Context: an optimization exercise on an open-source flow, tuned for small area. The choices shown serve that exercise and are no tape-out recipe.
The RTL was checked by simulation tests, not by an equivalence proof against the original design.
Some runs may be left out. An edit can pass the tests and still lose a function that they never use.
Power figures rest on the tool's default switching activity, not on a simulated workload.

Run 1, ports around the boundary:
The bar under the picture is 50 um long. Pins as bars across the die edge, other pins in gray.
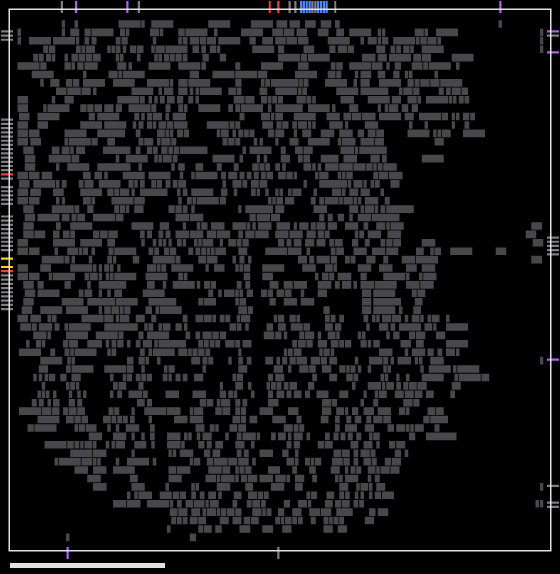
Run 1, cell classes on the final placement:
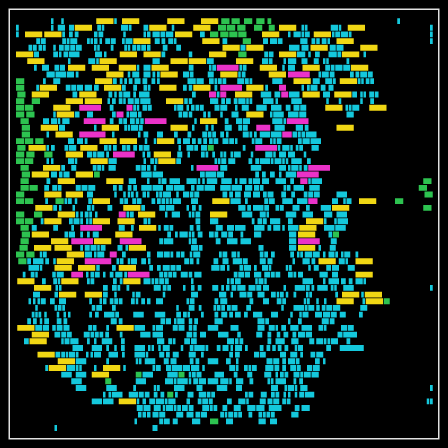
Run 1, clock tree branches:
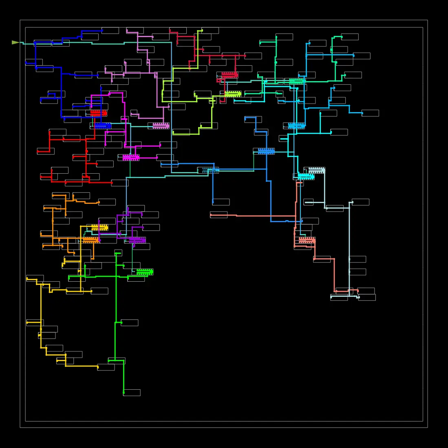
## flow/design.v

```verilog
module button_debouncer (
    input wire clk_fast,             
    input wire reset,                
    input wire btn_raw_in,           
    output reg btn_debounced_out     
);
    localparam CLK_FREQ_HZ = 25_000_000;  
    localparam DEBOUNCE_TIME_MS = 10;     
    localparam DEBOUNCE_CYCLES_THRESHOLD = (CLK_FREQ_HZ / 1000) * DEBOUNCE_TIME_MS;
    localparam COUNTER_WIDTH = $clog2(DEBOUNCE_CYCLES_THRESHOLD);
    reg [COUNTER_WIDTH-1:0] debounce_counter_reg;  
    reg                     btn_intermediate_reg;  
    reg                     btn_sync1_reg;         
    reg                     btn_sync2_reg;         
    always @(posedge clk_fast) begin
        if (reset) begin
            btn_sync1_reg <= 1'b1;  
            btn_sync2_reg <= 1'b1;  
        end else begin
            btn_sync1_reg <= btn_raw_in;
            btn_sync2_reg <= btn_sync1_reg;
        end
    end
    always @(posedge clk_fast) begin
        if (reset) begin
            btn_intermediate_reg <= 1'b1;  
            debounce_counter_reg <= 0;
            btn_debounced_out    <= 1'b1;  
        end else begin
            if (btn_sync2_reg != btn_intermediate_reg) begin
                btn_intermediate_reg <= btn_sync2_reg;
                debounce_counter_reg <= 0;
            end
            else begin
                if (debounce_counter_reg < (DEBOUNCE_CYCLES_THRESHOLD - 1)) begin
                    debounce_counter_reg <= debounce_counter_reg + 1;
                end
                else begin
                    btn_debounced_out <= btn_intermediate_reg;
                end
            end
        end
    end
endmodule
module input_handler (
    input  wire clk_50Mhz,           
    input  wire game_tick,           
    input  wire reset,               
    input  wire p1_key_left_raw_in,
    input  wire p1_key_right_raw_in,
    input  wire p1_key_attack_raw_in,
    input  wire p1_key_confirm_raw_in,
    output wire p1_move_left_cmd_out,
    output wire p1_move_right_cmd_out,
    output wire p1_attack_cmd_out,
    output reg  p1_confirm_cmd_out
);
    wire p1_left_db_n;
    wire p1_right_db_n;
    wire p1_confirm_db_n;
    button_debouncer db_left (
        .clk_fast        (clk_50Mhz),
        .reset           (reset),
        .btn_raw_in      (p1_key_left_raw_in),
        .btn_debounced_out(p1_left_db_n)
    );
    button_debouncer db_right (
        .clk_fast        (clk_50Mhz),
        .reset           (reset),
        .btn_raw_in      (p1_key_right_raw_in),
        .btn_debounced_out(p1_right_db_n)
    );
    button_debouncer db_confirm (
        .clk_fast        (clk_50Mhz),
        .reset           (reset),
        .btn_raw_in      (p1_key_confirm_raw_in),
        .btn_debounced_out(p1_confirm_db_n)
    );
    reg p1_left_sync1, p1_left_sync2;
    reg p1_right_sync1, p1_right_sync2;
    reg p1_confirm_sync1, p1_confirm_sync2;
    always @(posedge clk_50Mhz) begin
        if (reset) begin
            p1_left_sync1     <= 1'b0;
            p1_left_sync2     <= 1'b0;
            p1_right_sync1    <= 1'b0;
            p1_right_sync2    <= 1'b0;
            p1_confirm_sync1  <= 1'b0;
            p1_confirm_sync2  <= 1'b0;
            p1_confirm_cmd_out<= 1'b0;
        end else if (game_tick) begin
            p1_left_sync1     <= ~p1_left_db_n;
            p1_left_sync2     <= p1_left_sync1;
            p1_right_sync1    <= ~p1_right_db_n;
            p1_right_sync2    <= p1_right_sync1;
            p1_confirm_sync1  <= ~p1_confirm_db_n;
            p1_confirm_sync2  <= p1_confirm_sync1;
            p1_confirm_cmd_out<= p1_confirm_sync2;
        end
    end
    assign p1_move_left_cmd_out   = p1_left_sync1;
    assign p1_move_right_cmd_out  = p1_right_sync1;
    reg p1_attack_sync1;
    always @(posedge clk_50Mhz) begin
        if (reset)
            p1_attack_sync1 <= 1'b0;
        else if (game_tick)
            p1_attack_sync1 <= ~p1_key_attack_raw_in;  
    end
    assign p1_attack_cmd_out = p1_attack_sync1;
endmodule
module game_clocks (
    input  wire clk,             
    input  wire reset_in,        
    input  wire sw1_in,          
    input  wire key_step_in,     
    input  wire frame_sync_in,   
    output wire game_tick_out    
);
    reg key_sync1, key_sync2, key_prev;
    always @(posedge clk) begin
        if (reset_in) begin
            key_sync1 <= 1'b0;
            key_sync2 <= 1'b0;
            key_prev  <= 1'b0;
        end else begin
            key_sync1 <= key_step_in;
            key_sync2 <= key_sync1;
            key_prev  <= key_sync2;
        end
    end
    assign game_tick_out = sw1_in ? (key_sync2 & ~key_prev) : frame_sync_in;
endmodule
module player_logic (
    input  wire        clk,                 
    input  wire        tick,                
    input  wire        reset,              
    input  wire        move_left_cmd_in,
    input  wire        move_right_cmd_in,
    input  wire        p1_attack_cmd_in,
    output reg  [9:0]  char_x_pos_out,      
    output wire [9:0]  char_y_pos_out,      
    output wire [9:0]  char_width_out,      
    output wire [9:0]  char_height_out,     
    output reg  [7:0]  char_color_out_332,  
output wire [1:0] attack_phase_out,
    output wire        attack_active      
);
    localparam P_SCREEN_W   = 10'd640;
    localparam P_SCREEN_H   = 10'd480;
    localparam P_CHAR_W     = 10'd32;
    localparam P_CHAR_H     = 10'd60;
    localparam P_FLOOR_OFF  = 10'd40;
    localparam P_INIT_X     = (P_SCREEN_W - P_CHAR_W) >> 1;
    localparam P_INIT_Y     = P_SCREEN_H - P_CHAR_H - P_FLOOR_OFF;
    localparam P_FWD_SPD    = 10'd3;
    localparam P_BAK_SPD    = 10'd2;
    localparam N_STARTUP = 8'd5, N_ACTIVE = 8'd2,  N_RECOV = 8'd16;
    localparam D_STARTUP = 8'd4, D_ACTIVE = 8'd3,  D_RECOV = 8'd15;
    localparam COL_IDLE    = 8'b11111110;  
    localparam COL_START   = 8'b00011111;  
    localparam COL_ACTIVE  = 8'b11100000;  
    localparam COL_RECOV   = 8'b00111000;  
    localparam S_IDLE     = 2'd0;
    localparam S_STARTUP  = 2'd1;
    localparam S_ACTIVE   = 2'd2;
    localparam S_RECOVERY = 2'd3;
    reg [1:0] state_reg;
    reg [7:0] timer_reg;
    reg       dir_latch;        
    reg       dir_attack;       
    reg       prev_attack;
	 assign attack_phase_out = (state_reg == S_IDLE)     ? 2'b00 :
                          (state_reg == S_STARTUP)  ? 2'b01 :
                          (state_reg == S_ACTIVE)   ? 2'b10 :
                          (state_reg == S_RECOVERY) ? 2'b11 :
                          2'b00; 
    wire attack_trig = p1_attack_cmd_in && !prev_attack;
    assign char_width_out   = P_CHAR_W;
    assign char_height_out  = P_CHAR_H;
    assign char_y_pos_out   = P_INIT_Y;
    assign attack_active    = (state_reg == S_ACTIVE);
    always @(posedge clk) begin
        if (reset) prev_attack <= 1'b0;
        else if (tick) prev_attack <= p1_attack_cmd_in;
    end
    always @(posedge clk) begin
        if (reset) dir_latch <= 1'b0;
        else if (tick && state_reg == S_IDLE)
            dir_latch <= move_left_cmd_in || move_right_cmd_in;
    end
    always @(posedge clk) begin
        if (reset) begin
            char_x_pos_out     <= P_INIT_X;
            char_color_out_332 <= COL_IDLE;
            state_reg          <= S_IDLE;
            timer_reg          <= 8'd0;
            dir_attack         <= 1'b0;
        end else if (tick) begin
            if (attack_trig && state_reg == S_IDLE) begin
                dir_attack         <= dir_latch;
                state_reg          <= S_STARTUP;
                timer_reg          <= dir_latch ? D_STARTUP-1 : N_STARTUP-1;
                char_color_out_332 <= COL_START;
            end else begin
                case (state_reg)
                    S_IDLE: begin
                        char_color_out_332 <= COL_IDLE;
                        if (move_left_cmd_in) begin
                            if (char_x_pos_out >= P_BAK_SPD)
                                char_x_pos_out <= char_x_pos_out - P_BAK_SPD;
                            else
                                char_x_pos_out <= 10'd0;
                        end else if (move_right_cmd_in) begin
                            if (char_x_pos_out <= P_SCREEN_W - P_CHAR_W - P_FWD_SPD)
                                char_x_pos_out <= char_x_pos_out + P_FWD_SPD;
                            else
                                char_x_pos_out <= P_SCREEN_W - P_CHAR_W;
                        end
                    end
                    S_STARTUP: begin
                        char_color_out_332 <= COL_START;
                        if (timer_reg == 0) begin
                            state_reg          <= S_ACTIVE;
                            timer_reg          <= dir_attack ? D_ACTIVE-1 : N_ACTIVE-1;
                            char_color_out_332 <= COL_ACTIVE;
                        end else
                            timer_reg <= timer_reg - 1;
                    end
                    S_ACTIVE: begin
                        char_color_out_332 <= COL_ACTIVE;
                        if (timer_reg == 0) begin
                            state_reg          <= S_RECOVERY;
                            timer_reg          <= dir_attack ? D_RECOV-1 : N_RECOV-1;
                            char_color_out_332 <= COL_RECOV;
                        end else
                            timer_reg <= timer_reg - 1;
                    end
                    S_RECOVERY: begin
                        char_color_out_332 <= COL_RECOV;
                        if (timer_reg == 0) begin
                            state_reg          <= S_IDLE;
                            char_color_out_332 <= COL_IDLE;
                        end else
                            timer_reg <= timer_reg - 1;
                    end
                    default: state_reg <= S_IDLE;
                endcase
            end
        end
    end
endmodule
module background_generator (
    input wire pixel_clk,         
    input wire reset,             
    input wire display_enable,   
    input wire [9:0] pixel_x,    
    input wire [9:0] pixel_y,    
    output reg [7:0] color_out_332 
);
    localparam COLOR_BLACK      = 8'b00000000;
    localparam BACKGROUND_COLOR = 8'b00100101; 
    always @(*) begin  
        if (display_enable) begin
            color_out_332 = BACKGROUND_COLOR;
        end else begin
            color_out_332 = COLOR_BLACK;  
        end
    end
endmodule
module character_renderer (
    input  wire        display_enable,
    input  wire [9:0]  current_pixel_x,
    input  wire [9:0]  current_pixel_y,
    input  wire [9:0]  char_x_pos_in,
    input  wire [9:0]  char_y_pos_in,
    input  wire [9:0]  char_width_in,
    input  wire [9:0]  char_height_in,
    input  wire [7:0]  char_color_in_332,
    input  wire [1:0]  attack_phase_in,
    output reg  [7:0]  char_pixel_color_out_332,
    output reg         char_is_visible_at_pixel_out
);
    wire [9:0] body_right  = char_x_pos_in + char_width_in  - 1;
    wire [9:0] body_bottom = char_y_pos_in + char_height_in - 1;
    wire        in_body_x  = (current_pixel_x >= char_x_pos_in) && (current_pixel_x <= body_right);
    wire        in_body_y  = (current_pixel_y >= char_y_pos_in) && (current_pixel_y <= body_bottom);
    localparam HITBOX_WIDTH  = 32;
    localparam HITBOX_HEIGHT = 8;
    wire [9:0] hitbox_left   = body_right + 1;
    wire [9:0] hitbox_right  = hitbox_left + HITBOX_WIDTH  - 1;
    wire [9:0] hitbox_top    = char_y_pos_in + (char_height_in >> 1) - (HITBOX_HEIGHT >> 1);
    wire [9:0] hitbox_bottom = hitbox_top   + HITBOX_HEIGHT - 1;
    wire        in_hitbox_x  = (current_pixel_x >= hitbox_left)  && (current_pixel_x <= hitbox_right);
    wire        in_hitbox_y  = (current_pixel_y >= hitbox_top)   && (current_pixel_y <= hitbox_bottom);
    always @(*) begin
        char_is_visible_at_pixel_out = 1'b0;
        char_pixel_color_out_332    = 8'b00000000;
        if (display_enable && in_body_x && in_body_y) begin
            char_is_visible_at_pixel_out = 1'b1;
            char_pixel_color_out_332     = char_color_in_332;
        end
        if (display_enable && (attack_phase_in != 2'b00) && in_hitbox_x && in_hitbox_y) begin
            char_is_visible_at_pixel_out = 1'b1;
            case (attack_phase_in)
                2'b01: char_pixel_color_out_332 = 8'b000_000_11;  
                2'b10: char_pixel_color_out_332 = 8'b111_000_00;  
                2'b11: char_pixel_color_out_332 = 8'b000_111_00;  
                default: char_pixel_color_out_332 = 8'b00000000;
            endcase
        end
    end
endmodule
module graphics_mixer (
    input  wire        display_enable,          
    input  wire [9:0]  pixel_x,                 
    input  wire [9:0]  pixel_y,                 
    input  wire [7:0]  background_color_in_332,  
    input  wire [9:0]  char_x_pos,               
    input  wire [9:0]  char_y_pos,               
    input  wire [9:0]  char_width,               
    input  wire [9:0]  char_height,              
    input  wire [7:0]  char_color_in_332,        
    input  wire [1:0]  attack_phase,             
    input  wire [2:0]  current_game_state,       
    input  wire [7:0]  menu_color_in_332,        
    input  wire        menu_pixel_visible,       
    output reg  [7:0]  final_pixel_color_out_332
);
    localparam STATE_MENU      = 3'b000;
    localparam STATE_COUNTDOWN = 3'b001;
    localparam STATE_GAMEPLAY  = 3'b010;
    localparam STATE_GAME_OVER = 3'b011;
    wire gameplay_active = (current_game_state == STATE_GAMEPLAY);
    wire [7:0] sprite_color;
    wire       sprite_visible;
    character_renderer char_inst (
        .display_enable               (display_enable),
        .current_pixel_x              (pixel_x),
        .current_pixel_y              (pixel_y),
        .char_x_pos_in                (char_x_pos),
        .char_y_pos_in                (char_y_pos),
        .char_width_in                (char_width),
        .char_height_in               (char_height),
        .char_color_in_332            (char_color_in_332),
        .attack_phase_in              (attack_phase),
        .char_pixel_color_out_332     (sprite_color),
        .char_is_visible_at_pixel_out (sprite_visible)
    );
    always @(*) begin
        if (!display_enable) begin
            final_pixel_color_out_332 = 8'b00000000;
        end else if (menu_pixel_visible) begin
            final_pixel_color_out_332 = menu_color_in_332;
        end else if (gameplay_active && sprite_visible) begin
            final_pixel_color_out_332 = sprite_color;
        end else begin
            final_pixel_color_out_332 = background_color_in_332;
        end
    end
endmodule
module vga_driver (
    input wire pixel_clk,          
    input wire reset,              
    input wire [7:0] color_in_332,  
    output wire [9:0] pixel_x,     
    output wire [9:0] pixel_y,     
    output wire display_enable,    
    output wire vga_hsync,         
    output wire vga_vsync,         
    output wire [2:0] vga_r_out,       
    output wire [2:0] vga_g_out,       
    output wire [1:0] vga_b_out,        
	 output wire frame_sync,        
    output wire vblank             
);
    localparam [9:0] H_ACTIVE_CYCLES  = 10'd640;
    localparam [9:0] H_FRONT_CYCLES   = 10'd25;
    localparam [9:0] H_PULSE_CYCLES   = 10'd96;
    localparam [9:0] H_BACK_CYCLES    = 10'd39;
    localparam [9:0] H_ACTIVE_PARAM  = H_ACTIVE_CYCLES -1; 
    localparam [9:0] H_FRONT_PARAM   = H_FRONT_CYCLES -1;  
    localparam [9:0] H_PULSE_PARAM   = H_PULSE_CYCLES -1;  
    localparam [9:0] H_BACK_PARAM    = H_BACK_CYCLES -1;   
    localparam [9:0] V_ACTIVE_LINES   = 10'd480;
    localparam [9:0] V_FRONT_LINES    = 10'd10;
    localparam [9:0] V_PULSE_LINES    = 10'd2;
    localparam [9:0] V_BACK_LINES     = 10'd33;
    localparam [9:0] V_ACTIVE_PARAM   = V_ACTIVE_LINES -1;  
    localparam [9:0] V_FRONT_PARAM    = V_FRONT_LINES -1;   
    localparam [9:0] V_PULSE_PARAM    = V_PULSE_LINES -1;   
    localparam [9:0] V_BACK_PARAM     = V_BACK_LINES -1;    
    localparam [1:0] S_H_ACTIVE    = 2'd0; 
    localparam [1:0] S_H_FRONT     = 2'd1;
    localparam [1:0] S_H_PULSE     = 2'd2;
    localparam [1:0] S_H_BACK      = 2'd3;
    localparam [1:0] S_V_ACTIVE    = 2'd0;
    localparam [1:0] S_V_FRONT     = 2'd1;
    localparam [1:0] S_V_PULSE     = 2'd2;
    localparam [1:0] S_V_BACK      = 2'd3;
    reg hsync_reg_internal;  
    reg vsync_reg_internal;  
    reg [2:0] r_reg;
    reg [2:0] g_reg;
    reg [1:0] b_reg;
    reg line_done_tick;
    reg [9:0] h_count;
    reg [9:0] v_count;
    reg [1:0] h_state_reg;
    reg [1:0] v_state_reg;
    assign display_enable = (h_state_reg == S_H_ACTIVE) && (v_state_reg == S_V_ACTIVE);
    assign pixel_x = (h_state_reg == S_H_ACTIVE) ? h_count : 10'd0;  
    assign pixel_y = (v_state_reg == S_V_ACTIVE) ? v_count : 10'd0;  
    always @(posedge pixel_clk) begin
        if (reset) begin
            h_count <= 0; v_count <= 0;
            h_state_reg <= S_H_ACTIVE; v_state_reg <= S_V_ACTIVE;
            hsync_reg_internal <= 1'b1; vsync_reg_internal <= 1'b1;
            line_done_tick <= 1'b0;
            r_reg <= 0; g_reg <= 0; b_reg <= 0;
        end else begin
            line_done_tick <= 1'b0;
            case (h_state_reg)
                S_H_ACTIVE: begin
                    hsync_reg_internal <= 1'b1;  
                    if (h_count == H_ACTIVE_PARAM) begin
                        h_count <= 0;
                        h_state_reg <= S_H_FRONT;
                    end else begin
                        h_count <= h_count + 1;
                    end
                end
                S_H_FRONT: begin
                    hsync_reg_internal <= 1'b1;
                    if (h_count == H_FRONT_PARAM) begin
                        h_count <= 0;
                        h_state_reg <= S_H_PULSE;
                    end else begin
                        h_count <= h_count + 1;
                    end
                end
                S_H_PULSE: begin
                    hsync_reg_internal <= 1'b0;  
                    if (h_count == H_PULSE_PARAM) begin
                        h_count <= 0;
                        h_state_reg <= S_H_BACK;
                    end else begin
                        h_count <= h_count + 1;
                    end
                end
                S_H_BACK: begin
                    hsync_reg_internal <= 1'b1;
                    if (h_count == H_BACK_PARAM) begin
                        h_count <= 0;
                        h_state_reg <= S_H_ACTIVE;
                        line_done_tick <= 1'b1;  
                    end else begin
                        h_count <= h_count + 1;
                    end
                end
                default: begin 
                    h_state_reg <= S_H_ACTIVE;
                    h_count <= 0;
                end
            endcase
            if (line_done_tick) begin
                case (v_state_reg)
                    S_V_ACTIVE: begin
                        vsync_reg_internal <= 1'b1;  
                        if (v_count == V_ACTIVE_PARAM) begin
                            v_count <= 0;
                            v_state_reg <= S_V_FRONT;
                        end else begin
                            v_count <= v_count + 1;
                        end
                    end
                    S_V_FRONT: begin
                        vsync_reg_internal <= 1'b1;
                        if (v_count == V_FRONT_PARAM) begin
                            v_count <= 0;
                            v_state_reg <= S_V_PULSE;
                        end else begin
                            v_count <= v_count + 1;
                        end
                    end
                    S_V_PULSE: begin
                        vsync_reg_internal <= 1'b0;  
                        if (v_count == V_PULSE_PARAM) begin
                            v_count <= 0;
                            v_state_reg <= S_V_BACK;
                        end else begin
                            v_count <= v_count + 1;
                        end
                    end
                    S_V_BACK: begin
                        vsync_reg_internal <= 1'b1;
                        if (v_count == V_BACK_PARAM) begin
                            v_count <= 0;
                            v_state_reg <= S_V_ACTIVE;
                        end else begin
                            v_count <= v_count + 1;
                        end
                    end
                    default: begin  
                        v_state_reg <= S_V_ACTIVE;
                        v_count <= 0;
                    end
                endcase
            end
            if ((h_state_reg == S_H_ACTIVE) && (v_state_reg == S_V_ACTIVE)) begin
                r_reg <= color_in_332[7:5];
                g_reg <= color_in_332[4:2];
                b_reg <= color_in_332[1:0];
            end else begin
                r_reg <= 3'b0;  
                g_reg <= 3'b0;
                b_reg <= 2'b0;
            end
        end
    end
    assign vga_hsync = hsync_reg_internal;
    assign vga_vsync = vsync_reg_internal;
    assign vga_r_out = r_reg;
    assign vga_g_out = g_reg;
    assign vga_b_out = b_reg;
	 reg frame_sync_reg;
    reg prev_vsync;
    always @(posedge pixel_clk) begin
        if (reset) begin
            frame_sync_reg <= 1'b0;
            prev_vsync <= 1'b1;
        end else begin
            prev_vsync <= vsync_reg_internal;
            frame_sync_reg <= (~prev_vsync) & vsync_reg_internal;
        end
    end
    assign frame_sync = frame_sync_reg;
    assign vblank = (v_state_reg != S_V_ACTIVE);  
endmodule
module game_state_controller (
    input wire clk,                          
    input wire tick,                         
    input wire reset,                        
    input wire p1_any_button_pressed,        
    input wire sw0_game_mode,                
    input wire game_over_condition,          
    input wire winner_p1,                    
    input wire winner_p2,
    output reg [2:0] current_game_state,     
    output reg [7:0] countdown_value,        
    output reg game_mode_1p,                 
    output reg start_gameplay,               
    output reg reset_gameplay,                
	 output reg timer_enable,                 
output reg timer_reset                 
);
    localparam STATE_MENU      = 3'b000;
    localparam STATE_COUNTDOWN = 3'b001;
    localparam STATE_GAMEPLAY  = 3'b010;
    localparam STATE_GAME_OVER = 3'b011;
    localparam COUNTDOWN_START = 8'd180;     
    localparam COUNTDOWN_2     = 8'd120;     
    localparam COUNTDOWN_1     = 8'd60;      
    localparam COUNTDOWN_START_TEXT = 8'd0;  
    reg [2:0] state_reg, state_next;
    reg [7:0] countdown_timer;
    reg prev_p1_button;
    wire p1_button_edge = p1_any_button_pressed && !prev_p1_button;
    always @(posedge clk) begin
        if (reset) begin
            state_reg <= STATE_MENU;
            countdown_timer <= 8'd0;
            prev_p1_button <= 1'b0;
            game_mode_1p <= 1'b0;
        end else if (tick) begin
            state_reg <= state_next;
            prev_p1_button <= p1_any_button_pressed;
            game_mode_1p <= sw0_game_mode;
            if (state_reg == STATE_COUNTDOWN) begin
                if (countdown_timer > 0)
                    countdown_timer <= countdown_timer - 1;
            end else if (state_next == STATE_COUNTDOWN) begin
                countdown_timer <= COUNTDOWN_START;
            end
        end
    end
    always @(*) begin
        state_next = state_reg;
        case (state_reg)
            STATE_MENU: begin
                if (p1_button_edge) begin
                    state_next = STATE_COUNTDOWN;
                end
            end
            STATE_COUNTDOWN: begin
                if (countdown_timer == 0) begin
                    state_next = STATE_GAMEPLAY;
                end
            end
            STATE_GAMEPLAY: begin
                if (game_over_condition) begin
                    state_next = STATE_GAME_OVER;
                end
            end
            STATE_GAME_OVER: begin
                if (p1_button_edge) begin
                    state_next = STATE_MENU;
                end
            end
            default: state_next = STATE_MENU;
        endcase
    end
always @(*) begin
    current_game_state = state_reg;
    start_gameplay = (state_reg == STATE_COUNTDOWN && countdown_timer == 0);
    reset_gameplay = (state_reg == STATE_MENU || state_reg == STATE_COUNTDOWN);
    timer_enable = (state_reg == STATE_GAMEPLAY);
    timer_reset = (state_reg == STATE_MENU) || (state_next == STATE_COUNTDOWN && state_reg != STATE_COUNTDOWN);
    if (state_reg == STATE_COUNTDOWN) begin
        if (countdown_timer > COUNTDOWN_2)
            countdown_value = 8'd3;            
        else if (countdown_timer > COUNTDOWN_1)
            countdown_value = 8'd2;            
        else if (countdown_timer > COUNTDOWN_START_TEXT)
            countdown_value = 8'd1;            
        else
            countdown_value = 8'd0;            
    end else begin
        countdown_value = 8'd255;              
    end
end
endmodule
module text_renderer (
    input wire pixel_clk,
    input wire reset,
    input wire display_enable,
    input wire [9:0] pixel_x,
    input wire [9:0] pixel_y,
    input wire text_enable,
    input wire [9:0] text_x_pos,         
    input wire [9:0] text_y_pos,         
    input wire [7:0] text_color_332,     
    input wire [3:0] text_id,            
    output reg [7:0] text_pixel_color_332,
    output reg text_pixel_visible
);
    localparam CHAR_WIDTH = 8;
    localparam CHAR_HEIGHT = 16;
    localparam TEXT_MENU = 4'd0;
    localparam TEXT_1_PLAYER = 4'd1;
    localparam TEXT_2_PLAYER = 4'd2;
    localparam TEXT_PRESS_BUTTON = 4'd3;
    localparam TEXT_COUNT_3 = 4'd4;
    localparam TEXT_COUNT_2 = 4'd5;
    localparam TEXT_COUNT_1 = 4'd6;
    localparam TEXT_START = 4'd7;
    wire [9:0] rel_x = pixel_x - text_x_pos;
    wire [9:0] rel_y = pixel_y - text_y_pos;
    wire [3:0] char_x = rel_x[6:3];   
    wire [2:0] pixel_in_char_x = rel_x[2:0];   
    wire [3:0] pixel_in_char_y = rel_y[3:0];   
    reg [7:0] font_data;
    wire font_pixel = font_data[7 - pixel_in_char_x];
    reg [3:0] text_width;   
    always @(*) begin
        case (text_id)
            TEXT_MENU:        text_width = 4;    
            TEXT_1_PLAYER:    text_width = 3;    
            TEXT_2_PLAYER:    text_width = 3;    
            TEXT_PRESS_BUTTON: text_width = 11;  
            TEXT_COUNT_3:     text_width = 1;    
            TEXT_COUNT_2:     text_width = 1;    
            TEXT_COUNT_1:     text_width = 1;    
            TEXT_START:       text_width = 5;    
            default:          text_width = 0;
        endcase
    end
    wire in_text_bounds = text_enable && display_enable &&
                         (pixel_x >= text_x_pos) && 
                         (pixel_x < text_x_pos + (text_width * CHAR_WIDTH)) &&
                         (pixel_y >= text_y_pos) && 
                         (pixel_y < text_y_pos + CHAR_HEIGHT);
    always @(*) begin
        font_data = 8'h00;   
        if (in_text_bounds) begin
            case (text_id)
                TEXT_START: begin
                    case (char_x)
                        0: begin   
                            case (pixel_in_char_y)
                                0:  font_data = 8'b01111110;
                                1:  font_data = 8'b11000011;
                                2:  font_data = 8'b11000000;
                                3:  font_data = 8'b11000000;
                                4:  font_data = 8'b01111110;
                                5:  font_data = 8'b00000011;
                                6:  font_data = 8'b00000011;
                                7:  font_data = 8'b00000011;
                                8:  font_data = 8'b00000011;
                                9:  font_data = 8'b00000011;
                                10: font_data = 8'b00000011;
                                11: font_data = 8'b11000011;
                                12: font_data = 8'b01111110;
                                13: font_data = 8'b00000000;
                                14: font_data = 8'b00000000;
                                15: font_data = 8'b00000000;
                                default: font_data = 8'h00;
                            endcase
                        end
                        1: begin   
                            case (pixel_in_char_y)
                                0:  font_data = 8'b11111111;
                                1:  font_data = 8'b00011000;
                                2:  font_data = 8'b00011000;
                                3:  font_data = 8'b00011000;
                                4:  font_data = 8'b00011000;
                                5:  font_data = 8'b00011000;
                                6:  font_data = 8'b00011000;
                                7:  font_data = 8'b00011000;
                                8:  font_data = 8'b00011000;
                                9:  font_data = 8'b00011000;
                                10: font_data = 8'b00011000;
                                11: font_data = 8'b00011000;
                                12: font_data = 8'b00011000;
                                13: font_data = 8'b00011000;
                                14: font_data = 8'b00011000;
                                15: font_data = 8'b00000000;
                                default: font_data = 8'h00;
                            endcase
                        end
                        2: begin   
                            case (pixel_in_char_y)
                                0:  font_data = 8'b00111100;
                                1:  font_data = 8'b01100110;
                                2:  font_data = 8'b11000011;
                                3:  font_data = 8'b11000011;
                                4:  font_data = 8'b11000011;
                                5:  font_data = 8'b11111111;
                                6:  font_data = 8'b11000011;
                                7:  font_data = 8'b11000011;
                                8:  font_data = 8'b11000011;
                                9:  font_data = 8'b11000011;
                                10: font_data = 8'b11000011;
                                11: font_data = 8'b11000011;
                                12: font_data = 8'b11000011;
                                13: font_data = 8'b11000011;
                                14: font_data = 8'b11000011;
                                15: font_data = 8'b00000000;
                                default: font_data = 8'h00;
                            endcase
                        end
                        3: begin   
                            case (pixel_in_char_y)
                                0:  font_data = 8'b11111110;
                                1:  font_data = 8'b11000011;
                                2:  font_data = 8'b11000011;
                                3:  font_data = 8'b11000011;
                                4:  font_data = 8'b11111110;
                                5:  font_data = 8'b11111000;
                                6:  font_data = 8'b11001100;
                                7:  font_data = 8'b11000110;
                                8:  font_data = 8'b11000011;
                                9:  font_data = 8'b11000011;
                                10: font_data = 8'b11000011;
                                11: font_data = 8'b11000011;
                                12: font_data = 8'b11000011;
                                13: font_data = 8'b11000011;
                                14: font_data = 8'b11000011;
                                15: font_data = 8'b00000000;
                                default: font_data = 8'h00;
                            endcase
                        end
                        4: begin   
                            case (pixel_in_char_y)
                                0:  font_data = 8'b11111111;
                                1:  font_data = 8'b00011000;
                                2:  font_data = 8'b00011000;
                                3:  font_data = 8'b00011000;
                                4:  font_data = 8'b00011000;
                                5:  font_data = 8'b00011000;
                                6:  font_data = 8'b00011000;
                                7:  font_data = 8'b00011000;
                                8:  font_data = 8'b00011000;
                                9:  font_data = 8'b00011000;
                                10: font_data = 8'b00011000;
                                11: font_data = 8'b00011000;
                                12: font_data = 8'b00011000;
                                13: font_data = 8'b00011000;
                                14: font_data = 8'b00011000;
                                15: font_data = 8'b00000000;
                                default: font_data = 8'h00;
                            endcase
                        end
                        default: font_data = 8'h00;
                    endcase
                end
                TEXT_PRESS_BUTTON: begin
                    case (char_x)
                        0: begin   
                            case (pixel_in_char_y)
                                0:  font_data = 8'b11111110;
                                1:  font_data = 8'b11000011;
                                2:  font_data = 8'b11000011;
                                3:  font_data = 8'b11000011;
                                4:  font_data = 8'b11111110;
                                5:  font_data = 8'b11000000;
                                6:  font_data = 8'b11000000;
                                7:  font_data = 8'b11000000;
                                8:  font_data = 8'b11000000;
                                9:  font_data = 8'b11000000;
                                10: font_data = 8'b11000000;
                                11: font_data = 8'b11000000;
                                12: font_data = 8'b11000000;
                                13: font_data = 8'b11000000;
                                14: font_data = 8'b11000000;
                                15: font_data = 8'b00000000;
                                default: font_data = 8'h00;
                            endcase
                        end
                        1: begin   
                            case (pixel_in_char_y)
                                0:  font_data = 8'b11111110;
                                1:  font_data = 8'b11000011;
                                2:  font_data = 8'b11000011;
                                3:  font_data = 8'b11000011;
                                4:  font_data = 8'b11111110;
                                5:  font_data = 8'b11111000;
                                6:  font_data = 8'b11001100;
                                7:  font_data = 8'b11000110;
                                8:  font_data = 8'b11000011;
                                9:  font_data = 8'b11000011;
                                10: font_data = 8'b11000011;
                                11: font_data = 8'b11000011;
                                12: font_data = 8'b11000011;
                                13: font_data = 8'b11000011;
                                14: font_data = 8'b11000011;
                                15: font_data = 8'b00000000;
                                default: font_data = 8'h00;
                            endcase
                        end
                        2: begin   
                            case (pixel_in_char_y)
                                0:  font_data = 8'b11111111;
                                1:  font_data = 8'b11000000;
                                2:  font_data = 8'b11000000;
                                3:  font_data = 8'b11000000;
                                4:  font_data = 8'b11111110;
                                5:  font_data = 8'b11000000;
                                6:  font_data = 8'b11000000;
                                7:  font_data = 8'b11000000;
                                8:  font_data = 8'b11000000;
                                9:  font_data = 8'b11000000;
                                10: font_data = 8'b11000000;
                                11: font_data = 8'b11000000;
                                12: font_data = 8'b11000000;
                                13: font_data = 8'b11000000;
                                14: font_data = 8'b11111111;
                                15: font_data = 8'b00000000;
                                default: font_data = 8'h00;
                            endcase
                        end
                        3: begin   
                            case (pixel_in_char_y)
                                0:  font_data = 8'b01111110;
                                1:  font_data = 8'b11000011;
                                2:  font_data = 8'b11000000;
                                3:  font_data = 8'b11000000;
                                4:  font_data = 8'b01111110;
                                5:  font_data = 8'b00000011;
                                6:  font_data = 8'b00000011;
                                7:  font_data = 8'b00000011;
                                8:  font_data = 8'b00000011;
                                9:  font_data = 8'b00000011;
                                10: font_data = 8'b00000011;
                                11: font_data = 8'b11000011;
                                12: font_data = 8'b01111110;
                                13: font_data = 8'b00000000;
                                14: font_data = 8'b00000000;
                                15: font_data = 8'b00000000;
                                default: font_data = 8'h00;
                            endcase
                        end
                        4: begin   
                            case (pixel_in_char_y)
                                0:  font_data = 8'b01111110;
                                1:  font_data = 8'b11000011;
                                2:  font_data = 8'b11000000;
                                3:  font_data = 8'b11000000;
                                4:  font_data = 8'b01111110;
                                5:  font_data = 8'b00000011;
                                6:  font_data = 8'b00000011;
                                7:  font_data = 8'b00000011;
                                8:  font_data = 8'b00000011;
                                9:  font_data = 8'b00000011;
                                10: font_data = 8'b00000011;
                                11: font_data = 8'b11000011;
                                12: font_data = 8'b01111110;
                                13: font_data = 8'b00000000;
                                14: font_data = 8'b00000000;
                                15: font_data = 8'b00000000;
                                default: font_data = 8'h00;
                            endcase
                        end
                        5: begin   
                            font_data = 8'h00;
                        end
                        6: begin   
                            case (pixel_in_char_y)
                                0:  font_data = 8'b01111110;
                                1:  font_data = 8'b11000011;
                                2:  font_data = 8'b11000000;
                                3:  font_data = 8'b11000000;
                                4:  font_data = 8'b01111110;
                                5:  font_data = 8'b00000011;
                                6:  font_data = 8'b00000011;
                                7:  font_data = 8'b00000011;
                                8:  font_data = 8'b00000011;
                                9:  font_data = 8'b00000011;
                                10: font_data = 8'b00000011;
                                11: font_data = 8'b11000011;
                                12: font_data = 8'b01111110;
                                13: font_data = 8'b00000000;
                                14: font_data = 8'b00000000;
                                15: font_data = 8'b00000000;
                                default: font_data = 8'h00;
                            endcase
                        end
                        7: begin   
                            case (pixel_in_char_y)
                                0:  font_data = 8'b11111111;
                                1:  font_data = 8'b00011000;
                                2:  font_data = 8'b00011000;
                                3:  font_data = 8'b00011000;
                                4:  font_data = 8'b00011000;
                                5:  font_data = 8'b00011000;
                                6:  font_data = 8'b00011000;
                                7:  font_data = 8'b00011000;
                                8:  font_data = 8'b00011000;
                                9:  font_data = 8'b00011000;
                                10: font_data = 8'b00011000;
                                11: font_data = 8'b00011000;
                                12: font_data = 8'b00011000;
                                13: font_data = 8'b00011000;
                                14: font_data = 8'b00011000;
                                15: font_data = 8'b00000000;
                                default: font_data = 8'h00;
                            endcase
                        end
                        8: begin   
                            case (pixel_in_char_y)
                                0:  font_data = 8'b00111100;
                                1:  font_data = 8'b01100110;
                                2:  font_data = 8'b11000011;
                                3:  font_data = 8'b11000011;
                                4:  font_data = 8'b11000011;
                                5:  font_data = 8'b11111111;
                                6:  font_data = 8'b11000011;
                                7:  font_data = 8'b11000011;
                                8:  font_data = 8'b11000011;
                                9:  font_data = 8'b11000011;
                                10: font_data = 8'b11000011;
                                11: font_data = 8'b11000011;
                                12: font_data = 8'b11000011;
                                13: font_data = 8'b11000011;
                                14: font_data = 8'b11000011;
                                15: font_data = 8'b00000000;
                                default: font_data = 8'h00;
                            endcase
                        end
                        9: begin   
                            case (pixel_in_char_y)
                                0:  font_data = 8'b11111110;
                                1:  font_data = 8'b11000011;
                                2:  font_data = 8'b11000011;
                                3:  font_data = 8'b11000011;
                                4:  font_data = 8'b11111110;
                                5:  font_data = 8'b11111000;
                                6:  font_data = 8'b11001100;
                                7:  font_data = 8'b11000110;
                                8:  font_data = 8'b11000011;
                                9:  font_data = 8'b11000011;
                                10: font_data = 8'b11000011;
                                11: font_data = 8'b11000011;
                                12: font_data = 8'b11000011;
                                13: font_data = 8'b11000011;
                                14: font_data = 8'b11000011;
                                15: font_data = 8'b00000000;
                                default: font_data = 8'h00;
                            endcase
                        end
                        10: begin   
                            case (pixel_in_char_y)
                                0:  font_data = 8'b11111111;
                                1:  font_data = 8'b00011000;
                                2:  font_data = 8'b00011000;
                                3:  font_data = 8'b00011000;
                                4:  font_data = 8'b00011000;
                                5:  font_data = 8'b00011000;
                                6:  font_data = 8'b00011000;
                                7:  font_data = 8'b00011000;
                                8:  font_data = 8'b00011000;
                                9:  font_data = 8'b00011000;
                                10: font_data = 8'b00011000;
                                11: font_data = 8'b00011000;
                                12: font_data = 8'b00011000;
                                13: font_data = 8'b00011000;
                                14: font_data = 8'b00011000;
                                15: font_data = 8'b00000000;
                                default: font_data = 8'h00;
                            endcase
                        end
                        default: font_data = 8'h00;
                    endcase
                end
                TEXT_MENU: begin
                    case (char_x)
                        0: begin   
                            case (pixel_in_char_y)
                                0:  font_data = 8'b11000011;
                                1:  font_data = 8'b11100111;
                                2:  font_data = 8'b11111111;
                                3:  font_data = 8'b11011011;
                                4:  font_data = 8'b11000011;
                                5:  font_data = 8'b11000011;
                                6:  font_data = 8'b11000011;
                                7:  font_data = 8'b11000011;
                                8:  font_data = 8'b11000011;
                                9:  font_data = 8'b11000011;
                                10: font_data = 8'b11000011;
                                11: font_data = 8'b11000011;
                                12: font_data = 8'b11000011;
                                13: font_data = 8'b11000011;
                                14: font_data = 8'b11000011;
                                15: font_data = 8'b00000000;
                                default: font_data = 8'h00;
                            endcase
                        end
                        1: begin   
                            case (pixel_in_char_y)
                                0:  font_data = 8'b11111111;
                                1:  font_data = 8'b11000000;
                                2:  font_data = 8'b11000000;
                                3:  font_data = 8'b11000000;
                                4:  font_data = 8'b11111110;
                                5:  font_data = 8'b11000000;
                                6:  font_data = 8'b11000000;
                                7:  font_data = 8'b11000000;
                                8:  font_data = 8'b11000000;
                                9:  font_data = 8'b11000000;
                                10: font_data = 8'b11000000;
                                11: font_data = 8'b11000000;
                                12: font_data = 8'b11000000;
                                13: font_data = 8'b11000000;
                                14: font_data = 8'b11111111;
                                15: font_data = 8'b00000000;
                                default: font_data = 8'h00;
                            endcase
                        end
                        2: begin   
                            case (pixel_in_char_y)
                                0:  font_data = 8'b11000011;
                                1:  font_data = 8'b11100011;
                                2:  font_data = 8'b11110011;
                                3:  font_data = 8'b11111011;
                                4:  font_data = 8'b11011111;
                                5:  font_data = 8'b11001111;
                                6:  font_data = 8'b11000111;
                                7:  font_data = 8'b11000011;
                                8:  font_data = 8'b11000011;
                                9:  font_data = 8'b11000011;
                                10: font_data = 8'b11000011;
                                11: font_data = 8'b11000011;
                                12: font_data = 8'b11000011;
                                13: font_data = 8'b11000011;
                                14: font_data = 8'b11000011;
                                15: font_data = 8'b00000000;
                                default: font_data = 8'h00;
                            endcase
                        end
                        3: begin   
                            case (pixel_in_char_y)
                                0:  font_data = 8'b11000011;
                                1:  font_data = 8'b11000011;
                                2:  font_data = 8'b11000011;
                                3:  font_data = 8'b11000011;
                                4:  font_data = 8'b11000011;
                                5:  font_data = 8'b11000011;
                                6:  font_data = 8'b11000011;
                                7:  font_data = 8'b11000011;
                                8:  font_data = 8'b11000011;
                                9:  font_data = 8'b11000011;
                                10: font_data = 8'b11000011;
                                11: font_data = 8'b11000011;
                                12: font_data = 8'b01100110;
                                13: font_data = 8'b00111100;
                                14: font_data = 8'b00011000;
                                15: font_data = 8'b00000000;
                                default: font_data = 8'h00;
                            endcase
                        end
                        default: font_data = 8'h00;
                    endcase
                end
                TEXT_1_PLAYER: begin
                    case (char_x)
                        0: begin   
                            case (pixel_in_char_y)
                                0:  font_data = 8'b00011000;
                                1:  font_data = 8'b00111000;
                                2:  font_data = 8'b00011000;
                                3:  font_data = 8'b00011000;
                                4:  font_data = 8'b00011000;
                                5:  font_data = 8'b00011000;
                                6:  font_data = 8'b00011000;
                                7:  font_data = 8'b00011000;
                                8:  font_data = 8'b00011000;
                                9:  font_data = 8'b00011000;
                                10: font_data = 8'b00011000;
                                11: font_data = 8'b00011000;
                                12: font_data = 8'b00011000;
                                13: font_data = 8'b00011000;
                                14: font_data = 8'b01111110;
                                15: font_data = 8'b00000000;
                                default: font_data = 8'h00;
                            endcase
                        end
                        1: begin   
                            case (pixel_in_char_y)
                                7:  font_data = 8'b11111111;
                                8:  font_data = 8'b11111111;
                                default: font_data = 8'h00;
                            endcase
                        end
                        2: begin   
                            case (pixel_in_char_y)
                                0:  font_data = 8'b11111110;
                                1:  font_data = 8'b11000011;
                                2:  font_data = 8'b11000011;
                                3:  font_data = 8'b11000011;
                                4:  font_data = 8'b11111110;
                                5:  font_data = 8'b11000000;
                                6:  font_data = 8'b11000000;
                                7:  font_data = 8'b11000000;
                                8:  font_data = 8'b11000000;
                                9:  font_data = 8'b11000000;
                                10: font_data = 8'b11000000;
                                11: font_data = 8'b11000000;
                                12: font_data = 8'b11000000;
                                13: font_data = 8'b11000000;
                                14: font_data = 8'b11000000;
                                15: font_data = 8'b00000000;
                                default: font_data = 8'h00;
                            endcase
                        end
                        default: font_data = 8'h00;
                    endcase
                end
                TEXT_2_PLAYER: begin
                    case (char_x)
                        0: begin   
                            case (pixel_in_char_y)
                                0:  font_data = 8'b01111110;
                                1:  font_data = 8'b11000011;
                                2:  font_data = 8'b00000011;
                                3:  font_data = 8'b00000011;
                                4:  font_data = 8'b00000110;
                                5:  font_data = 8'b00001100;
                                6:  font_data = 8'b00011000;
                                7:  font_data = 8'b00110000;
                                8:  font_data = 8'b01100000;
                                9:  font_data = 8'b11000000;
                                10: font_data = 8'b11000000;
                                11: font_data = 8'b11000000;
                                12: font_data = 8'b11000011;
                                13: font_data = 8'b11000011;
                                14: font_data = 8'b11111111;
                                15: font_data = 8'b00000000;
                                default: font_data = 8'h00;
                            endcase
                        end
                        1: begin   
                            case (pixel_in_char_y)
                                7:  font_data = 8'b11111111;
                                8:  font_data = 8'b11111111;
                                default: font_data = 8'h00;
                            endcase
                        end
                        2: begin   
                            case (pixel_in_char_y)
                                0:  font_data = 8'b11111110;
                                1:  font_data = 8'b11000011;
                                2:  font_data = 8'b11000011;
                                3:  font_data = 8'b11000011;
                                4:  font_data = 8'b11111110;
                                5:  font_data = 8'b11000000;
                                6:  font_data = 8'b11000000;
                                7:  font_data = 8'b11000000;
                                8:  font_data = 8'b11000000;
                                9:  font_data = 8'b11000000;
                                10: font_data = 8'b11000000;
                                11: font_data = 8'b11000000;
                                12: font_data = 8'b11000000;
                                13: font_data = 8'b11000000;
                                14: font_data = 8'b11000000;
                                15: font_data = 8'b00000000;
                                default: font_data = 8'h00;
                            endcase
                        end
                        default: font_data = 8'h00;
                    endcase
                end
                TEXT_COUNT_3: begin
                    case (pixel_in_char_y)
                        1:  font_data = 8'b01111110;
                        2:  font_data = 8'b11000011;
                        3:  font_data = 8'b00000011;
                        4:  font_data = 8'b00000011;
                        5:  font_data = 8'b00111110;
                        6:  font_data = 8'b00000011;
                        7:  font_data = 8'b00000011;
                        8:  font_data = 8'b00000011;
                        9:  font_data = 8'b00000011;
                        10: font_data = 8'b00000011;
                        11: font_data = 8'b11000011;
                        12: font_data = 8'b01111110;
                        default: font_data = 8'h00;
                    endcase
                end
                TEXT_COUNT_2: begin
                    case (pixel_in_char_y)
                        1:  font_data = 8'b01111110;
                        2:  font_data = 8'b11000011;
                        3:  font_data = 8'b00000011;
                        4:  font_data = 8'b00000110;
                        5:  font_data = 8'b00001100;
                        6:  font_data = 8'b00011000;
                        7:  font_data = 8'b00110000;
                        8:  font_data = 8'b01100000;
                        9:  font_data = 8'b11000000;
                        10: font_data = 8'b11000011;
                        11: font_data = 8'b11111111;
                        default: font_data = 8'h00;
                    endcase
                end
                TEXT_COUNT_1: begin
                    case (pixel_in_char_y)
                        1:  font_data = 8'b00011000;
                        2:  font_data = 8'b00111000;
                        3:  font_data = 8'b00011000;
                        4:  font_data = 8'b00011000;
                        5:  font_data = 8'b00011000;
                        6:  font_data = 8'b00011000;
                        7:  font_data = 8'b00011000;
                        8:  font_data = 8'b00011000;
                        9:  font_data = 8'b00011000;
                        10: font_data = 8'b00011000;
                        11: font_data = 8'b01111110;
                        default: font_data = 8'h00;
                    endcase
                end
                default: font_data = 8'h00;
            endcase
        end
    end
    always @(*) begin
        if (in_text_bounds && font_pixel) begin
            text_pixel_visible = 1'b1;
            text_pixel_color_332 = text_color_332;
        end else begin
            text_pixel_visible = 1'b0;
            text_pixel_color_332 = 8'b00000000;
        end
    end
endmodule
module menu_controller (
    input wire pixel_clk,                    
    input wire reset,
    input wire display_enable,               
    input wire [9:0] pixel_x,
    input wire [9:0] pixel_y,
    input wire menu_active,                  
    input wire countdown_active,             
    input wire [7:0] countdown_value,        
    input wire game_mode_1p,                 
    output reg [7:0] menu_color_out_332,     
    output reg menu_pixel_visible            
);
    localparam SCREEN_WIDTH = 640;
    localparam SCREEN_HEIGHT = 480;
    localparam MENU_TITLE_X = 296;           
    localparam MENU_TITLE_Y = 150;
    localparam MODE_TEXT_X = 276;            
    localparam MODE_TEXT_Y = 220;
    localparam INSTRUCTION_X = 264;          
    localparam INSTRUCTION_Y = 280;
    localparam COUNTDOWN_X = 316;            
    localparam COUNTDOWN_Y = 200;
    localparam COLOR_MENU_BG = 8'b001_001_01;       
    localparam COLOR_TITLE = 8'b111_111_11;         
    localparam COLOR_MODE_1P = 8'b000_111_00;       
    localparam COLOR_MODE_2P = 8'b111_100_00;       
    localparam COLOR_INSTRUCTION = 8'b110_110_10;    
    localparam COLOR_COUNTDOWN = 8'b111_000_00;      
    wire [7:0] title_color, mode_color, instruction_color, countdown_color;
    wire title_visible, mode_visible, instruction_visible, countdown_visible;
    text_renderer title_renderer (
        .pixel_clk(pixel_clk),
        .reset(reset),
        .display_enable(display_enable),
        .pixel_x(pixel_x),
        .pixel_y(pixel_y),
        .text_enable(menu_active),
        .text_x_pos(MENU_TITLE_X),
        .text_y_pos(MENU_TITLE_Y),
        .text_color_332(COLOR_TITLE),
        .text_id(4'd0),   
        .text_pixel_color_332(title_color),
        .text_pixel_visible(title_visible)
    );
    text_renderer mode_renderer (
        .pixel_clk(pixel_clk),
        .reset(reset),
        .display_enable(display_enable),
        .pixel_x(pixel_x),
        .pixel_y(pixel_y),
        .text_enable(menu_active),
        .text_x_pos(MODE_TEXT_X),
        .text_y_pos(MODE_TEXT_Y),
        .text_color_332(game_mode_1p ? COLOR_MODE_1P : COLOR_MODE_2P),
        .text_id(game_mode_1p ? 4'd1 : 4'd2),   
        .text_pixel_color_332(mode_color),
        .text_pixel_visible(mode_visible)
    );
    text_renderer instruction_renderer (
        .pixel_clk(pixel_clk),
        .reset(reset),
        .display_enable(display_enable),
        .pixel_x(pixel_x),
        .pixel_y(pixel_y),
        .text_enable(menu_active),
        .text_x_pos(INSTRUCTION_X),
        .text_y_pos(INSTRUCTION_Y),
        .text_color_332(COLOR_INSTRUCTION),
        .text_id(4'd3),   
        .text_pixel_color_332(instruction_color),
        .text_pixel_visible(instruction_visible)
    );
    reg [3:0] countdown_text_id;
    always @(*) begin
        case (countdown_value)
            8'd3: countdown_text_id = 4'd4;     
            8'd2: countdown_text_id = 4'd5;     
            8'd1: countdown_text_id = 4'd6;     
            8'd0: countdown_text_id = 4'd7;     
            default: countdown_text_id = 4'd4;
        endcase
    end
    text_renderer countdown_renderer (
        .pixel_clk(pixel_clk),
        .reset(reset),
        .display_enable(display_enable),
        .pixel_x(pixel_x),
        .pixel_y(pixel_y),
        .text_enable(countdown_active),
        .text_x_pos(COUNTDOWN_X),
        .text_y_pos(COUNTDOWN_Y),
        .text_color_332(COLOR_COUNTDOWN),
        .text_id(countdown_text_id),
        .text_pixel_color_332(countdown_color),
        .text_pixel_visible(countdown_visible)
    );
    always @(*) begin
        menu_pixel_visible = 1'b0;
        menu_color_out_332 = COLOR_MENU_BG;
        if (display_enable && (menu_active || countdown_active)) begin
            menu_pixel_visible = 1'b1;
            if (countdown_visible) begin
                menu_color_out_332 = countdown_color;
            end else if (title_visible) begin
                menu_color_out_332 = title_color;
            end else if (mode_visible) begin
                menu_color_out_332 = mode_color;
            end else if (instruction_visible) begin
                menu_color_out_332 = instruction_color;
            end else begin
                menu_color_out_332 = COLOR_MENU_BG;   
            end
        end
    end
endmodule
module game_timer (
    input wire clk,                          
    input wire tick,                         
    input wire reset,                        
    input wire timer_enable,                 
    input wire timer_reset,                  
    output reg [7:0] seconds_count           
);
    reg [5:0] tick_counter;   
    always @(posedge clk) begin
        if (reset) begin
            seconds_count <= 8'd0;
            tick_counter <= 6'd0;
        end else if (tick && timer_reset) begin
            seconds_count <= 8'd0;
            tick_counter <= 6'd0;
        end else if (tick && timer_enable) begin
            if (tick_counter == 6'd59) begin
                tick_counter <= 6'd0;
                if (seconds_count < 8'd99) begin
                    seconds_count <= seconds_count + 1;
                end
            end else begin
                tick_counter <= tick_counter + 1;
            end
        end
    end
endmodule
module seven_segment_controller (
    input wire clk,                          
    input wire tick,                         
    input wire reset,                        
    input wire [2:0] current_game_state,     
    input wire game_mode_1p,                 
    input wire [7:0] game_time_seconds,      
    input wire winner_p1,                    
    input wire winner_p2,                    
    input wire game_is_draw,                 
    output reg [6:0] hex0_out,               
    output reg [6:0] hex1_out,
    output reg [6:0] hex2_out,
    output reg [6:0] hex3_out,
    output reg [6:0] hex4_out,
    output reg [6:0] hex5_out                
);
    localparam STATE_MENU      = 3'b000;
    localparam STATE_COUNTDOWN = 3'b001;
    localparam STATE_GAMEPLAY  = 3'b010;
    localparam STATE_GAME_OVER = 3'b011;
    localparam SEG_0 = 7'b1000000;   
    localparam SEG_1 = 7'b1111001;   
    localparam SEG_2 = 7'b0100100;   
    localparam SEG_3 = 7'b0110000;   
    localparam SEG_4 = 7'b0011001;   
    localparam SEG_5 = 7'b0010010;   
    localparam SEG_6 = 7'b0000010;   
    localparam SEG_7 = 7'b1111000;   
    localparam SEG_8 = 7'b0000000;   
    localparam SEG_9 = 7'b0010000;   
    localparam SEG_A = 7'b0001000;   
    localparam SEG_b = 7'b0000011;   
    localparam SEG_C = 7'b1000110;   
    localparam SEG_d = 7'b0100001;   
    localparam SEG_E = 7'b0000110;   
    localparam SEG_F = 7'b0001110;   
    localparam SEG_G = 7'b1000010;   
    localparam SEG_H = 7'b0001001;   
    localparam SEG_I = 7'b1111001;   
    localparam SEG_J = 7'b1100001;   
    localparam SEG_L = 7'b1000111;   
    localparam SEG_n = 7'b0101011;   
    localparam SEG_o = 7'b0100011;   
    localparam SEG_P = 7'b0001100;   
    localparam SEG_q = 7'b0011000;   
    localparam SEG_r = 7'b0101111;   
    localparam SEG_S = 7'b0010010;   
    localparam SEG_t = 7'b0000111;   
    localparam SEG_U = 7'b1000001;   
    localparam SEG_y = 7'b0010001;   
    localparam SEG_DASH = 7'b0111111;   
    localparam SEG_BLANK = 7'b1111111;  
    function [6:0] digit_to_7seg;
        input [3:0] digit;
        begin
            case (digit)
                4'd0: digit_to_7seg = SEG_0;
                4'd1: digit_to_7seg = SEG_1;
                4'd2: digit_to_7seg = SEG_2;
                4'd3: digit_to_7seg = SEG_3;
                4'd4: digit_to_7seg = SEG_4;
                4'd5: digit_to_7seg = SEG_5;
                4'd6: digit_to_7seg = SEG_6;
                4'd7: digit_to_7seg = SEG_7;
                4'd8: digit_to_7seg = SEG_8;
                4'd9: digit_to_7seg = SEG_9;
                default: digit_to_7seg = SEG_BLANK;
            endcase
        end
    endfunction
    wire [3:0] time_tens = (game_time_seconds >= 8'd10) ? (game_time_seconds / 8'd10) : 4'd0;
    wire [3:0] time_units = game_time_seconds % 8'd10;
    always @(posedge clk) begin
        if (reset) begin
            hex0_out <= SEG_BLANK;
            hex1_out <= SEG_BLANK;
            hex2_out <= SEG_BLANK;
            hex3_out <= SEG_BLANK;
            hex4_out <= SEG_BLANK;
            hex5_out <= SEG_BLANK;
        end else if (tick) begin
            case (current_game_state)
                STATE_MENU: begin
                    if (game_mode_1p) begin
                        hex5_out <= SEG_BLANK;
                        hex4_out <= SEG_BLANK;
                        hex3_out <= SEG_BLANK;
                        hex2_out <= SEG_1;         
                        hex1_out <= SEG_P;         
                        hex0_out <= SEG_BLANK;
                    end else begin
                        hex5_out <= SEG_BLANK;
                        hex4_out <= SEG_BLANK;
                        hex3_out <= SEG_BLANK;
                        hex2_out <= SEG_2;         
                        hex1_out <= SEG_P;         
                        hex0_out <= SEG_BLANK;
                    end
                end
                STATE_COUNTDOWN, STATE_GAMEPLAY: begin
                    hex5_out <= SEG_F;             
                    hex4_out <= SEG_I;             
                    hex3_out <= SEG_G;             
                    hex2_out <= SEG_H;             
                    hex1_out <= SEG_t;             
                    hex0_out <= SEG_BLANK;
                end
                STATE_GAME_OVER: begin
                    if (game_is_draw) begin
                        hex5_out <= SEG_E;                     
                        hex4_out <= SEG_q;                     
                        hex3_out <= SEG_DASH;                  
                        hex2_out <= digit_to_7seg(time_tens);  
                        hex1_out <= digit_to_7seg(time_units); 
                        hex0_out <= SEG_DASH;                  
                    end else if (winner_p1) begin
                        hex5_out <= SEG_P;                     
                        hex4_out <= SEG_1;                     
                        hex3_out <= SEG_DASH;                  
                        hex2_out <= digit_to_7seg(time_tens);  
                        hex1_out <= digit_to_7seg(time_units); 
                        hex0_out <= SEG_DASH;                  
                    end else if (winner_p2) begin
                        hex5_out <= SEG_P;                     
                        hex4_out <= SEG_2;                     
                        hex3_out <= SEG_DASH;                  
                        hex2_out <= digit_to_7seg(time_tens);  
                        hex1_out <= digit_to_7seg(time_units); 
                        hex0_out <= SEG_DASH;                  
                    end else begin
                        hex5_out <= SEG_E;                     
                        hex4_out <= SEG_r;                     
                        hex3_out <= SEG_r;                     
                        hex2_out <= SEG_o;                     
                        hex1_out <= SEG_r;                     
                        hex0_out <= SEG_BLANK;
                    end
                end
                default: begin
                    hex5_out <= SEG_E;         
                    hex4_out <= SEG_r;         
                    hex3_out <= SEG_r;         
                    hex2_out <= SEG_BLANK;
                    hex1_out <= SEG_BLANK;
                    hex0_out <= SEG_BLANK;
                end
            endcase
        end
    end
endmodule
module EE314_GROUP38(
    input              clk,         
    input              rst,         
    output     [6:0]   HEX0,
    output     [6:0]   HEX1,
    output     [6:0]   HEX2,
    output     [6:0]   HEX3,
    output     [6:0]   HEX4,
    output     [6:0]   HEX5,
    input      [3:0]   KEY,
    input      [1:0]   SW,
    output             VGA_BLANK_N,
    output     [7:0]   VGA_B,
    output             VGA_HS,
    output     [7:0]   VGA_R,
    output     [7:0]   VGA_G,
    output             VGA_SYNC_N,
    output             VGA_VS
);
    wire [2:0] vga_r_3bit_internal;
    wire [2:0] vga_g_3bit_internal;
    wire [1:0] vga_b_2bit_internal;
    wire timer_enable;
    wire timer_reset;
    wire [7:0] game_time_seconds;
    wire winner_p1, winner_p2, game_is_draw;
    wire p1_move_left_cmd;
    wire p1_move_right_cmd;
    wire p1_attack_cmd;
    wire p1_confirm_cmd;
    wire game_tick;
    wire [9:0] current_pixel_x;
    wire [9:0] current_pixel_y;
    wire current_display_enable;
    wire [9:0] char_x_pos;
    wire [9:0] char_y_pos;
    wire [9:0] char_width;
    wire [9:0] char_height;
    wire [7:0] char_color_332;
    wire [7:0] background_pixel_color_332;
    wire [7:0] final_pixel_color_to_vga_332;
    wire [1:0] attack_phase;
    wire frame_sync;
    wire vblank;
    wire [2:0] current_game_state;
    wire [7:0] countdown_value;
    wire game_mode_1p;
    wire start_gameplay;
    wire reset_gameplay;
    wire p1_any_button_pressed;
    wire menu_active;
    wire countdown_active;
    wire [7:0] menu_color_332;
    wire menu_pixel_visible;
    game_clocks clocks_inst (
        .clk          (clk),
        .reset_in     (rst),
        .sw1_in       (SW[1]),
        .key_step_in  (KEY[0]),
        .frame_sync_in(frame_sync),
        .game_tick_out(game_tick)
    );
    input_handler player1_input_inst (
        .clk_50Mhz(clk),
        .game_tick(game_tick),
        .reset(rst),
        .p1_key_left_raw_in(KEY[1]),
        .p1_key_right_raw_in(KEY[2]),
        .p1_key_attack_raw_in(KEY[3]),
        .p1_key_confirm_raw_in(1'b0),
        .p1_move_left_cmd_out(p1_move_left_cmd),
        .p1_move_right_cmd_out(p1_move_right_cmd),
        .p1_attack_cmd_out(p1_attack_cmd),
        .p1_confirm_cmd_out(p1_confirm_cmd)
    );
    player_logic player1_logic_inst (
        .clk(clk),
        .tick(game_tick),
        .reset(rst || reset_gameplay),
        .move_left_cmd_in(p1_move_left_cmd && (current_game_state == 3'b010)),
        .move_right_cmd_in(p1_move_right_cmd && (current_game_state == 3'b010)),
        .p1_attack_cmd_in(p1_attack_cmd && (current_game_state == 3'b010)),
        .char_x_pos_out(char_x_pos),
        .char_y_pos_out(char_y_pos),
        .char_width_out(char_width),
        .char_height_out(char_height),
        .char_color_out_332(char_color_332),
        .attack_phase_out(attack_phase),
        .attack_active()
    );
    background_generator background_gen_inst (
        .pixel_clk(clk),
        .reset(rst),
        .display_enable(current_display_enable),
        .pixel_x(current_pixel_x),
        .pixel_y(current_pixel_y),
        .color_out_332(background_pixel_color_332)
    );
    graphics_mixer mixer_inst (
        .display_enable(current_display_enable),
        .pixel_x(current_pixel_x),
        .pixel_y(current_pixel_y),
        .background_color_in_332(background_pixel_color_332),
        .char_x_pos(char_x_pos),
        .char_y_pos(char_y_pos),
        .char_width(char_width),
        .char_height(char_height),
        .char_color_in_332(char_color_332),
        .attack_phase(attack_phase),
        .current_game_state(current_game_state),
        .menu_color_in_332(menu_color_332),
        .menu_pixel_visible(menu_pixel_visible),
        .final_pixel_color_out_332(final_pixel_color_to_vga_332)
    );
    vga_driver vga_controller_inst (
        .pixel_clk(clk),
        .reset(rst),
        .color_in_332(final_pixel_color_to_vga_332),
        .pixel_x(current_pixel_x),
        .pixel_y(current_pixel_y),
        .display_enable(current_display_enable),
        .vga_hsync(VGA_HS),
        .vga_vsync(VGA_VS),
        .vga_r_out(vga_r_3bit_internal),
        .vga_g_out(vga_g_3bit_internal),
        .vga_b_out(vga_b_2bit_internal),
        .frame_sync(frame_sync),
        .vblank(vblank)
    );
    assign menu_active = (current_game_state == 3'b000);       
    assign countdown_active = (current_game_state == 3'b001);  
    assign p1_any_button_pressed = p1_move_left_cmd || p1_move_right_cmd || p1_attack_cmd;
    game_state_controller game_state_ctrl (
        .clk(clk),
        .tick(game_tick),
        .reset(rst),
        .p1_any_button_pressed(p1_any_button_pressed),
        .sw0_game_mode(SW[0]),
        .game_over_condition(1'b0),
        .winner_p1(1'b0),
        .winner_p2(1'b0),
        .current_game_state(current_game_state),
        .countdown_value(countdown_value),
        .game_mode_1p(game_mode_1p),
        .start_gameplay(start_gameplay),
        .reset_gameplay(reset_gameplay),
        .timer_enable(timer_enable),
        .timer_reset(timer_reset)
    );
    menu_controller menu_ctrl (
        .pixel_clk(clk),
        .reset(rst),
        .display_enable(current_display_enable),
        .pixel_x(current_pixel_x),
        .pixel_y(current_pixel_y),
        .menu_active(menu_active),
        .countdown_active(countdown_active),
        .countdown_value(countdown_value),
        .game_mode_1p(game_mode_1p),
        .menu_color_out_332(menu_color_332),
        .menu_pixel_visible(menu_pixel_visible)
    );
    game_timer timer_inst (
        .clk(clk),
        .tick(game_tick),
        .reset(rst),
        .timer_enable(timer_enable),
        .timer_reset(timer_reset),
        .seconds_count(game_time_seconds)
    );
    seven_segment_controller seg7_ctrl (
        .clk(clk),
        .tick(game_tick),
        .reset(rst),
        .current_game_state(current_game_state),
        .game_mode_1p(game_mode_1p),
        .game_time_seconds(game_time_seconds),
        .winner_p1(winner_p1),
        .winner_p2(winner_p2),
        .game_is_draw(game_is_draw),
        .hex0_out(HEX0),
        .hex1_out(HEX1),
        .hex2_out(HEX2),
        .hex3_out(HEX3),
        .hex4_out(HEX4),
        .hex5_out(HEX5)
    );
    assign winner_p1 = 1'b0;
    assign winner_p2 = 1'b0;
    assign game_is_draw = 1'b0;
    assign VGA_BLANK_N = current_display_enable;
    assign VGA_SYNC_N  = 1'b1;
    assign VGA_R = {vga_r_3bit_internal, vga_r_3bit_internal[2:1], vga_r_3bit_internal[2:0]};
    assign VGA_G = {vga_g_3bit_internal, vga_g_3bit_internal[2:1], vga_g_3bit_internal[2:0]};
    assign VGA_B = {vga_b_2bit_internal, vga_b_2bit_internal, vga_b_2bit_internal, vga_b_2bit_internal};
endmodule
```

## flow/run.sh

```bash
#!/bin/bash
# synth_recipe.tcl (not shown) runs the flow's synth.tcl, then flattens the netlist and writes it again
# the make line also repeats each setting of config.mk as NAME=value (left out here)
make -C /OpenROAD-flow-scripts/flow DESIGN_CONFIG=/design/flow/config.mk WORK_HOME=/design/flow/orfs CLKGATE_MAP_FILE= SYNTH_SCRIPT=/design/flow/synth_recipe.tcl finish
```

## flow/config.mk

```make
export PLATFORM = sky130hd
export DESIGN_NAME = EE314_GROUP38
export DESIGN_NICKNAME = EE314_GROUP38
export VERILOG_FILES = /design/flow/design.v
export SDC_FILE = /design/flow/constraint.sdc
export NUM_CORES = 4
export LEC_CHECK = 0
export CAP_MARGIN = 20
export CORE_MARGIN = 2
export CORE_UTILIZATION = 40
export PLACE_DENSITY = 0.6
export SLEW_MARGIN = 20
```

## flow/constraint.sdc

```tcl
create_clock -name core_clock -period 40.0 [get_ports {clk}]
set_input_delay 8.0000 -clock core_clock [delete_from_list [all_inputs] [get_ports {clk}]]
set_output_delay 8.0000 -clock core_clock [all_outputs]
set_load 0.01 [all_outputs]
```

==> out/qor.txt, run 1 <==
outcome: timing/DRC/antenna clean
Peak VDD IR: 0.00002091 V
R2R cell count: 20
critical path endpoint category: output pin
1st-pass router iterations: 5
Max stage delay on crit path: 0.54 ns
final hold vios: 0
Post-synth EDFFs: 0
Post CTS Setup Buffer Count: 0
critical path required time: 32.00 ns
initial core utilization: 40.52%
DR vias: 11122
max-cap viol count: 0
Mapped Avg Cell Area: 7.450 um2
CTS tree: yes
Sequential Area: 2763 um2
f_max: 96.04 MHz
Switching Fraction: 30.01%
internal power: 256.1 uW
Slowest-stage cell, CP: clkdlybuf4s50_1
RePlAce Congestion: 0.9312
Tmin final: 10.41 ns
worst-skew pair later-pin latency: 0.43 ns
Final period util: 26.03%
register bit total from synthesis: 138
Post-synth ARST share: 0%
Syn Inst Count: 1561
P_sw: 109.8 uW
Top delay family on crit path: buffers and inverters
WL/cell: 17.23 um
Area growth, synth to finish: 9.059%
Multi-input gate area: 7856 um2
DP Area: 12070 um2
Crit. path cell count: 6
post-cts hold buffer count: 0
Clock Power Share: 46.1%
DRC Markers: 0
RSZ-0062 raised after global routing: false
Tot Pwr: 366.0 uW
first-pass GRT wire length: 54110 um
Final Setup Violations: 0
die height: 174.5 um
## Picture notes: 'ports around the boundary'
port	color	pins	direction	edge
`KEY`	red	4	input	2 left, 2 top
`HEX0`	purple	7	output	3 right, 3 top, 1 bottom
`SW`	yellow	2	input	left
`VGA_B`	blue	8	output	top
all pins by edge	44 left, 20 top, 12 right, 2 bottom

## Picture notes: 'cell classes on the final placement'
class	color	cells	share of their area
remaining buffers and delay cells	green	71	5.6%
registers	yellow	138	23%
clock drivers and dummy loads	magenta	32	5.0%
remaining logic cells	cyan	1297	67%
Core Region: 28700 um2
Final Util: 44.19%
cell area after layout: 12680 um2
Seq area share: 21.78%
row cnt: 62

## Picture notes: 'clock tree branches'
htree depth: 4
root buf cell: clkbuf_16
Num CTS Buffers: 17
clk sinks: 138

## run 1: power by group through the flow
| stage | Combinational [mW] | Clock [mW] | Sequential [mW] |
|---|---|---|---|
| after floorplan | 0.0382 | 0 | 0.146 |
| after global placement | 0.0514 | 0 | 0.148 |
| final | 0.0525 | 0.169 | 0.145 |
| after global routing | 0.0571 | 0.178 | 0.145 |
| after CTS | 0.0518 | 0.172 | 0.145 |
| after detailed placement | 0.0516 | 0 | 0.148 |
## run 1: cells in the final DEF, fill, tap and decap left out, types with 8 or more instances in the layout
cell,n
nor2_1,175
dfxtp_1,138
nand2_1,127
a21oi_1,106
ha_1,101
o21ai_0,81
inv_1,73
nor3_1,66
clkdlybuf4s50_1,61
nand3_1,46
xnor2_1,46
nand2b_1,36
a211oi_1,30
xor2_1,24
nor4_1,22
a31oi_1,20
or3_1,18
nand4_1,17
clkbuf_16,17
mux2i_1,15
conb_1,15
and3_1,14
nor2b_1,14
o21bai_1,13
a21o_1,13
or2_2,13
a311oi_1,12
o22ai_1,11
and2_1,10
nand3b_1,9
o21a_1,9
o211ai_1,9
o221ai_1,9
buf_4,9
o31ai_1,8
a22oi_1,8
## run 1: through the flow
stage / cells / setup WS [ns]
2_1_floorplan: 1575 / 30.43
3_3_place_gp: 1890 / 29.77
3_5_place_dp: 1890 / 29.69
4_1_cts: 1922 / 29.58
5_1_grt: 1922 / 29.45
6_report: 1922 / 29.59
## run 1: per-layer routing
metal	vias to the layer above	part of all wire, %	global-route usage, %	wire (um)
li1	5468	-	-	-
met1	5218	48	30.11	15750
met5	-	0	0	0
met3	40	6.9	3.587	2296
met4	0	1.3	5.035	439
met2	396	44	34.38	14620
## run 1: final cells by class
class | count | area share [%]
clock inverter | 14 | 1.381
timing repair buffer | 71 | 5.386
sequential | 138 | 21.78
clock buffer | 18 | 3.463
inverter | 76 | 2.259
multi-input combinational | 1221 | 61.94
tap | 384 | 3.788
## run 1: worst min path at each step
| stage | slack (ns) | cells after the start | end | from |
|---|---|---|---|---|
| 2_1_floorplan | 0.37 | 1 | vga_controller_inst.frame_sync_reg | vga_controller_inst.prev_vsync |
| 3_5_place_dp | 0.39 | 1 | player1_input_inst.db_left.btn_sync2_reg | player1_input_inst.db_left.btn_sync1_reg |
| 3_3_place_gp | 0.39 | 1 | player1_input_inst.db_left.btn_sync2_reg | player1_input_inst.db_left.btn_sync1_reg |
| 4_1_cts | 0.41 | 1 | player1_input_inst.db_left.btn_sync2_reg | player1_input_inst.db_left.btn_sync1_reg |
| 5_1_grt | 0.44 | 1 | vga_controller_inst.frame_sync_reg | vga_controller_inst.prev_vsync |
| 6_report | 0.41 | 1 | player1_input_inst.db_left.btn_sync2_reg | player1_input_inst.db_left.btn_sync1_reg |
## run 1: synth_stat cells, types with 12 or more instances
cell type | number | area (um2)
or3_1 | 18 | 112.6
xor2_1 | 24 | 210.2
nand4_1 | 17 | 106.4
or2_2 | 13 | 81.33
mux2i_1 | 15 | 150.1
buf_2 | 23 | 115.1
buf_4 | 54 | 405.4
xnor2_1 | 46 | 402.9
nand2b_1 | 36 | 225.2
o21bai_1 | 13 | 97.59
nand3_1 | 46 | 230.2
a311oi_1 | 12 | 105.1
a21oi_1 | 106 | 530.5
o21ai_0 | 81 | 405.4
inv_1 | 73 | 274.0
a31oi_1 | 20 | 125.1
ha_1 | 101 | 1264
nor4_1 | 22 | 137.6
nor2_1 | 175 | 656.9
clkbuf_1 | 51 | 191.4
a211oi_1 | 30 | 225.2
nor2b_1 | 14 | 87.58
a21o_1 | 13 | 97.59
and3_1 | 14 | 87.58
dfxtp_1 | 138 | 2763
nor3_1 | 66 | 330.3
nand2_1 | 127 | 476.7
## run 1: logic make-up after synthesis
logic type,after synthesis,share of synthesized area [%]
xor+xnor,71,5.508
buf+inv,216,9.177
flops,138,23.75
other cells,1,0.03224
simple gates,609,26.08
fa+ha+maj,101,10.87
mux,17,1.485
compound gates,408,23.10
Run 1, where the registers sit:
The bar under the picture is 50 um long. Other sequential cells in the stronger gray, the rest of the logic in the fainter gray.
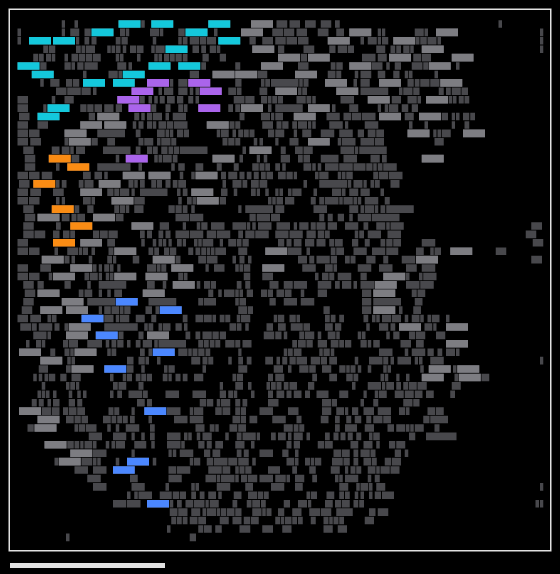

## Run 2: files that changed since run 1, shown whole
removed: flow/run.sh
==> flow/design.v <==
module button_debouncer (
    input  wire clk,
    input  wire rst,
    input  wire btn_raw_in,
    output reg  btn_debounced_out
);
    localparam [17:0] DB_TERM = 18'h0de83;
    reg        s1, s2;
    reg [17:0] c;
    always @(posedge clk) begin
        if (rst) begin
            s1 <= 1'b1;
            s2 <= 1'b1;
            c  <= 18'd1;
            btn_debounced_out <= 1'b1;
        end else begin
            s1 <= btn_raw_in;
            s2 <= s1;
            c  <= (s1 != s2) ? 18'd0 : {c[16:0], ~(c[17] ^ c[10])};
            if (c == DB_TERM)
                btn_debounced_out <= s2;
        end
    end
endmodule
module input_handler (
    input  wire clk,
    input  wire rst,
    input  wire tick,
    input  wire key_left,
    input  wire key_right,
    input  wire key_attack,
    output reg  mv_l,
    output reg  mv_r,
    output reg  atk
);
    wire db_l, db_r;
    button_debouncer db_left  (.clk(clk), .rst(rst), .btn_raw_in(key_left),  .btn_debounced_out(db_l));
    button_debouncer db_right (.clk(clk), .rst(rst), .btn_raw_in(key_right), .btn_debounced_out(db_r));
    always @(posedge clk) begin
        if (rst) begin
            mv_l <= 1'b0; mv_r <= 1'b0; atk <= 1'b0;
        end else if (tick) begin
            mv_l <= ~db_l;
            mv_r <= ~db_r;
            atk  <= ~key_attack;
        end
    end
endmodule
module game_clocks (
    input  wire clk,
    input  wire rst,
    input  wire sw1,
    input  wire key_step,
    input  wire frame_sync,
    output wire tick
);
    reg k1, k2, kp;
    always @(posedge clk) begin
        if (rst) begin
            k1 <= 1'b0; k2 <= 1'b0; kp <= 1'b0;
        end else begin
            k1 <= key_step; k2 <= k1; kp <= k2;
        end
    end
    assign tick = sw1 ? (k2 & ~kp) : frame_sync;
endmodule
module player_logic (
    input  wire       clk,
    input  wire       rst,
    input  wire       tick,
    input  wire       mv_l,
    input  wire       mv_r,
    input  wire       atk,
    output reg  [9:0] px,
    output wire [1:0] ps
);
    reg [4:0] k;
    reg       dir_latch, dir_attack, prev_attack;
    wire idle = (k == 5'd0);
    wire k_end = (k == {4'b1011, ~dir_attack});
    assign ps = idle ? 2'd0 :
                (k <= {4'b0010, ~dir_attack}) ? 2'd1 :
                (k <= 5'd7) ? 2'd2 : 2'd3;
    wire [9:0] px_step = px + (mv_l ? 10'h3fe : 10'd3);
    wire low_clamp  = (px[9:1] == 9'd0);         
    wire high_clamp = (px > 10'd605);
    always @(posedge clk) begin
        if (rst) begin
            px <= 10'd304; k <= 5'd0;
            dir_latch <= 1'b0; dir_attack <= 1'b0; prev_attack <= 1'b0;
        end else if (tick) begin
            prev_attack <= atk;
            if (idle)
                dir_latch <= mv_l | mv_r;
            if (idle) begin
                if (atk && !prev_attack) begin
                    dir_attack <= dir_latch;
                    k <= 5'd1;
                end else if (mv_l)
                    px <= low_clamp ? 10'd0 : px_step;
                else if (mv_r)
                    px <= high_clamp ? 10'd608 : px_step;
            end else
                k <= k_end ? 5'd0 : k + 5'd1;
        end
    end
endmodule
module character_renderer (
    input  wire [9:0] H,
    input  wire [9:0] V,
    input  wire [9:0] px,
    input  wire [1:0] ps,
    output wire       body,
    output wire       hitbox
);
    wire [10:0] dx = {1'b0, H} - {1'b0, px};
    wire near_x = (dx[10:6] == 5'd0);
    assign body   = near_x && !dx[5] && (V >= 10'd380) && (V <= 10'd439);
    assign hitbox = near_x &&  dx[5] && (V >= 10'd406) && (V <= 10'd413) && (ps != 2'd0);
endmodule
module graphics_mixer (
    input  wire       st_menu,
    input  wire       st_cd,
    input  wire       mode_1p,
    input  wire       lit,
    input  wire       y_title,
    input  wire       y_mode,
    input  wire       body,
    input  wire       hitbox,
    input  wire [1:0] ps,
    output reg  [3:0] code
);
    localparam [3:0] C_BG = 4'b1001, C_WHITE = 4'b0011, C_GREEN = 4'b0010, C_ORANGE = 4'b0101, C_LGRAY = 4'b1110, C_RED = 4'b0001, C_CREAM = 4'b0111, C_START = 4'b1010, C_RECOV = 4'b1111, C_BLUE = 4'b1000;
    always @(*) begin
        code = C_BG;
        if (st_menu) begin
            if (lit) begin
                if (y_title)     code = C_WHITE;
                else if (y_mode) code = mode_1p ? C_GREEN : C_ORANGE;
                else             code = C_LGRAY;
            end
        end else if (st_cd) begin
            if (lit) code = C_RED;
        end else if (hitbox) begin
            case (ps)
                2'd1: code = C_BLUE;
                2'd2: code = C_RED;
                default: code = C_GREEN;
            endcase
        end else if (body) begin
            case (ps)
                2'd0: code = C_CREAM;
                2'd1: code = C_START;
                2'd2: code = C_RED;
                default: code = C_RECOV;
            endcase
        end
    end
endmodule
module vga_driver (
    input  wire       clk,
    input  wire       rst,
    output reg  [9:0] H,
    output reg  [9:0] V,
    output wire       de,
    output wire       hs,
    output wire       vs,
    output wire       frame_sync
);
    reg ldt;
    wire h_end = (H == 10'd799);
    always @(posedge clk) begin
        if (rst) begin
            H   <= 10'd0;
            V   <= 10'd0;
            ldt <= 1'b0;
        end else begin
            H   <= h_end ? 10'd0 : H + 10'd1;
            ldt <= h_end;
            V   <= (ldt && V == 10'd524) ? 10'd0 : V + {9'd0, ldt};
        end
    end
    assign de = (H < 10'd640) && (V < 10'd480);
    assign hs = !((H >= 10'd666) && (H <= 10'd761));
    assign vs = !((V == 10'd491) || (V == 10'd492));
    assign frame_sync = (V == 10'd493) && (H == 10'd2);
endmodule
module game_state_controller (
    input  wire       clk,
    input  wire       rst,
    input  wire       tick,
    input  wire       any_btn,
    input  wire       sw0,
    output reg  [2:0] st,
    output reg        mode_1p
);
    reg [5:0] cr;
    reg       prev_btn;
    always @(posedge clk) begin
        if (rst) begin
            st <= 3'b000; cr <= 6'd0; prev_btn <= 1'b0; mode_1p <= 1'b0;
        end else if (tick) begin
            prev_btn <= any_btn;
            mode_1p  <= sw0;
            if (st == 3'b000) begin
                if (any_btn && !prev_btn) begin
                    st <= 3'b111;
                    cr <= 6'd59;
                end
            end else if (st[2]) begin
                if (st[1:0] == 2'd0)
                    st <= 3'b001;
                else if (cr == 6'd0) begin
                    st[1:0] <= st[1:0] - 2'd1;
                    cr <= 6'd59;
                end else
                    cr <= cr - 6'd1;
            end
        end
    end
endmodule
module text_renderer (
    input  wire [9:0] H,
    input  wire [9:0] V,
    input  wire st_menu,
    input  wire st_cd,
    input  wire [1:0] cdp,
    input  wire mode_1p,
    output wire lit,
    output wire y_title,
    output wire y_mode
);
  wire new_n29, new_n30, new_n31, new_n32, new_n33, new_n34, new_n35,
    new_n36, new_n37, new_n38, new_n39, new_n40, new_n41, new_n42, new_n43,
    new_n44, new_n45, new_n46, new_n47, new_n48, new_n49, new_n51, new_n52,
    new_n53, new_n54, new_n55, new_n57, new_n58, new_n59, new_n60, new_n61,
    new_n62, new_n63, new_n64, new_n65, new_n66, new_n67, new_n68, new_n69,
    new_n70, new_n71, new_n72, new_n73, new_n74, new_n75, new_n76, new_n77,
    new_n78, new_n79, new_n80, new_n81, new_n82, new_n83, new_n84, new_n85,
    new_n86, new_n87, new_n88, new_n89, new_n90, new_n91, new_n92, new_n93,
    new_n94, new_n95, new_n96, new_n97, new_n98, new_n99, new_n100,
    new_n101, new_n102, new_n103, new_n104, new_n105, new_n106, new_n107,
    new_n108, new_n109, new_n110, new_n111, new_n112, new_n113, new_n114,
    new_n115, new_n116, new_n117, new_n118, new_n119, new_n120, new_n121,
    new_n122, new_n123, new_n124, new_n125, new_n126, new_n127, new_n128,
    new_n129, new_n130, new_n131, new_n132, new_n133, new_n134, new_n135,
    new_n136, new_n137, new_n138, new_n139, new_n140, new_n141, new_n142,
    new_n143, new_n144, new_n145, new_n146, new_n147, new_n148, new_n149,
    new_n150, new_n151, new_n152, new_n153, new_n154, new_n155, new_n156,
    new_n157, new_n158, new_n159, new_n160, new_n161, new_n162, new_n163,
    new_n164, new_n165, new_n166, new_n167, new_n168, new_n169, new_n170,
    new_n171, new_n172, new_n173, new_n174, new_n175, new_n176, new_n177,
    new_n178, new_n179, new_n180, new_n181, new_n182, new_n183, new_n184,
    new_n185, new_n186, new_n187, new_n188, new_n189, new_n190, new_n191,
    new_n192, new_n193, new_n194, new_n195, new_n196, new_n197, new_n198,
    new_n199, new_n200, new_n201, new_n202, new_n203, new_n204, new_n205,
    new_n206, new_n207, new_n208, new_n209, new_n210, new_n211, new_n212,
    new_n213, new_n214, new_n215, new_n216, new_n217, new_n218, new_n219,
    new_n220, new_n221, new_n222, new_n223, new_n224, new_n225, new_n226,
    new_n227, new_n228, new_n229, new_n230, new_n231, new_n232, new_n233,
    new_n234, new_n235, new_n236, new_n237, new_n238, new_n239, new_n240,
    new_n241, new_n242, new_n243, new_n244, new_n245, new_n246, new_n247,
    new_n248, new_n249, new_n250, new_n251, new_n252, new_n253, new_n254,
    new_n255, new_n256, new_n257, new_n258, new_n259, new_n260, new_n261,
    new_n262, new_n263, new_n264, new_n265, new_n266, new_n267, new_n268,
    new_n269, new_n270, new_n271, new_n272, new_n273, new_n274, new_n275,
    new_n276, new_n277, new_n278, new_n279, new_n280, new_n281, new_n282,
    new_n283, new_n284, new_n285, new_n286, new_n287, new_n288, new_n289,
    new_n290, new_n291, new_n292, new_n293, new_n294, new_n295, new_n296,
    new_n297, new_n298, new_n299, new_n300, new_n301, new_n302, new_n303,
    new_n304, new_n305, new_n306, new_n307, new_n308, new_n309, new_n310,
    new_n311, new_n312, new_n313, new_n314, new_n315, new_n316, new_n317,
    new_n318, new_n319, new_n320, new_n321, new_n322, new_n323, new_n324,
    new_n325, new_n326, new_n327, new_n328, new_n329, new_n330, new_n331,
    new_n332, new_n333, new_n334, new_n335, new_n336, new_n337, new_n338,
    new_n339, new_n340, new_n341, new_n342, new_n343, new_n344, new_n345,
    new_n346, new_n347, new_n348, new_n349, new_n350, new_n351;
  assign new_n29 = ~H[7] & H[8];
  assign new_n30 = ~H[9] & new_n29;
  assign new_n31 = st_cd & new_n30;
  assign new_n32 = V[4] & ~V[5];
  assign new_n33 = V[3] & new_n32;
  assign new_n34 = V[6] & V[7];
  assign new_n35 = ~V[8] & new_n34;
  assign new_n36 = V[3] & ~V[5];
  assign new_n37 = ~new_n32 & ~new_n36;
  assign new_n38 = new_n35 & ~new_n37;
  assign new_n39 = ~new_n33 & new_n38;
  assign new_n40 = new_n31 & new_n39;
  assign new_n41 = cdp[0] & new_n40;
  assign new_n42 = V[1] & V[2];
  assign new_n43 = ~V[3] & ~new_n42;
  assign new_n44 = ~new_n32 & ~new_n43;
  assign new_n45 = ~V[4] & V[5];
  assign new_n46 = new_n43 & ~new_n45;
  assign new_n47 = ~V[6] & ~V[8];
  assign new_n48 = V[7] & new_n47;
  assign new_n49 = ~new_n46 & new_n48;
  assign y_title = ~new_n44 & new_n49;
  assign new_n51 = ~new_n41 & ~y_title;
  assign new_n52 = V[2] & V[3];
  assign new_n53 = ~new_n45 & ~new_n52;
  assign new_n54 = ~new_n32 & new_n52;
  assign new_n55 = ~new_n53 & ~new_n54;
  assign y_mode = new_n35 & new_n55;
  assign new_n57 = V[1] & new_n47;
  assign new_n58 = ~y_mode & ~new_n57;
  assign new_n59 = ~V[2] & ~new_n58;
  assign new_n60 = V[2] & new_n58;
  assign new_n61 = ~new_n59 & ~new_n60;
  assign new_n62 = ~V[3] & ~new_n57;
  assign new_n63 = V[3] & new_n57;
  assign new_n64 = ~new_n62 & ~new_n63;
  assign new_n65 = V[2] & ~new_n64;
  assign new_n66 = ~V[3] & V[5];
  assign new_n67 = V[6] & new_n66;
  assign new_n68 = ~new_n36 & ~new_n67;
  assign new_n69 = ~V[2] & new_n68;
  assign new_n70 = ~new_n65 & ~new_n69;
  assign new_n71 = new_n61 & new_n70;
  assign new_n72 = ~H[2] & ~V[6];
  assign new_n73 = H[2] & V[6];
  assign new_n74 = ~new_n72 & ~new_n73;
  assign new_n75 = ~H[1] & ~new_n74;
  assign new_n76 = H[1] & new_n74;
  assign new_n77 = ~new_n75 & ~new_n76;
  assign new_n78 = ~H[0] & ~H[1];
  assign new_n79 = H[0] & H[1];
  assign new_n80 = ~new_n78 & ~new_n79;
  assign new_n81 = ~new_n77 & ~new_n80;
  assign new_n82 = V[0] & ~new_n81;
  assign new_n83 = ~V[1] & ~new_n47;
  assign new_n84 = ~new_n57 & ~new_n83;
  assign new_n85 = ~V[2] & ~new_n84;
  assign new_n86 = ~new_n82 & new_n85;
  assign new_n87 = V[0] & new_n77;
  assign new_n88 = V[2] & new_n87;
  assign new_n89 = ~V[0] & ~V[2];
  assign new_n90 = H[2] & ~new_n89;
  assign new_n91 = ~new_n77 & ~new_n90;
  assign new_n92 = new_n84 & ~new_n91;
  assign new_n93 = ~new_n88 & ~new_n92;
  assign new_n94 = ~new_n86 & new_n93;
  assign new_n95 = new_n71 & ~new_n94;
  assign new_n96 = st_menu & new_n30;
  assign new_n97 = y_title & new_n96;
  assign new_n98 = ~H[3] & H[4];
  assign new_n99 = H[3] & H[6];
  assign new_n100 = ~new_n98 & ~new_n99;
  assign new_n101 = ~new_n97 & new_n100;
  assign new_n102 = new_n97 & ~new_n100;
  assign new_n103 = ~new_n101 & ~new_n102;
  assign new_n104 = ~H[5] & ~H[6];
  assign new_n105 = y_mode & new_n96;
  assign new_n106 = new_n104 & new_n105;
  assign new_n107 = ~H[3] & ~H[5];
  assign new_n108 = H[6] & ~new_n107;
  assign new_n109 = H[3] & H[5];
  assign new_n110 = H[4] & ~new_n109;
  assign new_n111 = ~new_n108 & ~new_n110;
  assign new_n112 = new_n41 & new_n111;
  assign new_n113 = ~new_n106 & ~new_n112;
  assign new_n114 = ~new_n75 & new_n113;
  assign new_n115 = ~new_n103 & new_n114;
  assign new_n116 = ~V[0] & ~new_n84;
  assign new_n117 = new_n71 & ~new_n116;
  assign new_n118 = ~new_n115 & new_n117;
  assign new_n119 = V[1] & new_n117;
  assign new_n120 = ~V[0] & ~V[1];
  assign new_n121 = new_n76 & ~new_n120;
  assign new_n122 = ~new_n119 & new_n121;
  assign new_n123 = ~new_n118 & ~new_n122;
  assign new_n124 = ~new_n80 & ~new_n84;
  assign new_n125 = ~new_n123 & ~new_n124;
  assign new_n126 = ~V[0] & ~new_n77;
  assign new_n127 = ~new_n87 & ~new_n126;
  assign new_n128 = H[2] & ~V[0];
  assign new_n129 = ~new_n84 & ~new_n128;
  assign new_n130 = ~new_n127 & new_n129;
  assign new_n131 = new_n70 & ~new_n130;
  assign new_n132 = ~new_n125 & new_n131;
  assign new_n133 = ~new_n95 & ~new_n132;
  assign new_n134 = ~new_n51 & ~new_n133;
  assign new_n135 = ~new_n61 & new_n68;
  assign new_n136 = new_n51 & new_n70;
  assign new_n137 = new_n123 & new_n136;
  assign new_n138 = ~new_n135 & ~new_n137;
  assign new_n139 = V[0] & V[1];
  assign new_n140 = new_n75 & new_n139;
  assign new_n141 = ~V[3] & ~new_n76;
  assign new_n142 = ~new_n140 & new_n141;
  assign new_n143 = new_n138 & new_n142;
  assign new_n144 = ~cdp[0] & new_n40;
  assign new_n145 = cdp[1] & new_n144;
  assign new_n146 = H[2] & H[3];
  assign new_n147 = ~H[2] & ~H[3];
  assign new_n148 = ~new_n146 & ~new_n147;
  assign new_n149 = new_n40 & ~new_n148;
  assign new_n150 = new_n98 & new_n149;
  assign new_n151 = H[5] & ~new_n146;
  assign new_n152 = mode_1p & ~new_n146;
  assign new_n153 = H[4] & ~new_n147;
  assign new_n154 = ~new_n152 & new_n153;
  assign new_n155 = ~new_n151 & ~new_n154;
  assign new_n156 = new_n105 & ~new_n155;
  assign new_n157 = ~new_n150 & ~new_n156;
  assign new_n158 = ~new_n145 & new_n157;
  assign new_n159 = ~V[3] & new_n45;
  assign new_n160 = ~new_n33 & ~new_n159;
  assign new_n161 = ~V[6] & ~V[7];
  assign new_n162 = V[8] & new_n161;
  assign new_n163 = new_n96 & new_n162;
  assign new_n164 = ~new_n160 & new_n163;
  assign new_n165 = new_n40 & ~new_n147;
  assign new_n166 = ~new_n164 & ~new_n165;
  assign new_n167 = H[5] & ~new_n166;
  assign new_n168 = ~H[5] & new_n166;
  assign new_n169 = ~new_n167 & ~new_n168;
  assign new_n170 = new_n158 & ~new_n169;
  assign new_n171 = ~new_n81 & new_n116;
  assign new_n172 = ~new_n138 & ~new_n171;
  assign new_n173 = new_n170 & ~new_n172;
  assign new_n174 = ~new_n143 & new_n173;
  assign new_n175 = ~new_n134 & new_n174;
  assign new_n176 = V[0] & ~V[1];
  assign new_n177 = ~new_n89 & ~new_n176;
  assign new_n178 = new_n43 & new_n177;
  assign new_n179 = new_n156 & new_n178;
  assign new_n180 = new_n84 & new_n135;
  assign new_n181 = V[0] & new_n180;
  assign new_n182 = ~cdp[1] & new_n144;
  assign new_n183 = new_n113 & ~new_n182;
  assign new_n184 = H[2] & ~new_n183;
  assign new_n185 = ~new_n104 & new_n164;
  assign new_n186 = ~new_n184 & ~new_n185;
  assign new_n187 = ~new_n113 & new_n186;
  assign new_n188 = new_n97 & new_n107;
  assign new_n189 = H[6] & ~new_n164;
  assign new_n190 = ~new_n182 & new_n189;
  assign new_n191 = H[6] & new_n109;
  assign new_n192 = ~new_n98 & ~new_n191;
  assign new_n193 = ~new_n190 & new_n192;
  assign new_n194 = ~new_n188 & ~new_n193;
  assign new_n195 = ~new_n187 & new_n194;
  assign new_n196 = ~H[4] & new_n108;
  assign new_n197 = ~new_n186 & ~new_n196;
  assign new_n198 = ~H[4] & new_n186;
  assign new_n199 = ~new_n194 & ~new_n198;
  assign new_n200 = ~new_n197 & new_n199;
  assign new_n201 = ~new_n195 & ~new_n200;
  assign new_n202 = ~new_n156 & ~new_n164;
  assign new_n203 = H[6] & ~new_n147;
  assign new_n204 = new_n202 & ~new_n203;
  assign new_n205 = H[5] & ~V[6];
  assign new_n206 = ~new_n147 & ~new_n205;
  assign new_n207 = new_n111 & ~new_n206;
  assign new_n208 = ~H[6] & ~V[6];
  assign new_n209 = H[4] & ~new_n208;
  assign new_n210 = H[3] & ~new_n209;
  assign new_n211 = ~H[5] & ~new_n210;
  assign new_n212 = ~new_n207 & ~new_n211;
  assign new_n213 = ~new_n190 & ~new_n212;
  assign new_n214 = ~new_n204 & new_n213;
  assign new_n215 = ~H[4] & ~H[6];
  assign new_n216 = new_n40 & ~new_n215;
  assign new_n217 = cdp[0] & ~cdp[1];
  assign new_n218 = new_n216 & ~new_n217;
  assign new_n219 = ~new_n214 & ~new_n218;
  assign new_n220 = new_n71 & new_n116;
  assign new_n221 = new_n77 & ~new_n80;
  assign new_n222 = ~new_n220 & ~new_n221;
  assign new_n223 = H[6] & ~new_n170;
  assign new_n224 = ~new_n222 & new_n223;
  assign new_n225 = ~new_n219 & ~new_n224;
  assign new_n226 = new_n201 & new_n225;
  assign new_n227 = ~new_n181 & ~new_n226;
  assign new_n228 = ~new_n179 & ~new_n227;
  assign new_n229 = ~new_n175 & new_n228;
  assign new_n230 = new_n70 & new_n171;
  assign new_n231 = new_n115 & ~new_n230;
  assign new_n232 = ~new_n220 & new_n231;
  assign new_n233 = ~new_n84 & new_n95;
  assign new_n234 = ~H[0] & new_n233;
  assign new_n235 = new_n80 & new_n170;
  assign new_n236 = ~new_n234 & new_n235;
  assign new_n237 = ~new_n232 & ~new_n236;
  assign new_n238 = ~new_n180 & ~new_n237;
  assign new_n239 = ~new_n81 & new_n106;
  assign new_n240 = ~new_n77 & ~new_n233;
  assign new_n241 = V[0] & new_n80;
  assign new_n242 = new_n94 & ~new_n241;
  assign new_n243 = V[3] & ~new_n84;
  assign new_n244 = new_n77 & new_n243;
  assign new_n245 = ~new_n242 & new_n244;
  assign new_n246 = H[6] & ~new_n245;
  assign new_n247 = ~new_n240 & new_n246;
  assign new_n248 = H[5] & ~new_n97;
  assign new_n249 = new_n104 & ~new_n164;
  assign new_n250 = ~new_n248 & ~new_n249;
  assign new_n251 = ~new_n190 & new_n250;
  assign new_n252 = ~new_n247 & new_n251;
  assign new_n253 = ~new_n239 & ~new_n252;
  assign new_n254 = ~new_n238 & ~new_n253;
  assign new_n255 = ~new_n97 & ~new_n149;
  assign new_n256 = new_n111 & ~new_n255;
  assign new_n257 = ~new_n214 & ~new_n256;
  assign new_n258 = ~new_n254 & new_n257;
  assign new_n259 = ~V[0] & ~new_n76;
  assign new_n260 = new_n84 & ~new_n259;
  assign new_n261 = ~V[5] & ~new_n260;
  assign new_n262 = ~V[2] & ~new_n261;
  assign new_n263 = H[2] & new_n78;
  assign new_n264 = new_n120 & new_n263;
  assign new_n265 = ~H[2] & ~V[3];
  assign new_n266 = ~H[0] & new_n120;
  assign new_n267 = H[2] & V[3];
  assign new_n268 = H[1] & ~new_n267;
  assign new_n269 = ~new_n266 & new_n268;
  assign new_n270 = ~new_n265 & ~new_n269;
  assign new_n271 = ~new_n264 & new_n270;
  assign new_n272 = ~new_n262 & ~new_n271;
  assign new_n273 = ~V[2] & V[3];
  assign new_n274 = new_n84 & new_n221;
  assign new_n275 = new_n80 & new_n116;
  assign new_n276 = ~new_n87 & ~new_n275;
  assign new_n277 = ~new_n274 & new_n276;
  assign new_n278 = H[2] & ~V[1];
  assign new_n279 = ~H[2] & new_n139;
  assign new_n280 = ~new_n278 & ~new_n279;
  assign new_n281 = ~new_n277 & new_n280;
  assign new_n282 = ~new_n273 & ~new_n281;
  assign new_n283 = ~new_n58 & new_n244;
  assign new_n284 = ~new_n282 & ~new_n283;
  assign new_n285 = ~new_n61 & ~new_n284;
  assign new_n286 = ~new_n272 & ~new_n285;
  assign new_n287 = ~new_n117 & ~new_n286;
  assign new_n288 = ~new_n95 & ~new_n158;
  assign new_n289 = ~new_n287 & new_n288;
  assign new_n290 = ~H[2] & ~V[1];
  assign new_n291 = H[0] & ~new_n290;
  assign new_n292 = H[2] & ~new_n176;
  assign new_n293 = ~new_n291 & ~new_n292;
  assign new_n294 = ~new_n51 & new_n293;
  assign new_n295 = new_n117 & ~new_n294;
  assign new_n296 = new_n70 & ~new_n295;
  assign new_n297 = new_n77 & ~new_n296;
  assign new_n298 = ~new_n51 & new_n77;
  assign new_n299 = H[2] & ~new_n84;
  assign new_n300 = ~new_n116 & ~new_n128;
  assign new_n301 = H[0] & ~new_n300;
  assign new_n302 = ~new_n299 & ~new_n301;
  assign new_n303 = ~new_n61 & ~new_n302;
  assign new_n304 = new_n298 & ~new_n303;
  assign new_n305 = ~V[1] & ~new_n74;
  assign new_n306 = ~new_n75 & ~new_n266;
  assign new_n307 = ~new_n305 & new_n306;
  assign new_n308 = ~H[0] & new_n139;
  assign new_n309 = H[0] & new_n176;
  assign new_n310 = ~H[1] & ~new_n309;
  assign new_n311 = ~new_n308 & new_n310;
  assign new_n312 = new_n76 & new_n308;
  assign new_n313 = ~new_n311 & ~new_n312;
  assign new_n314 = new_n307 & new_n313;
  assign new_n315 = new_n136 & new_n314;
  assign new_n316 = ~new_n304 & ~new_n315;
  assign new_n317 = ~new_n117 & ~new_n316;
  assign new_n318 = new_n158 & ~new_n317;
  assign new_n319 = ~new_n297 & new_n318;
  assign new_n320 = ~new_n257 & ~new_n319;
  assign new_n321 = ~new_n289 & new_n320;
  assign new_n322 = ~new_n258 & ~new_n321;
  assign new_n323 = ~new_n201 & ~new_n322;
  assign new_n324 = ~new_n77 & new_n117;
  assign new_n325 = new_n231 & ~new_n324;
  assign new_n326 = new_n97 & new_n109;
  assign new_n327 = new_n202 & ~new_n326;
  assign new_n328 = new_n84 & new_n241;
  assign new_n329 = ~new_n124 & ~new_n328;
  assign new_n330 = new_n117 & new_n329;
  assign new_n331 = new_n298 & ~new_n330;
  assign new_n332 = ~new_n327 & ~new_n331;
  assign new_n333 = ~new_n325 & new_n332;
  assign new_n334 = new_n80 & ~new_n178;
  assign new_n335 = ~new_n81 & ~new_n334;
  assign new_n336 = H[1] & new_n128;
  assign new_n337 = new_n71 & new_n336;
  assign new_n338 = ~new_n335 & ~new_n337;
  assign new_n339 = ~new_n135 & new_n216;
  assign new_n340 = ~new_n220 & new_n339;
  assign new_n341 = ~new_n338 & new_n340;
  assign new_n342 = new_n77 & ~new_n135;
  assign new_n343 = new_n135 & new_n277;
  assign new_n344 = H[6] & ~new_n40;
  assign new_n345 = ~new_n343 & new_n344;
  assign new_n346 = ~new_n342 & new_n345;
  assign new_n347 = new_n219 & ~new_n346;
  assign new_n348 = ~new_n341 & new_n347;
  assign new_n349 = ~new_n333 & new_n348;
  assign new_n350 = new_n201 & new_n349;
  assign new_n351 = ~new_n323 & ~new_n350;
  assign lit = ~new_n229 & new_n351;
endmodule
module seven_segment_controller (
    input  wire       clk,
    input  wire       rst,
    input  wire       tick,
    input  wire       st_menu,
    input  wire       mode_1p,
    output wire [6:0] hex0,
    output wire [6:0] hex1,
    output wire [6:0] hex2,
    output wire [6:0] hex3,
    output wire [6:0] hex4,
    output wire [6:0] hex5
);
    reg hx, hy;
    always @(posedge clk) begin
        if (rst) begin
            hx <= 1'b0; hy <= 1'b0;
        end else if (tick) begin
            hx <= !st_menu | !mode_1p;
            hy <= !st_menu |  mode_1p;
        end
    end
    wire f  = hx & hy;
    wire m2 = hx & ~hy;
    wire m1 = ~hx & hy;
    assign hex5 = f ? 7'b0001110 : 7'b1111111;
    assign hex4 = f ? 7'b1111001 : 7'b1111111;
    assign hex3 = f ? 7'b1000010 : 7'b1111111;
    assign hex2 = f ? 7'b0001001 : m1 ? 7'b1111001 : m2 ? 7'b0100100 : 7'b1111111;
    assign hex1 = f ? 7'b0000111 : (m1 | m2) ? 7'b0001100 : 7'b1111111;
    assign hex0 = 7'b1111111;
endmodule
module EE314_GROUP38(
    input              clk,         
    input              rst,         
    output     [6:0]   HEX0,
    output     [6:0]   HEX1,
    output     [6:0]   HEX2,
    output     [6:0]   HEX3,
    output     [6:0]   HEX4,
    output     [6:0]   HEX5,
    input      [3:0]   KEY,
    input      [1:0]   SW,
    output             VGA_BLANK_N,
    output     [7:0]   VGA_B,
    output             VGA_HS,
    output     [7:0]   VGA_R,
    output     [7:0]   VGA_G,
    output             VGA_SYNC_N,
    output             VGA_VS
);
    wire [9:0] H, V;
    wire de, frame_sync, tick;
    wire mv_l, mv_r, atk;
    wire [2:0] st;
    wire mode_1p;
    wire [9:0] px;
    wire [1:0] ps;
    wire lit, y_title, y_mode, body, hitbox;
    wire [3:0] code;
    wire st_menu = (st == 3'b000);
    wire st_gp   = (st == 3'b001);
    wire st_cd   = st[2];
    vga_driver vga (.clk(clk), .rst(rst), .H(H), .V(V), .de(de), .hs(VGA_HS), .vs(VGA_VS),
                    .frame_sync(frame_sync));
    game_clocks clocks (.clk(clk), .rst(rst), .sw1(SW[1]), .key_step(KEY[0]),
                        .frame_sync(frame_sync), .tick(tick));
    input_handler inputs (.clk(clk), .rst(rst), .tick(tick), .key_left(KEY[1]), .key_right(KEY[2]),
                          .key_attack(KEY[3]), .mv_l(mv_l), .mv_r(mv_r), .atk(atk));
    game_state_controller game (.clk(clk), .rst(rst), .tick(tick), .any_btn(mv_l | mv_r | atk),
                                .sw0(SW[0]), .st(st), .mode_1p(mode_1p));
    player_logic player (.clk(clk), .rst(rst | ~st_gp), .tick(tick), .mv_l(mv_l), .mv_r(mv_r),
                         .atk(atk), .px(px), .ps(ps));
    text_renderer text (.H(H), .V(V), .st_menu(st_menu), .st_cd(st_cd), .cdp(st[1:0]),
                        .mode_1p(mode_1p), .lit(lit), .y_title(y_title), .y_mode(y_mode));
    character_renderer sprite (.H(H), .V(V), .px(px), .ps(ps), .body(body), .hitbox(hitbox));
    graphics_mixer mixer (.st_menu(st_menu), .st_cd(st_cd), .mode_1p(mode_1p), .lit(lit),
                          .y_title(y_title), .y_mode(y_mode), .body(body), .hitbox(hitbox),
                          .ps(ps), .code(code));
    reg [3:0] cc;
    always @(posedge clk) begin
        if (rst || !de) begin
            cc <= 4'd0;
        end else begin
            cc <= code;
        end
    end
    reg [7:0] rgb;
    always @(*) begin
        case (cc)
            4'b1001: rgb = 8'b001_001_01;   
            4'b0011: rgb = 8'b111_111_11;   
            4'b0010: rgb = 8'b000_111_00;   
            4'b0101: rgb = 8'b111_100_00;   
            4'b1110: rgb = 8'b110_110_10;   
            4'b0001: rgb = 8'b111_000_00;   
            4'b0111: rgb = 8'b111_111_10;   
            4'b1010: rgb = 8'b000_111_11;   
            4'b1111: rgb = 8'b001_110_00;   
            4'b1000: rgb = 8'b000_000_11;   
            default: rgb = 8'b000_000_00;
        endcase
    end
    assign VGA_R = {rgb[7:5], rgb[7:6], rgb[7:5]};
    assign VGA_G = {rgb[4:2], rgb[4:3], rgb[4:2]};
    assign VGA_B = {rgb[1:0], rgb[1:0], rgb[1:0], rgb[1:0]};
    assign VGA_BLANK_N = de;
    assign VGA_SYNC_N  = 1'b1;
    seven_segment_controller seg7 (.clk(clk), .rst(rst), .tick(tick), .st_menu(st_menu),
                                   .mode_1p(mode_1p), .hex0(HEX0), .hex1(HEX1), .hex2(HEX2),
                                   .hex3(HEX3), .hex4(HEX4), .hex5(HEX5));
endmodule
==> flow/flow/run.sh <==
#!/bin/bash
# Own layout flow: the standard flow (standard.sh) unchanged for
# synthesis, with three layout changes:
#  - after floorplanning, OpenROAD's restructure re-maps the combinational
#    logic for area (registers are not touched);
#  - ports are buffered with 1x buffers;
#  - the clock tree uses the small clock buffers listed in config.mk.
# Each make step's full output goes to a log file in the work folder.
set -euo pipefail
here=$(cd "$(dirname "${BASH_SOURCE[0]}")" && pwd)
export POST_FLOORPLAN_TCL="$here/restructure.tcl"
export BUFFER_PORTS_ARGS="-buffer_cell sky130_fd_sc_hd__buf_1"
bash standard.sh synth > synth.log 2>&1
bash standard.sh floorplan > floorplan.log 2>&1
bash standard.sh finish > layout.log 2>&1
==> flow/flow/restructure.tcl <==
# Area-oriented resynthesis of the combinational logic (registers are kept).
# restructure hands ABC a liberty file, and ABC does not know the platform's
# don't-use list, so it gets a copy of the library without those cells.
proc write_filtered_lib { src dst patterns } {
  set in [open $src r]
  set out [open $dst w]
  set skip 0
  while { [gets $in line] >= 0 } {
    if { !$skip && [regexp {^    cell \("([^"]+)"\)} $line -> name] } {
      foreach p $patterns {
        if { [string match $p $name] } { set skip 1; break }
      }
    }
    if { !$skip } {
      puts $out $line
    } elseif { $line eq "    \}" } {
      set skip 0
    }
  }
  close $in
  close $out
}

remove_buffers
set rmp_dir $::env(RESULTS_DIR)/rmp
file mkdir $rmp_dir
set rmp_lib $rmp_dir/rmp.lib
write_filtered_lib [lindex $::env(LIB_FILES) 0] $rmp_lib $::env(DONT_USE_CELLS)
restructure -target area -liberty_file $rmp_lib \
  -tielo_port sky130_fd_sc_hd__conb_1/LO -tiehi_port sky130_fd_sc_hd__conb_1/HI \
  -work_dir $rmp_dir/
file delete $rmp_lib
==> flow/standard.sh <==
#!/bin/bash
# synth_recipe.tcl (not shown) runs the flow's synth.tcl, then flattens the netlist and writes it again
# the make line also repeats each setting of config.mk as NAME=value (left out here)
make -C /OpenROAD-flow-scripts/flow DESIGN_CONFIG=/design/flow/config.mk WORK_HOME=/design/flow/orfs CLKGATE_MAP_FILE= SYNTH_SCRIPT=/design/flow/synth_recipe.tcl "${@:-finish}"
==> flow/config.mk <==
export PLATFORM = sky130hd
export DESIGN_NAME = EE314_GROUP38
export DESIGN_NICKNAME = EE314_GROUP38
export VERILOG_FILES = /design/flow/design.v
export SDC_FILE = /design/flow/constraint.sdc
export NUM_CORES = 4
export LEC_CHECK = 0
export CAP_MARGIN = 20
export CORE_MARGIN = 2
export CORE_UTILIZATION = 40
export CTS_BUF_LIST = sky130_fd_sc_hd__clkbuf_8
export PLACE_DENSITY = 0.6
export SLEW_MARGIN = 20
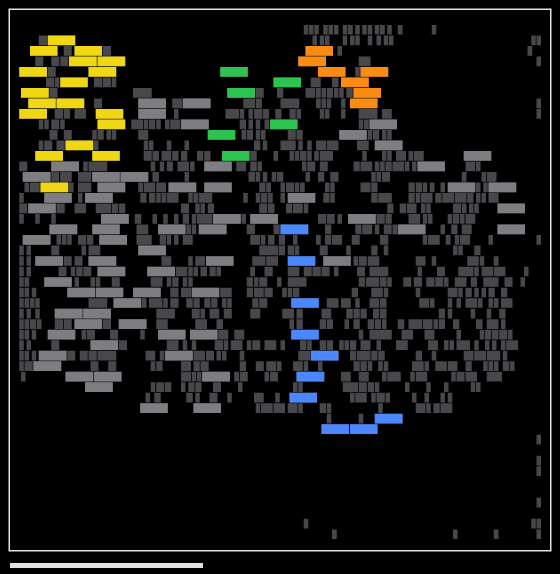
Run 2: where the registers sit
The bar under the picture is 50 um long. Other sequential cells in the stronger gray, the rest of the logic in the fainter gray.
netlist name	color	placed flops
`game.cr`	green	6
`vga.H`	blue	10
`inputs.db_left.c`	yellow	18
`rgb`	orange	7
not colored	66

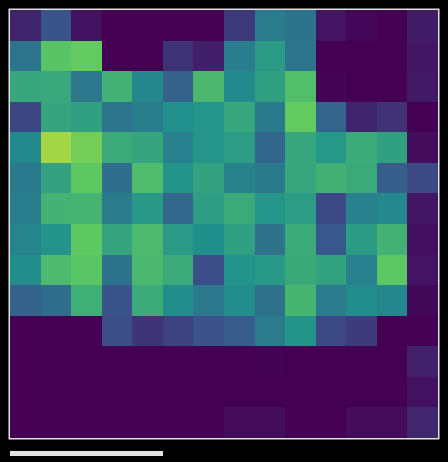
Run 2: cell area per tile
The bar under the picture is 50 um long. 14 x 14 tiles, from dark purple (low) to yellow (high), 0 to 100% covered.
tiles over 75% full	2.0%
densest ninth of the die	middle left
fullest tile	86%
mean over tiles	31%
nearly empty tiles	28%

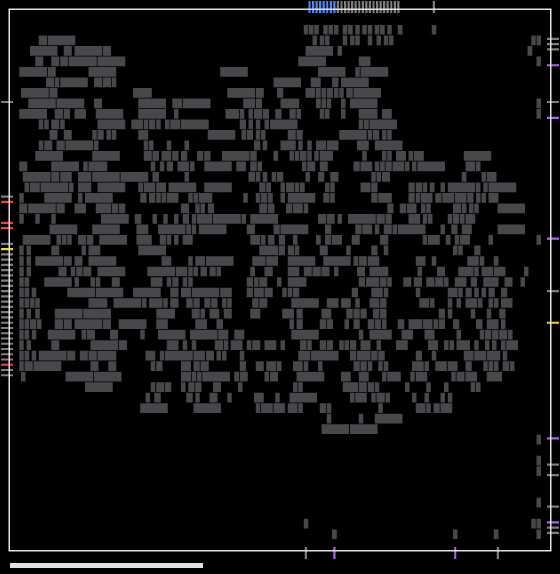
Run 2: ports around the boundary
The bar under the picture is 50 um long. Pins as bars across the die edge, other pins in gray.
port	color	pins	direction	edge
`KEY`	red	4	input	left
`VGA_B`	blue	8	output	top
`SW`	yellow	2	input	1 left, 1 right
`HEX0`	purple	7	output	5 right, 2 bottom
all pins by edge	31 left, 27 top, 16 right, 4 bottom
die height: 139.8 um
Die Wd: 139.8 um

==> out/qor.txt, run 2 <==
clk sinks: 107
critical path required time: 40.33 ns
final hold vios: 0
Sequential Area: 2142 um2
worst-skew pair later-pin latency: 0.39 ns
DRC Markers: 0
WL/cell: 14.59 um
most instantiated cells after synthesis: dfxtp_1 (107), nor2_1 (91), buf_4 (58)
Max stage delay on crit path: 0.61 ns
WL met2: 6872 um
1st-pass router iterations: 7
commonest non-fill, non-tap cells in the layout: nor2_1 (129), clkinv_1 (108), dfxtp_1 (107)
htree depth: 3
post-cts hold buffer count: 0
DP Area: 6086 um2
Peak VDD IR: 0.00002483 V
Top Metal Used: met4
top post-synthesis cells by area: dfxtp_1 (29%), ha_1 (8.0%), buf_4 (5.9%)
Final WS setup: 28.97 ns
Num CTS Buffers: 9
Post-synth EDFFs: 0
outcome: timing/DRC/antenna clean
Final Util: 34.88%
area leader, netlist: dfxtp_1
Final Setup Violations: 0
run 2: cell types whose count changed after synthesis, moves of 31 or more:
cell     before  now
nand2_1     127   51
nor2_1      175   91
ha_1        101   47
a21oi_1     106   53
o21ai_0      81   31
nor3_1       66   22
dfxtp_1     138  107
run 2: power by group:
part | switching (mW) | internal, mW | total [mW] | leakage (nW)
Sequential | 0.00169 | 0.108 | 0.110 | 0.868
Clock | 0.0414 | 0.0261 | 0.0675 | 0.103
Combinational | 0.00989 | 0.00409 | 0.0140 | 0.995
Total | 0.0530 | 0.138 | 0.191 | 1.97
run 2: path summary, 6_finish.rpt:
path / startpoint / endpoint / slack (ns) / cells past startpoint
min reg2reg: inputs.db_left.c[14] / inputs.db_left.c[15] / 0.43 / 2
max reg2reg: vga.H[2] / rgb[0] / 34.24 / 19
max: SW[1] / player.px[7] / 28.97 / 14
min: inputs.db_left.c[14] / inputs.db_left.c[15] / 0.43 / 2
run 2: cell type report:
class	count	share of cell area [%]
multi-input cells	536	47.80
flip-flops and latches	107	34.07
inverters	108	6.448
well taps	229	4.557
repair buffers	62	3.940
clock buffers	10	2.189
clock inverters	6	0.9950
run 2: cell families (layout without fill, tap and decap cells):
logic type      count (synthesis)  in the layout  synth area share (%)
compound gates                208            239                 20.54
xor+xnor                       30              2                 3.666
fa+ha+maj                      48              0                 8.113
buf+inv                       147            186                 11.05
flops                         107            107                 29.06
mux                            16              2                 2.274
other cells                     1             19               0.05087
simple gates                  347            274                 25.25
run 2: tightest hold or removal path: stages, from the launching register on:
cell and delay (ns):
dfxtp_1 0.32, clkinv_1 0.05, nor2_1 0.03
run 2: per-layer routing:
metal	up-vias	GRT usage, %
met4	0	5.579
li1	2852	-
met5	-	0
met1	2635	20.40
met3	31	3.338
met2	240	24.18
Run 2, cell classes on the final placement:
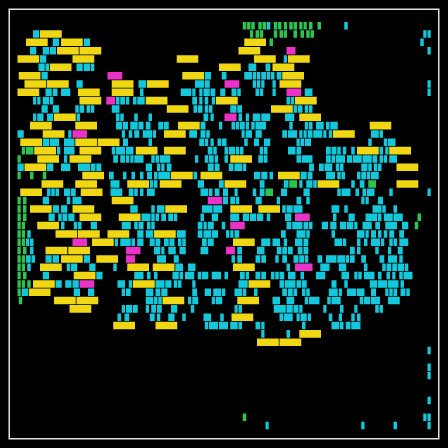

==> run 3: changes to the inputs <==
--- a/flow/design.v
+++ b/flow/design.v
@@ -65,45 +65,4 @@
     assign tick = sw1 ? (k2 & ~kp) : frame_sync;
 endmodule
-module player_logic (
-    input  wire       clk,
-    input  wire       rst,
-    input  wire       tick,
-    input  wire       mv_l,
-    input  wire       mv_r,
-    input  wire       atk,
-    output reg  [9:0] px,
-    output wire [1:0] ps
-);
-    reg [4:0] k;
-    reg       dir_latch, dir_attack, prev_attack;
-    wire idle = (k == 5'd0);
-    wire k_end = (k == {4'b1011, ~dir_attack});
-    assign ps = idle ? 2'd0 :
-                (k <= {4'b0010, ~dir_attack}) ? 2'd1 :
-                (k <= 5'd7) ? 2'd2 : 2'd3;
-    wire [9:0] px_step = px + (mv_l ? 10'h3fe : 10'd3);
-    wire low_clamp  = (px[9:1] == 9'd0);         
-    wire high_clamp = (px > 10'd605);
-    always @(posedge clk) begin
-        if (rst) begin
-            px <= 10'd304; k <= 5'd0;
-            dir_latch <= 1'b0; dir_attack <= 1'b0; prev_attack <= 1'b0;
-        end else if (tick) begin
-            prev_attack <= atk;
-            if (idle)
-                dir_latch <= mv_l | mv_r;
-            if (idle) begin
-                if (atk && !prev_attack) begin
-                    dir_attack <= dir_latch;
-                    k <= 5'd1;
-                end else if (mv_l)
-                    px <= low_clamp ? 10'd0 : px_step;
-                else if (mv_r)
-                    px <= high_clamp ? 10'd608 : px_step;
-            end else
-                k <= k_end ? 5'd0 : k + 5'd1;
-        end
-    end
-endmodule
 module character_renderer (
     input  wire [9:0] H,
@@ -190,33 +149,72 @@
     input  wire       rst,
     input  wire       tick,
-    input  wire       any_btn,
+    input  wire       mv_l,
+    input  wire       mv_r,
+    input  wire       atk,
     input  wire       sw0,
-    output reg  [2:0] st,
-    output reg        mode_1p
+    output reg  [1:0] st,
+    output reg        mode_1p,
+    output reg  [9:0] px,
+    output wire [1:0] ps,
+    output wire [1:0] cdp
 );
-    reg [5:0] cr;
+    localparam [1:0] S_MENU = 2'b00, S_CD = 2'b01, S_GP = 2'b10;
     reg       prev_btn;
+    reg [4:0] k;
+    reg       dir_latch, dir_attack, prev_attack;
+    wire any_btn = mv_l | mv_r | atk;
+    wire cd_done = (px == 10'd304);
+    assign cdp = (px < 10'd184) ? 2'd3 : (px < 10'd244) ? 2'd2 : cd_done ? 2'd0 : 2'd1;
+    wire idle  = (k == 5'd0);
+    wire k_end = (k == {4'b1011, ~dir_attack});
+    assign ps = idle ? 2'd0 :
+                (k <= {4'b0010, ~dir_attack}) ? 2'd1 :
+                (k <= 5'd7) ? 2'd2 : 2'd3;
+    wire [9:0] px_step = px + ((st == S_CD) ? 10'd1 : mv_l ? 10'h3fe : 10'd3);
+    wire low_clamp  = (px[9:1] == 9'd0);         
+    wire high_clamp = (px > 10'd605);
     always @(posedge clk) begin
         if (rst) begin
-            st <= 3'b000; cr <= 6'd0; prev_btn <= 1'b0; mode_1p <= 1'b0;
+            st <= S_MENU; prev_btn <= 1'b0; mode_1p <= 1'b0;
         end else if (tick) begin
             prev_btn <= any_btn;
             mode_1p  <= sw0;
-            if (st == 3'b000) begin
-                if (any_btn && !prev_btn) begin
-                    st <= 3'b111;
-                    cr <= 6'd59;
-                end
-            end else if (st[2]) begin
-                if (st[1:0] == 2'd0)
-                    st <= 3'b001;
-                else if (cr == 6'd0) begin
-                    st[1:0] <= st[1:0] - 2'd1;
-                    cr <= 6'd59;
-                end else
-                    cr <= cr - 6'd1;
+            if (st == S_MENU) begin
+                if (any_btn && !prev_btn) st <= S_CD;
+            end else if (st == S_CD) begin
+                if (cd_done) st <= S_GP;
             end
         end
     end
+    always @(posedge clk) begin
+        if (rst || st == S_MENU) begin
+            px <= (!rst && tick && any_btn && !prev_btn) ? 10'd124 : 10'd304;
+        end else if (tick) begin
+            if (st == S_CD) begin
+                if (!cd_done) px <= px_step;
+            end else if (idle && !(atk && !prev_attack)) begin
+                if (mv_l)
+                    px <= low_clamp ? 10'd0 : px_step;
+                else if (mv_r)
+                    px <= high_clamp ? 10'd608 : px_step;
+            end
+        end
+    end
+    always @(posedge clk) begin
+        if (rst || st != S_GP) begin
+            k <= 5'd0; dir_latch <= 1'b0; dir_attack <= 1'b0; prev_attack <= 1'b0;
+        end else if (tick) begin
+            prev_attack <= atk;
+            if (idle)
+                dir_latch <= mv_l | mv_r;
+            if (idle) begin
+                if (atk && !prev_attack) begin
+                    dir_attack <= dir_latch;
+                    k <= 5'd1;
+                end
+            end else
+                k <= k_end ? 5'd0 : k + 5'd1;
+        end
+    end
 endmodule
 module text_renderer (
@@ -655,5 +653,6 @@
     wire de, frame_sync, tick;
     wire mv_l, mv_r, atk;
-    wire [2:0] st;
+    wire [1:0] st;
+    wire [1:0] cdp;
     wire mode_1p;
     wire [9:0] px;
@@ -661,7 +660,6 @@
     wire lit, y_title, y_mode, body, hitbox;
     wire [3:0] code;
-    wire st_menu = (st == 3'b000);
-    wire st_gp   = (st == 3'b001);
-    wire st_cd   = st[2];
+    wire st_menu = (st == 2'b00);
+    wire st_cd   = (st == 2'b01);
     vga_driver vga (.clk(clk), .rst(rst), .H(H), .V(V), .de(de), .hs(VGA_HS), .vs(VGA_VS),
                     .frame_sync(frame_sync));
@@ -670,9 +668,8 @@
     input_handler inputs (.clk(clk), .rst(rst), .tick(tick), .key_left(KEY[1]), .key_right(KEY[2]),
                           .key_attack(KEY[3]), .mv_l(mv_l), .mv_r(mv_r), .atk(atk));
-    game_state_controller game (.clk(clk), .rst(rst), .tick(tick), .any_btn(mv_l | mv_r | atk),
-                                .sw0(SW[0]), .st(st), .mode_1p(mode_1p));
-    player_logic player (.clk(clk), .rst(rst | ~st_gp), .tick(tick), .mv_l(mv_l), .mv_r(mv_r),
-                         .atk(atk), .px(px), .ps(ps));
-    text_renderer text (.H(H), .V(V), .st_menu(st_menu), .st_cd(st_cd), .cdp(st[1:0]),
+    game_state_controller game (.clk(clk), .rst(rst), .tick(tick), .mv_l(mv_l), .mv_r(mv_r),
+                                .atk(atk), .sw0(SW[0]), .st(st), .mode_1p(mode_1p), .px(px),
+                                .ps(ps), .cdp(cdp));
+    text_renderer text (.H(H), .V(V), .st_menu(st_menu), .st_cd(st_cd), .cdp(cdp),
                         .mode_1p(mode_1p), .lit(lit), .y_title(y_title), .y_mode(y_mode));
     character_renderer sprite (.H(H), .V(V), .px(px), .ps(ps), .body(body), .hitbox(hitbox));
@@ -688,20 +685,13 @@
         end
     end
-    reg [7:0] rgb;
-    always @(*) begin
-        case (cc)
-            4'b1001: rgb = 8'b001_001_01;   
-            4'b0011: rgb = 8'b111_111_11;   
-            4'b0010: rgb = 8'b000_111_00;   
-            4'b0101: rgb = 8'b111_100_00;   
-            4'b1110: rgb = 8'b110_110_10;   
-            4'b0001: rgb = 8'b111_000_00;   
-            4'b0111: rgb = 8'b111_111_10;   
-            4'b1010: rgb = 8'b000_111_11;   
-            4'b1111: rgb = 8'b001_110_00;   
-            4'b1000: rgb = 8'b000_000_11;   
-            default: rgb = 8'b000_000_00;
-        endcase
-    end
+    wire [7:0] rgb;
+    assign rgb[0] = (cc == 4'b1001) | (cc == 4'b0011) | (cc == 4'b1010) | (cc == 4'b1000);
+    assign rgb[1] = (cc == 4'b0011) | (cc == 4'b1110) | (cc == 4'b0111) | (cc == 4'b1010) | (cc == 4'b1000);
+    assign rgb[2] = (cc == 4'b1001) | (cc == 4'b0011) | (cc == 4'b0010) | (cc == 4'b0111) | (cc == 4'b1010);
+    assign rgb[3] = (cc == 4'b0011) | (cc == 4'b0010) | (cc == 4'b1110) | (cc == 4'b0111) | (cc == 4'b1010) | (cc == 4'b1111);
+    assign rgb[4] = (cc == 4'b0011) | (cc == 4'b0010) | (cc == 4'b0101) | (cc == 4'b1110) | (cc == 4'b0111) | (cc == 4'b1010) | (cc == 4'b1111);
+    assign rgb[5] = (cc == 4'b1001) | (cc == 4'b0011) | (cc == 4'b0101) | (cc == 4'b0001) | (cc == 4'b0111) | (cc == 4'b1111);
+    assign rgb[6] = (cc == 4'b0011) | (cc == 4'b0101) | (cc == 4'b1110) | (cc == 4'b0001) | (cc == 4'b0111);
+    assign rgb[7] = (cc == 4'b0011) | (cc == 4'b0101) | (cc == 4'b1110) | (cc == 4'b0001) | (cc == 4'b0111);
     assign VGA_R = {rgb[7:5], rgb[7:6], rgb[7:5]};
     assign VGA_G = {rgb[4:2], rgb[4:3], rgb[4:2]};
==> flow/flow/run.sh (replaced) <==
#!/bin/bash
set -euo pipefail
here=$(cd "$(dirname "${BASH_SOURCE[0]}")" && pwd)
work=$(pwd)
res=$work/orfs/results/${FLOW_PLATFORM}/EE314_GROUP38/base
export BUFFER_PORTS_ARGS="-buffer_cell sky130_fd_sc_hd__buf_1"

bash standard.sh synth > synth.log 2>&1

export REMAP_DIR=$work/remap
mkdir -p "$REMAP_DIR"
export REMAP_LIB=$FLOW_HOME/platforms/${FLOW_PLATFORM}/lib/sky130_fd_sc_hd__tt_025C_1v80.lib
export REMAP_CELLS=$REMAP_DIR/cells.v
export REMAP_IN=$REMAP_DIR/1_2_yosys.standard.v
cp "$res/1_2_yosys.v" "$REMAP_IN"
python3 "$here/cells.py" "$REMAP_LIB" "$REMAP_CELLS" > cells.log 2>&1
pids=()
for s in 1 2 3; do
  echo "strash; &get -n; &deepsyn -T 300 -S $s; &put; dch; amap; topo" > "$REMAP_DIR/s$s.abc"
  REMAP_SCRIPT=$REMAP_DIR/s$s.abc REMAP_OUT=$REMAP_DIR/out$s.v REMAP_STAT=$REMAP_DIR/stat$s.txt \
    yosys -c "$here/remap.tcl" > "remap$s.log" 2>&1 &
  pids+=($!)
done
for p in "${pids[@]}"; do wait "$p" || true; done
best=""; best_area=""
for s in 1 2 3; do
  [[ -s $REMAP_DIR/out$s.v && -s $REMAP_DIR/stat$s.txt ]] || continue
  a=$(awk '/Chip area/ {print $NF}' "$REMAP_DIR/stat$s.txt")
  if [[ -z $best_area ]] || awk -v a="$a" -v b="$best_area" 'BEGIN {exit !(a < b)}'; then
    best=$s; best_area=$a
  fi
done
[[ -n $best ]] || { echo "remap failed" >&2; exit 1; }
echo "remap: kept run $best, area $best_area" > remap.log
cp "$REMAP_DIR/out$best.v" "$res/1_2_yosys.v"
rm -f "$res/1_synth.odb" "$res/1_synth.sdc"
bash standard.sh synth > synth_odb.log 2>&1

bash standard.sh finish > layout.log 2>&1
==> flow/flow/cells.py (new file) <==
#!/usr/bin/env python3
# Writes a Verilog model of every cell in a liberty file: combinational cells
# as assign statements from their liberty functions, sequential and
# tri-state cells as black boxes. usage: cells.py lib out.v
import re, sys
lib = open(sys.argv[1]).read()
out = []
for m in re.finditer(r'\n    cell \("(\w+)"\) \{(.*?)\n    \}', lib, re.S):
    name, body = m.group(1), m.group(2)
    parts = re.split(r'\n        pin \("', body)[1:]
    pins = []
    for p in parts:
        pn = p.split('"')[0]
        d = re.search(r'direction : "(\w+)"', p)
        f = re.search(r'\n            function : "(.*?)"', p)
        tri = 'three_state' in p
        pins.append((pn, d.group(1) if d else 'input', f.group(1) if f else None, tri))
    seq = re.search(r'\n        (ff|latch|statetable) ?\(', body) is not None
    comb = not seq and all(f is not None and not t for pn, d, f, t in pins if d == 'output') \
        and any(d == 'output' for pn, d, f, t in pins)
    ports = ', '.join(('input ' if d == 'input' else 'output ') + pn for pn, d, f, t in pins
                      if d in ('input', 'output'))
    if comb:
        out.append('module %s(%s);' % (name, ports))
        for pn, d, f, t in pins:
            if d == 'output':
                e = f.replace('!', '~').replace('+', '|').replace('*', '&')
                e = re.sub(r'\)\s*\(', ')&(', e)
                out.append('  assign %s = %s;' % (pn, e))
        out.append('endmodule')
    else:
        out.append('(* blackbox *)\nmodule %s(%s);\nendmodule' % (name, ports))
open(sys.argv[2], 'w').write('\n'.join(out) + '\n')
==> flow/flow/remap.tcl (new file) <==
# Re-map the combinational logic of the standard synthesis for area.
# The flip-flops stay as the standard synthesis made them (same instances,
# names and cells): they are black boxes here, and only the logic between
# them and the ports is re-synthesised (ABC deepsyn, then area mapping).
yosys read_verilog $::env(REMAP_CELLS)
yosys read_verilog $::env(REMAP_IN)
yosys hierarchy -top $::env(FLOW_TOP)
yosys flatten
yosys techmap
yosys opt_clean -purge
set dont_use {}
foreach c {sky130_fd_sc_hd__probe_p_8 sky130_fd_sc_hd__probec_p_8 sky130_fd_sc_hd__lpflow_*} {
  lappend dont_use -dont_use $c
}
yosys abc -liberty $::env(REMAP_LIB) {*}$dont_use -script $::env(REMAP_SCRIPT)
yosys opt_clean -purge
# the cells ABC chose, as black boxes, for the checks below
yosys read_liberty -lib -ignore_redef $::env(REMAP_LIB)
yosys hilomap -singleton -hicell sky130_fd_sc_hd__conb_1 HI -locell sky130_fd_sc_hd__conb_1 LO
yosys insbuf -buf sky130_fd_sc_hd__buf_4 A X
yosys splitnets
yosys opt_clean -purge
yosys tee -o $::env(REMAP_STAT) stat -liberty $::env(REMAP_LIB)
yosys check -assert -mapped
yosys write_verilog -noattr -nohex -nodec $::env(REMAP_OUT)
removed: flow/flow/restructure.tcl
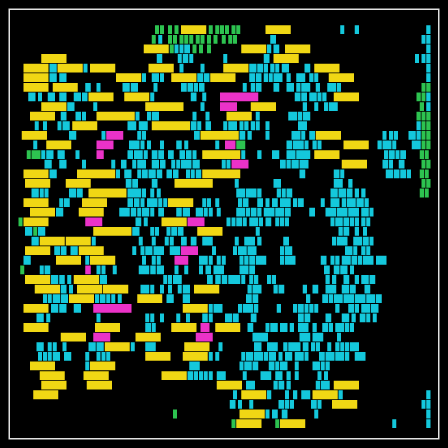
Run 3: cell classes on the final placement
class	color	cells	share of their area
registers	yellow	97	36%
clock drivers and dummy loads	magenta	16	4.0%
remaining logic cells	cyan	627	56%
remaining buffers and delay cells	green	60	4.1%

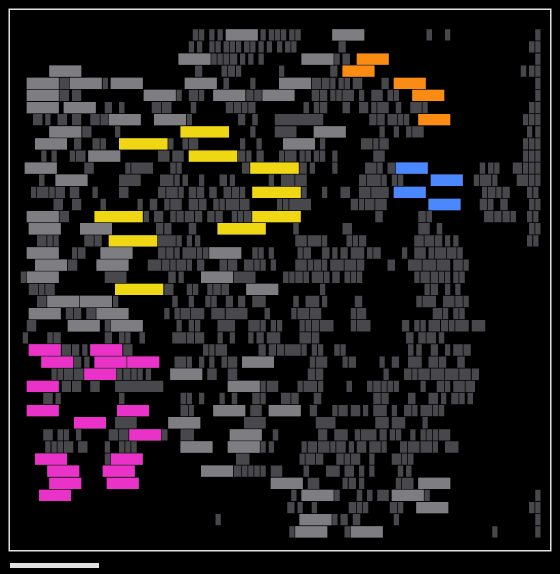
Run 3: where the registers sit
The bar under the picture is 20 um long. Other sequential cells in the stronger gray, the rest of the logic in the fainter gray.
netlist name	color	placed flops
`game.k`	orange	5
`inputs.db_left.c`	magenta	18
`game.px`	yellow	10
`cc`	blue	4
not colored	60
Sequential Area: 2042 um2
Final Util: 43.72%
Sequential Power: 100 uW
Seq area share: 34.99%

==> out/qor.txt, run 3 <==
Post CTS Setup Buffer Count: 0
internal power: 138.0 uW
Core Region: 13350 um2
Mapped Avg Cell Area: 7.226 um2
WL/cell: 15.16 um
Final period util: 25.68%
DP HPWL: 11390 um
post-cts hold buffer count: 0
commonest non-fill, non-tap cells in the layout: nor2_1 (137), clkinv_1 (109), dfxtp_1 (87)
Num CTS Buffers: 9
via/cell ratio: 5.575
Final Setup Violations: 0
Peak VDD IR: 0.00001896 V
outcome: timing/DRC/antenna clean
f_max: 97.36 MHz
initial antenna violation count: 0
htree depth: 3
row cnt: 42
commonest non-fill, non-tap cell in the layout: nor2_1
1st-pass router iterations: 7
worst-skew pair later-pin latency: 0.37 ns
final hold vios: 0
Final TNS setup: 0 ns
Tmin final: 10.27 ns
ratio of cells with drive above 1 in the final layout: 2.375%
RSZ-0062 raised after global routing: false
Layout Nets: 803
# diodes: 0
initial drt markers: 537
critical path required time: 32.00 ns
combinational share of power: 6.5%
Clock Power Share: 38.7%
P_sw: 44.59 uW
share of power burned in registers: 54.9%
CTS tree: yes
vias in the first global route: 4965
clk sinks: 97
DRC Markers: 0
DR vias: 5441
initial core utilization: 41.14%
Syn Inst Count: 760
first-pass GRT wire length: 24080 um
Area growth, synth to finish: 6.266%
root buf cell: clkbuf_8
critical path endpoint category: output pin
Switching Fraction: 24.41%
Multi-input gate area: 2709 um2
RePlAce Congestion: 0.9500
max-cap viol count: 0
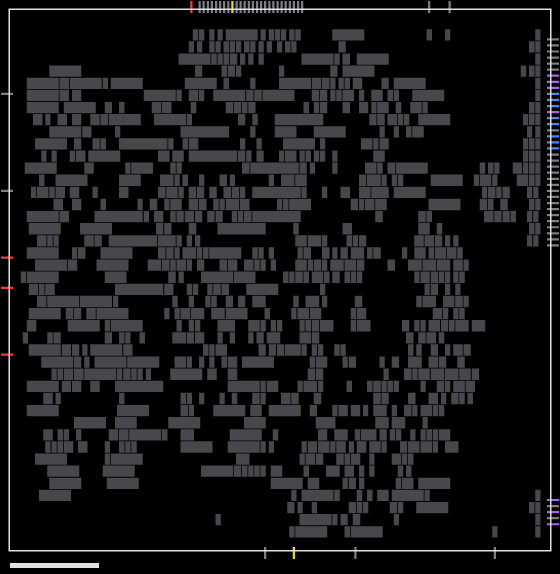
Run 3: ports around the boundary
The bar under the picture is 20 um long. Pins as bars across the die edge, other pins in gray.
port	color	pins	direction	edge
`HEX0`	purple	7	output	right
`VGA_B`	blue	8	output	right
`KEY`	red	4	input	3 left, 1 top
`SW`	yellow	2	input	1 top, 1 bottom
all pins by edge	40 right, 29 top, 5 left, 4 bottom
die height: 121.2 um
Die Wd: 121.2 um
number of buffers added on ports: 58

-- run 3: cell types whose count changed in the layout (fill, tap and decap cells not counted), sizes merged, moves of 8 or more --
cell / change
nor2: +8
o221ai: -9
o21a: -8
nand2: +20
nor3: -16
o21ai: +14
o22ai: -10
dfxtp: -20
edfxtp: +10
-- run 3: critical path: stages, from the launching register on --
cell	delay, ns
dfxtp_1	0.61
clkinv_1	0.37
nor2_1	0.30
o21ai_0	0.14
a21oi_1	0.19
nand4_1	0.13
buf_1	0.16
-- run 3: path summary, 6_finish.rpt --
path                        startpoint                   end  slack, ns  cells past startpoint
setup reg to reg              vga.V[3]                 cc[1]      35.08                     16
hold / removal    inputs.db_right.c[4]  inputs.db_right.c[5]       0.42                      2
hold reg to reg   inputs.db_right.c[4]  inputs.db_right.c[5]       0.42                      2
setup / recovery              vga.H[2]                VGA_HS      29.73                      6
-- run 3: stage by stage --
step	total power [mW]	cells	setup slack, ns	cell area, um2
after floorplan	0.1127	778	30.20	5559
after global placement	0.1141	960	30.07	5608
after detailed placement	0.1140	960	29.91	5608
after CTS	0.1843	976	29.70	5831
after global routing	0.1900	976	29.52	5836
final	0.1826	976	29.73	5836
-- run 3: power by group through the flow --
stage	Sequential, mW	Clock [mW]	Combinational, mW
6_report	0.100	0.0706	0.0118
5_1_grt	0.100	0.0764	0.0132
4_1_cts	0.100	0.0726	0.0116
3_5_place_dp	0.102	0	0.0115
3_3_place_gp	0.102	0	0.0117
2_1_floorplan	0.102	0	0.0106
-- run 3: routing by layer --
layer | vias up | global-route usage, % | part of all wire, %
met5 | - | 0 | 0
met4 | 0 | 8.764 | 4.0
met3 | 53 | 3.712 | 7.0
met2 | 281 | 33.36 | 46
met1 | 2453 | 26.15 | 43
li1 | 2654 | - | -
-- run 3: layout make-up --
type                    instances  share of cell area (%)
inverters                     109                   7.011
flip-flops and latches         97                   34.99
repair buffers                 60                   3.988
well taps                     176                   3.774
clock inverters                 7                   1.694
multi-input cells             518                   46.42
clock buffers                   9                   2.123
Run 3, cell area per tile:
The bar under the picture is 20 um long. 12 x 12 tiles, from dark purple (low) to yellow (high), 0 to 100% covered.
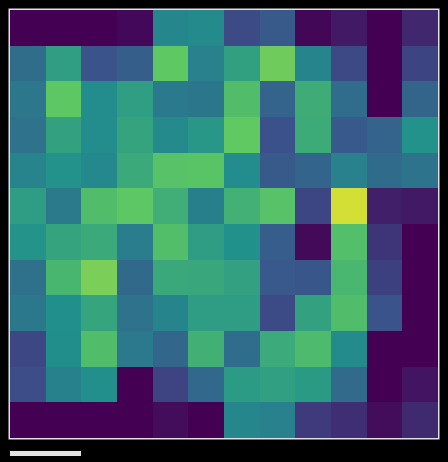

==> run 4: changes to the inputs <==
--- a/flow/design.v
+++ b/flow/design.v
@@ -5,5 +5,6 @@
     output reg  btn_debounced_out
 );
-    localparam [17:0] DB_TERM = 18'h0de83;
+    localparam [17:0] DB_CLR = 18'h2e51f;
+    localparam [17:0] DB_RST = 18'h1ca3e;
     reg        s1, s2;
     reg [17:0] c;
@@ -12,11 +13,11 @@
             s1 <= 1'b1;
             s2 <= 1'b1;
-            c  <= 18'd1;
+            c  <= DB_RST;
             btn_debounced_out <= 1'b1;
         end else begin
             s1 <= btn_raw_in;
             s2 <= s1;
-            c  <= (s1 != s2) ? 18'd0 : {c[16:0], ~(c[17] ^ c[10])};
-            if (c == DB_TERM)
+            c  <= (s1 != s2) ? DB_CLR : {c[16:0], c[17] ^ c[10]};
+            if (&c)
                 btn_debounced_out <= s2;
         end
--- a/flow/flow/run.sh
+++ b/flow/flow/run.sh
@@ -5,4 +5,5 @@
 res=$work/orfs/results/${FLOW_PLATFORM}/EE314_GROUP38/base
 export BUFFER_PORTS_ARGS="-buffer_cell sky130_fd_sc_hd__buf_1"
+export SKIP_REPAIR_TIE_FANOUT=1
 
 bash standard.sh synth > synth.log 2>&1
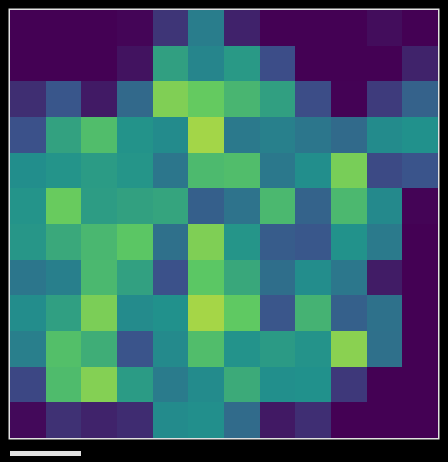
Run 4: cell area per tile
The bar under the picture is 20 um long. 12 x 12 tiles, from dark purple (low) to yellow (high), 0 to 100% covered.
mean over tiles	38%
fullest tile	86%
nearly empty tiles	17%
tiles over 75% full	7.6%

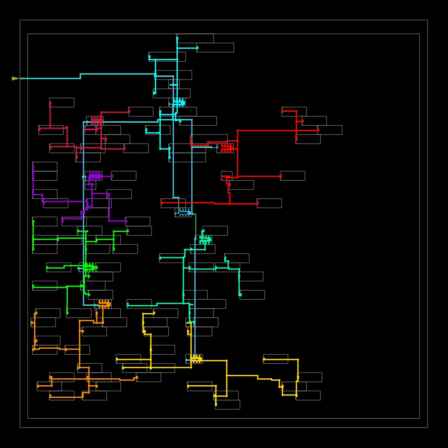
Run 4: clock tree branches
root buf cell: clkbuf_8
FFs & Latches: 97
clk sinks: 97

==> out/qor.txt, run 4 <==
number of buffers added on ports: 58
final hold vios: 0
Final period util: 25.57%
Area growth, synth to finish: 4.678%
met3 routed WL: 1006 um
DP Worst Slack: 29.74 ns
Mapped Avg Cell Area: 7.243 um2
f_max: 97.78 MHz
max-cap viol count: 0
Final Setup Violations: 0
ratio of cells with drive above 1 in the final layout: 2.436%
Post CTS Setup Buffer Count: 0
CTS tree: yes
DRC Markers: 0
Final TNS setup: 0 ns
Layout Nets: 784
combinational share of power: 8.0%
R2R cell count: 20
first-pass GRT wire length: 24650 um
die height: 121.1 um
commonest non-fill, non-tap cell in the layout: nor2_1
1st-pass router iterations: 7
share of power burned in registers: 57.3%
RSZ-0062 raised after global routing: false
initial drt markers: 546
critical path endpoint category: output pin
Tmin final: 10.23 ns
Critical path buffers and inverters: 2
Clock Power Share: 34.7%
# diodes: 0
commonest non-fill, non-tap cells in the layout: nor2_1 (142), clkinv_1 (90), dfxtp_1 (87)
RePlAce Congestion: 0.9205
Peak VDD IR: 0.00002313 V
vias in the first global route: 4997
outcome: timing/DRC/antenna clean
WL met2: 7321 um
Num CTS Buffers: 9
Top delay family on crit path: simple AND/OR/NAND/NOR gates
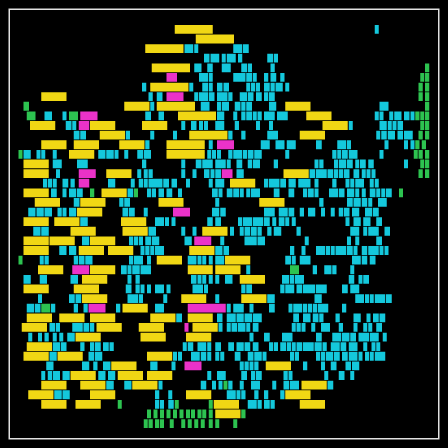
Run 4: cell classes on the final placement
class	color	cells	share of their area
remaining logic cells	cyan	606	55%
registers	yellow	97	37%
remaining buffers and delay cells	green	62	4.5%
clock drivers and dummy loads	magenta	15	3.5%

-- run 4: routing by layer --
layer	track usage, %	vias to the layer above
met5	0	-
met4	8.358	0
met3	2.867	28
met2	34.45	235
met1	27.91	2512
li1	-	2672
-- run 4: cell type report --
type | instances | area, um2 | share of cell area, %
Clock buffer | 9 | 123.9 | 2.158
Sequential cell | 97 | 2042 | 35.58
Clock inverter | 6 | 68.82 | 1.199
Timing Repair Buffer | 62 | 249.0 | 4.338
Inverter | 90 | 337.8 | 5.886
Tap cell | 176 | 220.2 | 3.837
Multi-Input combinational cell | 516 | 2698 | 47.00
-- run 4: worst reg2reg max path: stages, from the launching register on --
cell and delay [ns]:
dfxtp_1 0.73, nand2_1 0.18, nor2_1 0.21, a21oi_1 0.11, nor3_1 0.63, nor2_1 0.14
o21ai_0 0.47, clkinv_1 0.23, o221ai_1 0.27, clkinv_1 0.20, nor2_1 0.14, a41oi_1 0.08
o31ai_1 0.26, nor3_1 0.07, o21ai_0 0.20, nand2_1 0.07, nand2b_1 0.17, or2_0 0.24
a21oi_1 0.19, nor2_1 0.08, nor2_1 0.13
-- run 4: worst paths after layout --
path                                 from   endpoint  slack [ns]
worst max-delay path             vga.V[1]     VGA_VS       29.77
worst min-delay path            clocks.k2  clocks.kp        0.42
worst max register to register   vga.V[3]      cc[1]       35.15
worst min register to register  clocks.k2  clocks.kp        0.42
-- run 4: stage by stage --
step	util (%)	instances	cell area, um2
2_1_floorplan	-	757	5483
3_3_place_gp	41.72	941	5547
3_5_place_dp	41.72	941	5547
4_1_cts	43.17	956	5739
5_1_grt	43.17	956	5739
6_report	43.17	956	5739
-- run 4: power by group through the flow --
stage                     clock [mW]  combinational, mW  sequential (mW)
after floorplan                    0             0.0124            0.105
after global placement             0             0.0144            0.106
after detailed placement           0             0.0144            0.106
after CTS                     0.0649             0.0144            0.104
after global routing          0.0688             0.0163            0.104
final                         0.0628             0.0145            0.104
Run 4, where the registers sit:
The bar under the picture is 20 um long. Other sequential cells in the stronger gray, the rest of the logic in the fainter gray.
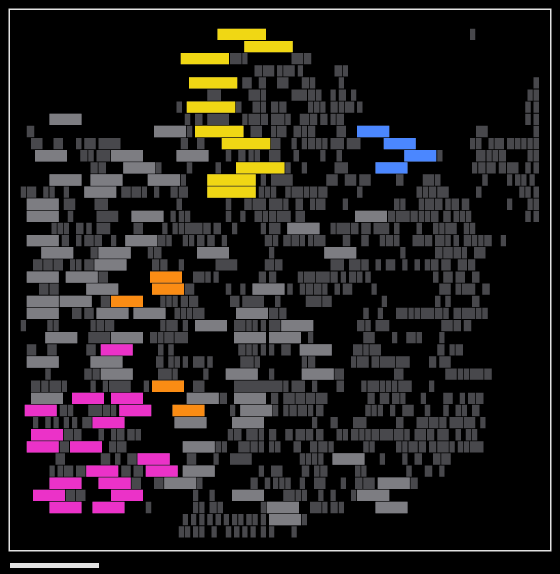

==> run 5: changes to the inputs <==
--- a/flow/design.v
+++ b/flow/design.v
@@ -154,5 +154,5 @@
     input  wire       atk,
     input  wire       sw0,
-    output reg  [1:0] st,
+    output wire [1:0] st,
     output reg        mode_1p,
     output reg  [9:0] px,
@@ -160,9 +160,14 @@
     output wire [1:0] cdp
 );
-    localparam [1:0] S_MENU = 2'b00, S_CD = 2'b01, S_GP = 2'b10;
-    reg       prev_btn;
+    localparam [4:0] K_MENU = 5'd24, K_CD = 5'd25;
     reg [4:0] k;
-    reg       dir_latch, dir_attack, prev_attack;
+    reg       pv;
+    reg       dir_latch, dir_attack;
+    wire menu = (k == K_MENU);
+    wire cd   = (k == K_CD);
+    wire gp   = !(k[4] & k[3]);
+    assign st = menu ? 2'b00 : cd ? 2'b01 : 2'b10;
     wire any_btn = mv_l | mv_r | atk;
+    wire start   = tick && any_btn && !pv;
     wire cd_done = (px == 10'd304);
     assign cdp = (px < 10'd184) ? 2'd3 : (px < 10'd244) ? 2'd2 : cd_done ? 2'd0 : 2'd1;
@@ -172,46 +177,39 @@
                 (k <= {4'b0010, ~dir_attack}) ? 2'd1 :
                 (k <= 5'd7) ? 2'd2 : 2'd3;
-    wire [9:0] px_step = px + ((st == S_CD) ? 10'd1 : mv_l ? 10'h3fe : 10'd3);
+    wire [9:0] px_step = px + (cd ? 10'd1 : mv_l ? 10'h3fe : 10'd3);
     wire low_clamp  = (px[9:1] == 9'd0);         
     wire high_clamp = (px > 10'd605);
     always @(posedge clk) begin
         if (rst) begin
-            st <= S_MENU; prev_btn <= 1'b0; mode_1p <= 1'b0;
+            mode_1p <= 1'b0;
         end else if (tick) begin
-            prev_btn <= any_btn;
-            mode_1p  <= sw0;
-            if (st == S_MENU) begin
-                if (any_btn && !prev_btn) st <= S_CD;
-            end else if (st == S_CD) begin
-                if (cd_done) st <= S_GP;
-            end
+            mode_1p <= sw0;
         end
     end
     always @(posedge clk) begin
-        if (rst || st == S_MENU) begin
-            px <= (!rst && tick && any_btn && !prev_btn) ? 10'd124 : 10'd304;
-        end else if (tick) begin
-            if (st == S_CD) begin
-                if (!cd_done) px <= px_step;
-            end else if (idle && !(atk && !prev_attack)) begin
-                if (mv_l)
-                    px <= low_clamp ? 10'd0 : px_step;
-                else if (mv_r)
-                    px <= high_clamp ? 10'd608 : px_step;
+        if (rst) begin
+            k <= K_MENU; pv <= 1'b0; px <= 10'd304;
+            dir_latch <= 1'b0; dir_attack <= 1'b0;
+        end else if (menu) begin
+            px <= start ? 10'd124 : 10'd304;
+            if (tick) pv <= any_btn;
+            if (start) k <= K_CD;
+        end else if (cd) begin
+            pv <= 1'b0;
+            if (tick) begin
+                if (cd_done) k <= 5'd0;
+                else px <= px_step;
             end
-        end
-    end
-    always @(posedge clk) begin
-        if (rst || st != S_GP) begin
-            k <= 5'd0; dir_latch <= 1'b0; dir_attack <= 1'b0; prev_attack <= 1'b0;
         end else if (tick) begin
-            prev_attack <= atk;
-            if (idle)
-                dir_latch <= mv_l | mv_r;
+            pv <= atk;
             if (idle) begin
-                if (atk && !prev_attack) begin
+                dir_latch <= mv_l | mv_r;
+                if (atk && !pv) begin
                     dir_attack <= dir_latch;
                     k <= 5'd1;
-                end
+                end else if (mv_l)
+                    px <= low_clamp ? 10'd0 : px_step;
+                else if (mv_r)
+                    px <= high_clamp ? 10'd608 : px_step;
             end else
                 k <= k_end ? 5'd0 : k + 5'd1;
--- a/flow/flow/run.sh
+++ b/flow/flow/run.sh
@@ -1,3 +1,13 @@
 #!/bin/bash
+# Own layout flow: the standard flow (standard.sh), with two changes:
+#  - after the standard synthesis, the combinational logic between the
+#    flip-flops and ports is re-synthesised for area with Yosys and ABC
+#    (flow/remap.tcl; three ABC deepsyn runs with different seeds, the
+#    smallest result is kept); the flip-flops are left exactly as the
+#    standard synthesis made them;
+#  - ports are buffered with 1x buffers;
+#  - the constant outputs share one tie cell (no repair_tie_fanout).
+# The clock tree uses 8x clock buffers and no dummy loads (CTS_ARGS).
+# Each tool's full output goes to a log file of its own in the work folder.
 set -euo pipefail
 here=$(cd "$(dirname "${BASH_SOURCE[0]}")" && pwd)
@@ -6,4 +16,5 @@
 export BUFFER_PORTS_ARGS="-buffer_cell sky130_fd_sc_hd__buf_1"
 export SKIP_REPAIR_TIE_FANOUT=1
+export CTS_ARGS="-sink_clustering_enable -repair_clock_nets -buf_list sky130_fd_sc_hd__clkbuf_8 -dont_use_dummy_load"
 
 bash standard.sh synth > synth.log 2>&1
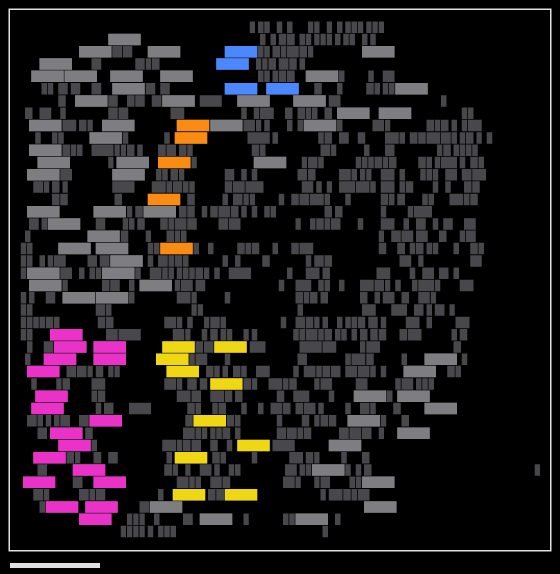
Run 5: where the registers sit
The bar under the picture is 20 um long. Other sequential cells in the stronger gray, the rest of the logic in the fainter gray.
netlist name	color	placed flops
`game.k`	orange	5
`inputs.db_left.c`	magenta	18
`game.px`	yellow	10
`cc`	blue	4

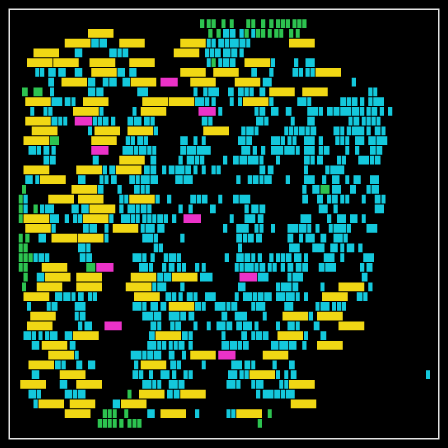
Run 5: cell classes on the final placement
class	color	cells	share of their area
clock-net drivers	magenta	9	2.3%
remaining logic cells	cyan	605	57%
remaining buffers and delay cells	green	62	4.7%
registers	yellow	94	36%

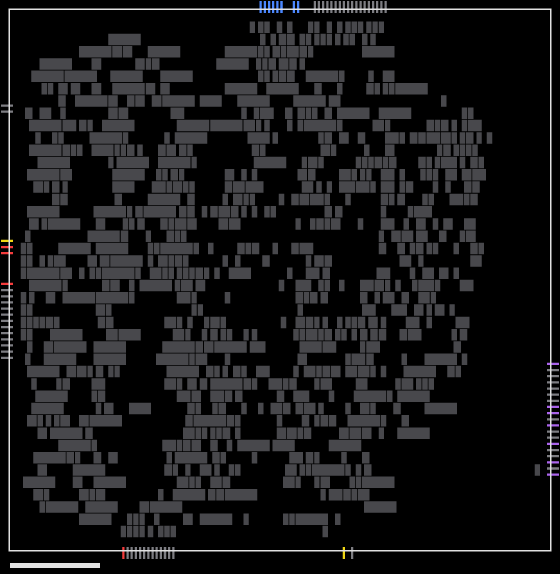
Run 5: ports around the boundary
The bar under the picture is 20 um long. Pins as bars across the die edge, other pins in gray.
port	color	pins	direction	edge
`HEX0`	purple	7	output	right
`VGA_B`	blue	8	output	top
`SW`	yellow	2	input	1 left, 1 bottom
`KEY`	red	4	input	3 left, 1 bottom
all pins by edge	26 top, 19 right, 18 left, 15 bottom
Die Wd: 119.4 um
die height: 119.4 um

==> out/qor.txt, run 5 <==
outcome: timing/DRC/antenna clean
WL/cell: 15.71 um
htree depth: 3
f_max: 84.14 MHz
via/cell ratio: 5.656
RSZ-0062 raised after global routing: false
DP Area: 5390 um2
Final Util: 41.97%
Num CTS Buffers: 9
DP Worst Slack: 27.92 ns
final hold vios: 0
io pins: 78
CTS tree: yes
dpl cells: 937
Critical path buffers and inverters: 2
Final period util: 29.71%
first-pass GRT wire length: 24390 um
Mapped Avg Cell Area: 7.074 um2
vias in the first global route: 4932
commonest non-fill, non-tap cells in the layout: nor2_1 (156), dfxtp_1 (94), clkinv_1 (89)
DR vias: 5351
ratio of cells with drive above 1 in the final layout: 1.818%
row cnt: 42
clk sinks: 94
initial drt markers: 608
commonest non-fill, non-tap cell in the layout: nor2_1
Final WS setup: 28.12 ns
Core Region: 13140 um2
Layout Nets: 780
worst-skew pair later-pin latency: 0.36 ns
Final Setup Violations: 0
Tmin final: 11.88 ns
DRC Markers: 0
Tot Pwr: 163.4 uW
# diodes: 0
initial antenna violation count: 0
initial core utilization: 40.54%
Critical Path, Cell by Cell: buf_1 > or3_1 > or4_1 > o21ai_0 > o211ai_1 > a21oi_1 > clkinv_1 > a211oi_1 > o221ai_1 > nand2_1 > a211oi_1 > o41ai_1 > or3_1 > o21ai_0
RePlAce Congestion: 0.9573
crit path DAT: 12.10 ns
DP HPWL: 11220 um
post-cts hold buffer count: 0
1st-pass router iterations: 5
Top delay family on crit path: compound AO/OA/AOI/OAI gates
critical path endpoint category: flop
Slowest-stage cell, CP: o41ai_1
Peak VDD IR: 0.00002536 V
root buf cell: clkbuf_8
Area growth, synth to finish: 3.524%
Syn Inst Count: 753
WS Path Type: input pin to flop
number of buffers added on ports: 58
Max stage delay on crit path: 0.64 ns
==> run 5: final timing paths <==
kind | slack, ns | from | cells after the start | end
hold / removal | 0.43 | clocks.k2 | 2 | clocks.kp
setup / recovery | 28.12 | SW[1] | 14 | game.px[2]
hold reg to reg | 0.43 | clocks.k2 | 2 | clocks.kp
setup reg to reg | 34.77 | vga.V[1] | 18 | game.px[2]
==> run 5: layer usage <==
| layer | up-vias | track usage, % | share of wire, % |
|---|---|---|---|
| met5 | - | 0 | 0 |
| met4 | 0 | 11.25 | 4.6 |
| met3 | 50 | 3.448 | 6.4 |
| met2 | 239 | 33.76 | 45 |
| met1 | 2424 | 27.49 | 44 |
| li1 | 2638 | - | - |
==> run 5: report_power, final <==
group | internal [mW] | switching, mW | leakage [nW]
clock network | 0.0202 | 0.0289 | 0.0647
registers | 0.0968 | 0.00245 | 0.770
logic | 0.00473 | 0.0102 | 0.968
total | 0.122 | 0.0416 | 1.80
==> run 5: area by class of cell <==
class,count,area (um2)
fill,1427,7624
clock buffer,9,123.9
tap,176,220.2
multi-input combinational,516,2705
sequential,94,1882
timing repair buffer,62,249.0
inverter,89,334.1
==> run 5: tightest hold or removal path: stages (launching register included) <==
cell and delay [ns]:
dfxtp_1 0.31, clkinv_1 0.05, nor2_1 0.03
Run 5, cell area per tile:
The bar under the picture is 20 um long. 12 x 12 tiles, from dark purple (low) to yellow (high), 0 to 100% covered.
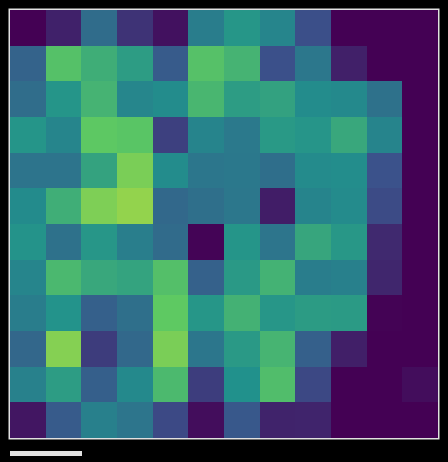

==> run 6: changes to the inputs <==
--- a/flow/flow/run.sh
+++ b/flow/flow/run.sh
@@ -3,7 +3,7 @@
 #  - after the standard synthesis, the combinational logic between the
 #    flip-flops and ports is re-synthesised for area with Yosys and ABC
-#    (flow/remap.tcl; three ABC deepsyn runs with different seeds, the
-#    smallest result is kept); the flip-flops are left exactly as the
-#    standard synthesis made them;
+#    (flow/remap.tcl; four ABC deepsyn runs with different seeds and
+#    starting points, the smallest result is kept); the flip-flops are
+#    left exactly as the standard synthesis made them;
 #  - ports are buffered with 1x buffers;
 #  - the constant outputs share one tie cell (no repair_tie_fanout).
@@ -28,6 +28,10 @@
 python3 "$here/cells.py" "$REMAP_LIB" "$REMAP_CELLS" > cells.log 2>&1
 pids=()
-for s in 1 2 3; do
-  echo "strash; &get -n; &deepsyn -T 300 -S $s; &put; dch; amap; topo" > "$REMAP_DIR/s$s.abc"
+pre="dc2; balance; rewrite; refactor; balance; rewrite; rewrite -z; balance; refactor -z; rewrite -z; balance"
+echo "strash; &get -n; &deepsyn -T 300 -S 1; &put; dch; amap; topo" > "$REMAP_DIR/s1.abc"
+echo "strash; $pre; &get -n; &deepsyn -T 300 -S 1; &put; dch; amap; topo" > "$REMAP_DIR/s2.abc"
+echo "strash; $pre; &get -n; &deepsyn -T 300 -S 2; &put; dch; amap; topo" > "$REMAP_DIR/s3.abc"
+echo "strash; &get -n; &deepsyn -T 300 -S 3; &put; dch; amap; topo" > "$REMAP_DIR/s4.abc"
+for s in 1 2 3 4; do
   REMAP_SCRIPT=$REMAP_DIR/s$s.abc REMAP_OUT=$REMAP_DIR/out$s.v REMAP_STAT=$REMAP_DIR/stat$s.txt \
     yosys -c "$here/remap.tcl" > "remap$s.log" 2>&1 &
@@ -36,5 +40,5 @@
 for p in "${pids[@]}"; do wait "$p" || true; done
 best=""; best_area=""
-for s in 1 2 3; do
+for s in 1 2 3 4; do
   [[ -s $REMAP_DIR/out$s.v && -s $REMAP_DIR/stat$s.txt ]] || continue
   a=$(awk '/Chip area/ {print $NF}' "$REMAP_DIR/stat$s.txt")
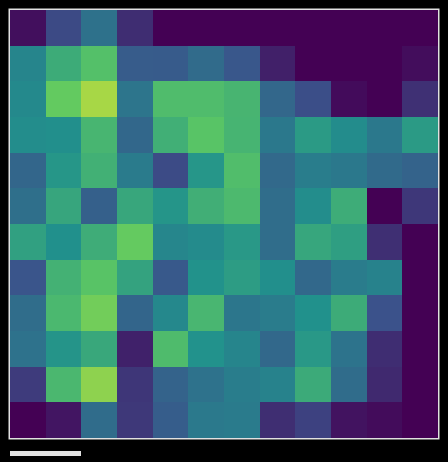
Run 6: cell area per tile
The bar under the picture is 20 um long. 12 x 12 tiles, from dark purple (low) to yellow (high), 0 to 100% covered.
tiles over 75% full	3.5%
emptiest ninth of the die	upper right
densest ninth of the die	middle left

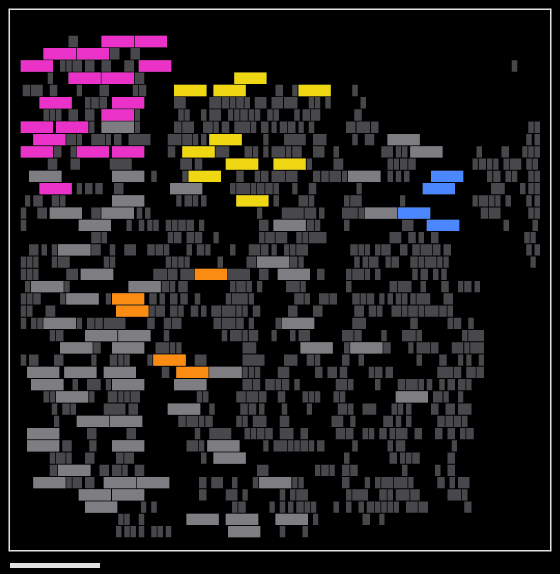
Run 6: where the registers sit
The bar under the picture is 20 um long. Other sequential cells in the stronger gray, the rest of the logic in the fainter gray.
netlist name	color	placed flops
`inputs.db_left.c`	magenta	18
`cc`	blue	4
`game.px`	yellow	10
`game.k`	orange	5
not colored	57
Final Util: 42.10%
Sequential Area: 1882 um2
Seq area share: 33.89%

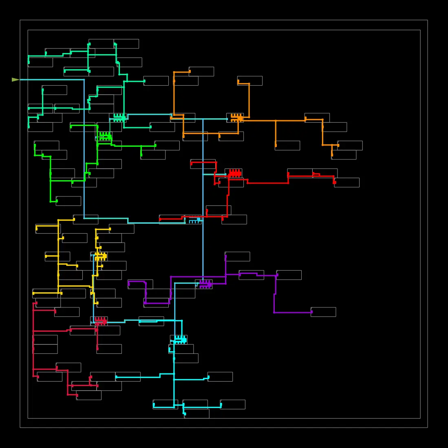
Run 6: clock tree branches
htree depth: 3
FFs & Latches: 94
Num CTS Buffers: 9

==> out/qor.txt, run 6 <==
crit path DAT: 12.18 ns
commonest non-fill, non-tap cell in the layout: nor2_1
fillcell total: 1406
GR Util met1: 28.24%
critical path endpoint category: flop
initial core utilization: 40.73%
Layout Nets: 791
via/cell ratio: 5.762
Mapped Avg Cell Area: 7.023 um2
Critical Path, Cell by Cell: buf_1 > nor3_1 > nand3_1 > nor4_1 > a32oi_1 > clkinv_1 > o21ai_0 > a31oi_1 > clkinv_1 > a211oi_1 > o21ai_0 > clkinv_1 > nand2_1 > o32a_1 > o21ai_0 > o21ai_0 > o22a_1
Core Region: 13190 um2
CP most frequent cell: o21ai_0
# diodes: 0
die height: 119.9 um
1st-pass router iterations: 5
worst-skew pair later-pin latency: 0.37 ns
r2r endpoint: cc[2]
Slowest-stage cell, CP: o21ai_0
dpl cells: 948
reg2reg setup slack: 33.43 ns
DR vias: 5514
busiest grt layer: met2
Die Wd: 119.9 um
ratio of cells with drive above 1 in the final layout: 1.665%
final hold vios: 0
CTS tree: yes
root buf cell: clkbuf_8
share of power burned in registers: 58.9%
max-cap viol count: 0
GRT met2 Usage: 34.68%
internal power: 123.5 uW
Peak VDD IR: 0.00002251 V
first-pass GRT wire length: 24710 um
DRC Markers: 0
io pins: 78
Hold Path Cell Cnt: 2
clk sinks: 94
Layout Cells excl Fill: 957
Max stage delay on crit path: 0.77 ns
RePlAce Congestion: 0.9683
Clock Power Share: 29.2%
Final Setup Violations: 0
vias in the first global route: 4993
initial antenna violation count: 0
combinational share of power: 11.9%
FF-to-FF Start: game.k[3]
Switching Fraction: 27.12%
Final period util: 29.82%
Syn Inst Count: 765
DP HPWL: 11590 um
number of buffers added on ports: 58
WS Path Type: input pin to flop
f_max: 83.84 MHz
met3 usage: 3.612%
initial drt markers: 421
Post CTS Setup Buffer Count: 0
outcome: timing/DRC/antenna clean
[run 6: worst max-delay path by stage]
stage,from,endpoint,slack (ns)
finish,SW[1],game.px[6],28.07
global route,SW[1],game.px[6],27.62
CTS,SW[1],game.px[6],28.13
detailed placement,SW[1],game.px[6],27.75
global placement,SW[1],game.px[6],27.97
floorplan,SW[1],game.px[6],28.80
[run 6: through the flow]
step / setup slack (ns) / hold slack, ns / util, % / area [um2] / total power, mW
floorplan: 28.80 / 0.3984 / - / 5373 / 0.1175
global placement: 27.97 / 0.4083 / 41.16 / 5429 / 0.1216
detailed placement: 27.75 / 0.4189 / 41.16 / 5429 / 0.1217
CTS: 28.13 / 0.4314 / 42.10 / 5553 / 0.1704
global route: 27.62 / 0.4597 / 42.10 / 5553 / 0.1767
finish: 28.07 / 0.4282 / 42.10 / 5553 / 0.1695
[run 6: area by class of cell]
type	count	area (um2)	share of cell area, %
Tap cell	176	220.2	3.966
Clock buffer	9	123.9	2.231
Sequential cell	94	1882	33.89
Multi-Input combinational cell	527	2748	49.48
Timing Repair Buffer	61	241.5	4.349
Inverter	90	337.8	6.084
[run 6: worst max-delay path: cells and delay by family]
kind	cells	cell delay, ns
compound gates	9	3.06
buf+inv	4	0.55
simple gates	4	0.53
[run 6: metal layers]
layer	vias up	part of all wire, %	wire, um
met5	-	0	0
met4	0	3.4	521
met3	40	7.1	1092
met2	235	45	6881
met1	2549	45	6932
li1	2690	-	-
[run 6: power by group through the flow]
stage          clock, mW  sequential, mW  combinational (mW)
2_1_floorplan          0           0.101              0.0165
3_3_place_gp           0           0.102              0.0198
3_5_place_dp           0           0.102              0.0198
4_1_cts           0.0508          0.0997              0.0199
5_1_grt           0.0542           0.100              0.0222
6_report          0.0495          0.0998              0.0202
Run 6, cell classes on the final placement:
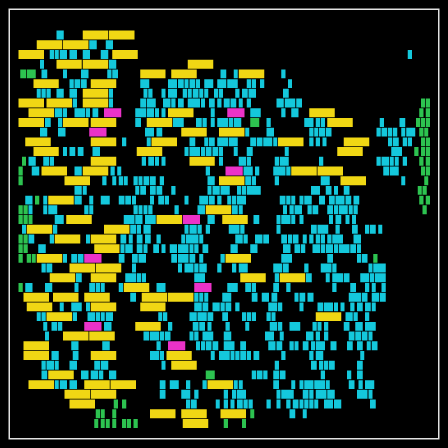

==> run 7: changes to the inputs <==
--- a/flow/flow/run.sh
+++ b/flow/flow/run.sh
@@ -4,5 +4,6 @@
 #    flip-flops and ports is re-synthesised for area with Yosys and ABC
 #    (flow/remap.tcl; four ABC deepsyn runs with different seeds and
-#    starting points, the smallest result is kept); the flip-flops are
+#    starting points, each followed by a don't-care resubstitution pass
+#    (mfs2) and remapping; the smallest result is kept); the flip-flops are
 #    left exactly as the standard synthesis made them;
 #  - ports are buffered with 1x buffers;
@@ -29,8 +30,8 @@
 pids=()
 pre="dc2; balance; rewrite; refactor; balance; rewrite; rewrite -z; balance; refactor -z; rewrite -z; balance"
-echo "strash; &get -n; &deepsyn -T 300 -S 1; &put; dch; amap; topo" > "$REMAP_DIR/s1.abc"
-echo "strash; $pre; &get -n; &deepsyn -T 300 -S 1; &put; dch; amap; topo" > "$REMAP_DIR/s2.abc"
-echo "strash; $pre; &get -n; &deepsyn -T 300 -S 2; &put; dch; amap; topo" > "$REMAP_DIR/s3.abc"
-echo "strash; &get -n; &deepsyn -T 300 -S 3; &put; dch; amap; topo" > "$REMAP_DIR/s4.abc"
+echo "strash; &get -n; &deepsyn -T 300 -S 1; &put; dch; amap; mfs2 -W 4 -M 500; strash; dch; amap; topo" > "$REMAP_DIR/s1.abc"
+echo "strash; $pre; &get -n; &deepsyn -T 300 -S 1; &put; dch; amap; mfs2 -W 4 -M 500; strash; dch; amap; topo" > "$REMAP_DIR/s2.abc"
+echo "strash; $pre; &get -n; &deepsyn -T 300 -S 2; &put; dch; amap; mfs2 -W 4 -M 500; strash; dch; amap; topo" > "$REMAP_DIR/s3.abc"
+echo "strash; &get -n; &deepsyn -T 300 -S 3; &put; dch; amap; mfs2 -W 4 -M 500; strash; dch; amap; topo" > "$REMAP_DIR/s4.abc"
 for s in 1 2 3 4; do
   REMAP_SCRIPT=$REMAP_DIR/s$s.abc REMAP_OUT=$REMAP_DIR/out$s.v REMAP_STAT=$REMAP_DIR/stat$s.txt \
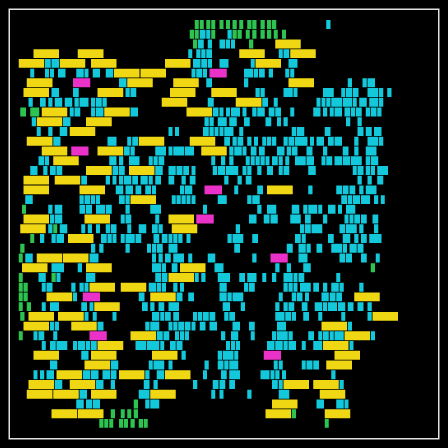
Run 7: cell classes on the final placement
class	color	cells	share of their area
clock-net drivers	magenta	9	2.3%
registers	yellow	94	36%
remaining logic cells	cyan	616	58%
remaining buffers and delay cells	green	59	4.3%

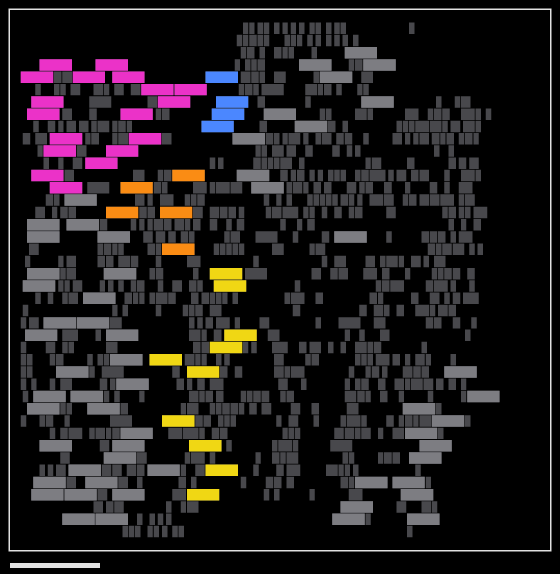
Run 7: where the registers sit
The bar under the picture is 20 um long. Other sequential cells in the stronger gray, the rest of the logic in the fainter gray.
netlist name	color	placed flops
`inputs.db_left.c`	magenta	18
`game.px`	yellow	10
`game.k`	orange	5
`cc`	blue	4

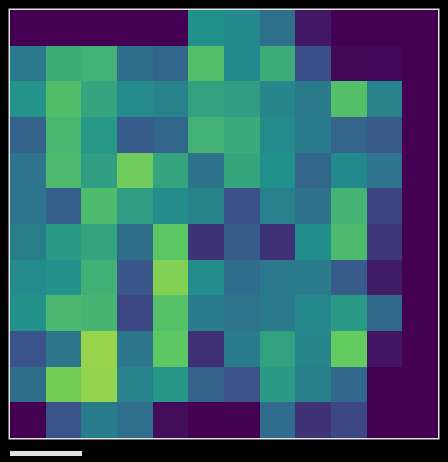
Run 7: cell area per tile
The bar under the picture is 20 um long. 12 x 12 tiles, from dark purple (low) to yellow (high), 0 to 100% covered.
mean over tiles	37%
tiles over 75% full	4.2%
nearly empty tiles	17%
fullest tile	84%
emptiest ninth of the die	upper right

==> out/qor.txt, run 7 <==
Post CTS Setup Buffer Count: 0
initial core utilization: 40.71%
dpl cells: 945
# diodes: 0
CTS tree: yes
cell area after layout: 5514 um2
reg2reg setup slack: 34.64 ns
number of buffers added on ports: 58
Final period util: 28.56%
Layout Nets: 788
Layout Cells excl Fill: 954
RePlAce Congestion: 0.9553
max-cap viol count: 0
commonest non-fill, non-tap cell in the layout: nor2_1
Die Wd: 119.6 um
outcome: timing/DRC/antenna clean
WL/cell: 15.94 um
fillcell total: 1442
DP HPWL: 11610 um
Syn Inst Count: 764
Tmin final: 11.42 ns
critical path required time: 40.26 ns
htree depth: 3
root buf cell: clkbuf_8
via/cell ratio: 5.580
Sequential Area: 1882 um2
Core Region: 13140 um2
Multi-input gate area: 2701 um2
WS Path Type: input pin to flop
WHS: 0.4268 ns
commonest non-fill, non-tap cells in the layout: nor2_1 (150), clkinv_1 (96), dfxtp_1 (94)
f_max: 87.54 MHz
run 7: final timing paths:
kind | from | end | cells past startpoint
worst max-delay path | SW[1] | game.px[9] | 18
worst min register to register | clocks.k2 | clocks.kp | 2
worst max register to register | vga.V[1] | game.px[9] | 21
worst min-delay path | clocks.k2 | clocks.kp | 2
run 7: metal layers:
layer / global-route usage, % / vias to the layer above / wire length, um
li1: - / 2663 / -
met1: 28.44 / 2464 / 6801
met2: 35.86 / 162 / 7109
met3: 2.757 / 34 / 797
met4: 10.51 / 0 / 495
met5: 0 / - / 0
run 7: power breakdown:
group	switching, mW	internal [mW]	leakage [nW]	total [mW]
logic	0.00999	0.00436	0.913	0.0143
clock network	0.0302	0.0202	0.0647	0.0504
registers	0.00249	0.0967	0.769	0.0992
total	0.0427	0.121	1.75	0.164
run 7: cell type report:
cell class | instances | area share, %
multi-input cells | 520 | 48.99
flip-flops and latches | 94 | 34.13
inverters | 96 | 6.535
repair buffers | 59 | 4.107
well taps | 176 | 3.994
clock buffers | 9 | 2.246
run 7: critical path, stage by stage:
cell,delay [ns]
buf_1,0.12
or3_1,0.13
nor4_1,0.05
a22oi_1,0.67
clkinv_1,0.29
o211ai_1,0.22
clkinv_1,0.16
o21ai_0,0.16
a211oi_1,0.15
o221ai_1,0.16
nand2_1,0.13
a211oi_1,0.32
nor4_1,0.13
a41o_1,0.26
a2111oi_0,0.45
nor2_1,0.09
a21oi_1,0.13
nor2_1,0.05
Run 7, clock tree branches:
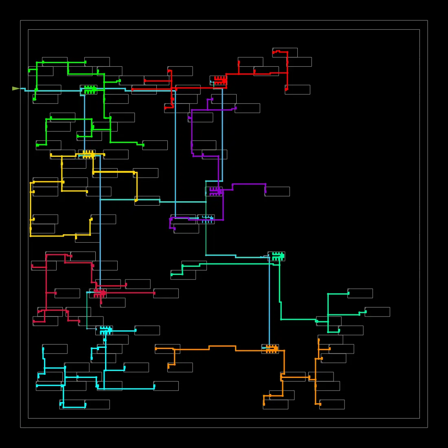

==> run 8: changes to the inputs <==
--- a/flow/flow/run.sh
+++ b/flow/flow/run.sh
@@ -3,5 +3,5 @@
 #  - after the standard synthesis, the combinational logic between the
 #    flip-flops and ports is re-synthesised for area with Yosys and ABC
-#    (flow/remap.tcl; four ABC deepsyn runs with different seeds and
+#    (flow/remap.tcl; eight ABC deepsyn runs with different seeds and
 #    starting points, each followed by a don't-care resubstitution pass
 #    (mfs2) and remapping; the smallest result is kept); the flip-flops are
@@ -28,18 +28,25 @@
 cp "$res/1_2_yosys.v" "$REMAP_IN"
 python3 "$here/cells.py" "$REMAP_LIB" "$REMAP_CELLS" > cells.log 2>&1
-pids=()
 pre="dc2; balance; rewrite; refactor; balance; rewrite; rewrite -z; balance; refactor -z; rewrite -z; balance"
-echo "strash; &get -n; &deepsyn -T 300 -S 1; &put; dch; amap; mfs2 -W 4 -M 500; strash; dch; amap; topo" > "$REMAP_DIR/s1.abc"
-echo "strash; $pre; &get -n; &deepsyn -T 300 -S 1; &put; dch; amap; mfs2 -W 4 -M 500; strash; dch; amap; topo" > "$REMAP_DIR/s2.abc"
-echo "strash; $pre; &get -n; &deepsyn -T 300 -S 2; &put; dch; amap; mfs2 -W 4 -M 500; strash; dch; amap; topo" > "$REMAP_DIR/s3.abc"
-echo "strash; &get -n; &deepsyn -T 300 -S 3; &put; dch; amap; mfs2 -W 4 -M 500; strash; dch; amap; topo" > "$REMAP_DIR/s4.abc"
-for s in 1 2 3 4; do
-  REMAP_SCRIPT=$REMAP_DIR/s$s.abc REMAP_OUT=$REMAP_DIR/out$s.v REMAP_STAT=$REMAP_DIR/stat$s.txt \
-    yosys -c "$here/remap.tcl" > "remap$s.log" 2>&1 &
-  pids+=($!)
+post="dch; amap; mfs2 -W 4 -M 500; strash; dch; amap; topo"
+run_remap() {  # $1: run number, $2: deepsyn seed, $3: 1 to start from a rewritten graph
+  local p=""
+  [[ $3 == 1 ]] && p="$pre; "
+  echo "strash; $p&get -n; &deepsyn -T 240 -S $2; &put; $post" > "$REMAP_DIR/s$1.abc"
+  REMAP_SCRIPT=$REMAP_DIR/s$1.abc REMAP_OUT=$REMAP_DIR/out$1.v REMAP_STAT=$REMAP_DIR/stat$1.txt \
+    yosys -c "$here/remap.tcl" > "remap$1.log" 2>&1
+}
+# two rounds of four runs in parallel (NUM_CORES is 4)
+for round in 0 1; do
+  pids=()
+  for i in 1 2 3 4; do
+    n=$((round * 4 + i))
+    run_remap "$n" "$n" $((i % 2)) &
+    pids+=($!)
+  done
+  for p in "${pids[@]}"; do wait "$p" || true; done
 done
-for p in "${pids[@]}"; do wait "$p" || true; done
 best=""; best_area=""
-for s in 1 2 3 4; do
+for s in 1 2 3 4 5 6 7 8; do
   [[ -s $REMAP_DIR/out$s.v && -s $REMAP_DIR/stat$s.txt ]] || continue
   a=$(awk '/Chip area/ {print $NF}' "$REMAP_DIR/stat$s.txt")
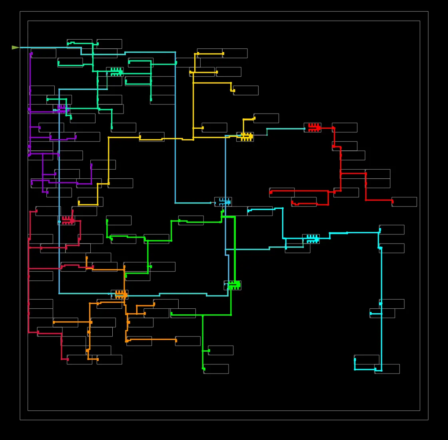
Run 8: clock tree branches
clk sinks: 94

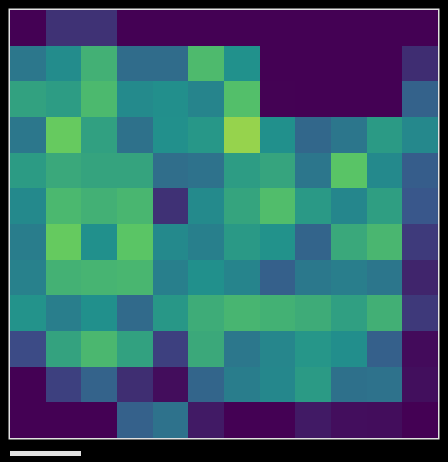
Run 8: cell area per tile
The bar under the picture is 20 um long. 12 x 12 tiles, from dark purple (low) to yellow (high), 0 to 100% covered.
densest ninth of the die	middle left
nearly empty tiles	17%
emptiest ninth of the die	upper right
mean over tiles	37%
initial core utilization: 40.78%
Core Region: 13140 um2
Final Util: 42.15%

==> out/qor.txt, run 8 <==
outcome: timing/DRC/antenna clean
met3 routed WL: 1034 um
io pins: 78
via/cell ratio: 5.395
htree depth: 3
CTS tree: yes
die height: 119.7 um
Post CTS Setup Buffer Count: 0
Mapped Avg Cell Area: 6.922 um2
DR vias: 5212
f_max: 89.70 MHz
root buf cell: clkbuf_8
DP Worst Slack: 28.52 ns
WL/cell: 14.78 um
Area growth, synth to finish: 3.363%
commonest non-fill, non-tap cell in the layout: nor2_1
DRC Markers: 0
Die Wd: 119.7 um
initial drt markers: 370
DRT met1 WL: 6634 um
RSZ-0062 raised after global routing: false
DP HPWL: 10830 um
Final Setup Violations: 0
WS Path Type: input pin to flop
first-pass GRT wire length: 23500 um
Peak VDD IR: 0.00003302 V
Final WS setup: 28.85 ns
WHS: 0.4384 ns
worst-skew pair later-pin latency: 0.37 ns
commonest non-fill, non-tap cells in the layout: nor2_1 (186), clkinv_1 (100), dfxtp_1 (94)
post-cts hold buffer count: 0
Tmin final: 11.15 ns
RePlAce Congestion: 0.9632
ratio of cells with drive above 1 in the final layout: 1.646%
# diodes: 0
crit path DAT: 11.41 ns
Syn Inst Count: 774
Top Metal Used: met4
critical path required time: 40.26 ns
vias in the first global route: 4683
Final TNS setup: 0 ns
critical path endpoint category: flop
initial antenna violation count: 0
Detail Route Antenna Nets: 0
final hold vios: 0
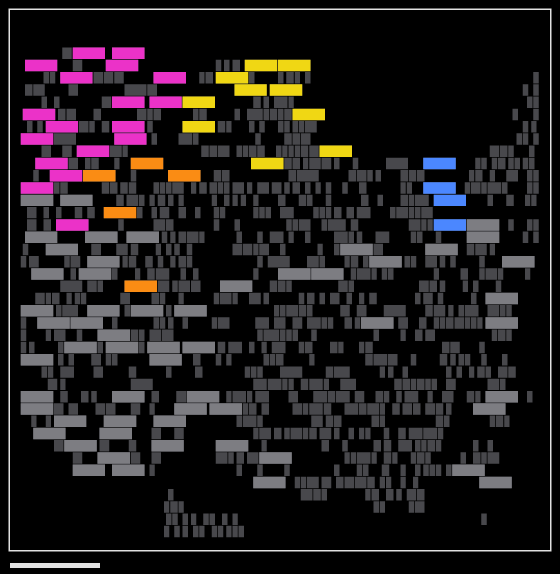
Run 8: where the registers sit
The bar under the picture is 20 um long. Other sequential cells in the stronger gray, the rest of the logic in the fainter gray.
netlist name	color	placed flops
`game.px`	yellow	10
`inputs.db_left.c`	magenta	18
`cc`	blue	4
`game.k`	orange	5
not colored	57
Seq area share: 33.98%
Sequential Power: 99.1 uW

run 8: where the power goes:
group / switching [mW] / internal (mW)
registers: 0.00238 / 0.0967
clock network: 0.0307 / 0.0202
logic: 0.0104 / 0.00496
total: 0.0436 / 0.122
run 8: through the flow:
step | cell area, um2 | instances | total power [mW]
2_1_floorplan | 5358 | 774 | 0.1138
3_3_place_gp | 5414 | 957 | 0.1166
3_5_place_dp | 5414 | 957 | 0.1166
4_1_cts | 5538 | 966 | 0.1675
5_1_grt | 5538 | 966 | 0.1727
6_report | 5538 | 966 | 0.1655
run 8: worst paths after layout:
kind	depth (start not counted)	slack (ns)	to	from
worst min-delay path	1	0.44	inputs.db_right.c[3]	inputs.db_right.c[2]
worst max-delay path	14	28.85	game.px[6]	SW[1]
worst min register to register	1	0.44	inputs.db_right.c[3]	inputs.db_right.c[2]
worst max register to register	18	34.71	cc[1]	game.k[3]
run 8: critical path: stages:
cell and delay (ns):
buf_1 0.08, nor2_1 0.09, nand4b_1 0.10, o32ai_1 0.75
clkinv_1 0.42, nor2_1 0.35, o211ai_1 0.22, nor2_1 0.22
clkinv_1 0.17, o21ai_0 0.27, nor2_1 0.07, nor2_1 0.19
nor2_1 0.13, o32a_1 0.35
run 8: layout make-up:
cell class	count	area [um2]
multi-input cells	526	2695
flip-flops and latches	94	1882
repair buffers	61	241.5
inverters	100	375.4
fillers	1463	7600
well taps	176	220.2
clock buffers	9	123.9
run 8: per-layer routing:
| metal | vias up | track usage, % |
|---|---|---|
| li1 | 2666 | - |
| met1 | 2314 | 28.54 |
| met2 | 207 | 31.39 |
| met3 | 25 | 4.563 |
| met4 | 0 | 7.059 |
| met5 | - | 0 |
Run 8, cell classes on the final placement:
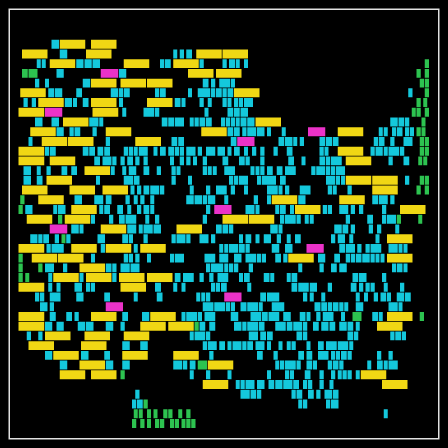

## Run 9: files that changed since run 8, shown whole
==> flow/design.v <==
module button_debouncer (
    input  wire clk,
    input  wire rst,
    input  wire btn_raw_in,
    output reg  btn_debounced_out
);
    localparam [17:0] DB_CLR = 18'h2e51f;
    localparam [17:0] DB_RST = 18'h1ca3e;
    reg        s1, s2;
    reg [17:0] c;
    always @(posedge clk) begin
        if (rst) begin
            s1 <= 1'b1;
            s2 <= 1'b1;
            c  <= DB_RST;
            btn_debounced_out <= 1'b1;
        end else begin
            s1 <= btn_raw_in;
            s2 <= s1;
            c  <= (s1 != s2) ? DB_CLR : {c[16:0], c[17] ^ c[10]};
            if (&c)
                btn_debounced_out <= s2;
        end
    end
endmodule
module input_handler (
    input  wire clk,
    input  wire rst,
    input  wire tick,
    input  wire key_left,
    input  wire key_right,
    input  wire key_attack,
    output reg  mv_l,
    output reg  mv_r,
    output reg  atk
);
    wire db_l, db_r;
    button_debouncer db_left  (.clk(clk), .rst(rst), .btn_raw_in(key_left),  .btn_debounced_out(db_l));
    button_debouncer db_right (.clk(clk), .rst(rst), .btn_raw_in(key_right), .btn_debounced_out(db_r));
    always @(posedge clk) begin
        if (rst) begin
            mv_l <= 1'b0; mv_r <= 1'b0; atk <= 1'b0;
        end else if (tick) begin
            mv_l <= ~db_l;
            mv_r <= ~db_r;
            atk  <= ~key_attack;
        end
    end
endmodule
module game_clocks (
    input  wire clk,
    input  wire rst,
    input  wire sw1,
    input  wire key_step,
    input  wire frame_sync,
    output wire tick
);
    reg k1, k2, kp;
    always @(posedge clk) begin
        if (rst) begin
            k1 <= 1'b0; k2 <= 1'b0; kp <= 1'b0;
        end else begin
            k1 <= key_step; k2 <= k1; kp <= k2;
        end
    end
    assign tick = sw1 ? (k2 & ~kp) : frame_sync;
endmodule
module character_renderer (
    input  wire [9:0] H,
    input  wire [9:0] V,
    input  wire [9:0] px,
    input  wire [1:0] ps,
    output wire       body,
    output wire       hitbox
);
    wire [10:0] dx = {1'b0, H} - {1'b0, px};
    wire near_x = (dx[10:6] == 5'd0);
    assign body   = near_x && !dx[5] && (V[8:0] >= 9'd380) && (V[8:0] <= 9'd439);
    assign hitbox = near_x &&  dx[5] && (V[8:0] >= 9'd406) && (V[8:0] <= 9'd413) && (ps != 2'd0);
endmodule
module graphics_mixer (
    input  wire       st_menu,
    input  wire       st_cd,
    input  wire       mode_1p,
    input  wire       lit,
    input  wire       y_title,
    input  wire       y_mode,
    input  wire       body,
    input  wire       hitbox,
    input  wire [1:0] ps,
    output reg  [3:0] code
);
    localparam [3:0] C_BG = 4'b1001, C_WHITE = 4'b0011, C_GREEN = 4'b0010, C_ORANGE = 4'b0101, C_LGRAY = 4'b1110, C_RED = 4'b0001, C_CREAM = 4'b0111, C_START = 4'b1010, C_RECOV = 4'b1111, C_BLUE = 4'b1000;
    always @(*) begin
        code = C_BG;
        if (st_menu) begin
            if (lit) begin
                if (y_title)     code = C_WHITE;
                else if (y_mode) code = mode_1p ? C_GREEN : C_ORANGE;
                else             code = C_LGRAY;
            end
        end else if (st_cd) begin
            if (lit) code = C_RED;
        end else if (hitbox) begin
            case (ps)
                2'd1: code = C_BLUE;
                2'd2: code = C_RED;
                default: code = C_GREEN;
            endcase
        end else if (body) begin
            case (ps)
                2'd0: code = C_CREAM;
                2'd1: code = C_START;
                2'd2: code = C_RED;
                default: code = C_RECOV;
            endcase
        end
    end
endmodule
module vga_driver (
    input  wire       clk,
    input  wire       rst,
    output reg  [9:0] H,
    output reg  [9:0] V,
    output wire       de,
    output wire       hs,
    output wire       vs,
    output wire       frame_sync
);
    reg ldt;
    wire h_end = H[9] & H[8] & (&H[4:0]);         
    wire v_end = V[9] & V[3] & V[2];               
    always @(posedge clk) begin
        if (rst) begin
            H   <= 10'd0;
            V   <= 10'd0;
            ldt <= 1'b0;
        end else begin
            H   <= h_end ? 10'd0 : H + 10'd1;
            ldt <= h_end;
            V   <= (ldt && v_end) ? 10'd0 : V + {9'd0, ldt};
        end
    end
    assign de = (H < 10'd640) && (V < 10'd480);
    assign hs = !((H >= 10'd666) && (H <= 10'd761));
    assign vs = !((V == 10'd491) || (V == 10'd492));
    assign frame_sync = (V == 10'd493) && (H == 10'd2);
endmodule
module game_state_controller (
    input  wire       clk,
    input  wire       rst,
    input  wire       tick,
    input  wire       mv_l,
    input  wire       mv_r,
    input  wire       atk,
    input  wire       sw0,
    output wire [1:0] st,
    output reg        mode_1p,
    output reg  [9:0] px,
    output wire [1:0] ps,
    output wire [1:0] cdp
);
    localparam [4:0] K_MENU = 5'd24, K_CD = 5'd25;
    reg [4:0] k;
    reg       pv;
    reg       dir_latch, dir_attack;
    wire menu = (k == K_MENU);
    wire cd   = (k == K_CD);
    wire gp   = !(k[4] & k[3]);
    assign st = menu ? 2'b00 : cd ? 2'b01 : 2'b10;
    wire any_btn = mv_l | mv_r | atk;
    wire start   = tick && any_btn && !pv;
    wire cd_done = (px == 10'd304);
    assign cdp = (px[8:0] < 9'd184) ? 2'd3 : (px[8:0] < 9'd244) ? 2'd2 : cd_done ? 2'd0 : 2'd1;
    wire idle  = (k == 5'd0);
    wire k_end = (k == {4'b1011, ~dir_attack});
    assign ps = idle ? 2'd0 :
                (k <= {4'b0010, ~dir_attack}) ? 2'd1 :
                (k <= 5'd7) ? 2'd2 : 2'd3;
    wire [9:0] px_step = px + (cd ? 10'd1 : mv_l ? 10'h3fe : 10'd3);
    wire low_clamp  = (px[9:1] == 9'd0);         
    wire high_clamp = (px > 10'd605);
    always @(posedge clk) begin
        if (rst) begin
            mode_1p <= 1'b0;
        end else if (tick) begin
            mode_1p <= sw0;
        end
    end
    always @(posedge clk) begin
        if (rst) begin
            k <= K_MENU; pv <= 1'b0; px <= 10'd304;
            dir_latch <= 1'b0; dir_attack <= 1'b0;
        end else if (menu) begin
            px <= start ? 10'd124 : 10'd304;
            if (tick) pv <= any_btn;
            if (start) k <= K_CD;
        end else if (cd) begin
            pv <= 1'b0;
            if (tick) begin
                if (cd_done) k <= 5'd0;
                else px <= px_step;
            end
        end else if (tick) begin
            pv <= atk;
            if (idle) begin
                dir_latch <= mv_l | mv_r;
                if (atk && !pv) begin
                    dir_attack <= dir_latch;
                    k <= 5'd1;
                end else if (mv_l)
                    px <= low_clamp ? 10'd0 : px_step;
                else if (mv_r)
                    px <= high_clamp ? 10'd608 : px_step;
            end else
                k <= k_end ? 5'd0 : k + 5'd1;
        end
    end
endmodule
module text_renderer (
    input  wire [9:0] H,
    input  wire [9:0] V,
    input  wire st_menu,
    input  wire st_cd,
    input  wire [1:0] cdp,
    input  wire mode_1p,
    output wire lit,
    output wire y_title,
    output wire y_mode
);
  wire new_n29, new_n30, new_n31, new_n32, new_n33, new_n34, new_n35,
    new_n36, new_n37, new_n38, new_n39, new_n40, new_n41, new_n42, new_n43,
    new_n44, new_n45, new_n46, new_n47, new_n48, new_n49, new_n50, new_n51,
    new_n52, new_n53, new_n54, new_n55, new_n56, new_n57, new_n58, new_n59,
    new_n60, new_n61, new_n62, new_n63, new_n64, new_n65, new_n66, new_n67,
    new_n68, new_n69, new_n70, new_n71, new_n72, new_n73, new_n74, new_n75,
    new_n76, new_n77, new_n78, new_n79, new_n80, new_n82, new_n83, new_n84,
    new_n85, new_n86, new_n87, new_n88, new_n89, new_n90, new_n91, new_n92,
    new_n93, new_n94, new_n95, new_n96, new_n97, new_n98, new_n99,
    new_n100, new_n102, new_n103, new_n104, new_n105, new_n106, new_n107,
    new_n108, new_n109, new_n110, new_n111, new_n112, new_n113, new_n114,
    new_n115, new_n116, new_n117, new_n118, new_n119, new_n120, new_n121,
    new_n122, new_n123, new_n124, new_n125, new_n126, new_n127, new_n128,
    new_n129, new_n130, new_n131, new_n132, new_n133, new_n134, new_n135,
    new_n136, new_n137, new_n138, new_n139, new_n140, new_n141, new_n142,
    new_n143, new_n144, new_n145, new_n146, new_n147, new_n148, new_n149,
    new_n150, new_n151, new_n152, new_n153, new_n154, new_n155, new_n156,
    new_n157, new_n158, new_n159, new_n160, new_n161, new_n162, new_n163,
    new_n164, new_n165, new_n166, new_n167, new_n168, new_n169, new_n170,
    new_n171, new_n172, new_n173, new_n174, new_n175, new_n176, new_n177,
    new_n178, new_n179, new_n180, new_n181, new_n182, new_n183, new_n184,
    new_n185, new_n186, new_n187, new_n188, new_n189, new_n190, new_n191,
    new_n192, new_n193, new_n194, new_n195, new_n196, new_n197, new_n198,
    new_n199, new_n200, new_n201, new_n202, new_n203, new_n204, new_n205,
    new_n206, new_n207, new_n208, new_n209, new_n210, new_n211, new_n212,
    new_n213, new_n214, new_n215, new_n216, new_n217, new_n218, new_n219,
    new_n220, new_n221, new_n222, new_n223, new_n224, new_n225, new_n226,
    new_n227, new_n228, new_n229, new_n230, new_n231, new_n232, new_n233,
    new_n234, new_n235, new_n236, new_n237, new_n238, new_n239, new_n240,
    new_n241, new_n242, new_n243, new_n244, new_n245, new_n246, new_n247,
    new_n248, new_n249, new_n250, new_n251, new_n252, new_n253, new_n254,
    new_n255, new_n256, new_n257, new_n258, new_n259, new_n260, new_n261,
    new_n262, new_n263, new_n264, new_n265, new_n266, new_n267, new_n268,
    new_n269, new_n270, new_n271, new_n272, new_n273, new_n274, new_n275,
    new_n276, new_n277, new_n278, new_n279, new_n280, new_n281, new_n282,
    new_n283, new_n284, new_n285, new_n286, new_n287, new_n288, new_n289,
    new_n290, new_n291, new_n292, new_n293, new_n294, new_n295, new_n296,
    new_n297, new_n298, new_n299, new_n300, new_n301, new_n302, new_n303,
    new_n304, new_n305, new_n306, new_n307, new_n308, new_n309, new_n310,
    new_n311, new_n312, new_n313, new_n314, new_n315, new_n316, new_n317,
    new_n318, new_n319, new_n320, new_n321, new_n322, new_n323, new_n324,
    new_n325, new_n326, new_n327, new_n328, new_n329, new_n330, new_n331,
    new_n332, new_n333, new_n334, new_n335, new_n336, new_n337, new_n338,
    new_n339, new_n340, new_n341;
  assign new_n29 = cdp[0] & ~cdp[1];
  assign new_n30 = H[4] & ~H[6];
  assign new_n31 = ~H[4] & H[6];
  assign new_n32 = ~new_n30 & ~new_n31;
  assign new_n33 = V[6] & V[7];
  assign new_n34 = ~V[8] & new_n33;
  assign new_n35 = ~V[5] & st_cd;
  assign new_n36 = new_n34 & new_n35;
  assign new_n37 = ~H[7] & H[8];
  assign new_n38 = ~H[9] & new_n37;
  assign new_n39 = ~V[3] & ~V[4];
  assign new_n40 = V[3] & V[4];
  assign new_n41 = ~new_n39 & ~new_n40;
  assign new_n42 = new_n38 & new_n41;
  assign new_n43 = new_n36 & new_n42;
  assign new_n44 = ~new_n32 & new_n43;
  assign new_n45 = ~H[3] & H[4];
  assign new_n46 = H[3] & ~H[4];
  assign new_n47 = H[6] & new_n46;
  assign new_n48 = ~new_n45 & ~new_n47;
  assign new_n49 = ~H[5] & ~H[6];
  assign new_n50 = ~new_n46 & new_n49;
  assign new_n51 = H[5] & H[6];
  assign new_n52 = ~new_n50 & ~new_n51;
  assign new_n53 = new_n48 & new_n52;
  assign new_n54 = ~H[2] & ~H[3];
  assign new_n55 = H[2] & H[3];
  assign new_n56 = ~new_n54 & ~new_n55;
  assign new_n57 = new_n53 & ~new_n56;
  assign new_n58 = new_n44 & new_n57;
  assign new_n59 = ~new_n29 & new_n58;
  assign new_n60 = H[6] & ~cdp[0];
  assign new_n61 = ~cdp[1] & new_n60;
  assign new_n62 = new_n43 & new_n61;
  assign new_n63 = ~H[4] & H[5];
  assign new_n64 = new_n54 & ~new_n63;
  assign new_n65 = H[4] & ~H[5];
  assign new_n66 = ~new_n54 & ~new_n65;
  assign new_n67 = ~new_n64 & ~new_n66;
  assign new_n68 = new_n62 & new_n67;
  assign new_n69 = ~new_n59 & ~new_n68;
  assign new_n70 = ~H[5] & new_n62;
  assign new_n71 = new_n56 & new_n70;
  assign new_n72 = new_n69 & new_n71;
  assign new_n73 = st_menu & new_n38;
  assign new_n74 = ~H[6] & new_n73;
  assign new_n75 = V[2] & V[3];
  assign new_n76 = V[4] & ~V[5];
  assign new_n77 = new_n75 & ~new_n76;
  assign new_n78 = ~V[4] & V[5];
  assign new_n79 = ~new_n75 & ~new_n78;
  assign new_n80 = new_n34 & ~new_n79;
  assign y_mode = ~new_n77 & new_n80;
  assign new_n82 = new_n74 & y_mode;
  assign new_n83 = new_n69 & ~new_n82;
  assign new_n84 = ~new_n55 & ~new_n63;
  assign new_n85 = new_n55 & ~new_n65;
  assign new_n86 = ~new_n84 & ~new_n85;
  assign new_n87 = ~new_n83 & new_n86;
  assign new_n88 = ~new_n72 & ~new_n87;
  assign new_n89 = H[5] & new_n74;
  assign new_n90 = ~new_n45 & ~new_n46;
  assign new_n91 = new_n89 & ~new_n90;
  assign new_n92 = new_n31 & new_n73;
  assign new_n93 = ~new_n91 & ~new_n92;
  assign new_n94 = V[1] & V[2];
  assign new_n95 = ~V[3] & ~new_n94;
  assign new_n96 = ~new_n78 & new_n95;
  assign new_n97 = ~new_n76 & ~new_n95;
  assign new_n98 = ~V[6] & ~V[8];
  assign new_n99 = V[7] & new_n98;
  assign new_n100 = ~new_n97 & new_n99;
  assign y_title = ~new_n96 & new_n100;
  assign new_n102 = ~new_n93 & y_title;
  assign new_n103 = ~cdp[0] & cdp[1];
  assign new_n104 = new_n44 & ~new_n103;
  assign new_n105 = ~new_n76 & ~new_n78;
  assign new_n106 = ~V[6] & ~V[7];
  assign new_n107 = V[8] & new_n106;
  assign new_n108 = ~new_n41 & new_n107;
  assign new_n109 = ~new_n105 & new_n108;
  assign new_n110 = new_n73 & new_n109;
  assign new_n111 = ~new_n104 & ~new_n110;
  assign new_n112 = ~new_n102 & new_n111;
  assign new_n113 = new_n53 & ~new_n112;
  assign new_n114 = new_n88 & ~new_n113;
  assign new_n115 = V[1] & y_title;
  assign new_n116 = ~y_mode & ~new_n115;
  assign new_n117 = V[2] & ~new_n116;
  assign new_n118 = ~V[2] & new_n116;
  assign new_n119 = ~new_n117 & ~new_n118;
  assign new_n120 = ~V[2] & V[5];
  assign new_n121 = V[1] & new_n98;
  assign new_n122 = V[2] & new_n121;
  assign new_n123 = ~new_n120 & ~new_n122;
  assign new_n124 = V[3] & ~new_n123;
  assign new_n125 = V[6] & new_n120;
  assign new_n126 = ~V[3] & ~new_n125;
  assign new_n127 = ~new_n122 & new_n126;
  assign new_n128 = ~new_n124 & ~new_n127;
  assign new_n129 = ~new_n119 & new_n128;
  assign new_n130 = ~V[1] & ~new_n98;
  assign new_n131 = ~new_n121 & ~new_n130;
  assign new_n132 = ~V[0] & ~new_n131;
  assign new_n133 = ~H[2] & ~V[6];
  assign new_n134 = H[2] & V[6];
  assign new_n135 = ~new_n133 & ~new_n134;
  assign new_n136 = ~H[1] & ~new_n135;
  assign new_n137 = H[1] & new_n135;
  assign new_n138 = ~new_n136 & ~new_n137;
  assign new_n139 = ~new_n132 & ~new_n138;
  assign new_n140 = new_n129 & new_n139;
  assign new_n141 = cdp[0] & new_n58;
  assign new_n142 = ~V[7] & ~new_n48;
  assign new_n143 = new_n32 & new_n55;
  assign new_n144 = new_n31 & ~new_n55;
  assign new_n145 = H[5] & ~new_n54;
  assign new_n146 = V[6] & ~new_n145;
  assign new_n147 = ~new_n144 & new_n146;
  assign new_n148 = ~new_n143 & new_n147;
  assign new_n149 = ~new_n142 & ~new_n148;
  assign new_n150 = ~new_n141 & new_n149;
  assign new_n151 = ~H[0] & ~H[1];
  assign new_n152 = H[0] & H[1];
  assign new_n153 = ~new_n151 & ~new_n152;
  assign new_n154 = ~new_n138 & ~new_n153;
  assign new_n155 = new_n132 & ~new_n154;
  assign new_n156 = new_n128 & new_n155;
  assign new_n157 = ~new_n136 & ~new_n156;
  assign new_n158 = ~new_n150 & new_n157;
  assign new_n159 = ~new_n140 & new_n158;
  assign new_n160 = V[0] & ~new_n131;
  assign new_n161 = V[2] & ~new_n155;
  assign new_n162 = new_n136 & new_n161;
  assign new_n163 = ~new_n160 & new_n162;
  assign new_n164 = new_n129 & ~new_n163;
  assign new_n165 = ~new_n159 & new_n164;
  assign new_n166 = ~H[0] & ~V[0];
  assign new_n167 = new_n129 & new_n166;
  assign new_n168 = V[0] & new_n153;
  assign new_n169 = V[1] & V[4];
  assign new_n170 = new_n168 & new_n169;
  assign new_n171 = new_n138 & ~new_n153;
  assign new_n172 = ~new_n170 & ~new_n171;
  assign new_n173 = ~new_n167 & new_n172;
  assign new_n174 = H[3] & y_title;
  assign new_n175 = new_n150 & ~new_n174;
  assign new_n176 = new_n119 & ~new_n128;
  assign new_n177 = ~new_n175 & ~new_n176;
  assign new_n178 = ~new_n173 & new_n177;
  assign new_n179 = ~new_n165 & new_n178;
  assign new_n180 = V[7] & new_n69;
  assign new_n181 = ~V[0] & new_n131;
  assign new_n182 = new_n171 & new_n181;
  assign new_n183 = new_n138 & new_n160;
  assign new_n184 = new_n132 & new_n153;
  assign new_n185 = ~new_n183 & ~new_n184;
  assign new_n186 = ~new_n182 & new_n185;
  assign new_n187 = new_n176 & new_n186;
  assign new_n188 = new_n138 & ~new_n176;
  assign new_n189 = ~V[6] & ~new_n188;
  assign new_n190 = ~new_n187 & new_n189;
  assign new_n191 = new_n180 & ~new_n190;
  assign new_n192 = ~new_n179 & new_n191;
  assign new_n193 = H[1] & V[1];
  assign new_n194 = ~new_n119 & new_n193;
  assign new_n195 = new_n139 & ~new_n194;
  assign new_n196 = new_n150 & ~new_n155;
  assign new_n197 = ~new_n195 & new_n196;
  assign new_n198 = ~new_n131 & ~new_n168;
  assign new_n199 = ~new_n138 & ~new_n198;
  assign new_n200 = ~new_n183 & ~new_n199;
  assign new_n201 = V[0] & new_n131;
  assign new_n202 = H[2] & new_n201;
  assign new_n203 = ~new_n200 & ~new_n202;
  assign new_n204 = H[1] & ~H[2];
  assign new_n205 = ~V[0] & V[2];
  assign new_n206 = new_n204 & new_n205;
  assign new_n207 = ~new_n203 & ~new_n206;
  assign new_n208 = ~new_n150 & new_n207;
  assign new_n209 = new_n128 & ~new_n162;
  assign new_n210 = ~new_n208 & new_n209;
  assign new_n211 = ~new_n197 & new_n210;
  assign new_n212 = new_n136 & new_n201;
  assign new_n213 = ~V[2] & ~new_n137;
  assign new_n214 = ~new_n212 & new_n213;
  assign new_n215 = ~new_n128 & ~new_n214;
  assign new_n216 = ~new_n161 & new_n215;
  assign new_n217 = ~new_n180 & ~new_n216;
  assign new_n218 = ~new_n211 & new_n217;
  assign new_n219 = new_n67 & new_n82;
  assign new_n220 = ~mode_1p & new_n219;
  assign new_n221 = new_n88 & ~new_n220;
  assign new_n222 = new_n91 & y_title;
  assign new_n223 = new_n58 & new_n103;
  assign new_n224 = ~H[5] & new_n110;
  assign new_n225 = ~H[3] & ~new_n31;
  assign new_n226 = new_n224 & ~new_n225;
  assign new_n227 = ~new_n223 & ~new_n226;
  assign new_n228 = ~new_n222 & new_n227;
  assign new_n229 = new_n221 & new_n228;
  assign new_n230 = ~new_n218 & new_n229;
  assign new_n231 = ~new_n192 & new_n230;
  assign new_n232 = new_n67 & ~new_n221;
  assign new_n233 = new_n69 & ~new_n232;
  assign new_n234 = ~H[6] & new_n233;
  assign new_n235 = new_n176 & new_n201;
  assign new_n236 = ~new_n138 & ~new_n235;
  assign new_n237 = new_n153 & new_n201;
  assign new_n238 = ~new_n198 & ~new_n237;
  assign new_n239 = new_n129 & new_n238;
  assign new_n240 = ~new_n236 & ~new_n239;
  assign new_n241 = ~new_n175 & ~new_n240;
  assign new_n242 = ~new_n157 & ~new_n235;
  assign new_n243 = new_n175 & new_n242;
  assign new_n244 = ~new_n140 & ~new_n243;
  assign new_n245 = ~new_n241 & new_n244;
  assign new_n246 = new_n234 & new_n245;
  assign new_n247 = ~new_n119 & new_n132;
  assign new_n248 = new_n128 & new_n201;
  assign new_n249 = ~new_n247 & ~new_n248;
  assign new_n250 = ~new_n129 & ~new_n249;
  assign new_n251 = ~new_n175 & ~new_n250;
  assign new_n252 = new_n171 & ~new_n235;
  assign new_n253 = new_n128 & new_n247;
  assign new_n254 = new_n175 & ~new_n253;
  assign new_n255 = ~new_n252 & new_n254;
  assign new_n256 = ~new_n251 & ~new_n255;
  assign new_n257 = ~new_n234 & ~new_n256;
  assign new_n258 = ~new_n229 & ~new_n257;
  assign new_n259 = ~new_n246 & new_n258;
  assign new_n260 = ~new_n231 & ~new_n259;
  assign new_n261 = ~new_n114 & ~new_n260;
  assign new_n262 = new_n45 & new_n224;
  assign new_n263 = new_n89 & new_n174;
  assign new_n264 = ~new_n262 & ~new_n263;
  assign new_n265 = new_n233 & new_n264;
  assign new_n266 = new_n128 & new_n203;
  assign new_n267 = ~new_n236 & ~new_n266;
  assign new_n268 = ~V[2] & new_n198;
  assign new_n269 = new_n128 & new_n268;
  assign new_n270 = new_n267 & new_n269;
  assign new_n271 = ~new_n267 & ~new_n269;
  assign new_n272 = H[6] & ~new_n271;
  assign new_n273 = ~new_n270 & new_n272;
  assign new_n274 = new_n176 & new_n181;
  assign new_n275 = new_n254 & ~new_n274;
  assign new_n276 = ~new_n242 & new_n275;
  assign new_n277 = ~new_n273 & ~new_n276;
  assign new_n278 = new_n265 & ~new_n277;
  assign new_n279 = ~V[2] & ~new_n203;
  assign new_n280 = new_n165 & ~new_n279;
  assign new_n281 = ~new_n131 & new_n138;
  assign new_n282 = new_n219 & ~new_n281;
  assign new_n283 = new_n176 & ~new_n282;
  assign new_n284 = ~V[0] & ~new_n204;
  assign new_n285 = new_n169 & ~new_n284;
  assign new_n286 = H[1] & ~V[1];
  assign new_n287 = ~H[1] & V[1];
  assign new_n288 = ~new_n286 & ~new_n287;
  assign new_n289 = new_n166 & new_n288;
  assign new_n290 = H[1] & ~new_n166;
  assign new_n291 = H[2] & ~new_n290;
  assign new_n292 = ~new_n289 & new_n291;
  assign new_n293 = ~new_n285 & ~new_n292;
  assign new_n294 = ~new_n119 & new_n293;
  assign new_n295 = H[2] & V[0];
  assign new_n296 = new_n186 & ~new_n295;
  assign new_n297 = ~new_n183 & new_n293;
  assign new_n298 = H[2] & ~new_n297;
  assign new_n299 = ~new_n296 & ~new_n298;
  assign new_n300 = new_n128 & ~new_n299;
  assign new_n301 = ~new_n294 & ~new_n300;
  assign new_n302 = ~new_n235 & new_n301;
  assign new_n303 = ~new_n283 & new_n302;
  assign new_n304 = ~new_n280 & ~new_n303;
  assign new_n305 = ~new_n265 & new_n304;
  assign new_n306 = ~new_n70 & new_n229;
  assign new_n307 = ~new_n71 & ~new_n306;
  assign new_n308 = new_n153 & new_n274;
  assign new_n309 = H[1] & H[2];
  assign new_n310 = new_n160 & new_n309;
  assign new_n311 = new_n129 & new_n310;
  assign new_n312 = ~new_n252 & ~new_n311;
  assign new_n313 = ~new_n308 & new_n312;
  assign new_n314 = new_n219 & ~new_n313;
  assign new_n315 = ~new_n307 & ~new_n314;
  assign new_n316 = ~new_n305 & ~new_n315;
  assign new_n317 = ~new_n278 & new_n316;
  assign new_n318 = ~H[0] & V[0];
  assign new_n319 = ~new_n286 & ~new_n318;
  assign new_n320 = new_n135 & ~new_n319;
  assign new_n321 = ~new_n288 & ~new_n320;
  assign new_n322 = new_n288 & new_n320;
  assign new_n323 = ~new_n321 & ~new_n322;
  assign new_n324 = new_n128 & new_n323;
  assign new_n325 = ~new_n129 & ~new_n324;
  assign new_n326 = new_n159 & ~new_n325;
  assign new_n327 = ~new_n287 & ~new_n319;
  assign new_n328 = ~new_n119 & new_n327;
  assign new_n329 = H[0] & ~V[0];
  assign new_n330 = ~new_n287 & ~new_n329;
  assign new_n331 = ~new_n286 & ~new_n330;
  assign new_n332 = new_n119 & new_n331;
  assign new_n333 = new_n150 & ~new_n332;
  assign new_n334 = ~new_n328 & new_n333;
  assign new_n335 = new_n128 & ~new_n334;
  assign new_n336 = ~new_n236 & ~new_n335;
  assign new_n337 = ~new_n326 & ~new_n336;
  assign new_n338 = ~new_n265 & new_n337;
  assign new_n339 = new_n315 & new_n338;
  assign new_n340 = ~new_n317 & ~new_n339;
  assign new_n341 = new_n114 & ~new_n340;
  assign lit = new_n261 | new_n341;
endmodule
module seven_segment_controller (
    input  wire       clk,
    input  wire       rst,
    input  wire       tick,
    input  wire       st_menu,
    input  wire       mode_1p,
    output wire [6:0] hex0,
    output wire [6:0] hex1,
    output wire [6:0] hex2,
    output wire [6:0] hex3,
    output wire [6:0] hex4,
    output wire [6:0] hex5
);
    reg hx, hy;
    always @(posedge clk) begin
        if (rst) begin
            hx <= 1'b0; hy <= 1'b0;
        end else if (tick) begin
            hx <= !st_menu | !mode_1p;
            hy <= !st_menu |  mode_1p;
        end
    end
    wire f  = hx & hy;
    wire m2 = hx & ~hy;
    wire m1 = ~hx & hy;
    assign hex5 = f ? 7'b0001110 : 7'b1111111;
    assign hex4 = f ? 7'b1111001 : 7'b1111111;
    assign hex3 = f ? 7'b1000010 : 7'b1111111;
    assign hex2 = f ? 7'b0001001 : m1 ? 7'b1111001 : m2 ? 7'b0100100 : 7'b1111111;
    assign hex1 = f ? 7'b0000111 : (m1 | m2) ? 7'b0001100 : 7'b1111111;
    assign hex0 = 7'b1111111;
endmodule
module EE314_GROUP38(
    input              clk,         
    input              rst,         
    output     [6:0]   HEX0,
    output     [6:0]   HEX1,
    output     [6:0]   HEX2,
    output     [6:0]   HEX3,
    output     [6:0]   HEX4,
    output     [6:0]   HEX5,
    input      [3:0]   KEY,
    input      [1:0]   SW,
    output             VGA_BLANK_N,
    output     [7:0]   VGA_B,
    output             VGA_HS,
    output     [7:0]   VGA_R,
    output     [7:0]   VGA_G,
    output             VGA_SYNC_N,
    output             VGA_VS
);
    wire [9:0] H, V;
    wire de, frame_sync, tick;
    wire mv_l, mv_r, atk;
    wire [1:0] st;
    wire [1:0] cdp;
    wire mode_1p;
    wire [9:0] px;
    wire [1:0] ps;
    wire lit, y_title, y_mode, body, hitbox;
    wire [3:0] code;
    wire st_menu = (st == 2'b00);
    wire st_cd   = (st == 2'b01);
    vga_driver vga (.clk(clk), .rst(rst), .H(H), .V(V), .de(de), .hs(VGA_HS), .vs(VGA_VS),
                    .frame_sync(frame_sync));
    game_clocks clocks (.clk(clk), .rst(rst), .sw1(SW[1]), .key_step(KEY[0]),
                        .frame_sync(frame_sync), .tick(tick));
    input_handler inputs (.clk(clk), .rst(rst), .tick(tick), .key_left(KEY[1]), .key_right(KEY[2]),
                          .key_attack(KEY[3]), .mv_l(mv_l), .mv_r(mv_r), .atk(atk));
    game_state_controller game (.clk(clk), .rst(rst), .tick(tick), .mv_l(mv_l), .mv_r(mv_r),
                                .atk(atk), .sw0(SW[0]), .st(st), .mode_1p(mode_1p), .px(px),
                                .ps(ps), .cdp(cdp));
    text_renderer text (.H(H), .V(V), .st_menu(st_menu), .st_cd(st_cd), .cdp(cdp),
                        .mode_1p(mode_1p), .lit(lit), .y_title(y_title), .y_mode(y_mode));
    character_renderer sprite (.H(H), .V(V), .px(px), .ps(ps), .body(body), .hitbox(hitbox));
    graphics_mixer mixer (.st_menu(st_menu), .st_cd(st_cd), .mode_1p(mode_1p), .lit(lit),
                          .y_title(y_title), .y_mode(y_mode), .body(body), .hitbox(hitbox),
                          .ps(ps), .code(code));
    reg [3:0] cc;
    always @(posedge clk) begin
        if (rst || !de) begin
            cc <= 4'd0;
        end else begin
            cc <= code;
        end
    end
    wire [7:0] rgb;
    assign rgb[0] = (cc == 4'b1001) | (cc == 4'b0011) | (cc == 4'b1010) | (cc == 4'b1000);
    assign rgb[1] = (cc == 4'b0011) | (cc == 4'b1110) | (cc == 4'b0111) | (cc == 4'b1010) | (cc == 4'b1000);
    assign rgb[2] = (cc == 4'b1001) | (cc == 4'b0011) | (cc == 4'b0010) | (cc == 4'b0111) | (cc == 4'b1010);
    assign rgb[3] = (cc == 4'b0011) | (cc == 4'b0010) | (cc == 4'b1110) | (cc == 4'b0111) | (cc == 4'b1010) | (cc == 4'b1111);
    assign rgb[4] = (cc == 4'b0011) | (cc == 4'b0010) | (cc == 4'b0101) | (cc == 4'b1110) | (cc == 4'b0111) | (cc == 4'b1010) | (cc == 4'b1111);
    assign rgb[5] = (cc == 4'b1001) | (cc == 4'b0011) | (cc == 4'b0101) | (cc == 4'b0001) | (cc == 4'b0111) | (cc == 4'b1111);
    assign rgb[6] = (cc == 4'b0011) | (cc == 4'b0101) | (cc == 4'b1110) | (cc == 4'b0001) | (cc == 4'b0111);
    assign rgb[7] = (cc == 4'b0011) | (cc == 4'b0101) | (cc == 4'b1110) | (cc == 4'b0001) | (cc == 4'b0111);
    assign VGA_R = {rgb[7:5], rgb[7:6], rgb[7:5]};
    assign VGA_G = {rgb[4:2], rgb[4:3], rgb[4:2]};
    assign VGA_B = {rgb[1:0], rgb[1:0], rgb[1:0], rgb[1:0]};
    assign VGA_BLANK_N = de;
    assign VGA_SYNC_N  = 1'b1;
    seven_segment_controller seg7 (.clk(clk), .rst(rst), .tick(tick), .st_menu(st_menu),
                                   .mode_1p(mode_1p), .hex0(HEX0), .hex1(HEX1), .hex2(HEX2),
                                   .hex3(HEX3), .hex4(HEX4), .hex5(HEX5));
endmodule
==> flow/flow/run.sh <==
#!/bin/bash
# Own layout flow: the standard flow (standard.sh), with two changes:
#  - after the standard synthesis, the combinational logic between the
#    flip-flops and ports is re-synthesised for area with Yosys and ABC
#    (flow/remap.tcl; eight ABC deepsyn runs with different seeds and
#    starting points, each followed by a don't-care resubstitution pass
#    (mfs2) and remapping; the smallest result is kept); the flip-flops are
#    left exactly as the standard synthesis made them;
#  - ports are buffered with 1x buffers;
#  - the constant outputs share one tie cell (no repair_tie_fanout).
# The clock tree uses 8x clock buffers and no dummy loads (CTS_ARGS).
# Each tool's full output goes to a log file of its own in the work folder.
set -euo pipefail
here=$(cd "$(dirname "${BASH_SOURCE[0]}")" && pwd)
work=$(pwd)
res=$work/orfs/results/${FLOW_PLATFORM}/EE314_GROUP38/base
export BUFFER_PORTS_ARGS="-buffer_cell sky130_fd_sc_hd__buf_1"
export SKIP_REPAIR_TIE_FANOUT=1
export CTS_ARGS="-sink_clustering_enable -repair_clock_nets -buf_list sky130_fd_sc_hd__clkbuf_8 -dont_use_dummy_load"

bash standard.sh synth > synth.log 2>&1

export REMAP_DIR=$work/remap
mkdir -p "$REMAP_DIR"
export REMAP_LIB=$FLOW_HOME/platforms/${FLOW_PLATFORM}/lib/sky130_fd_sc_hd__tt_025C_1v80.lib
export REMAP_CELLS=$REMAP_DIR/cells.v
export REMAP_IN=$REMAP_DIR/1_2_yosys.standard.v
cp "$res/1_2_yosys.v" "$REMAP_IN"
python3 "$here/cells.py" "$REMAP_LIB" "$REMAP_CELLS" > cells.log 2>&1
pre="dc2; balance; rewrite; refactor; balance; rewrite; rewrite -z; balance; refactor -z; rewrite -z; balance"
post="dch; amap; mfs2 -W 4 -M 500; strash; dch; amap; topo"
run_remap() {  # $1: run number, $2: deepsyn seed, $3: 1 to start from a rewritten graph
  local p=""
  [[ $3 == 1 ]] && p="$pre; "
  echo "strash; $p&get -n; &deepsyn -T 300 -S $2; &put; $post" > "$REMAP_DIR/s$1.abc"
  REMAP_SCRIPT=$REMAP_DIR/s$1.abc REMAP_OUT=$REMAP_DIR/out$1.v REMAP_STAT=$REMAP_DIR/stat$1.txt \
    yosys -c "$here/remap.tcl" > "remap$1.log" 2>&1
}
# two rounds of four runs in parallel (NUM_CORES is 4)
for round in 0 1; do
  pids=()
  for i in 1 2 3 4; do
    n=$((round * 4 + i))
    run_remap "$n" "$n" $((i % 2)) &
    pids+=($!)
  done
  for p in "${pids[@]}"; do wait "$p" || true; done
done
best=""; best_area=""
for s in 1 2 3 4 5 6 7 8; do
  [[ -s $REMAP_DIR/out$s.v && -s $REMAP_DIR/stat$s.txt ]] || continue
  a=$(awk '/Chip area/ {print $NF}' "$REMAP_DIR/stat$s.txt")
  if [[ -z $best_area ]] || awk -v a="$a" -v b="$best_area" 'BEGIN {exit !(a < b)}'; then
    best=$s; best_area=$a
  fi
done
[[ -n $best ]] || { echo "remap failed" >&2; exit 1; }
echo "remap: kept run $best, area $best_area" > remap.log
cp "$REMAP_DIR/out$best.v" "$res/1_2_yosys.v"
rm -f "$res/1_synth.odb" "$res/1_synth.sdc"
bash standard.sh synth > synth_odb.log 2>&1

bash standard.sh finish > layout.log 2>&1
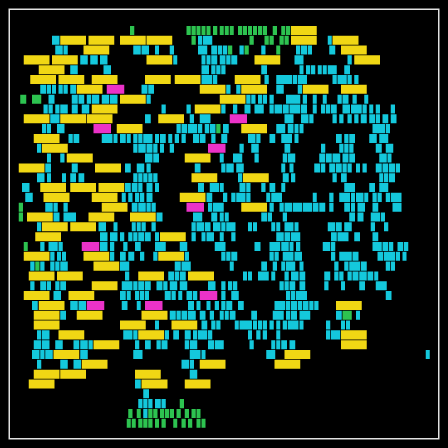
Run 9: cell classes on the final placement
class	color	cells	share of their area
remaining logic cells	cyan	606	57%
clock-net drivers	magenta	9	2.4%
remaining buffers and delay cells	green	60	4.5%
registers	yellow	94	36%
Final Util: 42.60%
Seq area share: 34.72%
row cnt: 41
Core Region: 12720 um2

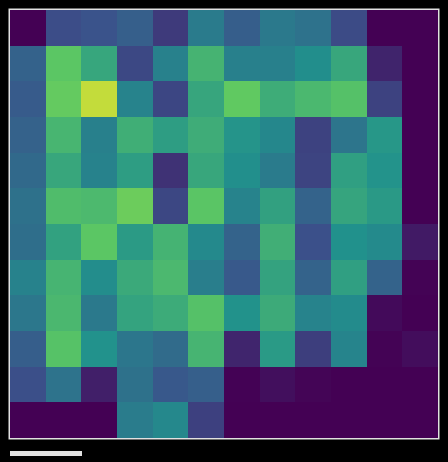
Run 9: cell area per tile
The bar under the picture is 20 um long. 12 x 12 tiles, from dark purple (low) to yellow (high), 0 to 100% covered.
densest ninth of the die	middle left
fullest tile	91%
emptiest ninth of the die	lower right

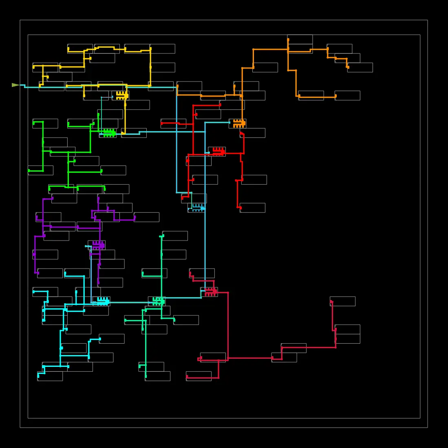
Run 9: clock tree branches

==> out/qor.txt, run 9 <==
critical path required time: 32.00 ns
commonest non-fill, non-tap cell in the layout: nor2_1
Slowest-stage cell, CP: or4_1
max-cap viol count: 0
Layout Nets: 779
Mapped Avg Cell Area: 6.960 um2
CTS tree: yes
Top delay family on crit path: simple AND/OR/NAND/NOR gates
Syn Inst Count: 754
DP HPWL: 10820 um
Final Setup Violations: 0
initial drt markers: 328
# diodes: 0
fillcell total: 1402
crit path DAT: 2.42 ns
outcome: timing/DRC/antenna clean
Die Wd: 118.5 um
RSZ-0062 raised after global routing: false
Sequential Area: 1882 um2
GR Util met1: 24.17%
htree depth: 3
Area growth, synth to finish: 3.290%
Final period util: 26.04%
WS Path Type: flop to output pin
post-cts hold buffer count: 0
Detail Route Antenna Nets: 0
Critical path buffers and inverters: 2
vias in the first global route: 4810
met3 usage: 3.234%
critical path endpoint category: output pin
final hold vios: 0
Critical Path, Cell by Cell: clkinv_1 > nand2_1 > nand3_1 > nand2_1 > o32ai_1 > or4_1 > buf_1
first-pass GRT wire length: 22980 um
DP Area: 5291 um2
cell area after layout: 5420 um2
Peak VDD IR: 0.00002418 V
1st-pass router iterations: 5
via/cell ratio: 5.486
==> run 9: per-layer routing <==
metal  share of wire [%]  vias up  wire [um]
li1                    -     2596          -
met1                  44     2369       6156
met2                  48      154       6766
met3                 4.2       43        585
met4                 3.6        0        499
met5                   0        -          0
==> run 9: worst paths after layout <==
path              from         to  slack (ns)  cells past startpoint
max reg2reg   vga.H[1]      cc[0]       34.86                     17
min reg2reg  clocks.k2  clocks.kp        0.42                      2
max           vga.H[2]     VGA_HS       29.58                      7
min          clocks.k2  clocks.kp        0.42                      2
==> run 9: power by group <==
group / internal, mW / total, mW / switching (mW)
combinational: 0.00471 / 0.0148 / 0.0101
sequential: 0.0967 / 0.0990 / 0.00229
clock: 0.0202 / 0.0486 / 0.0283
total: 0.122 / 0.162 / 0.0407
==> run 9: cell type report <==
type,instances,area share [%]
Multi-Input combinational cell,514,48.34
Sequential cell,94,34.72
Inverter,92,6.371
Timing Repair Buffer,60,4.317
Tap cell,172,3.970
Clock buffer,9,2.285
==> run 9: worst reg2reg max path: stages, from the launching register on <==
cell and delay (ns):
dfxtp_1 0.59, clkinv_1 0.20, nor2_1 0.29, clkinv_1 0.14, o21ai_0 0.29, nor2_1 0.15, a21oi_1 0.74, clkinv_1 0.30
nor2_1 0.25, nor2_1 0.06, a2111oi_0 0.74, o32ai_1 0.20, a31oi_1 0.15, o21ai_0 0.16, o21a_1 0.20, or2_0 0.22
nor2_1 0.23, a221oi_1 0.11
==> run 9: per-stage QoR <==
stage               instances  hold slack (ns)  power (mW)  setup slack (ns)
finish                    941           0.4202      0.1623             29.58
global route              941           0.4367      0.1699             29.28
CTS                       941           0.4270      0.1637             29.59
detailed placement        932           0.4124      0.1157             29.38
global placement          932           0.4083      0.1156             29.54
floorplan                 754           0.3982      0.1130             29.87
Run 9, where the registers sit:
The bar under the picture is 20 um long. Other sequential cells in the stronger gray, the rest of the logic in the fainter gray.
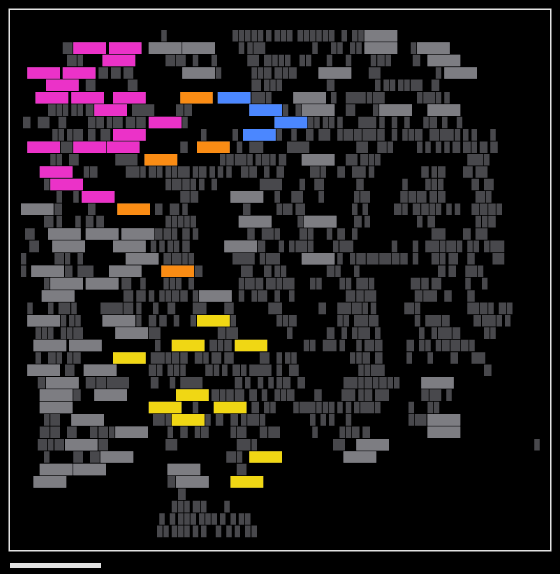

==> run 10: changes to the inputs <==
--- a/flow/design.v
+++ b/flow/design.v
@@ -144,6 +144,6 @@
     assign de = (H < 10'd640) && (V < 10'd480);
     assign hs = !((H >= 10'd666) && (H <= 10'd761));
-    assign vs = !((V == 10'd491) || (V == 10'd492));
-    assign frame_sync = (V == 10'd493) && (H == 10'd2);
+    assign vs = !((V[8:0] == 9'd491) || (V[8:0] == 9'd492));
+    assign frame_sync = (V[8:0] == 9'd493) && (H == 10'd2);
 endmodule
 module game_state_controller (
@@ -165,11 +165,11 @@
     reg       pv;
     reg       dir_latch, dir_attack;
-    wire menu = (k == K_MENU);
-    wire cd   = (k == K_CD);
+    wire menu = k[4] & k[3] & ~k[0];      
+    wire cd   = k[4] & k[3] &  k[0];      
     wire gp   = !(k[4] & k[3]);
     assign st = menu ? 2'b00 : cd ? 2'b01 : 2'b10;
     wire any_btn = mv_l | mv_r | atk;
     wire start   = tick && any_btn && !pv;
-    wire cd_done = (px == 10'd304);
+    wire cd_done = px[8] & px[5] & px[4];
     assign cdp = (px[8:0] < 9'd184) ? 2'd3 : (px[8:0] < 9'd244) ? 2'd2 : cd_done ? 2'd0 : 2'd1;
     wire idle  = (k == 5'd0);
@@ -180,5 +180,5 @@
     wire [9:0] px_step = px + (cd ? 10'd1 : mv_l ? 10'h3fe : 10'd3);
     wire low_clamp  = (px[9:1] == 9'd0);         
-    wire high_clamp = (px > 10'd605);
+    wire high_clamp = px[9] & px[6] & (px[5] | (&px[4:1]));
     always @(posedge clk) begin
         if (rst) begin
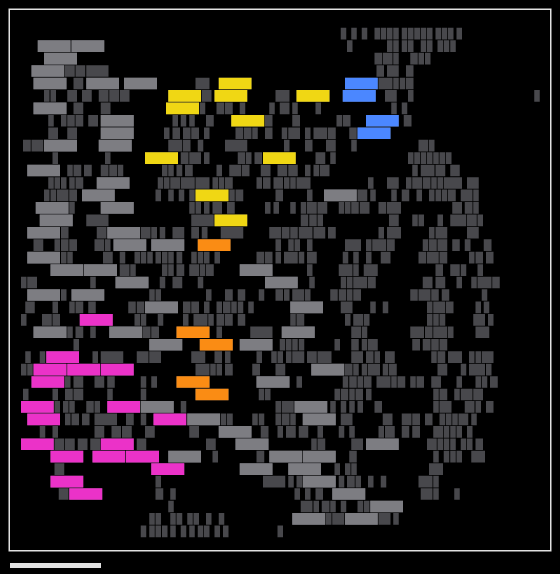
Run 10: where the registers sit
The bar under the picture is 20 um long. Other sequential cells in the stronger gray, the rest of the logic in the fainter gray.
netlist name	color	placed flops
`game.px`	yellow	10
`game.k`	orange	5
`inputs.db_left.c`	magenta	18
`cc`	blue	4
not colored	57

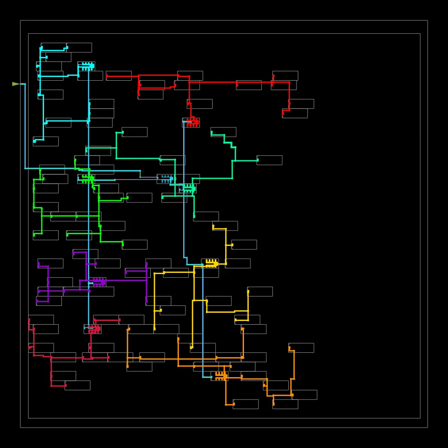
Run 10: clock tree branches

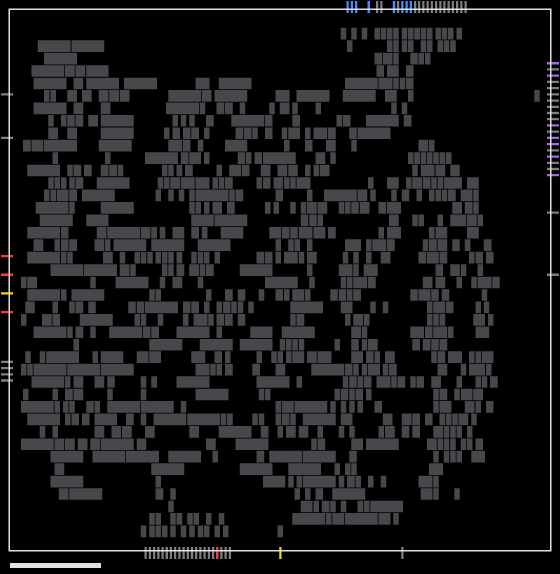
Run 10: ports around the boundary
The bar under the picture is 20 um long. Pins as bars across the die edge, other pins in gray.
port	color	pins	direction	edge
`HEX0`	purple	7	output	right
`KEY`	red	4	input	3 left, 1 bottom
`SW`	yellow	2	input	1 left, 1 bottom
`VGA_B`	blue	8	output	top

==> out/qor.txt, run 10 <==
Final Setup Violations: 0
htree depth: 3
RSZ-0062 raised after global routing: false
number of buffers added on ports: 58
# diodes: 0
WS Path Type: input pin to flop
RePlAce Congestion: 0.9547
Area growth, synth to finish: 3.078%
post-cts hold buffer count: 0
Hold Crit Start: clocks.k2
Num CTS Buffers: 9
Core Region: 12670 um2
commonest non-fill, non-tap cell in the layout: nor2_1
row cnt: 41
Die Wd: 118.1 um
fillcell total: 1368
outcome: timing/DRC/antenna clean
R2R cell count: 18
Tmin final: 10.29 ns
via/cell ratio: 5.610
Top delay family on crit path: simple AND/OR/NAND/NOR gates
critical path endpoint category: flop
DR vias: 5189
crit path DAT: 10.54 ns
Switching Fraction: 25.20%
Mapped Avg Cell Area: 7.042 um2
Max stage delay on crit path: 0.35 ns
CTS tree: yes
DRC Markers: 0
io pins: 78
vias in the first global route: 4906
## run 10: cell types whose count changed in the layout (fill, tap and decap cells not counted), moves of 4 or more
cell and delta:
o21a_1 -5, nor2_1 -14, a21oi_1 +12, o221ai_1 +5, clkinv_1 -7, nand2_1 +6
nor3_1 -10, nand3_1 +5, o21ai_0 -16, o22ai_1 +8, a32oi_1 -4
## run 10: path summary, 6_finish.rpt
| check | end | slack, ns |
|---|---|---|
| setup / recovery | game.px[4] | 29.71 |
| hold / removal | clocks.kp | 0.40 |
| setup reg to reg | cc[2] | 35.01 |
| hold reg to reg | clocks.kp | 0.40 |
## run 10: area by class of cell
cell class	count	area share, %
multi-input cells	506	48.43
flip-flops and latches	94	35.08
inverters	85	5.948
repair buffers	59	4.222
well taps	172	4.012
clock buffers	9	2.309
## run 10: worst register-to-register path, stage by stage (launching register included)
cell,delay [ns]
dfxtp_1,0.60
clkinv_1,0.38
nor2_1,0.31
nand2_1,0.12
o21a_1,0.19
nor2_1,0.15
clkinv_1,0.17
a31oi_1,0.26
clkinv_1,0.12
o21ai_0,0.69
a211oi_1,0.17
a2111oi_0,0.56
a31o_1,0.21
o311ai_0,0.15
o21ai_0,0.11
o21a_1,0.17
nand2_1,0.09
o32a_1,0.32
nor2_1,0.13
## run 10: stage by stage
step           utilization (%)  worst slack [ns]  power, mW  hold WS, ns
6_report                 42.33             29.71     0.1621       0.3964
4_1_cts                  42.33             29.79     0.1638       0.4047
3_3_place_gp             41.35             29.65     0.1152       0.4078
5_1_grt                  42.33             29.40     0.1697       0.4227
3_5_place_dp             41.35             29.46     0.1153       0.4090
2_1_floorplan                -             30.14     0.1128       0.3982
## run 10: power groups by stage
| stage | combinational [mW] | sequential (mW) | clock (mW) |
|---|---|---|---|
| floorplan | 0.0123 | 0.100 | 0 |
| global placement | 0.0138 | 0.101 | 0 |
| detailed placement | 0.0138 | 0.101 | 0 |
| CTS | 0.0139 | 0.0993 | 0.0507 |
| global route | 0.0158 | 0.0997 | 0.0542 |
| finish | 0.0139 | 0.0994 | 0.0488 |
## run 10: metal layers
| layer | vias up | GRT usage, % | part of all wire [%] |
|---|---|---|---|
| met3 | 59 | 2.229 | 4.4 |
| li1 | 2568 | - | - |
| met1 | 2363 | 26.20 | 44 |
| met5 | - | 0 | 0 |
| met4 | 0 | 12.20 | 4.7 |
| met2 | 199 | 34.79 | 47 |

==> screenshots <==
Clock tree branches.
panel A
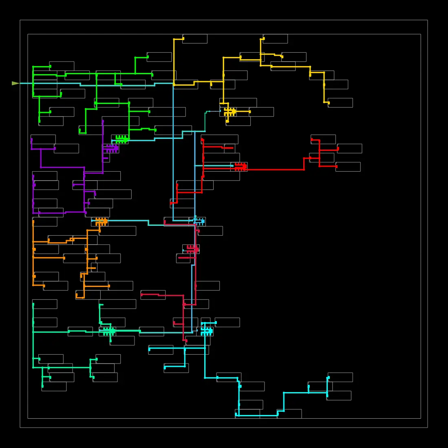
panel B
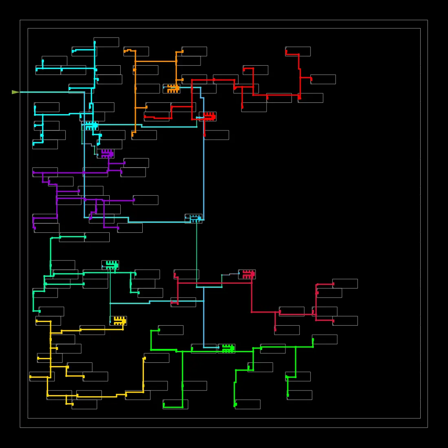
panel C
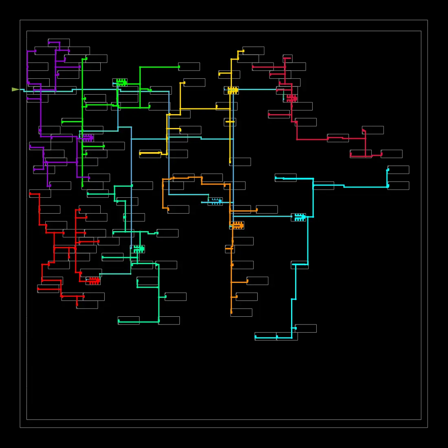
panel B -> run 5
panel C -> run 2
panel A -> run 3

-- static timing again, ports no longer ideal --
No port has a modelled driver above. Below, the same layouts with a new extraction and two added sets of constraints. Step 1: set_driving_cell puts a clkbuf_16 on clk and a buf_2 on each other input, an assumption about the parent block. Step 2 adds t to the input delays and takes it off the output delays; t is the mean of the earliest and latest rising clock arrival at the registers after step 1. Input paths then give back, and output paths get back, about the clock's delay inside the block. Three values: ideal, step 1, step 2; two values: the first two.
run	shift t [ns]	slack for setup (ns)	hold slack, ns	worst slew at a driven data input, ns	pins driven straight from the clock port
run 1	0.474	29.588 / 29.542 / 29.648	0.407 / 0.407 / 0.407	0.04	1
run 2	0.424	28.974 / 28.979 / 28.555	0.426 / 0.426 / 0.426	0.03	1
run 3	0.394	29.729 / 29.696 / 29.963	0.417 / 0.417 / 0.417	0.03	1
run 4	0.391	29.773 / 29.742 / 29.690	0.421 / 0.421 / 0.421	0.05	1
run 5	0.381	28.116 / 28.128 / 27.748	0.427 / 0.427 / 0.427	0.03	1
run 6	0.389	28.073 / 28.087 / 27.698	0.428 / 0.428 / 0.428	0.03	1
run 7	0.396	28.577 / 28.578 / 28.181	0.427 / 0.427 / 0.427	0.03	1
run 8	0.398	28.852 / 28.853 / 28.455	0.438 / 0.438 / 0.438	0.04	1
run 9	0.374	29.583 / 29.551 / 29.282	0.420 / 0.420 / 0.420	0.05	1
run 10	0.382	29.715 / 29.704 / 29.339	0.396 / 0.396 / 0.396	0.03	1
After both steps every run listed still meets setup and hold. For run 2, which loses most, drivers alone change the setup slack by +0.005 ns; drivers and shift together by -0.419 ns.
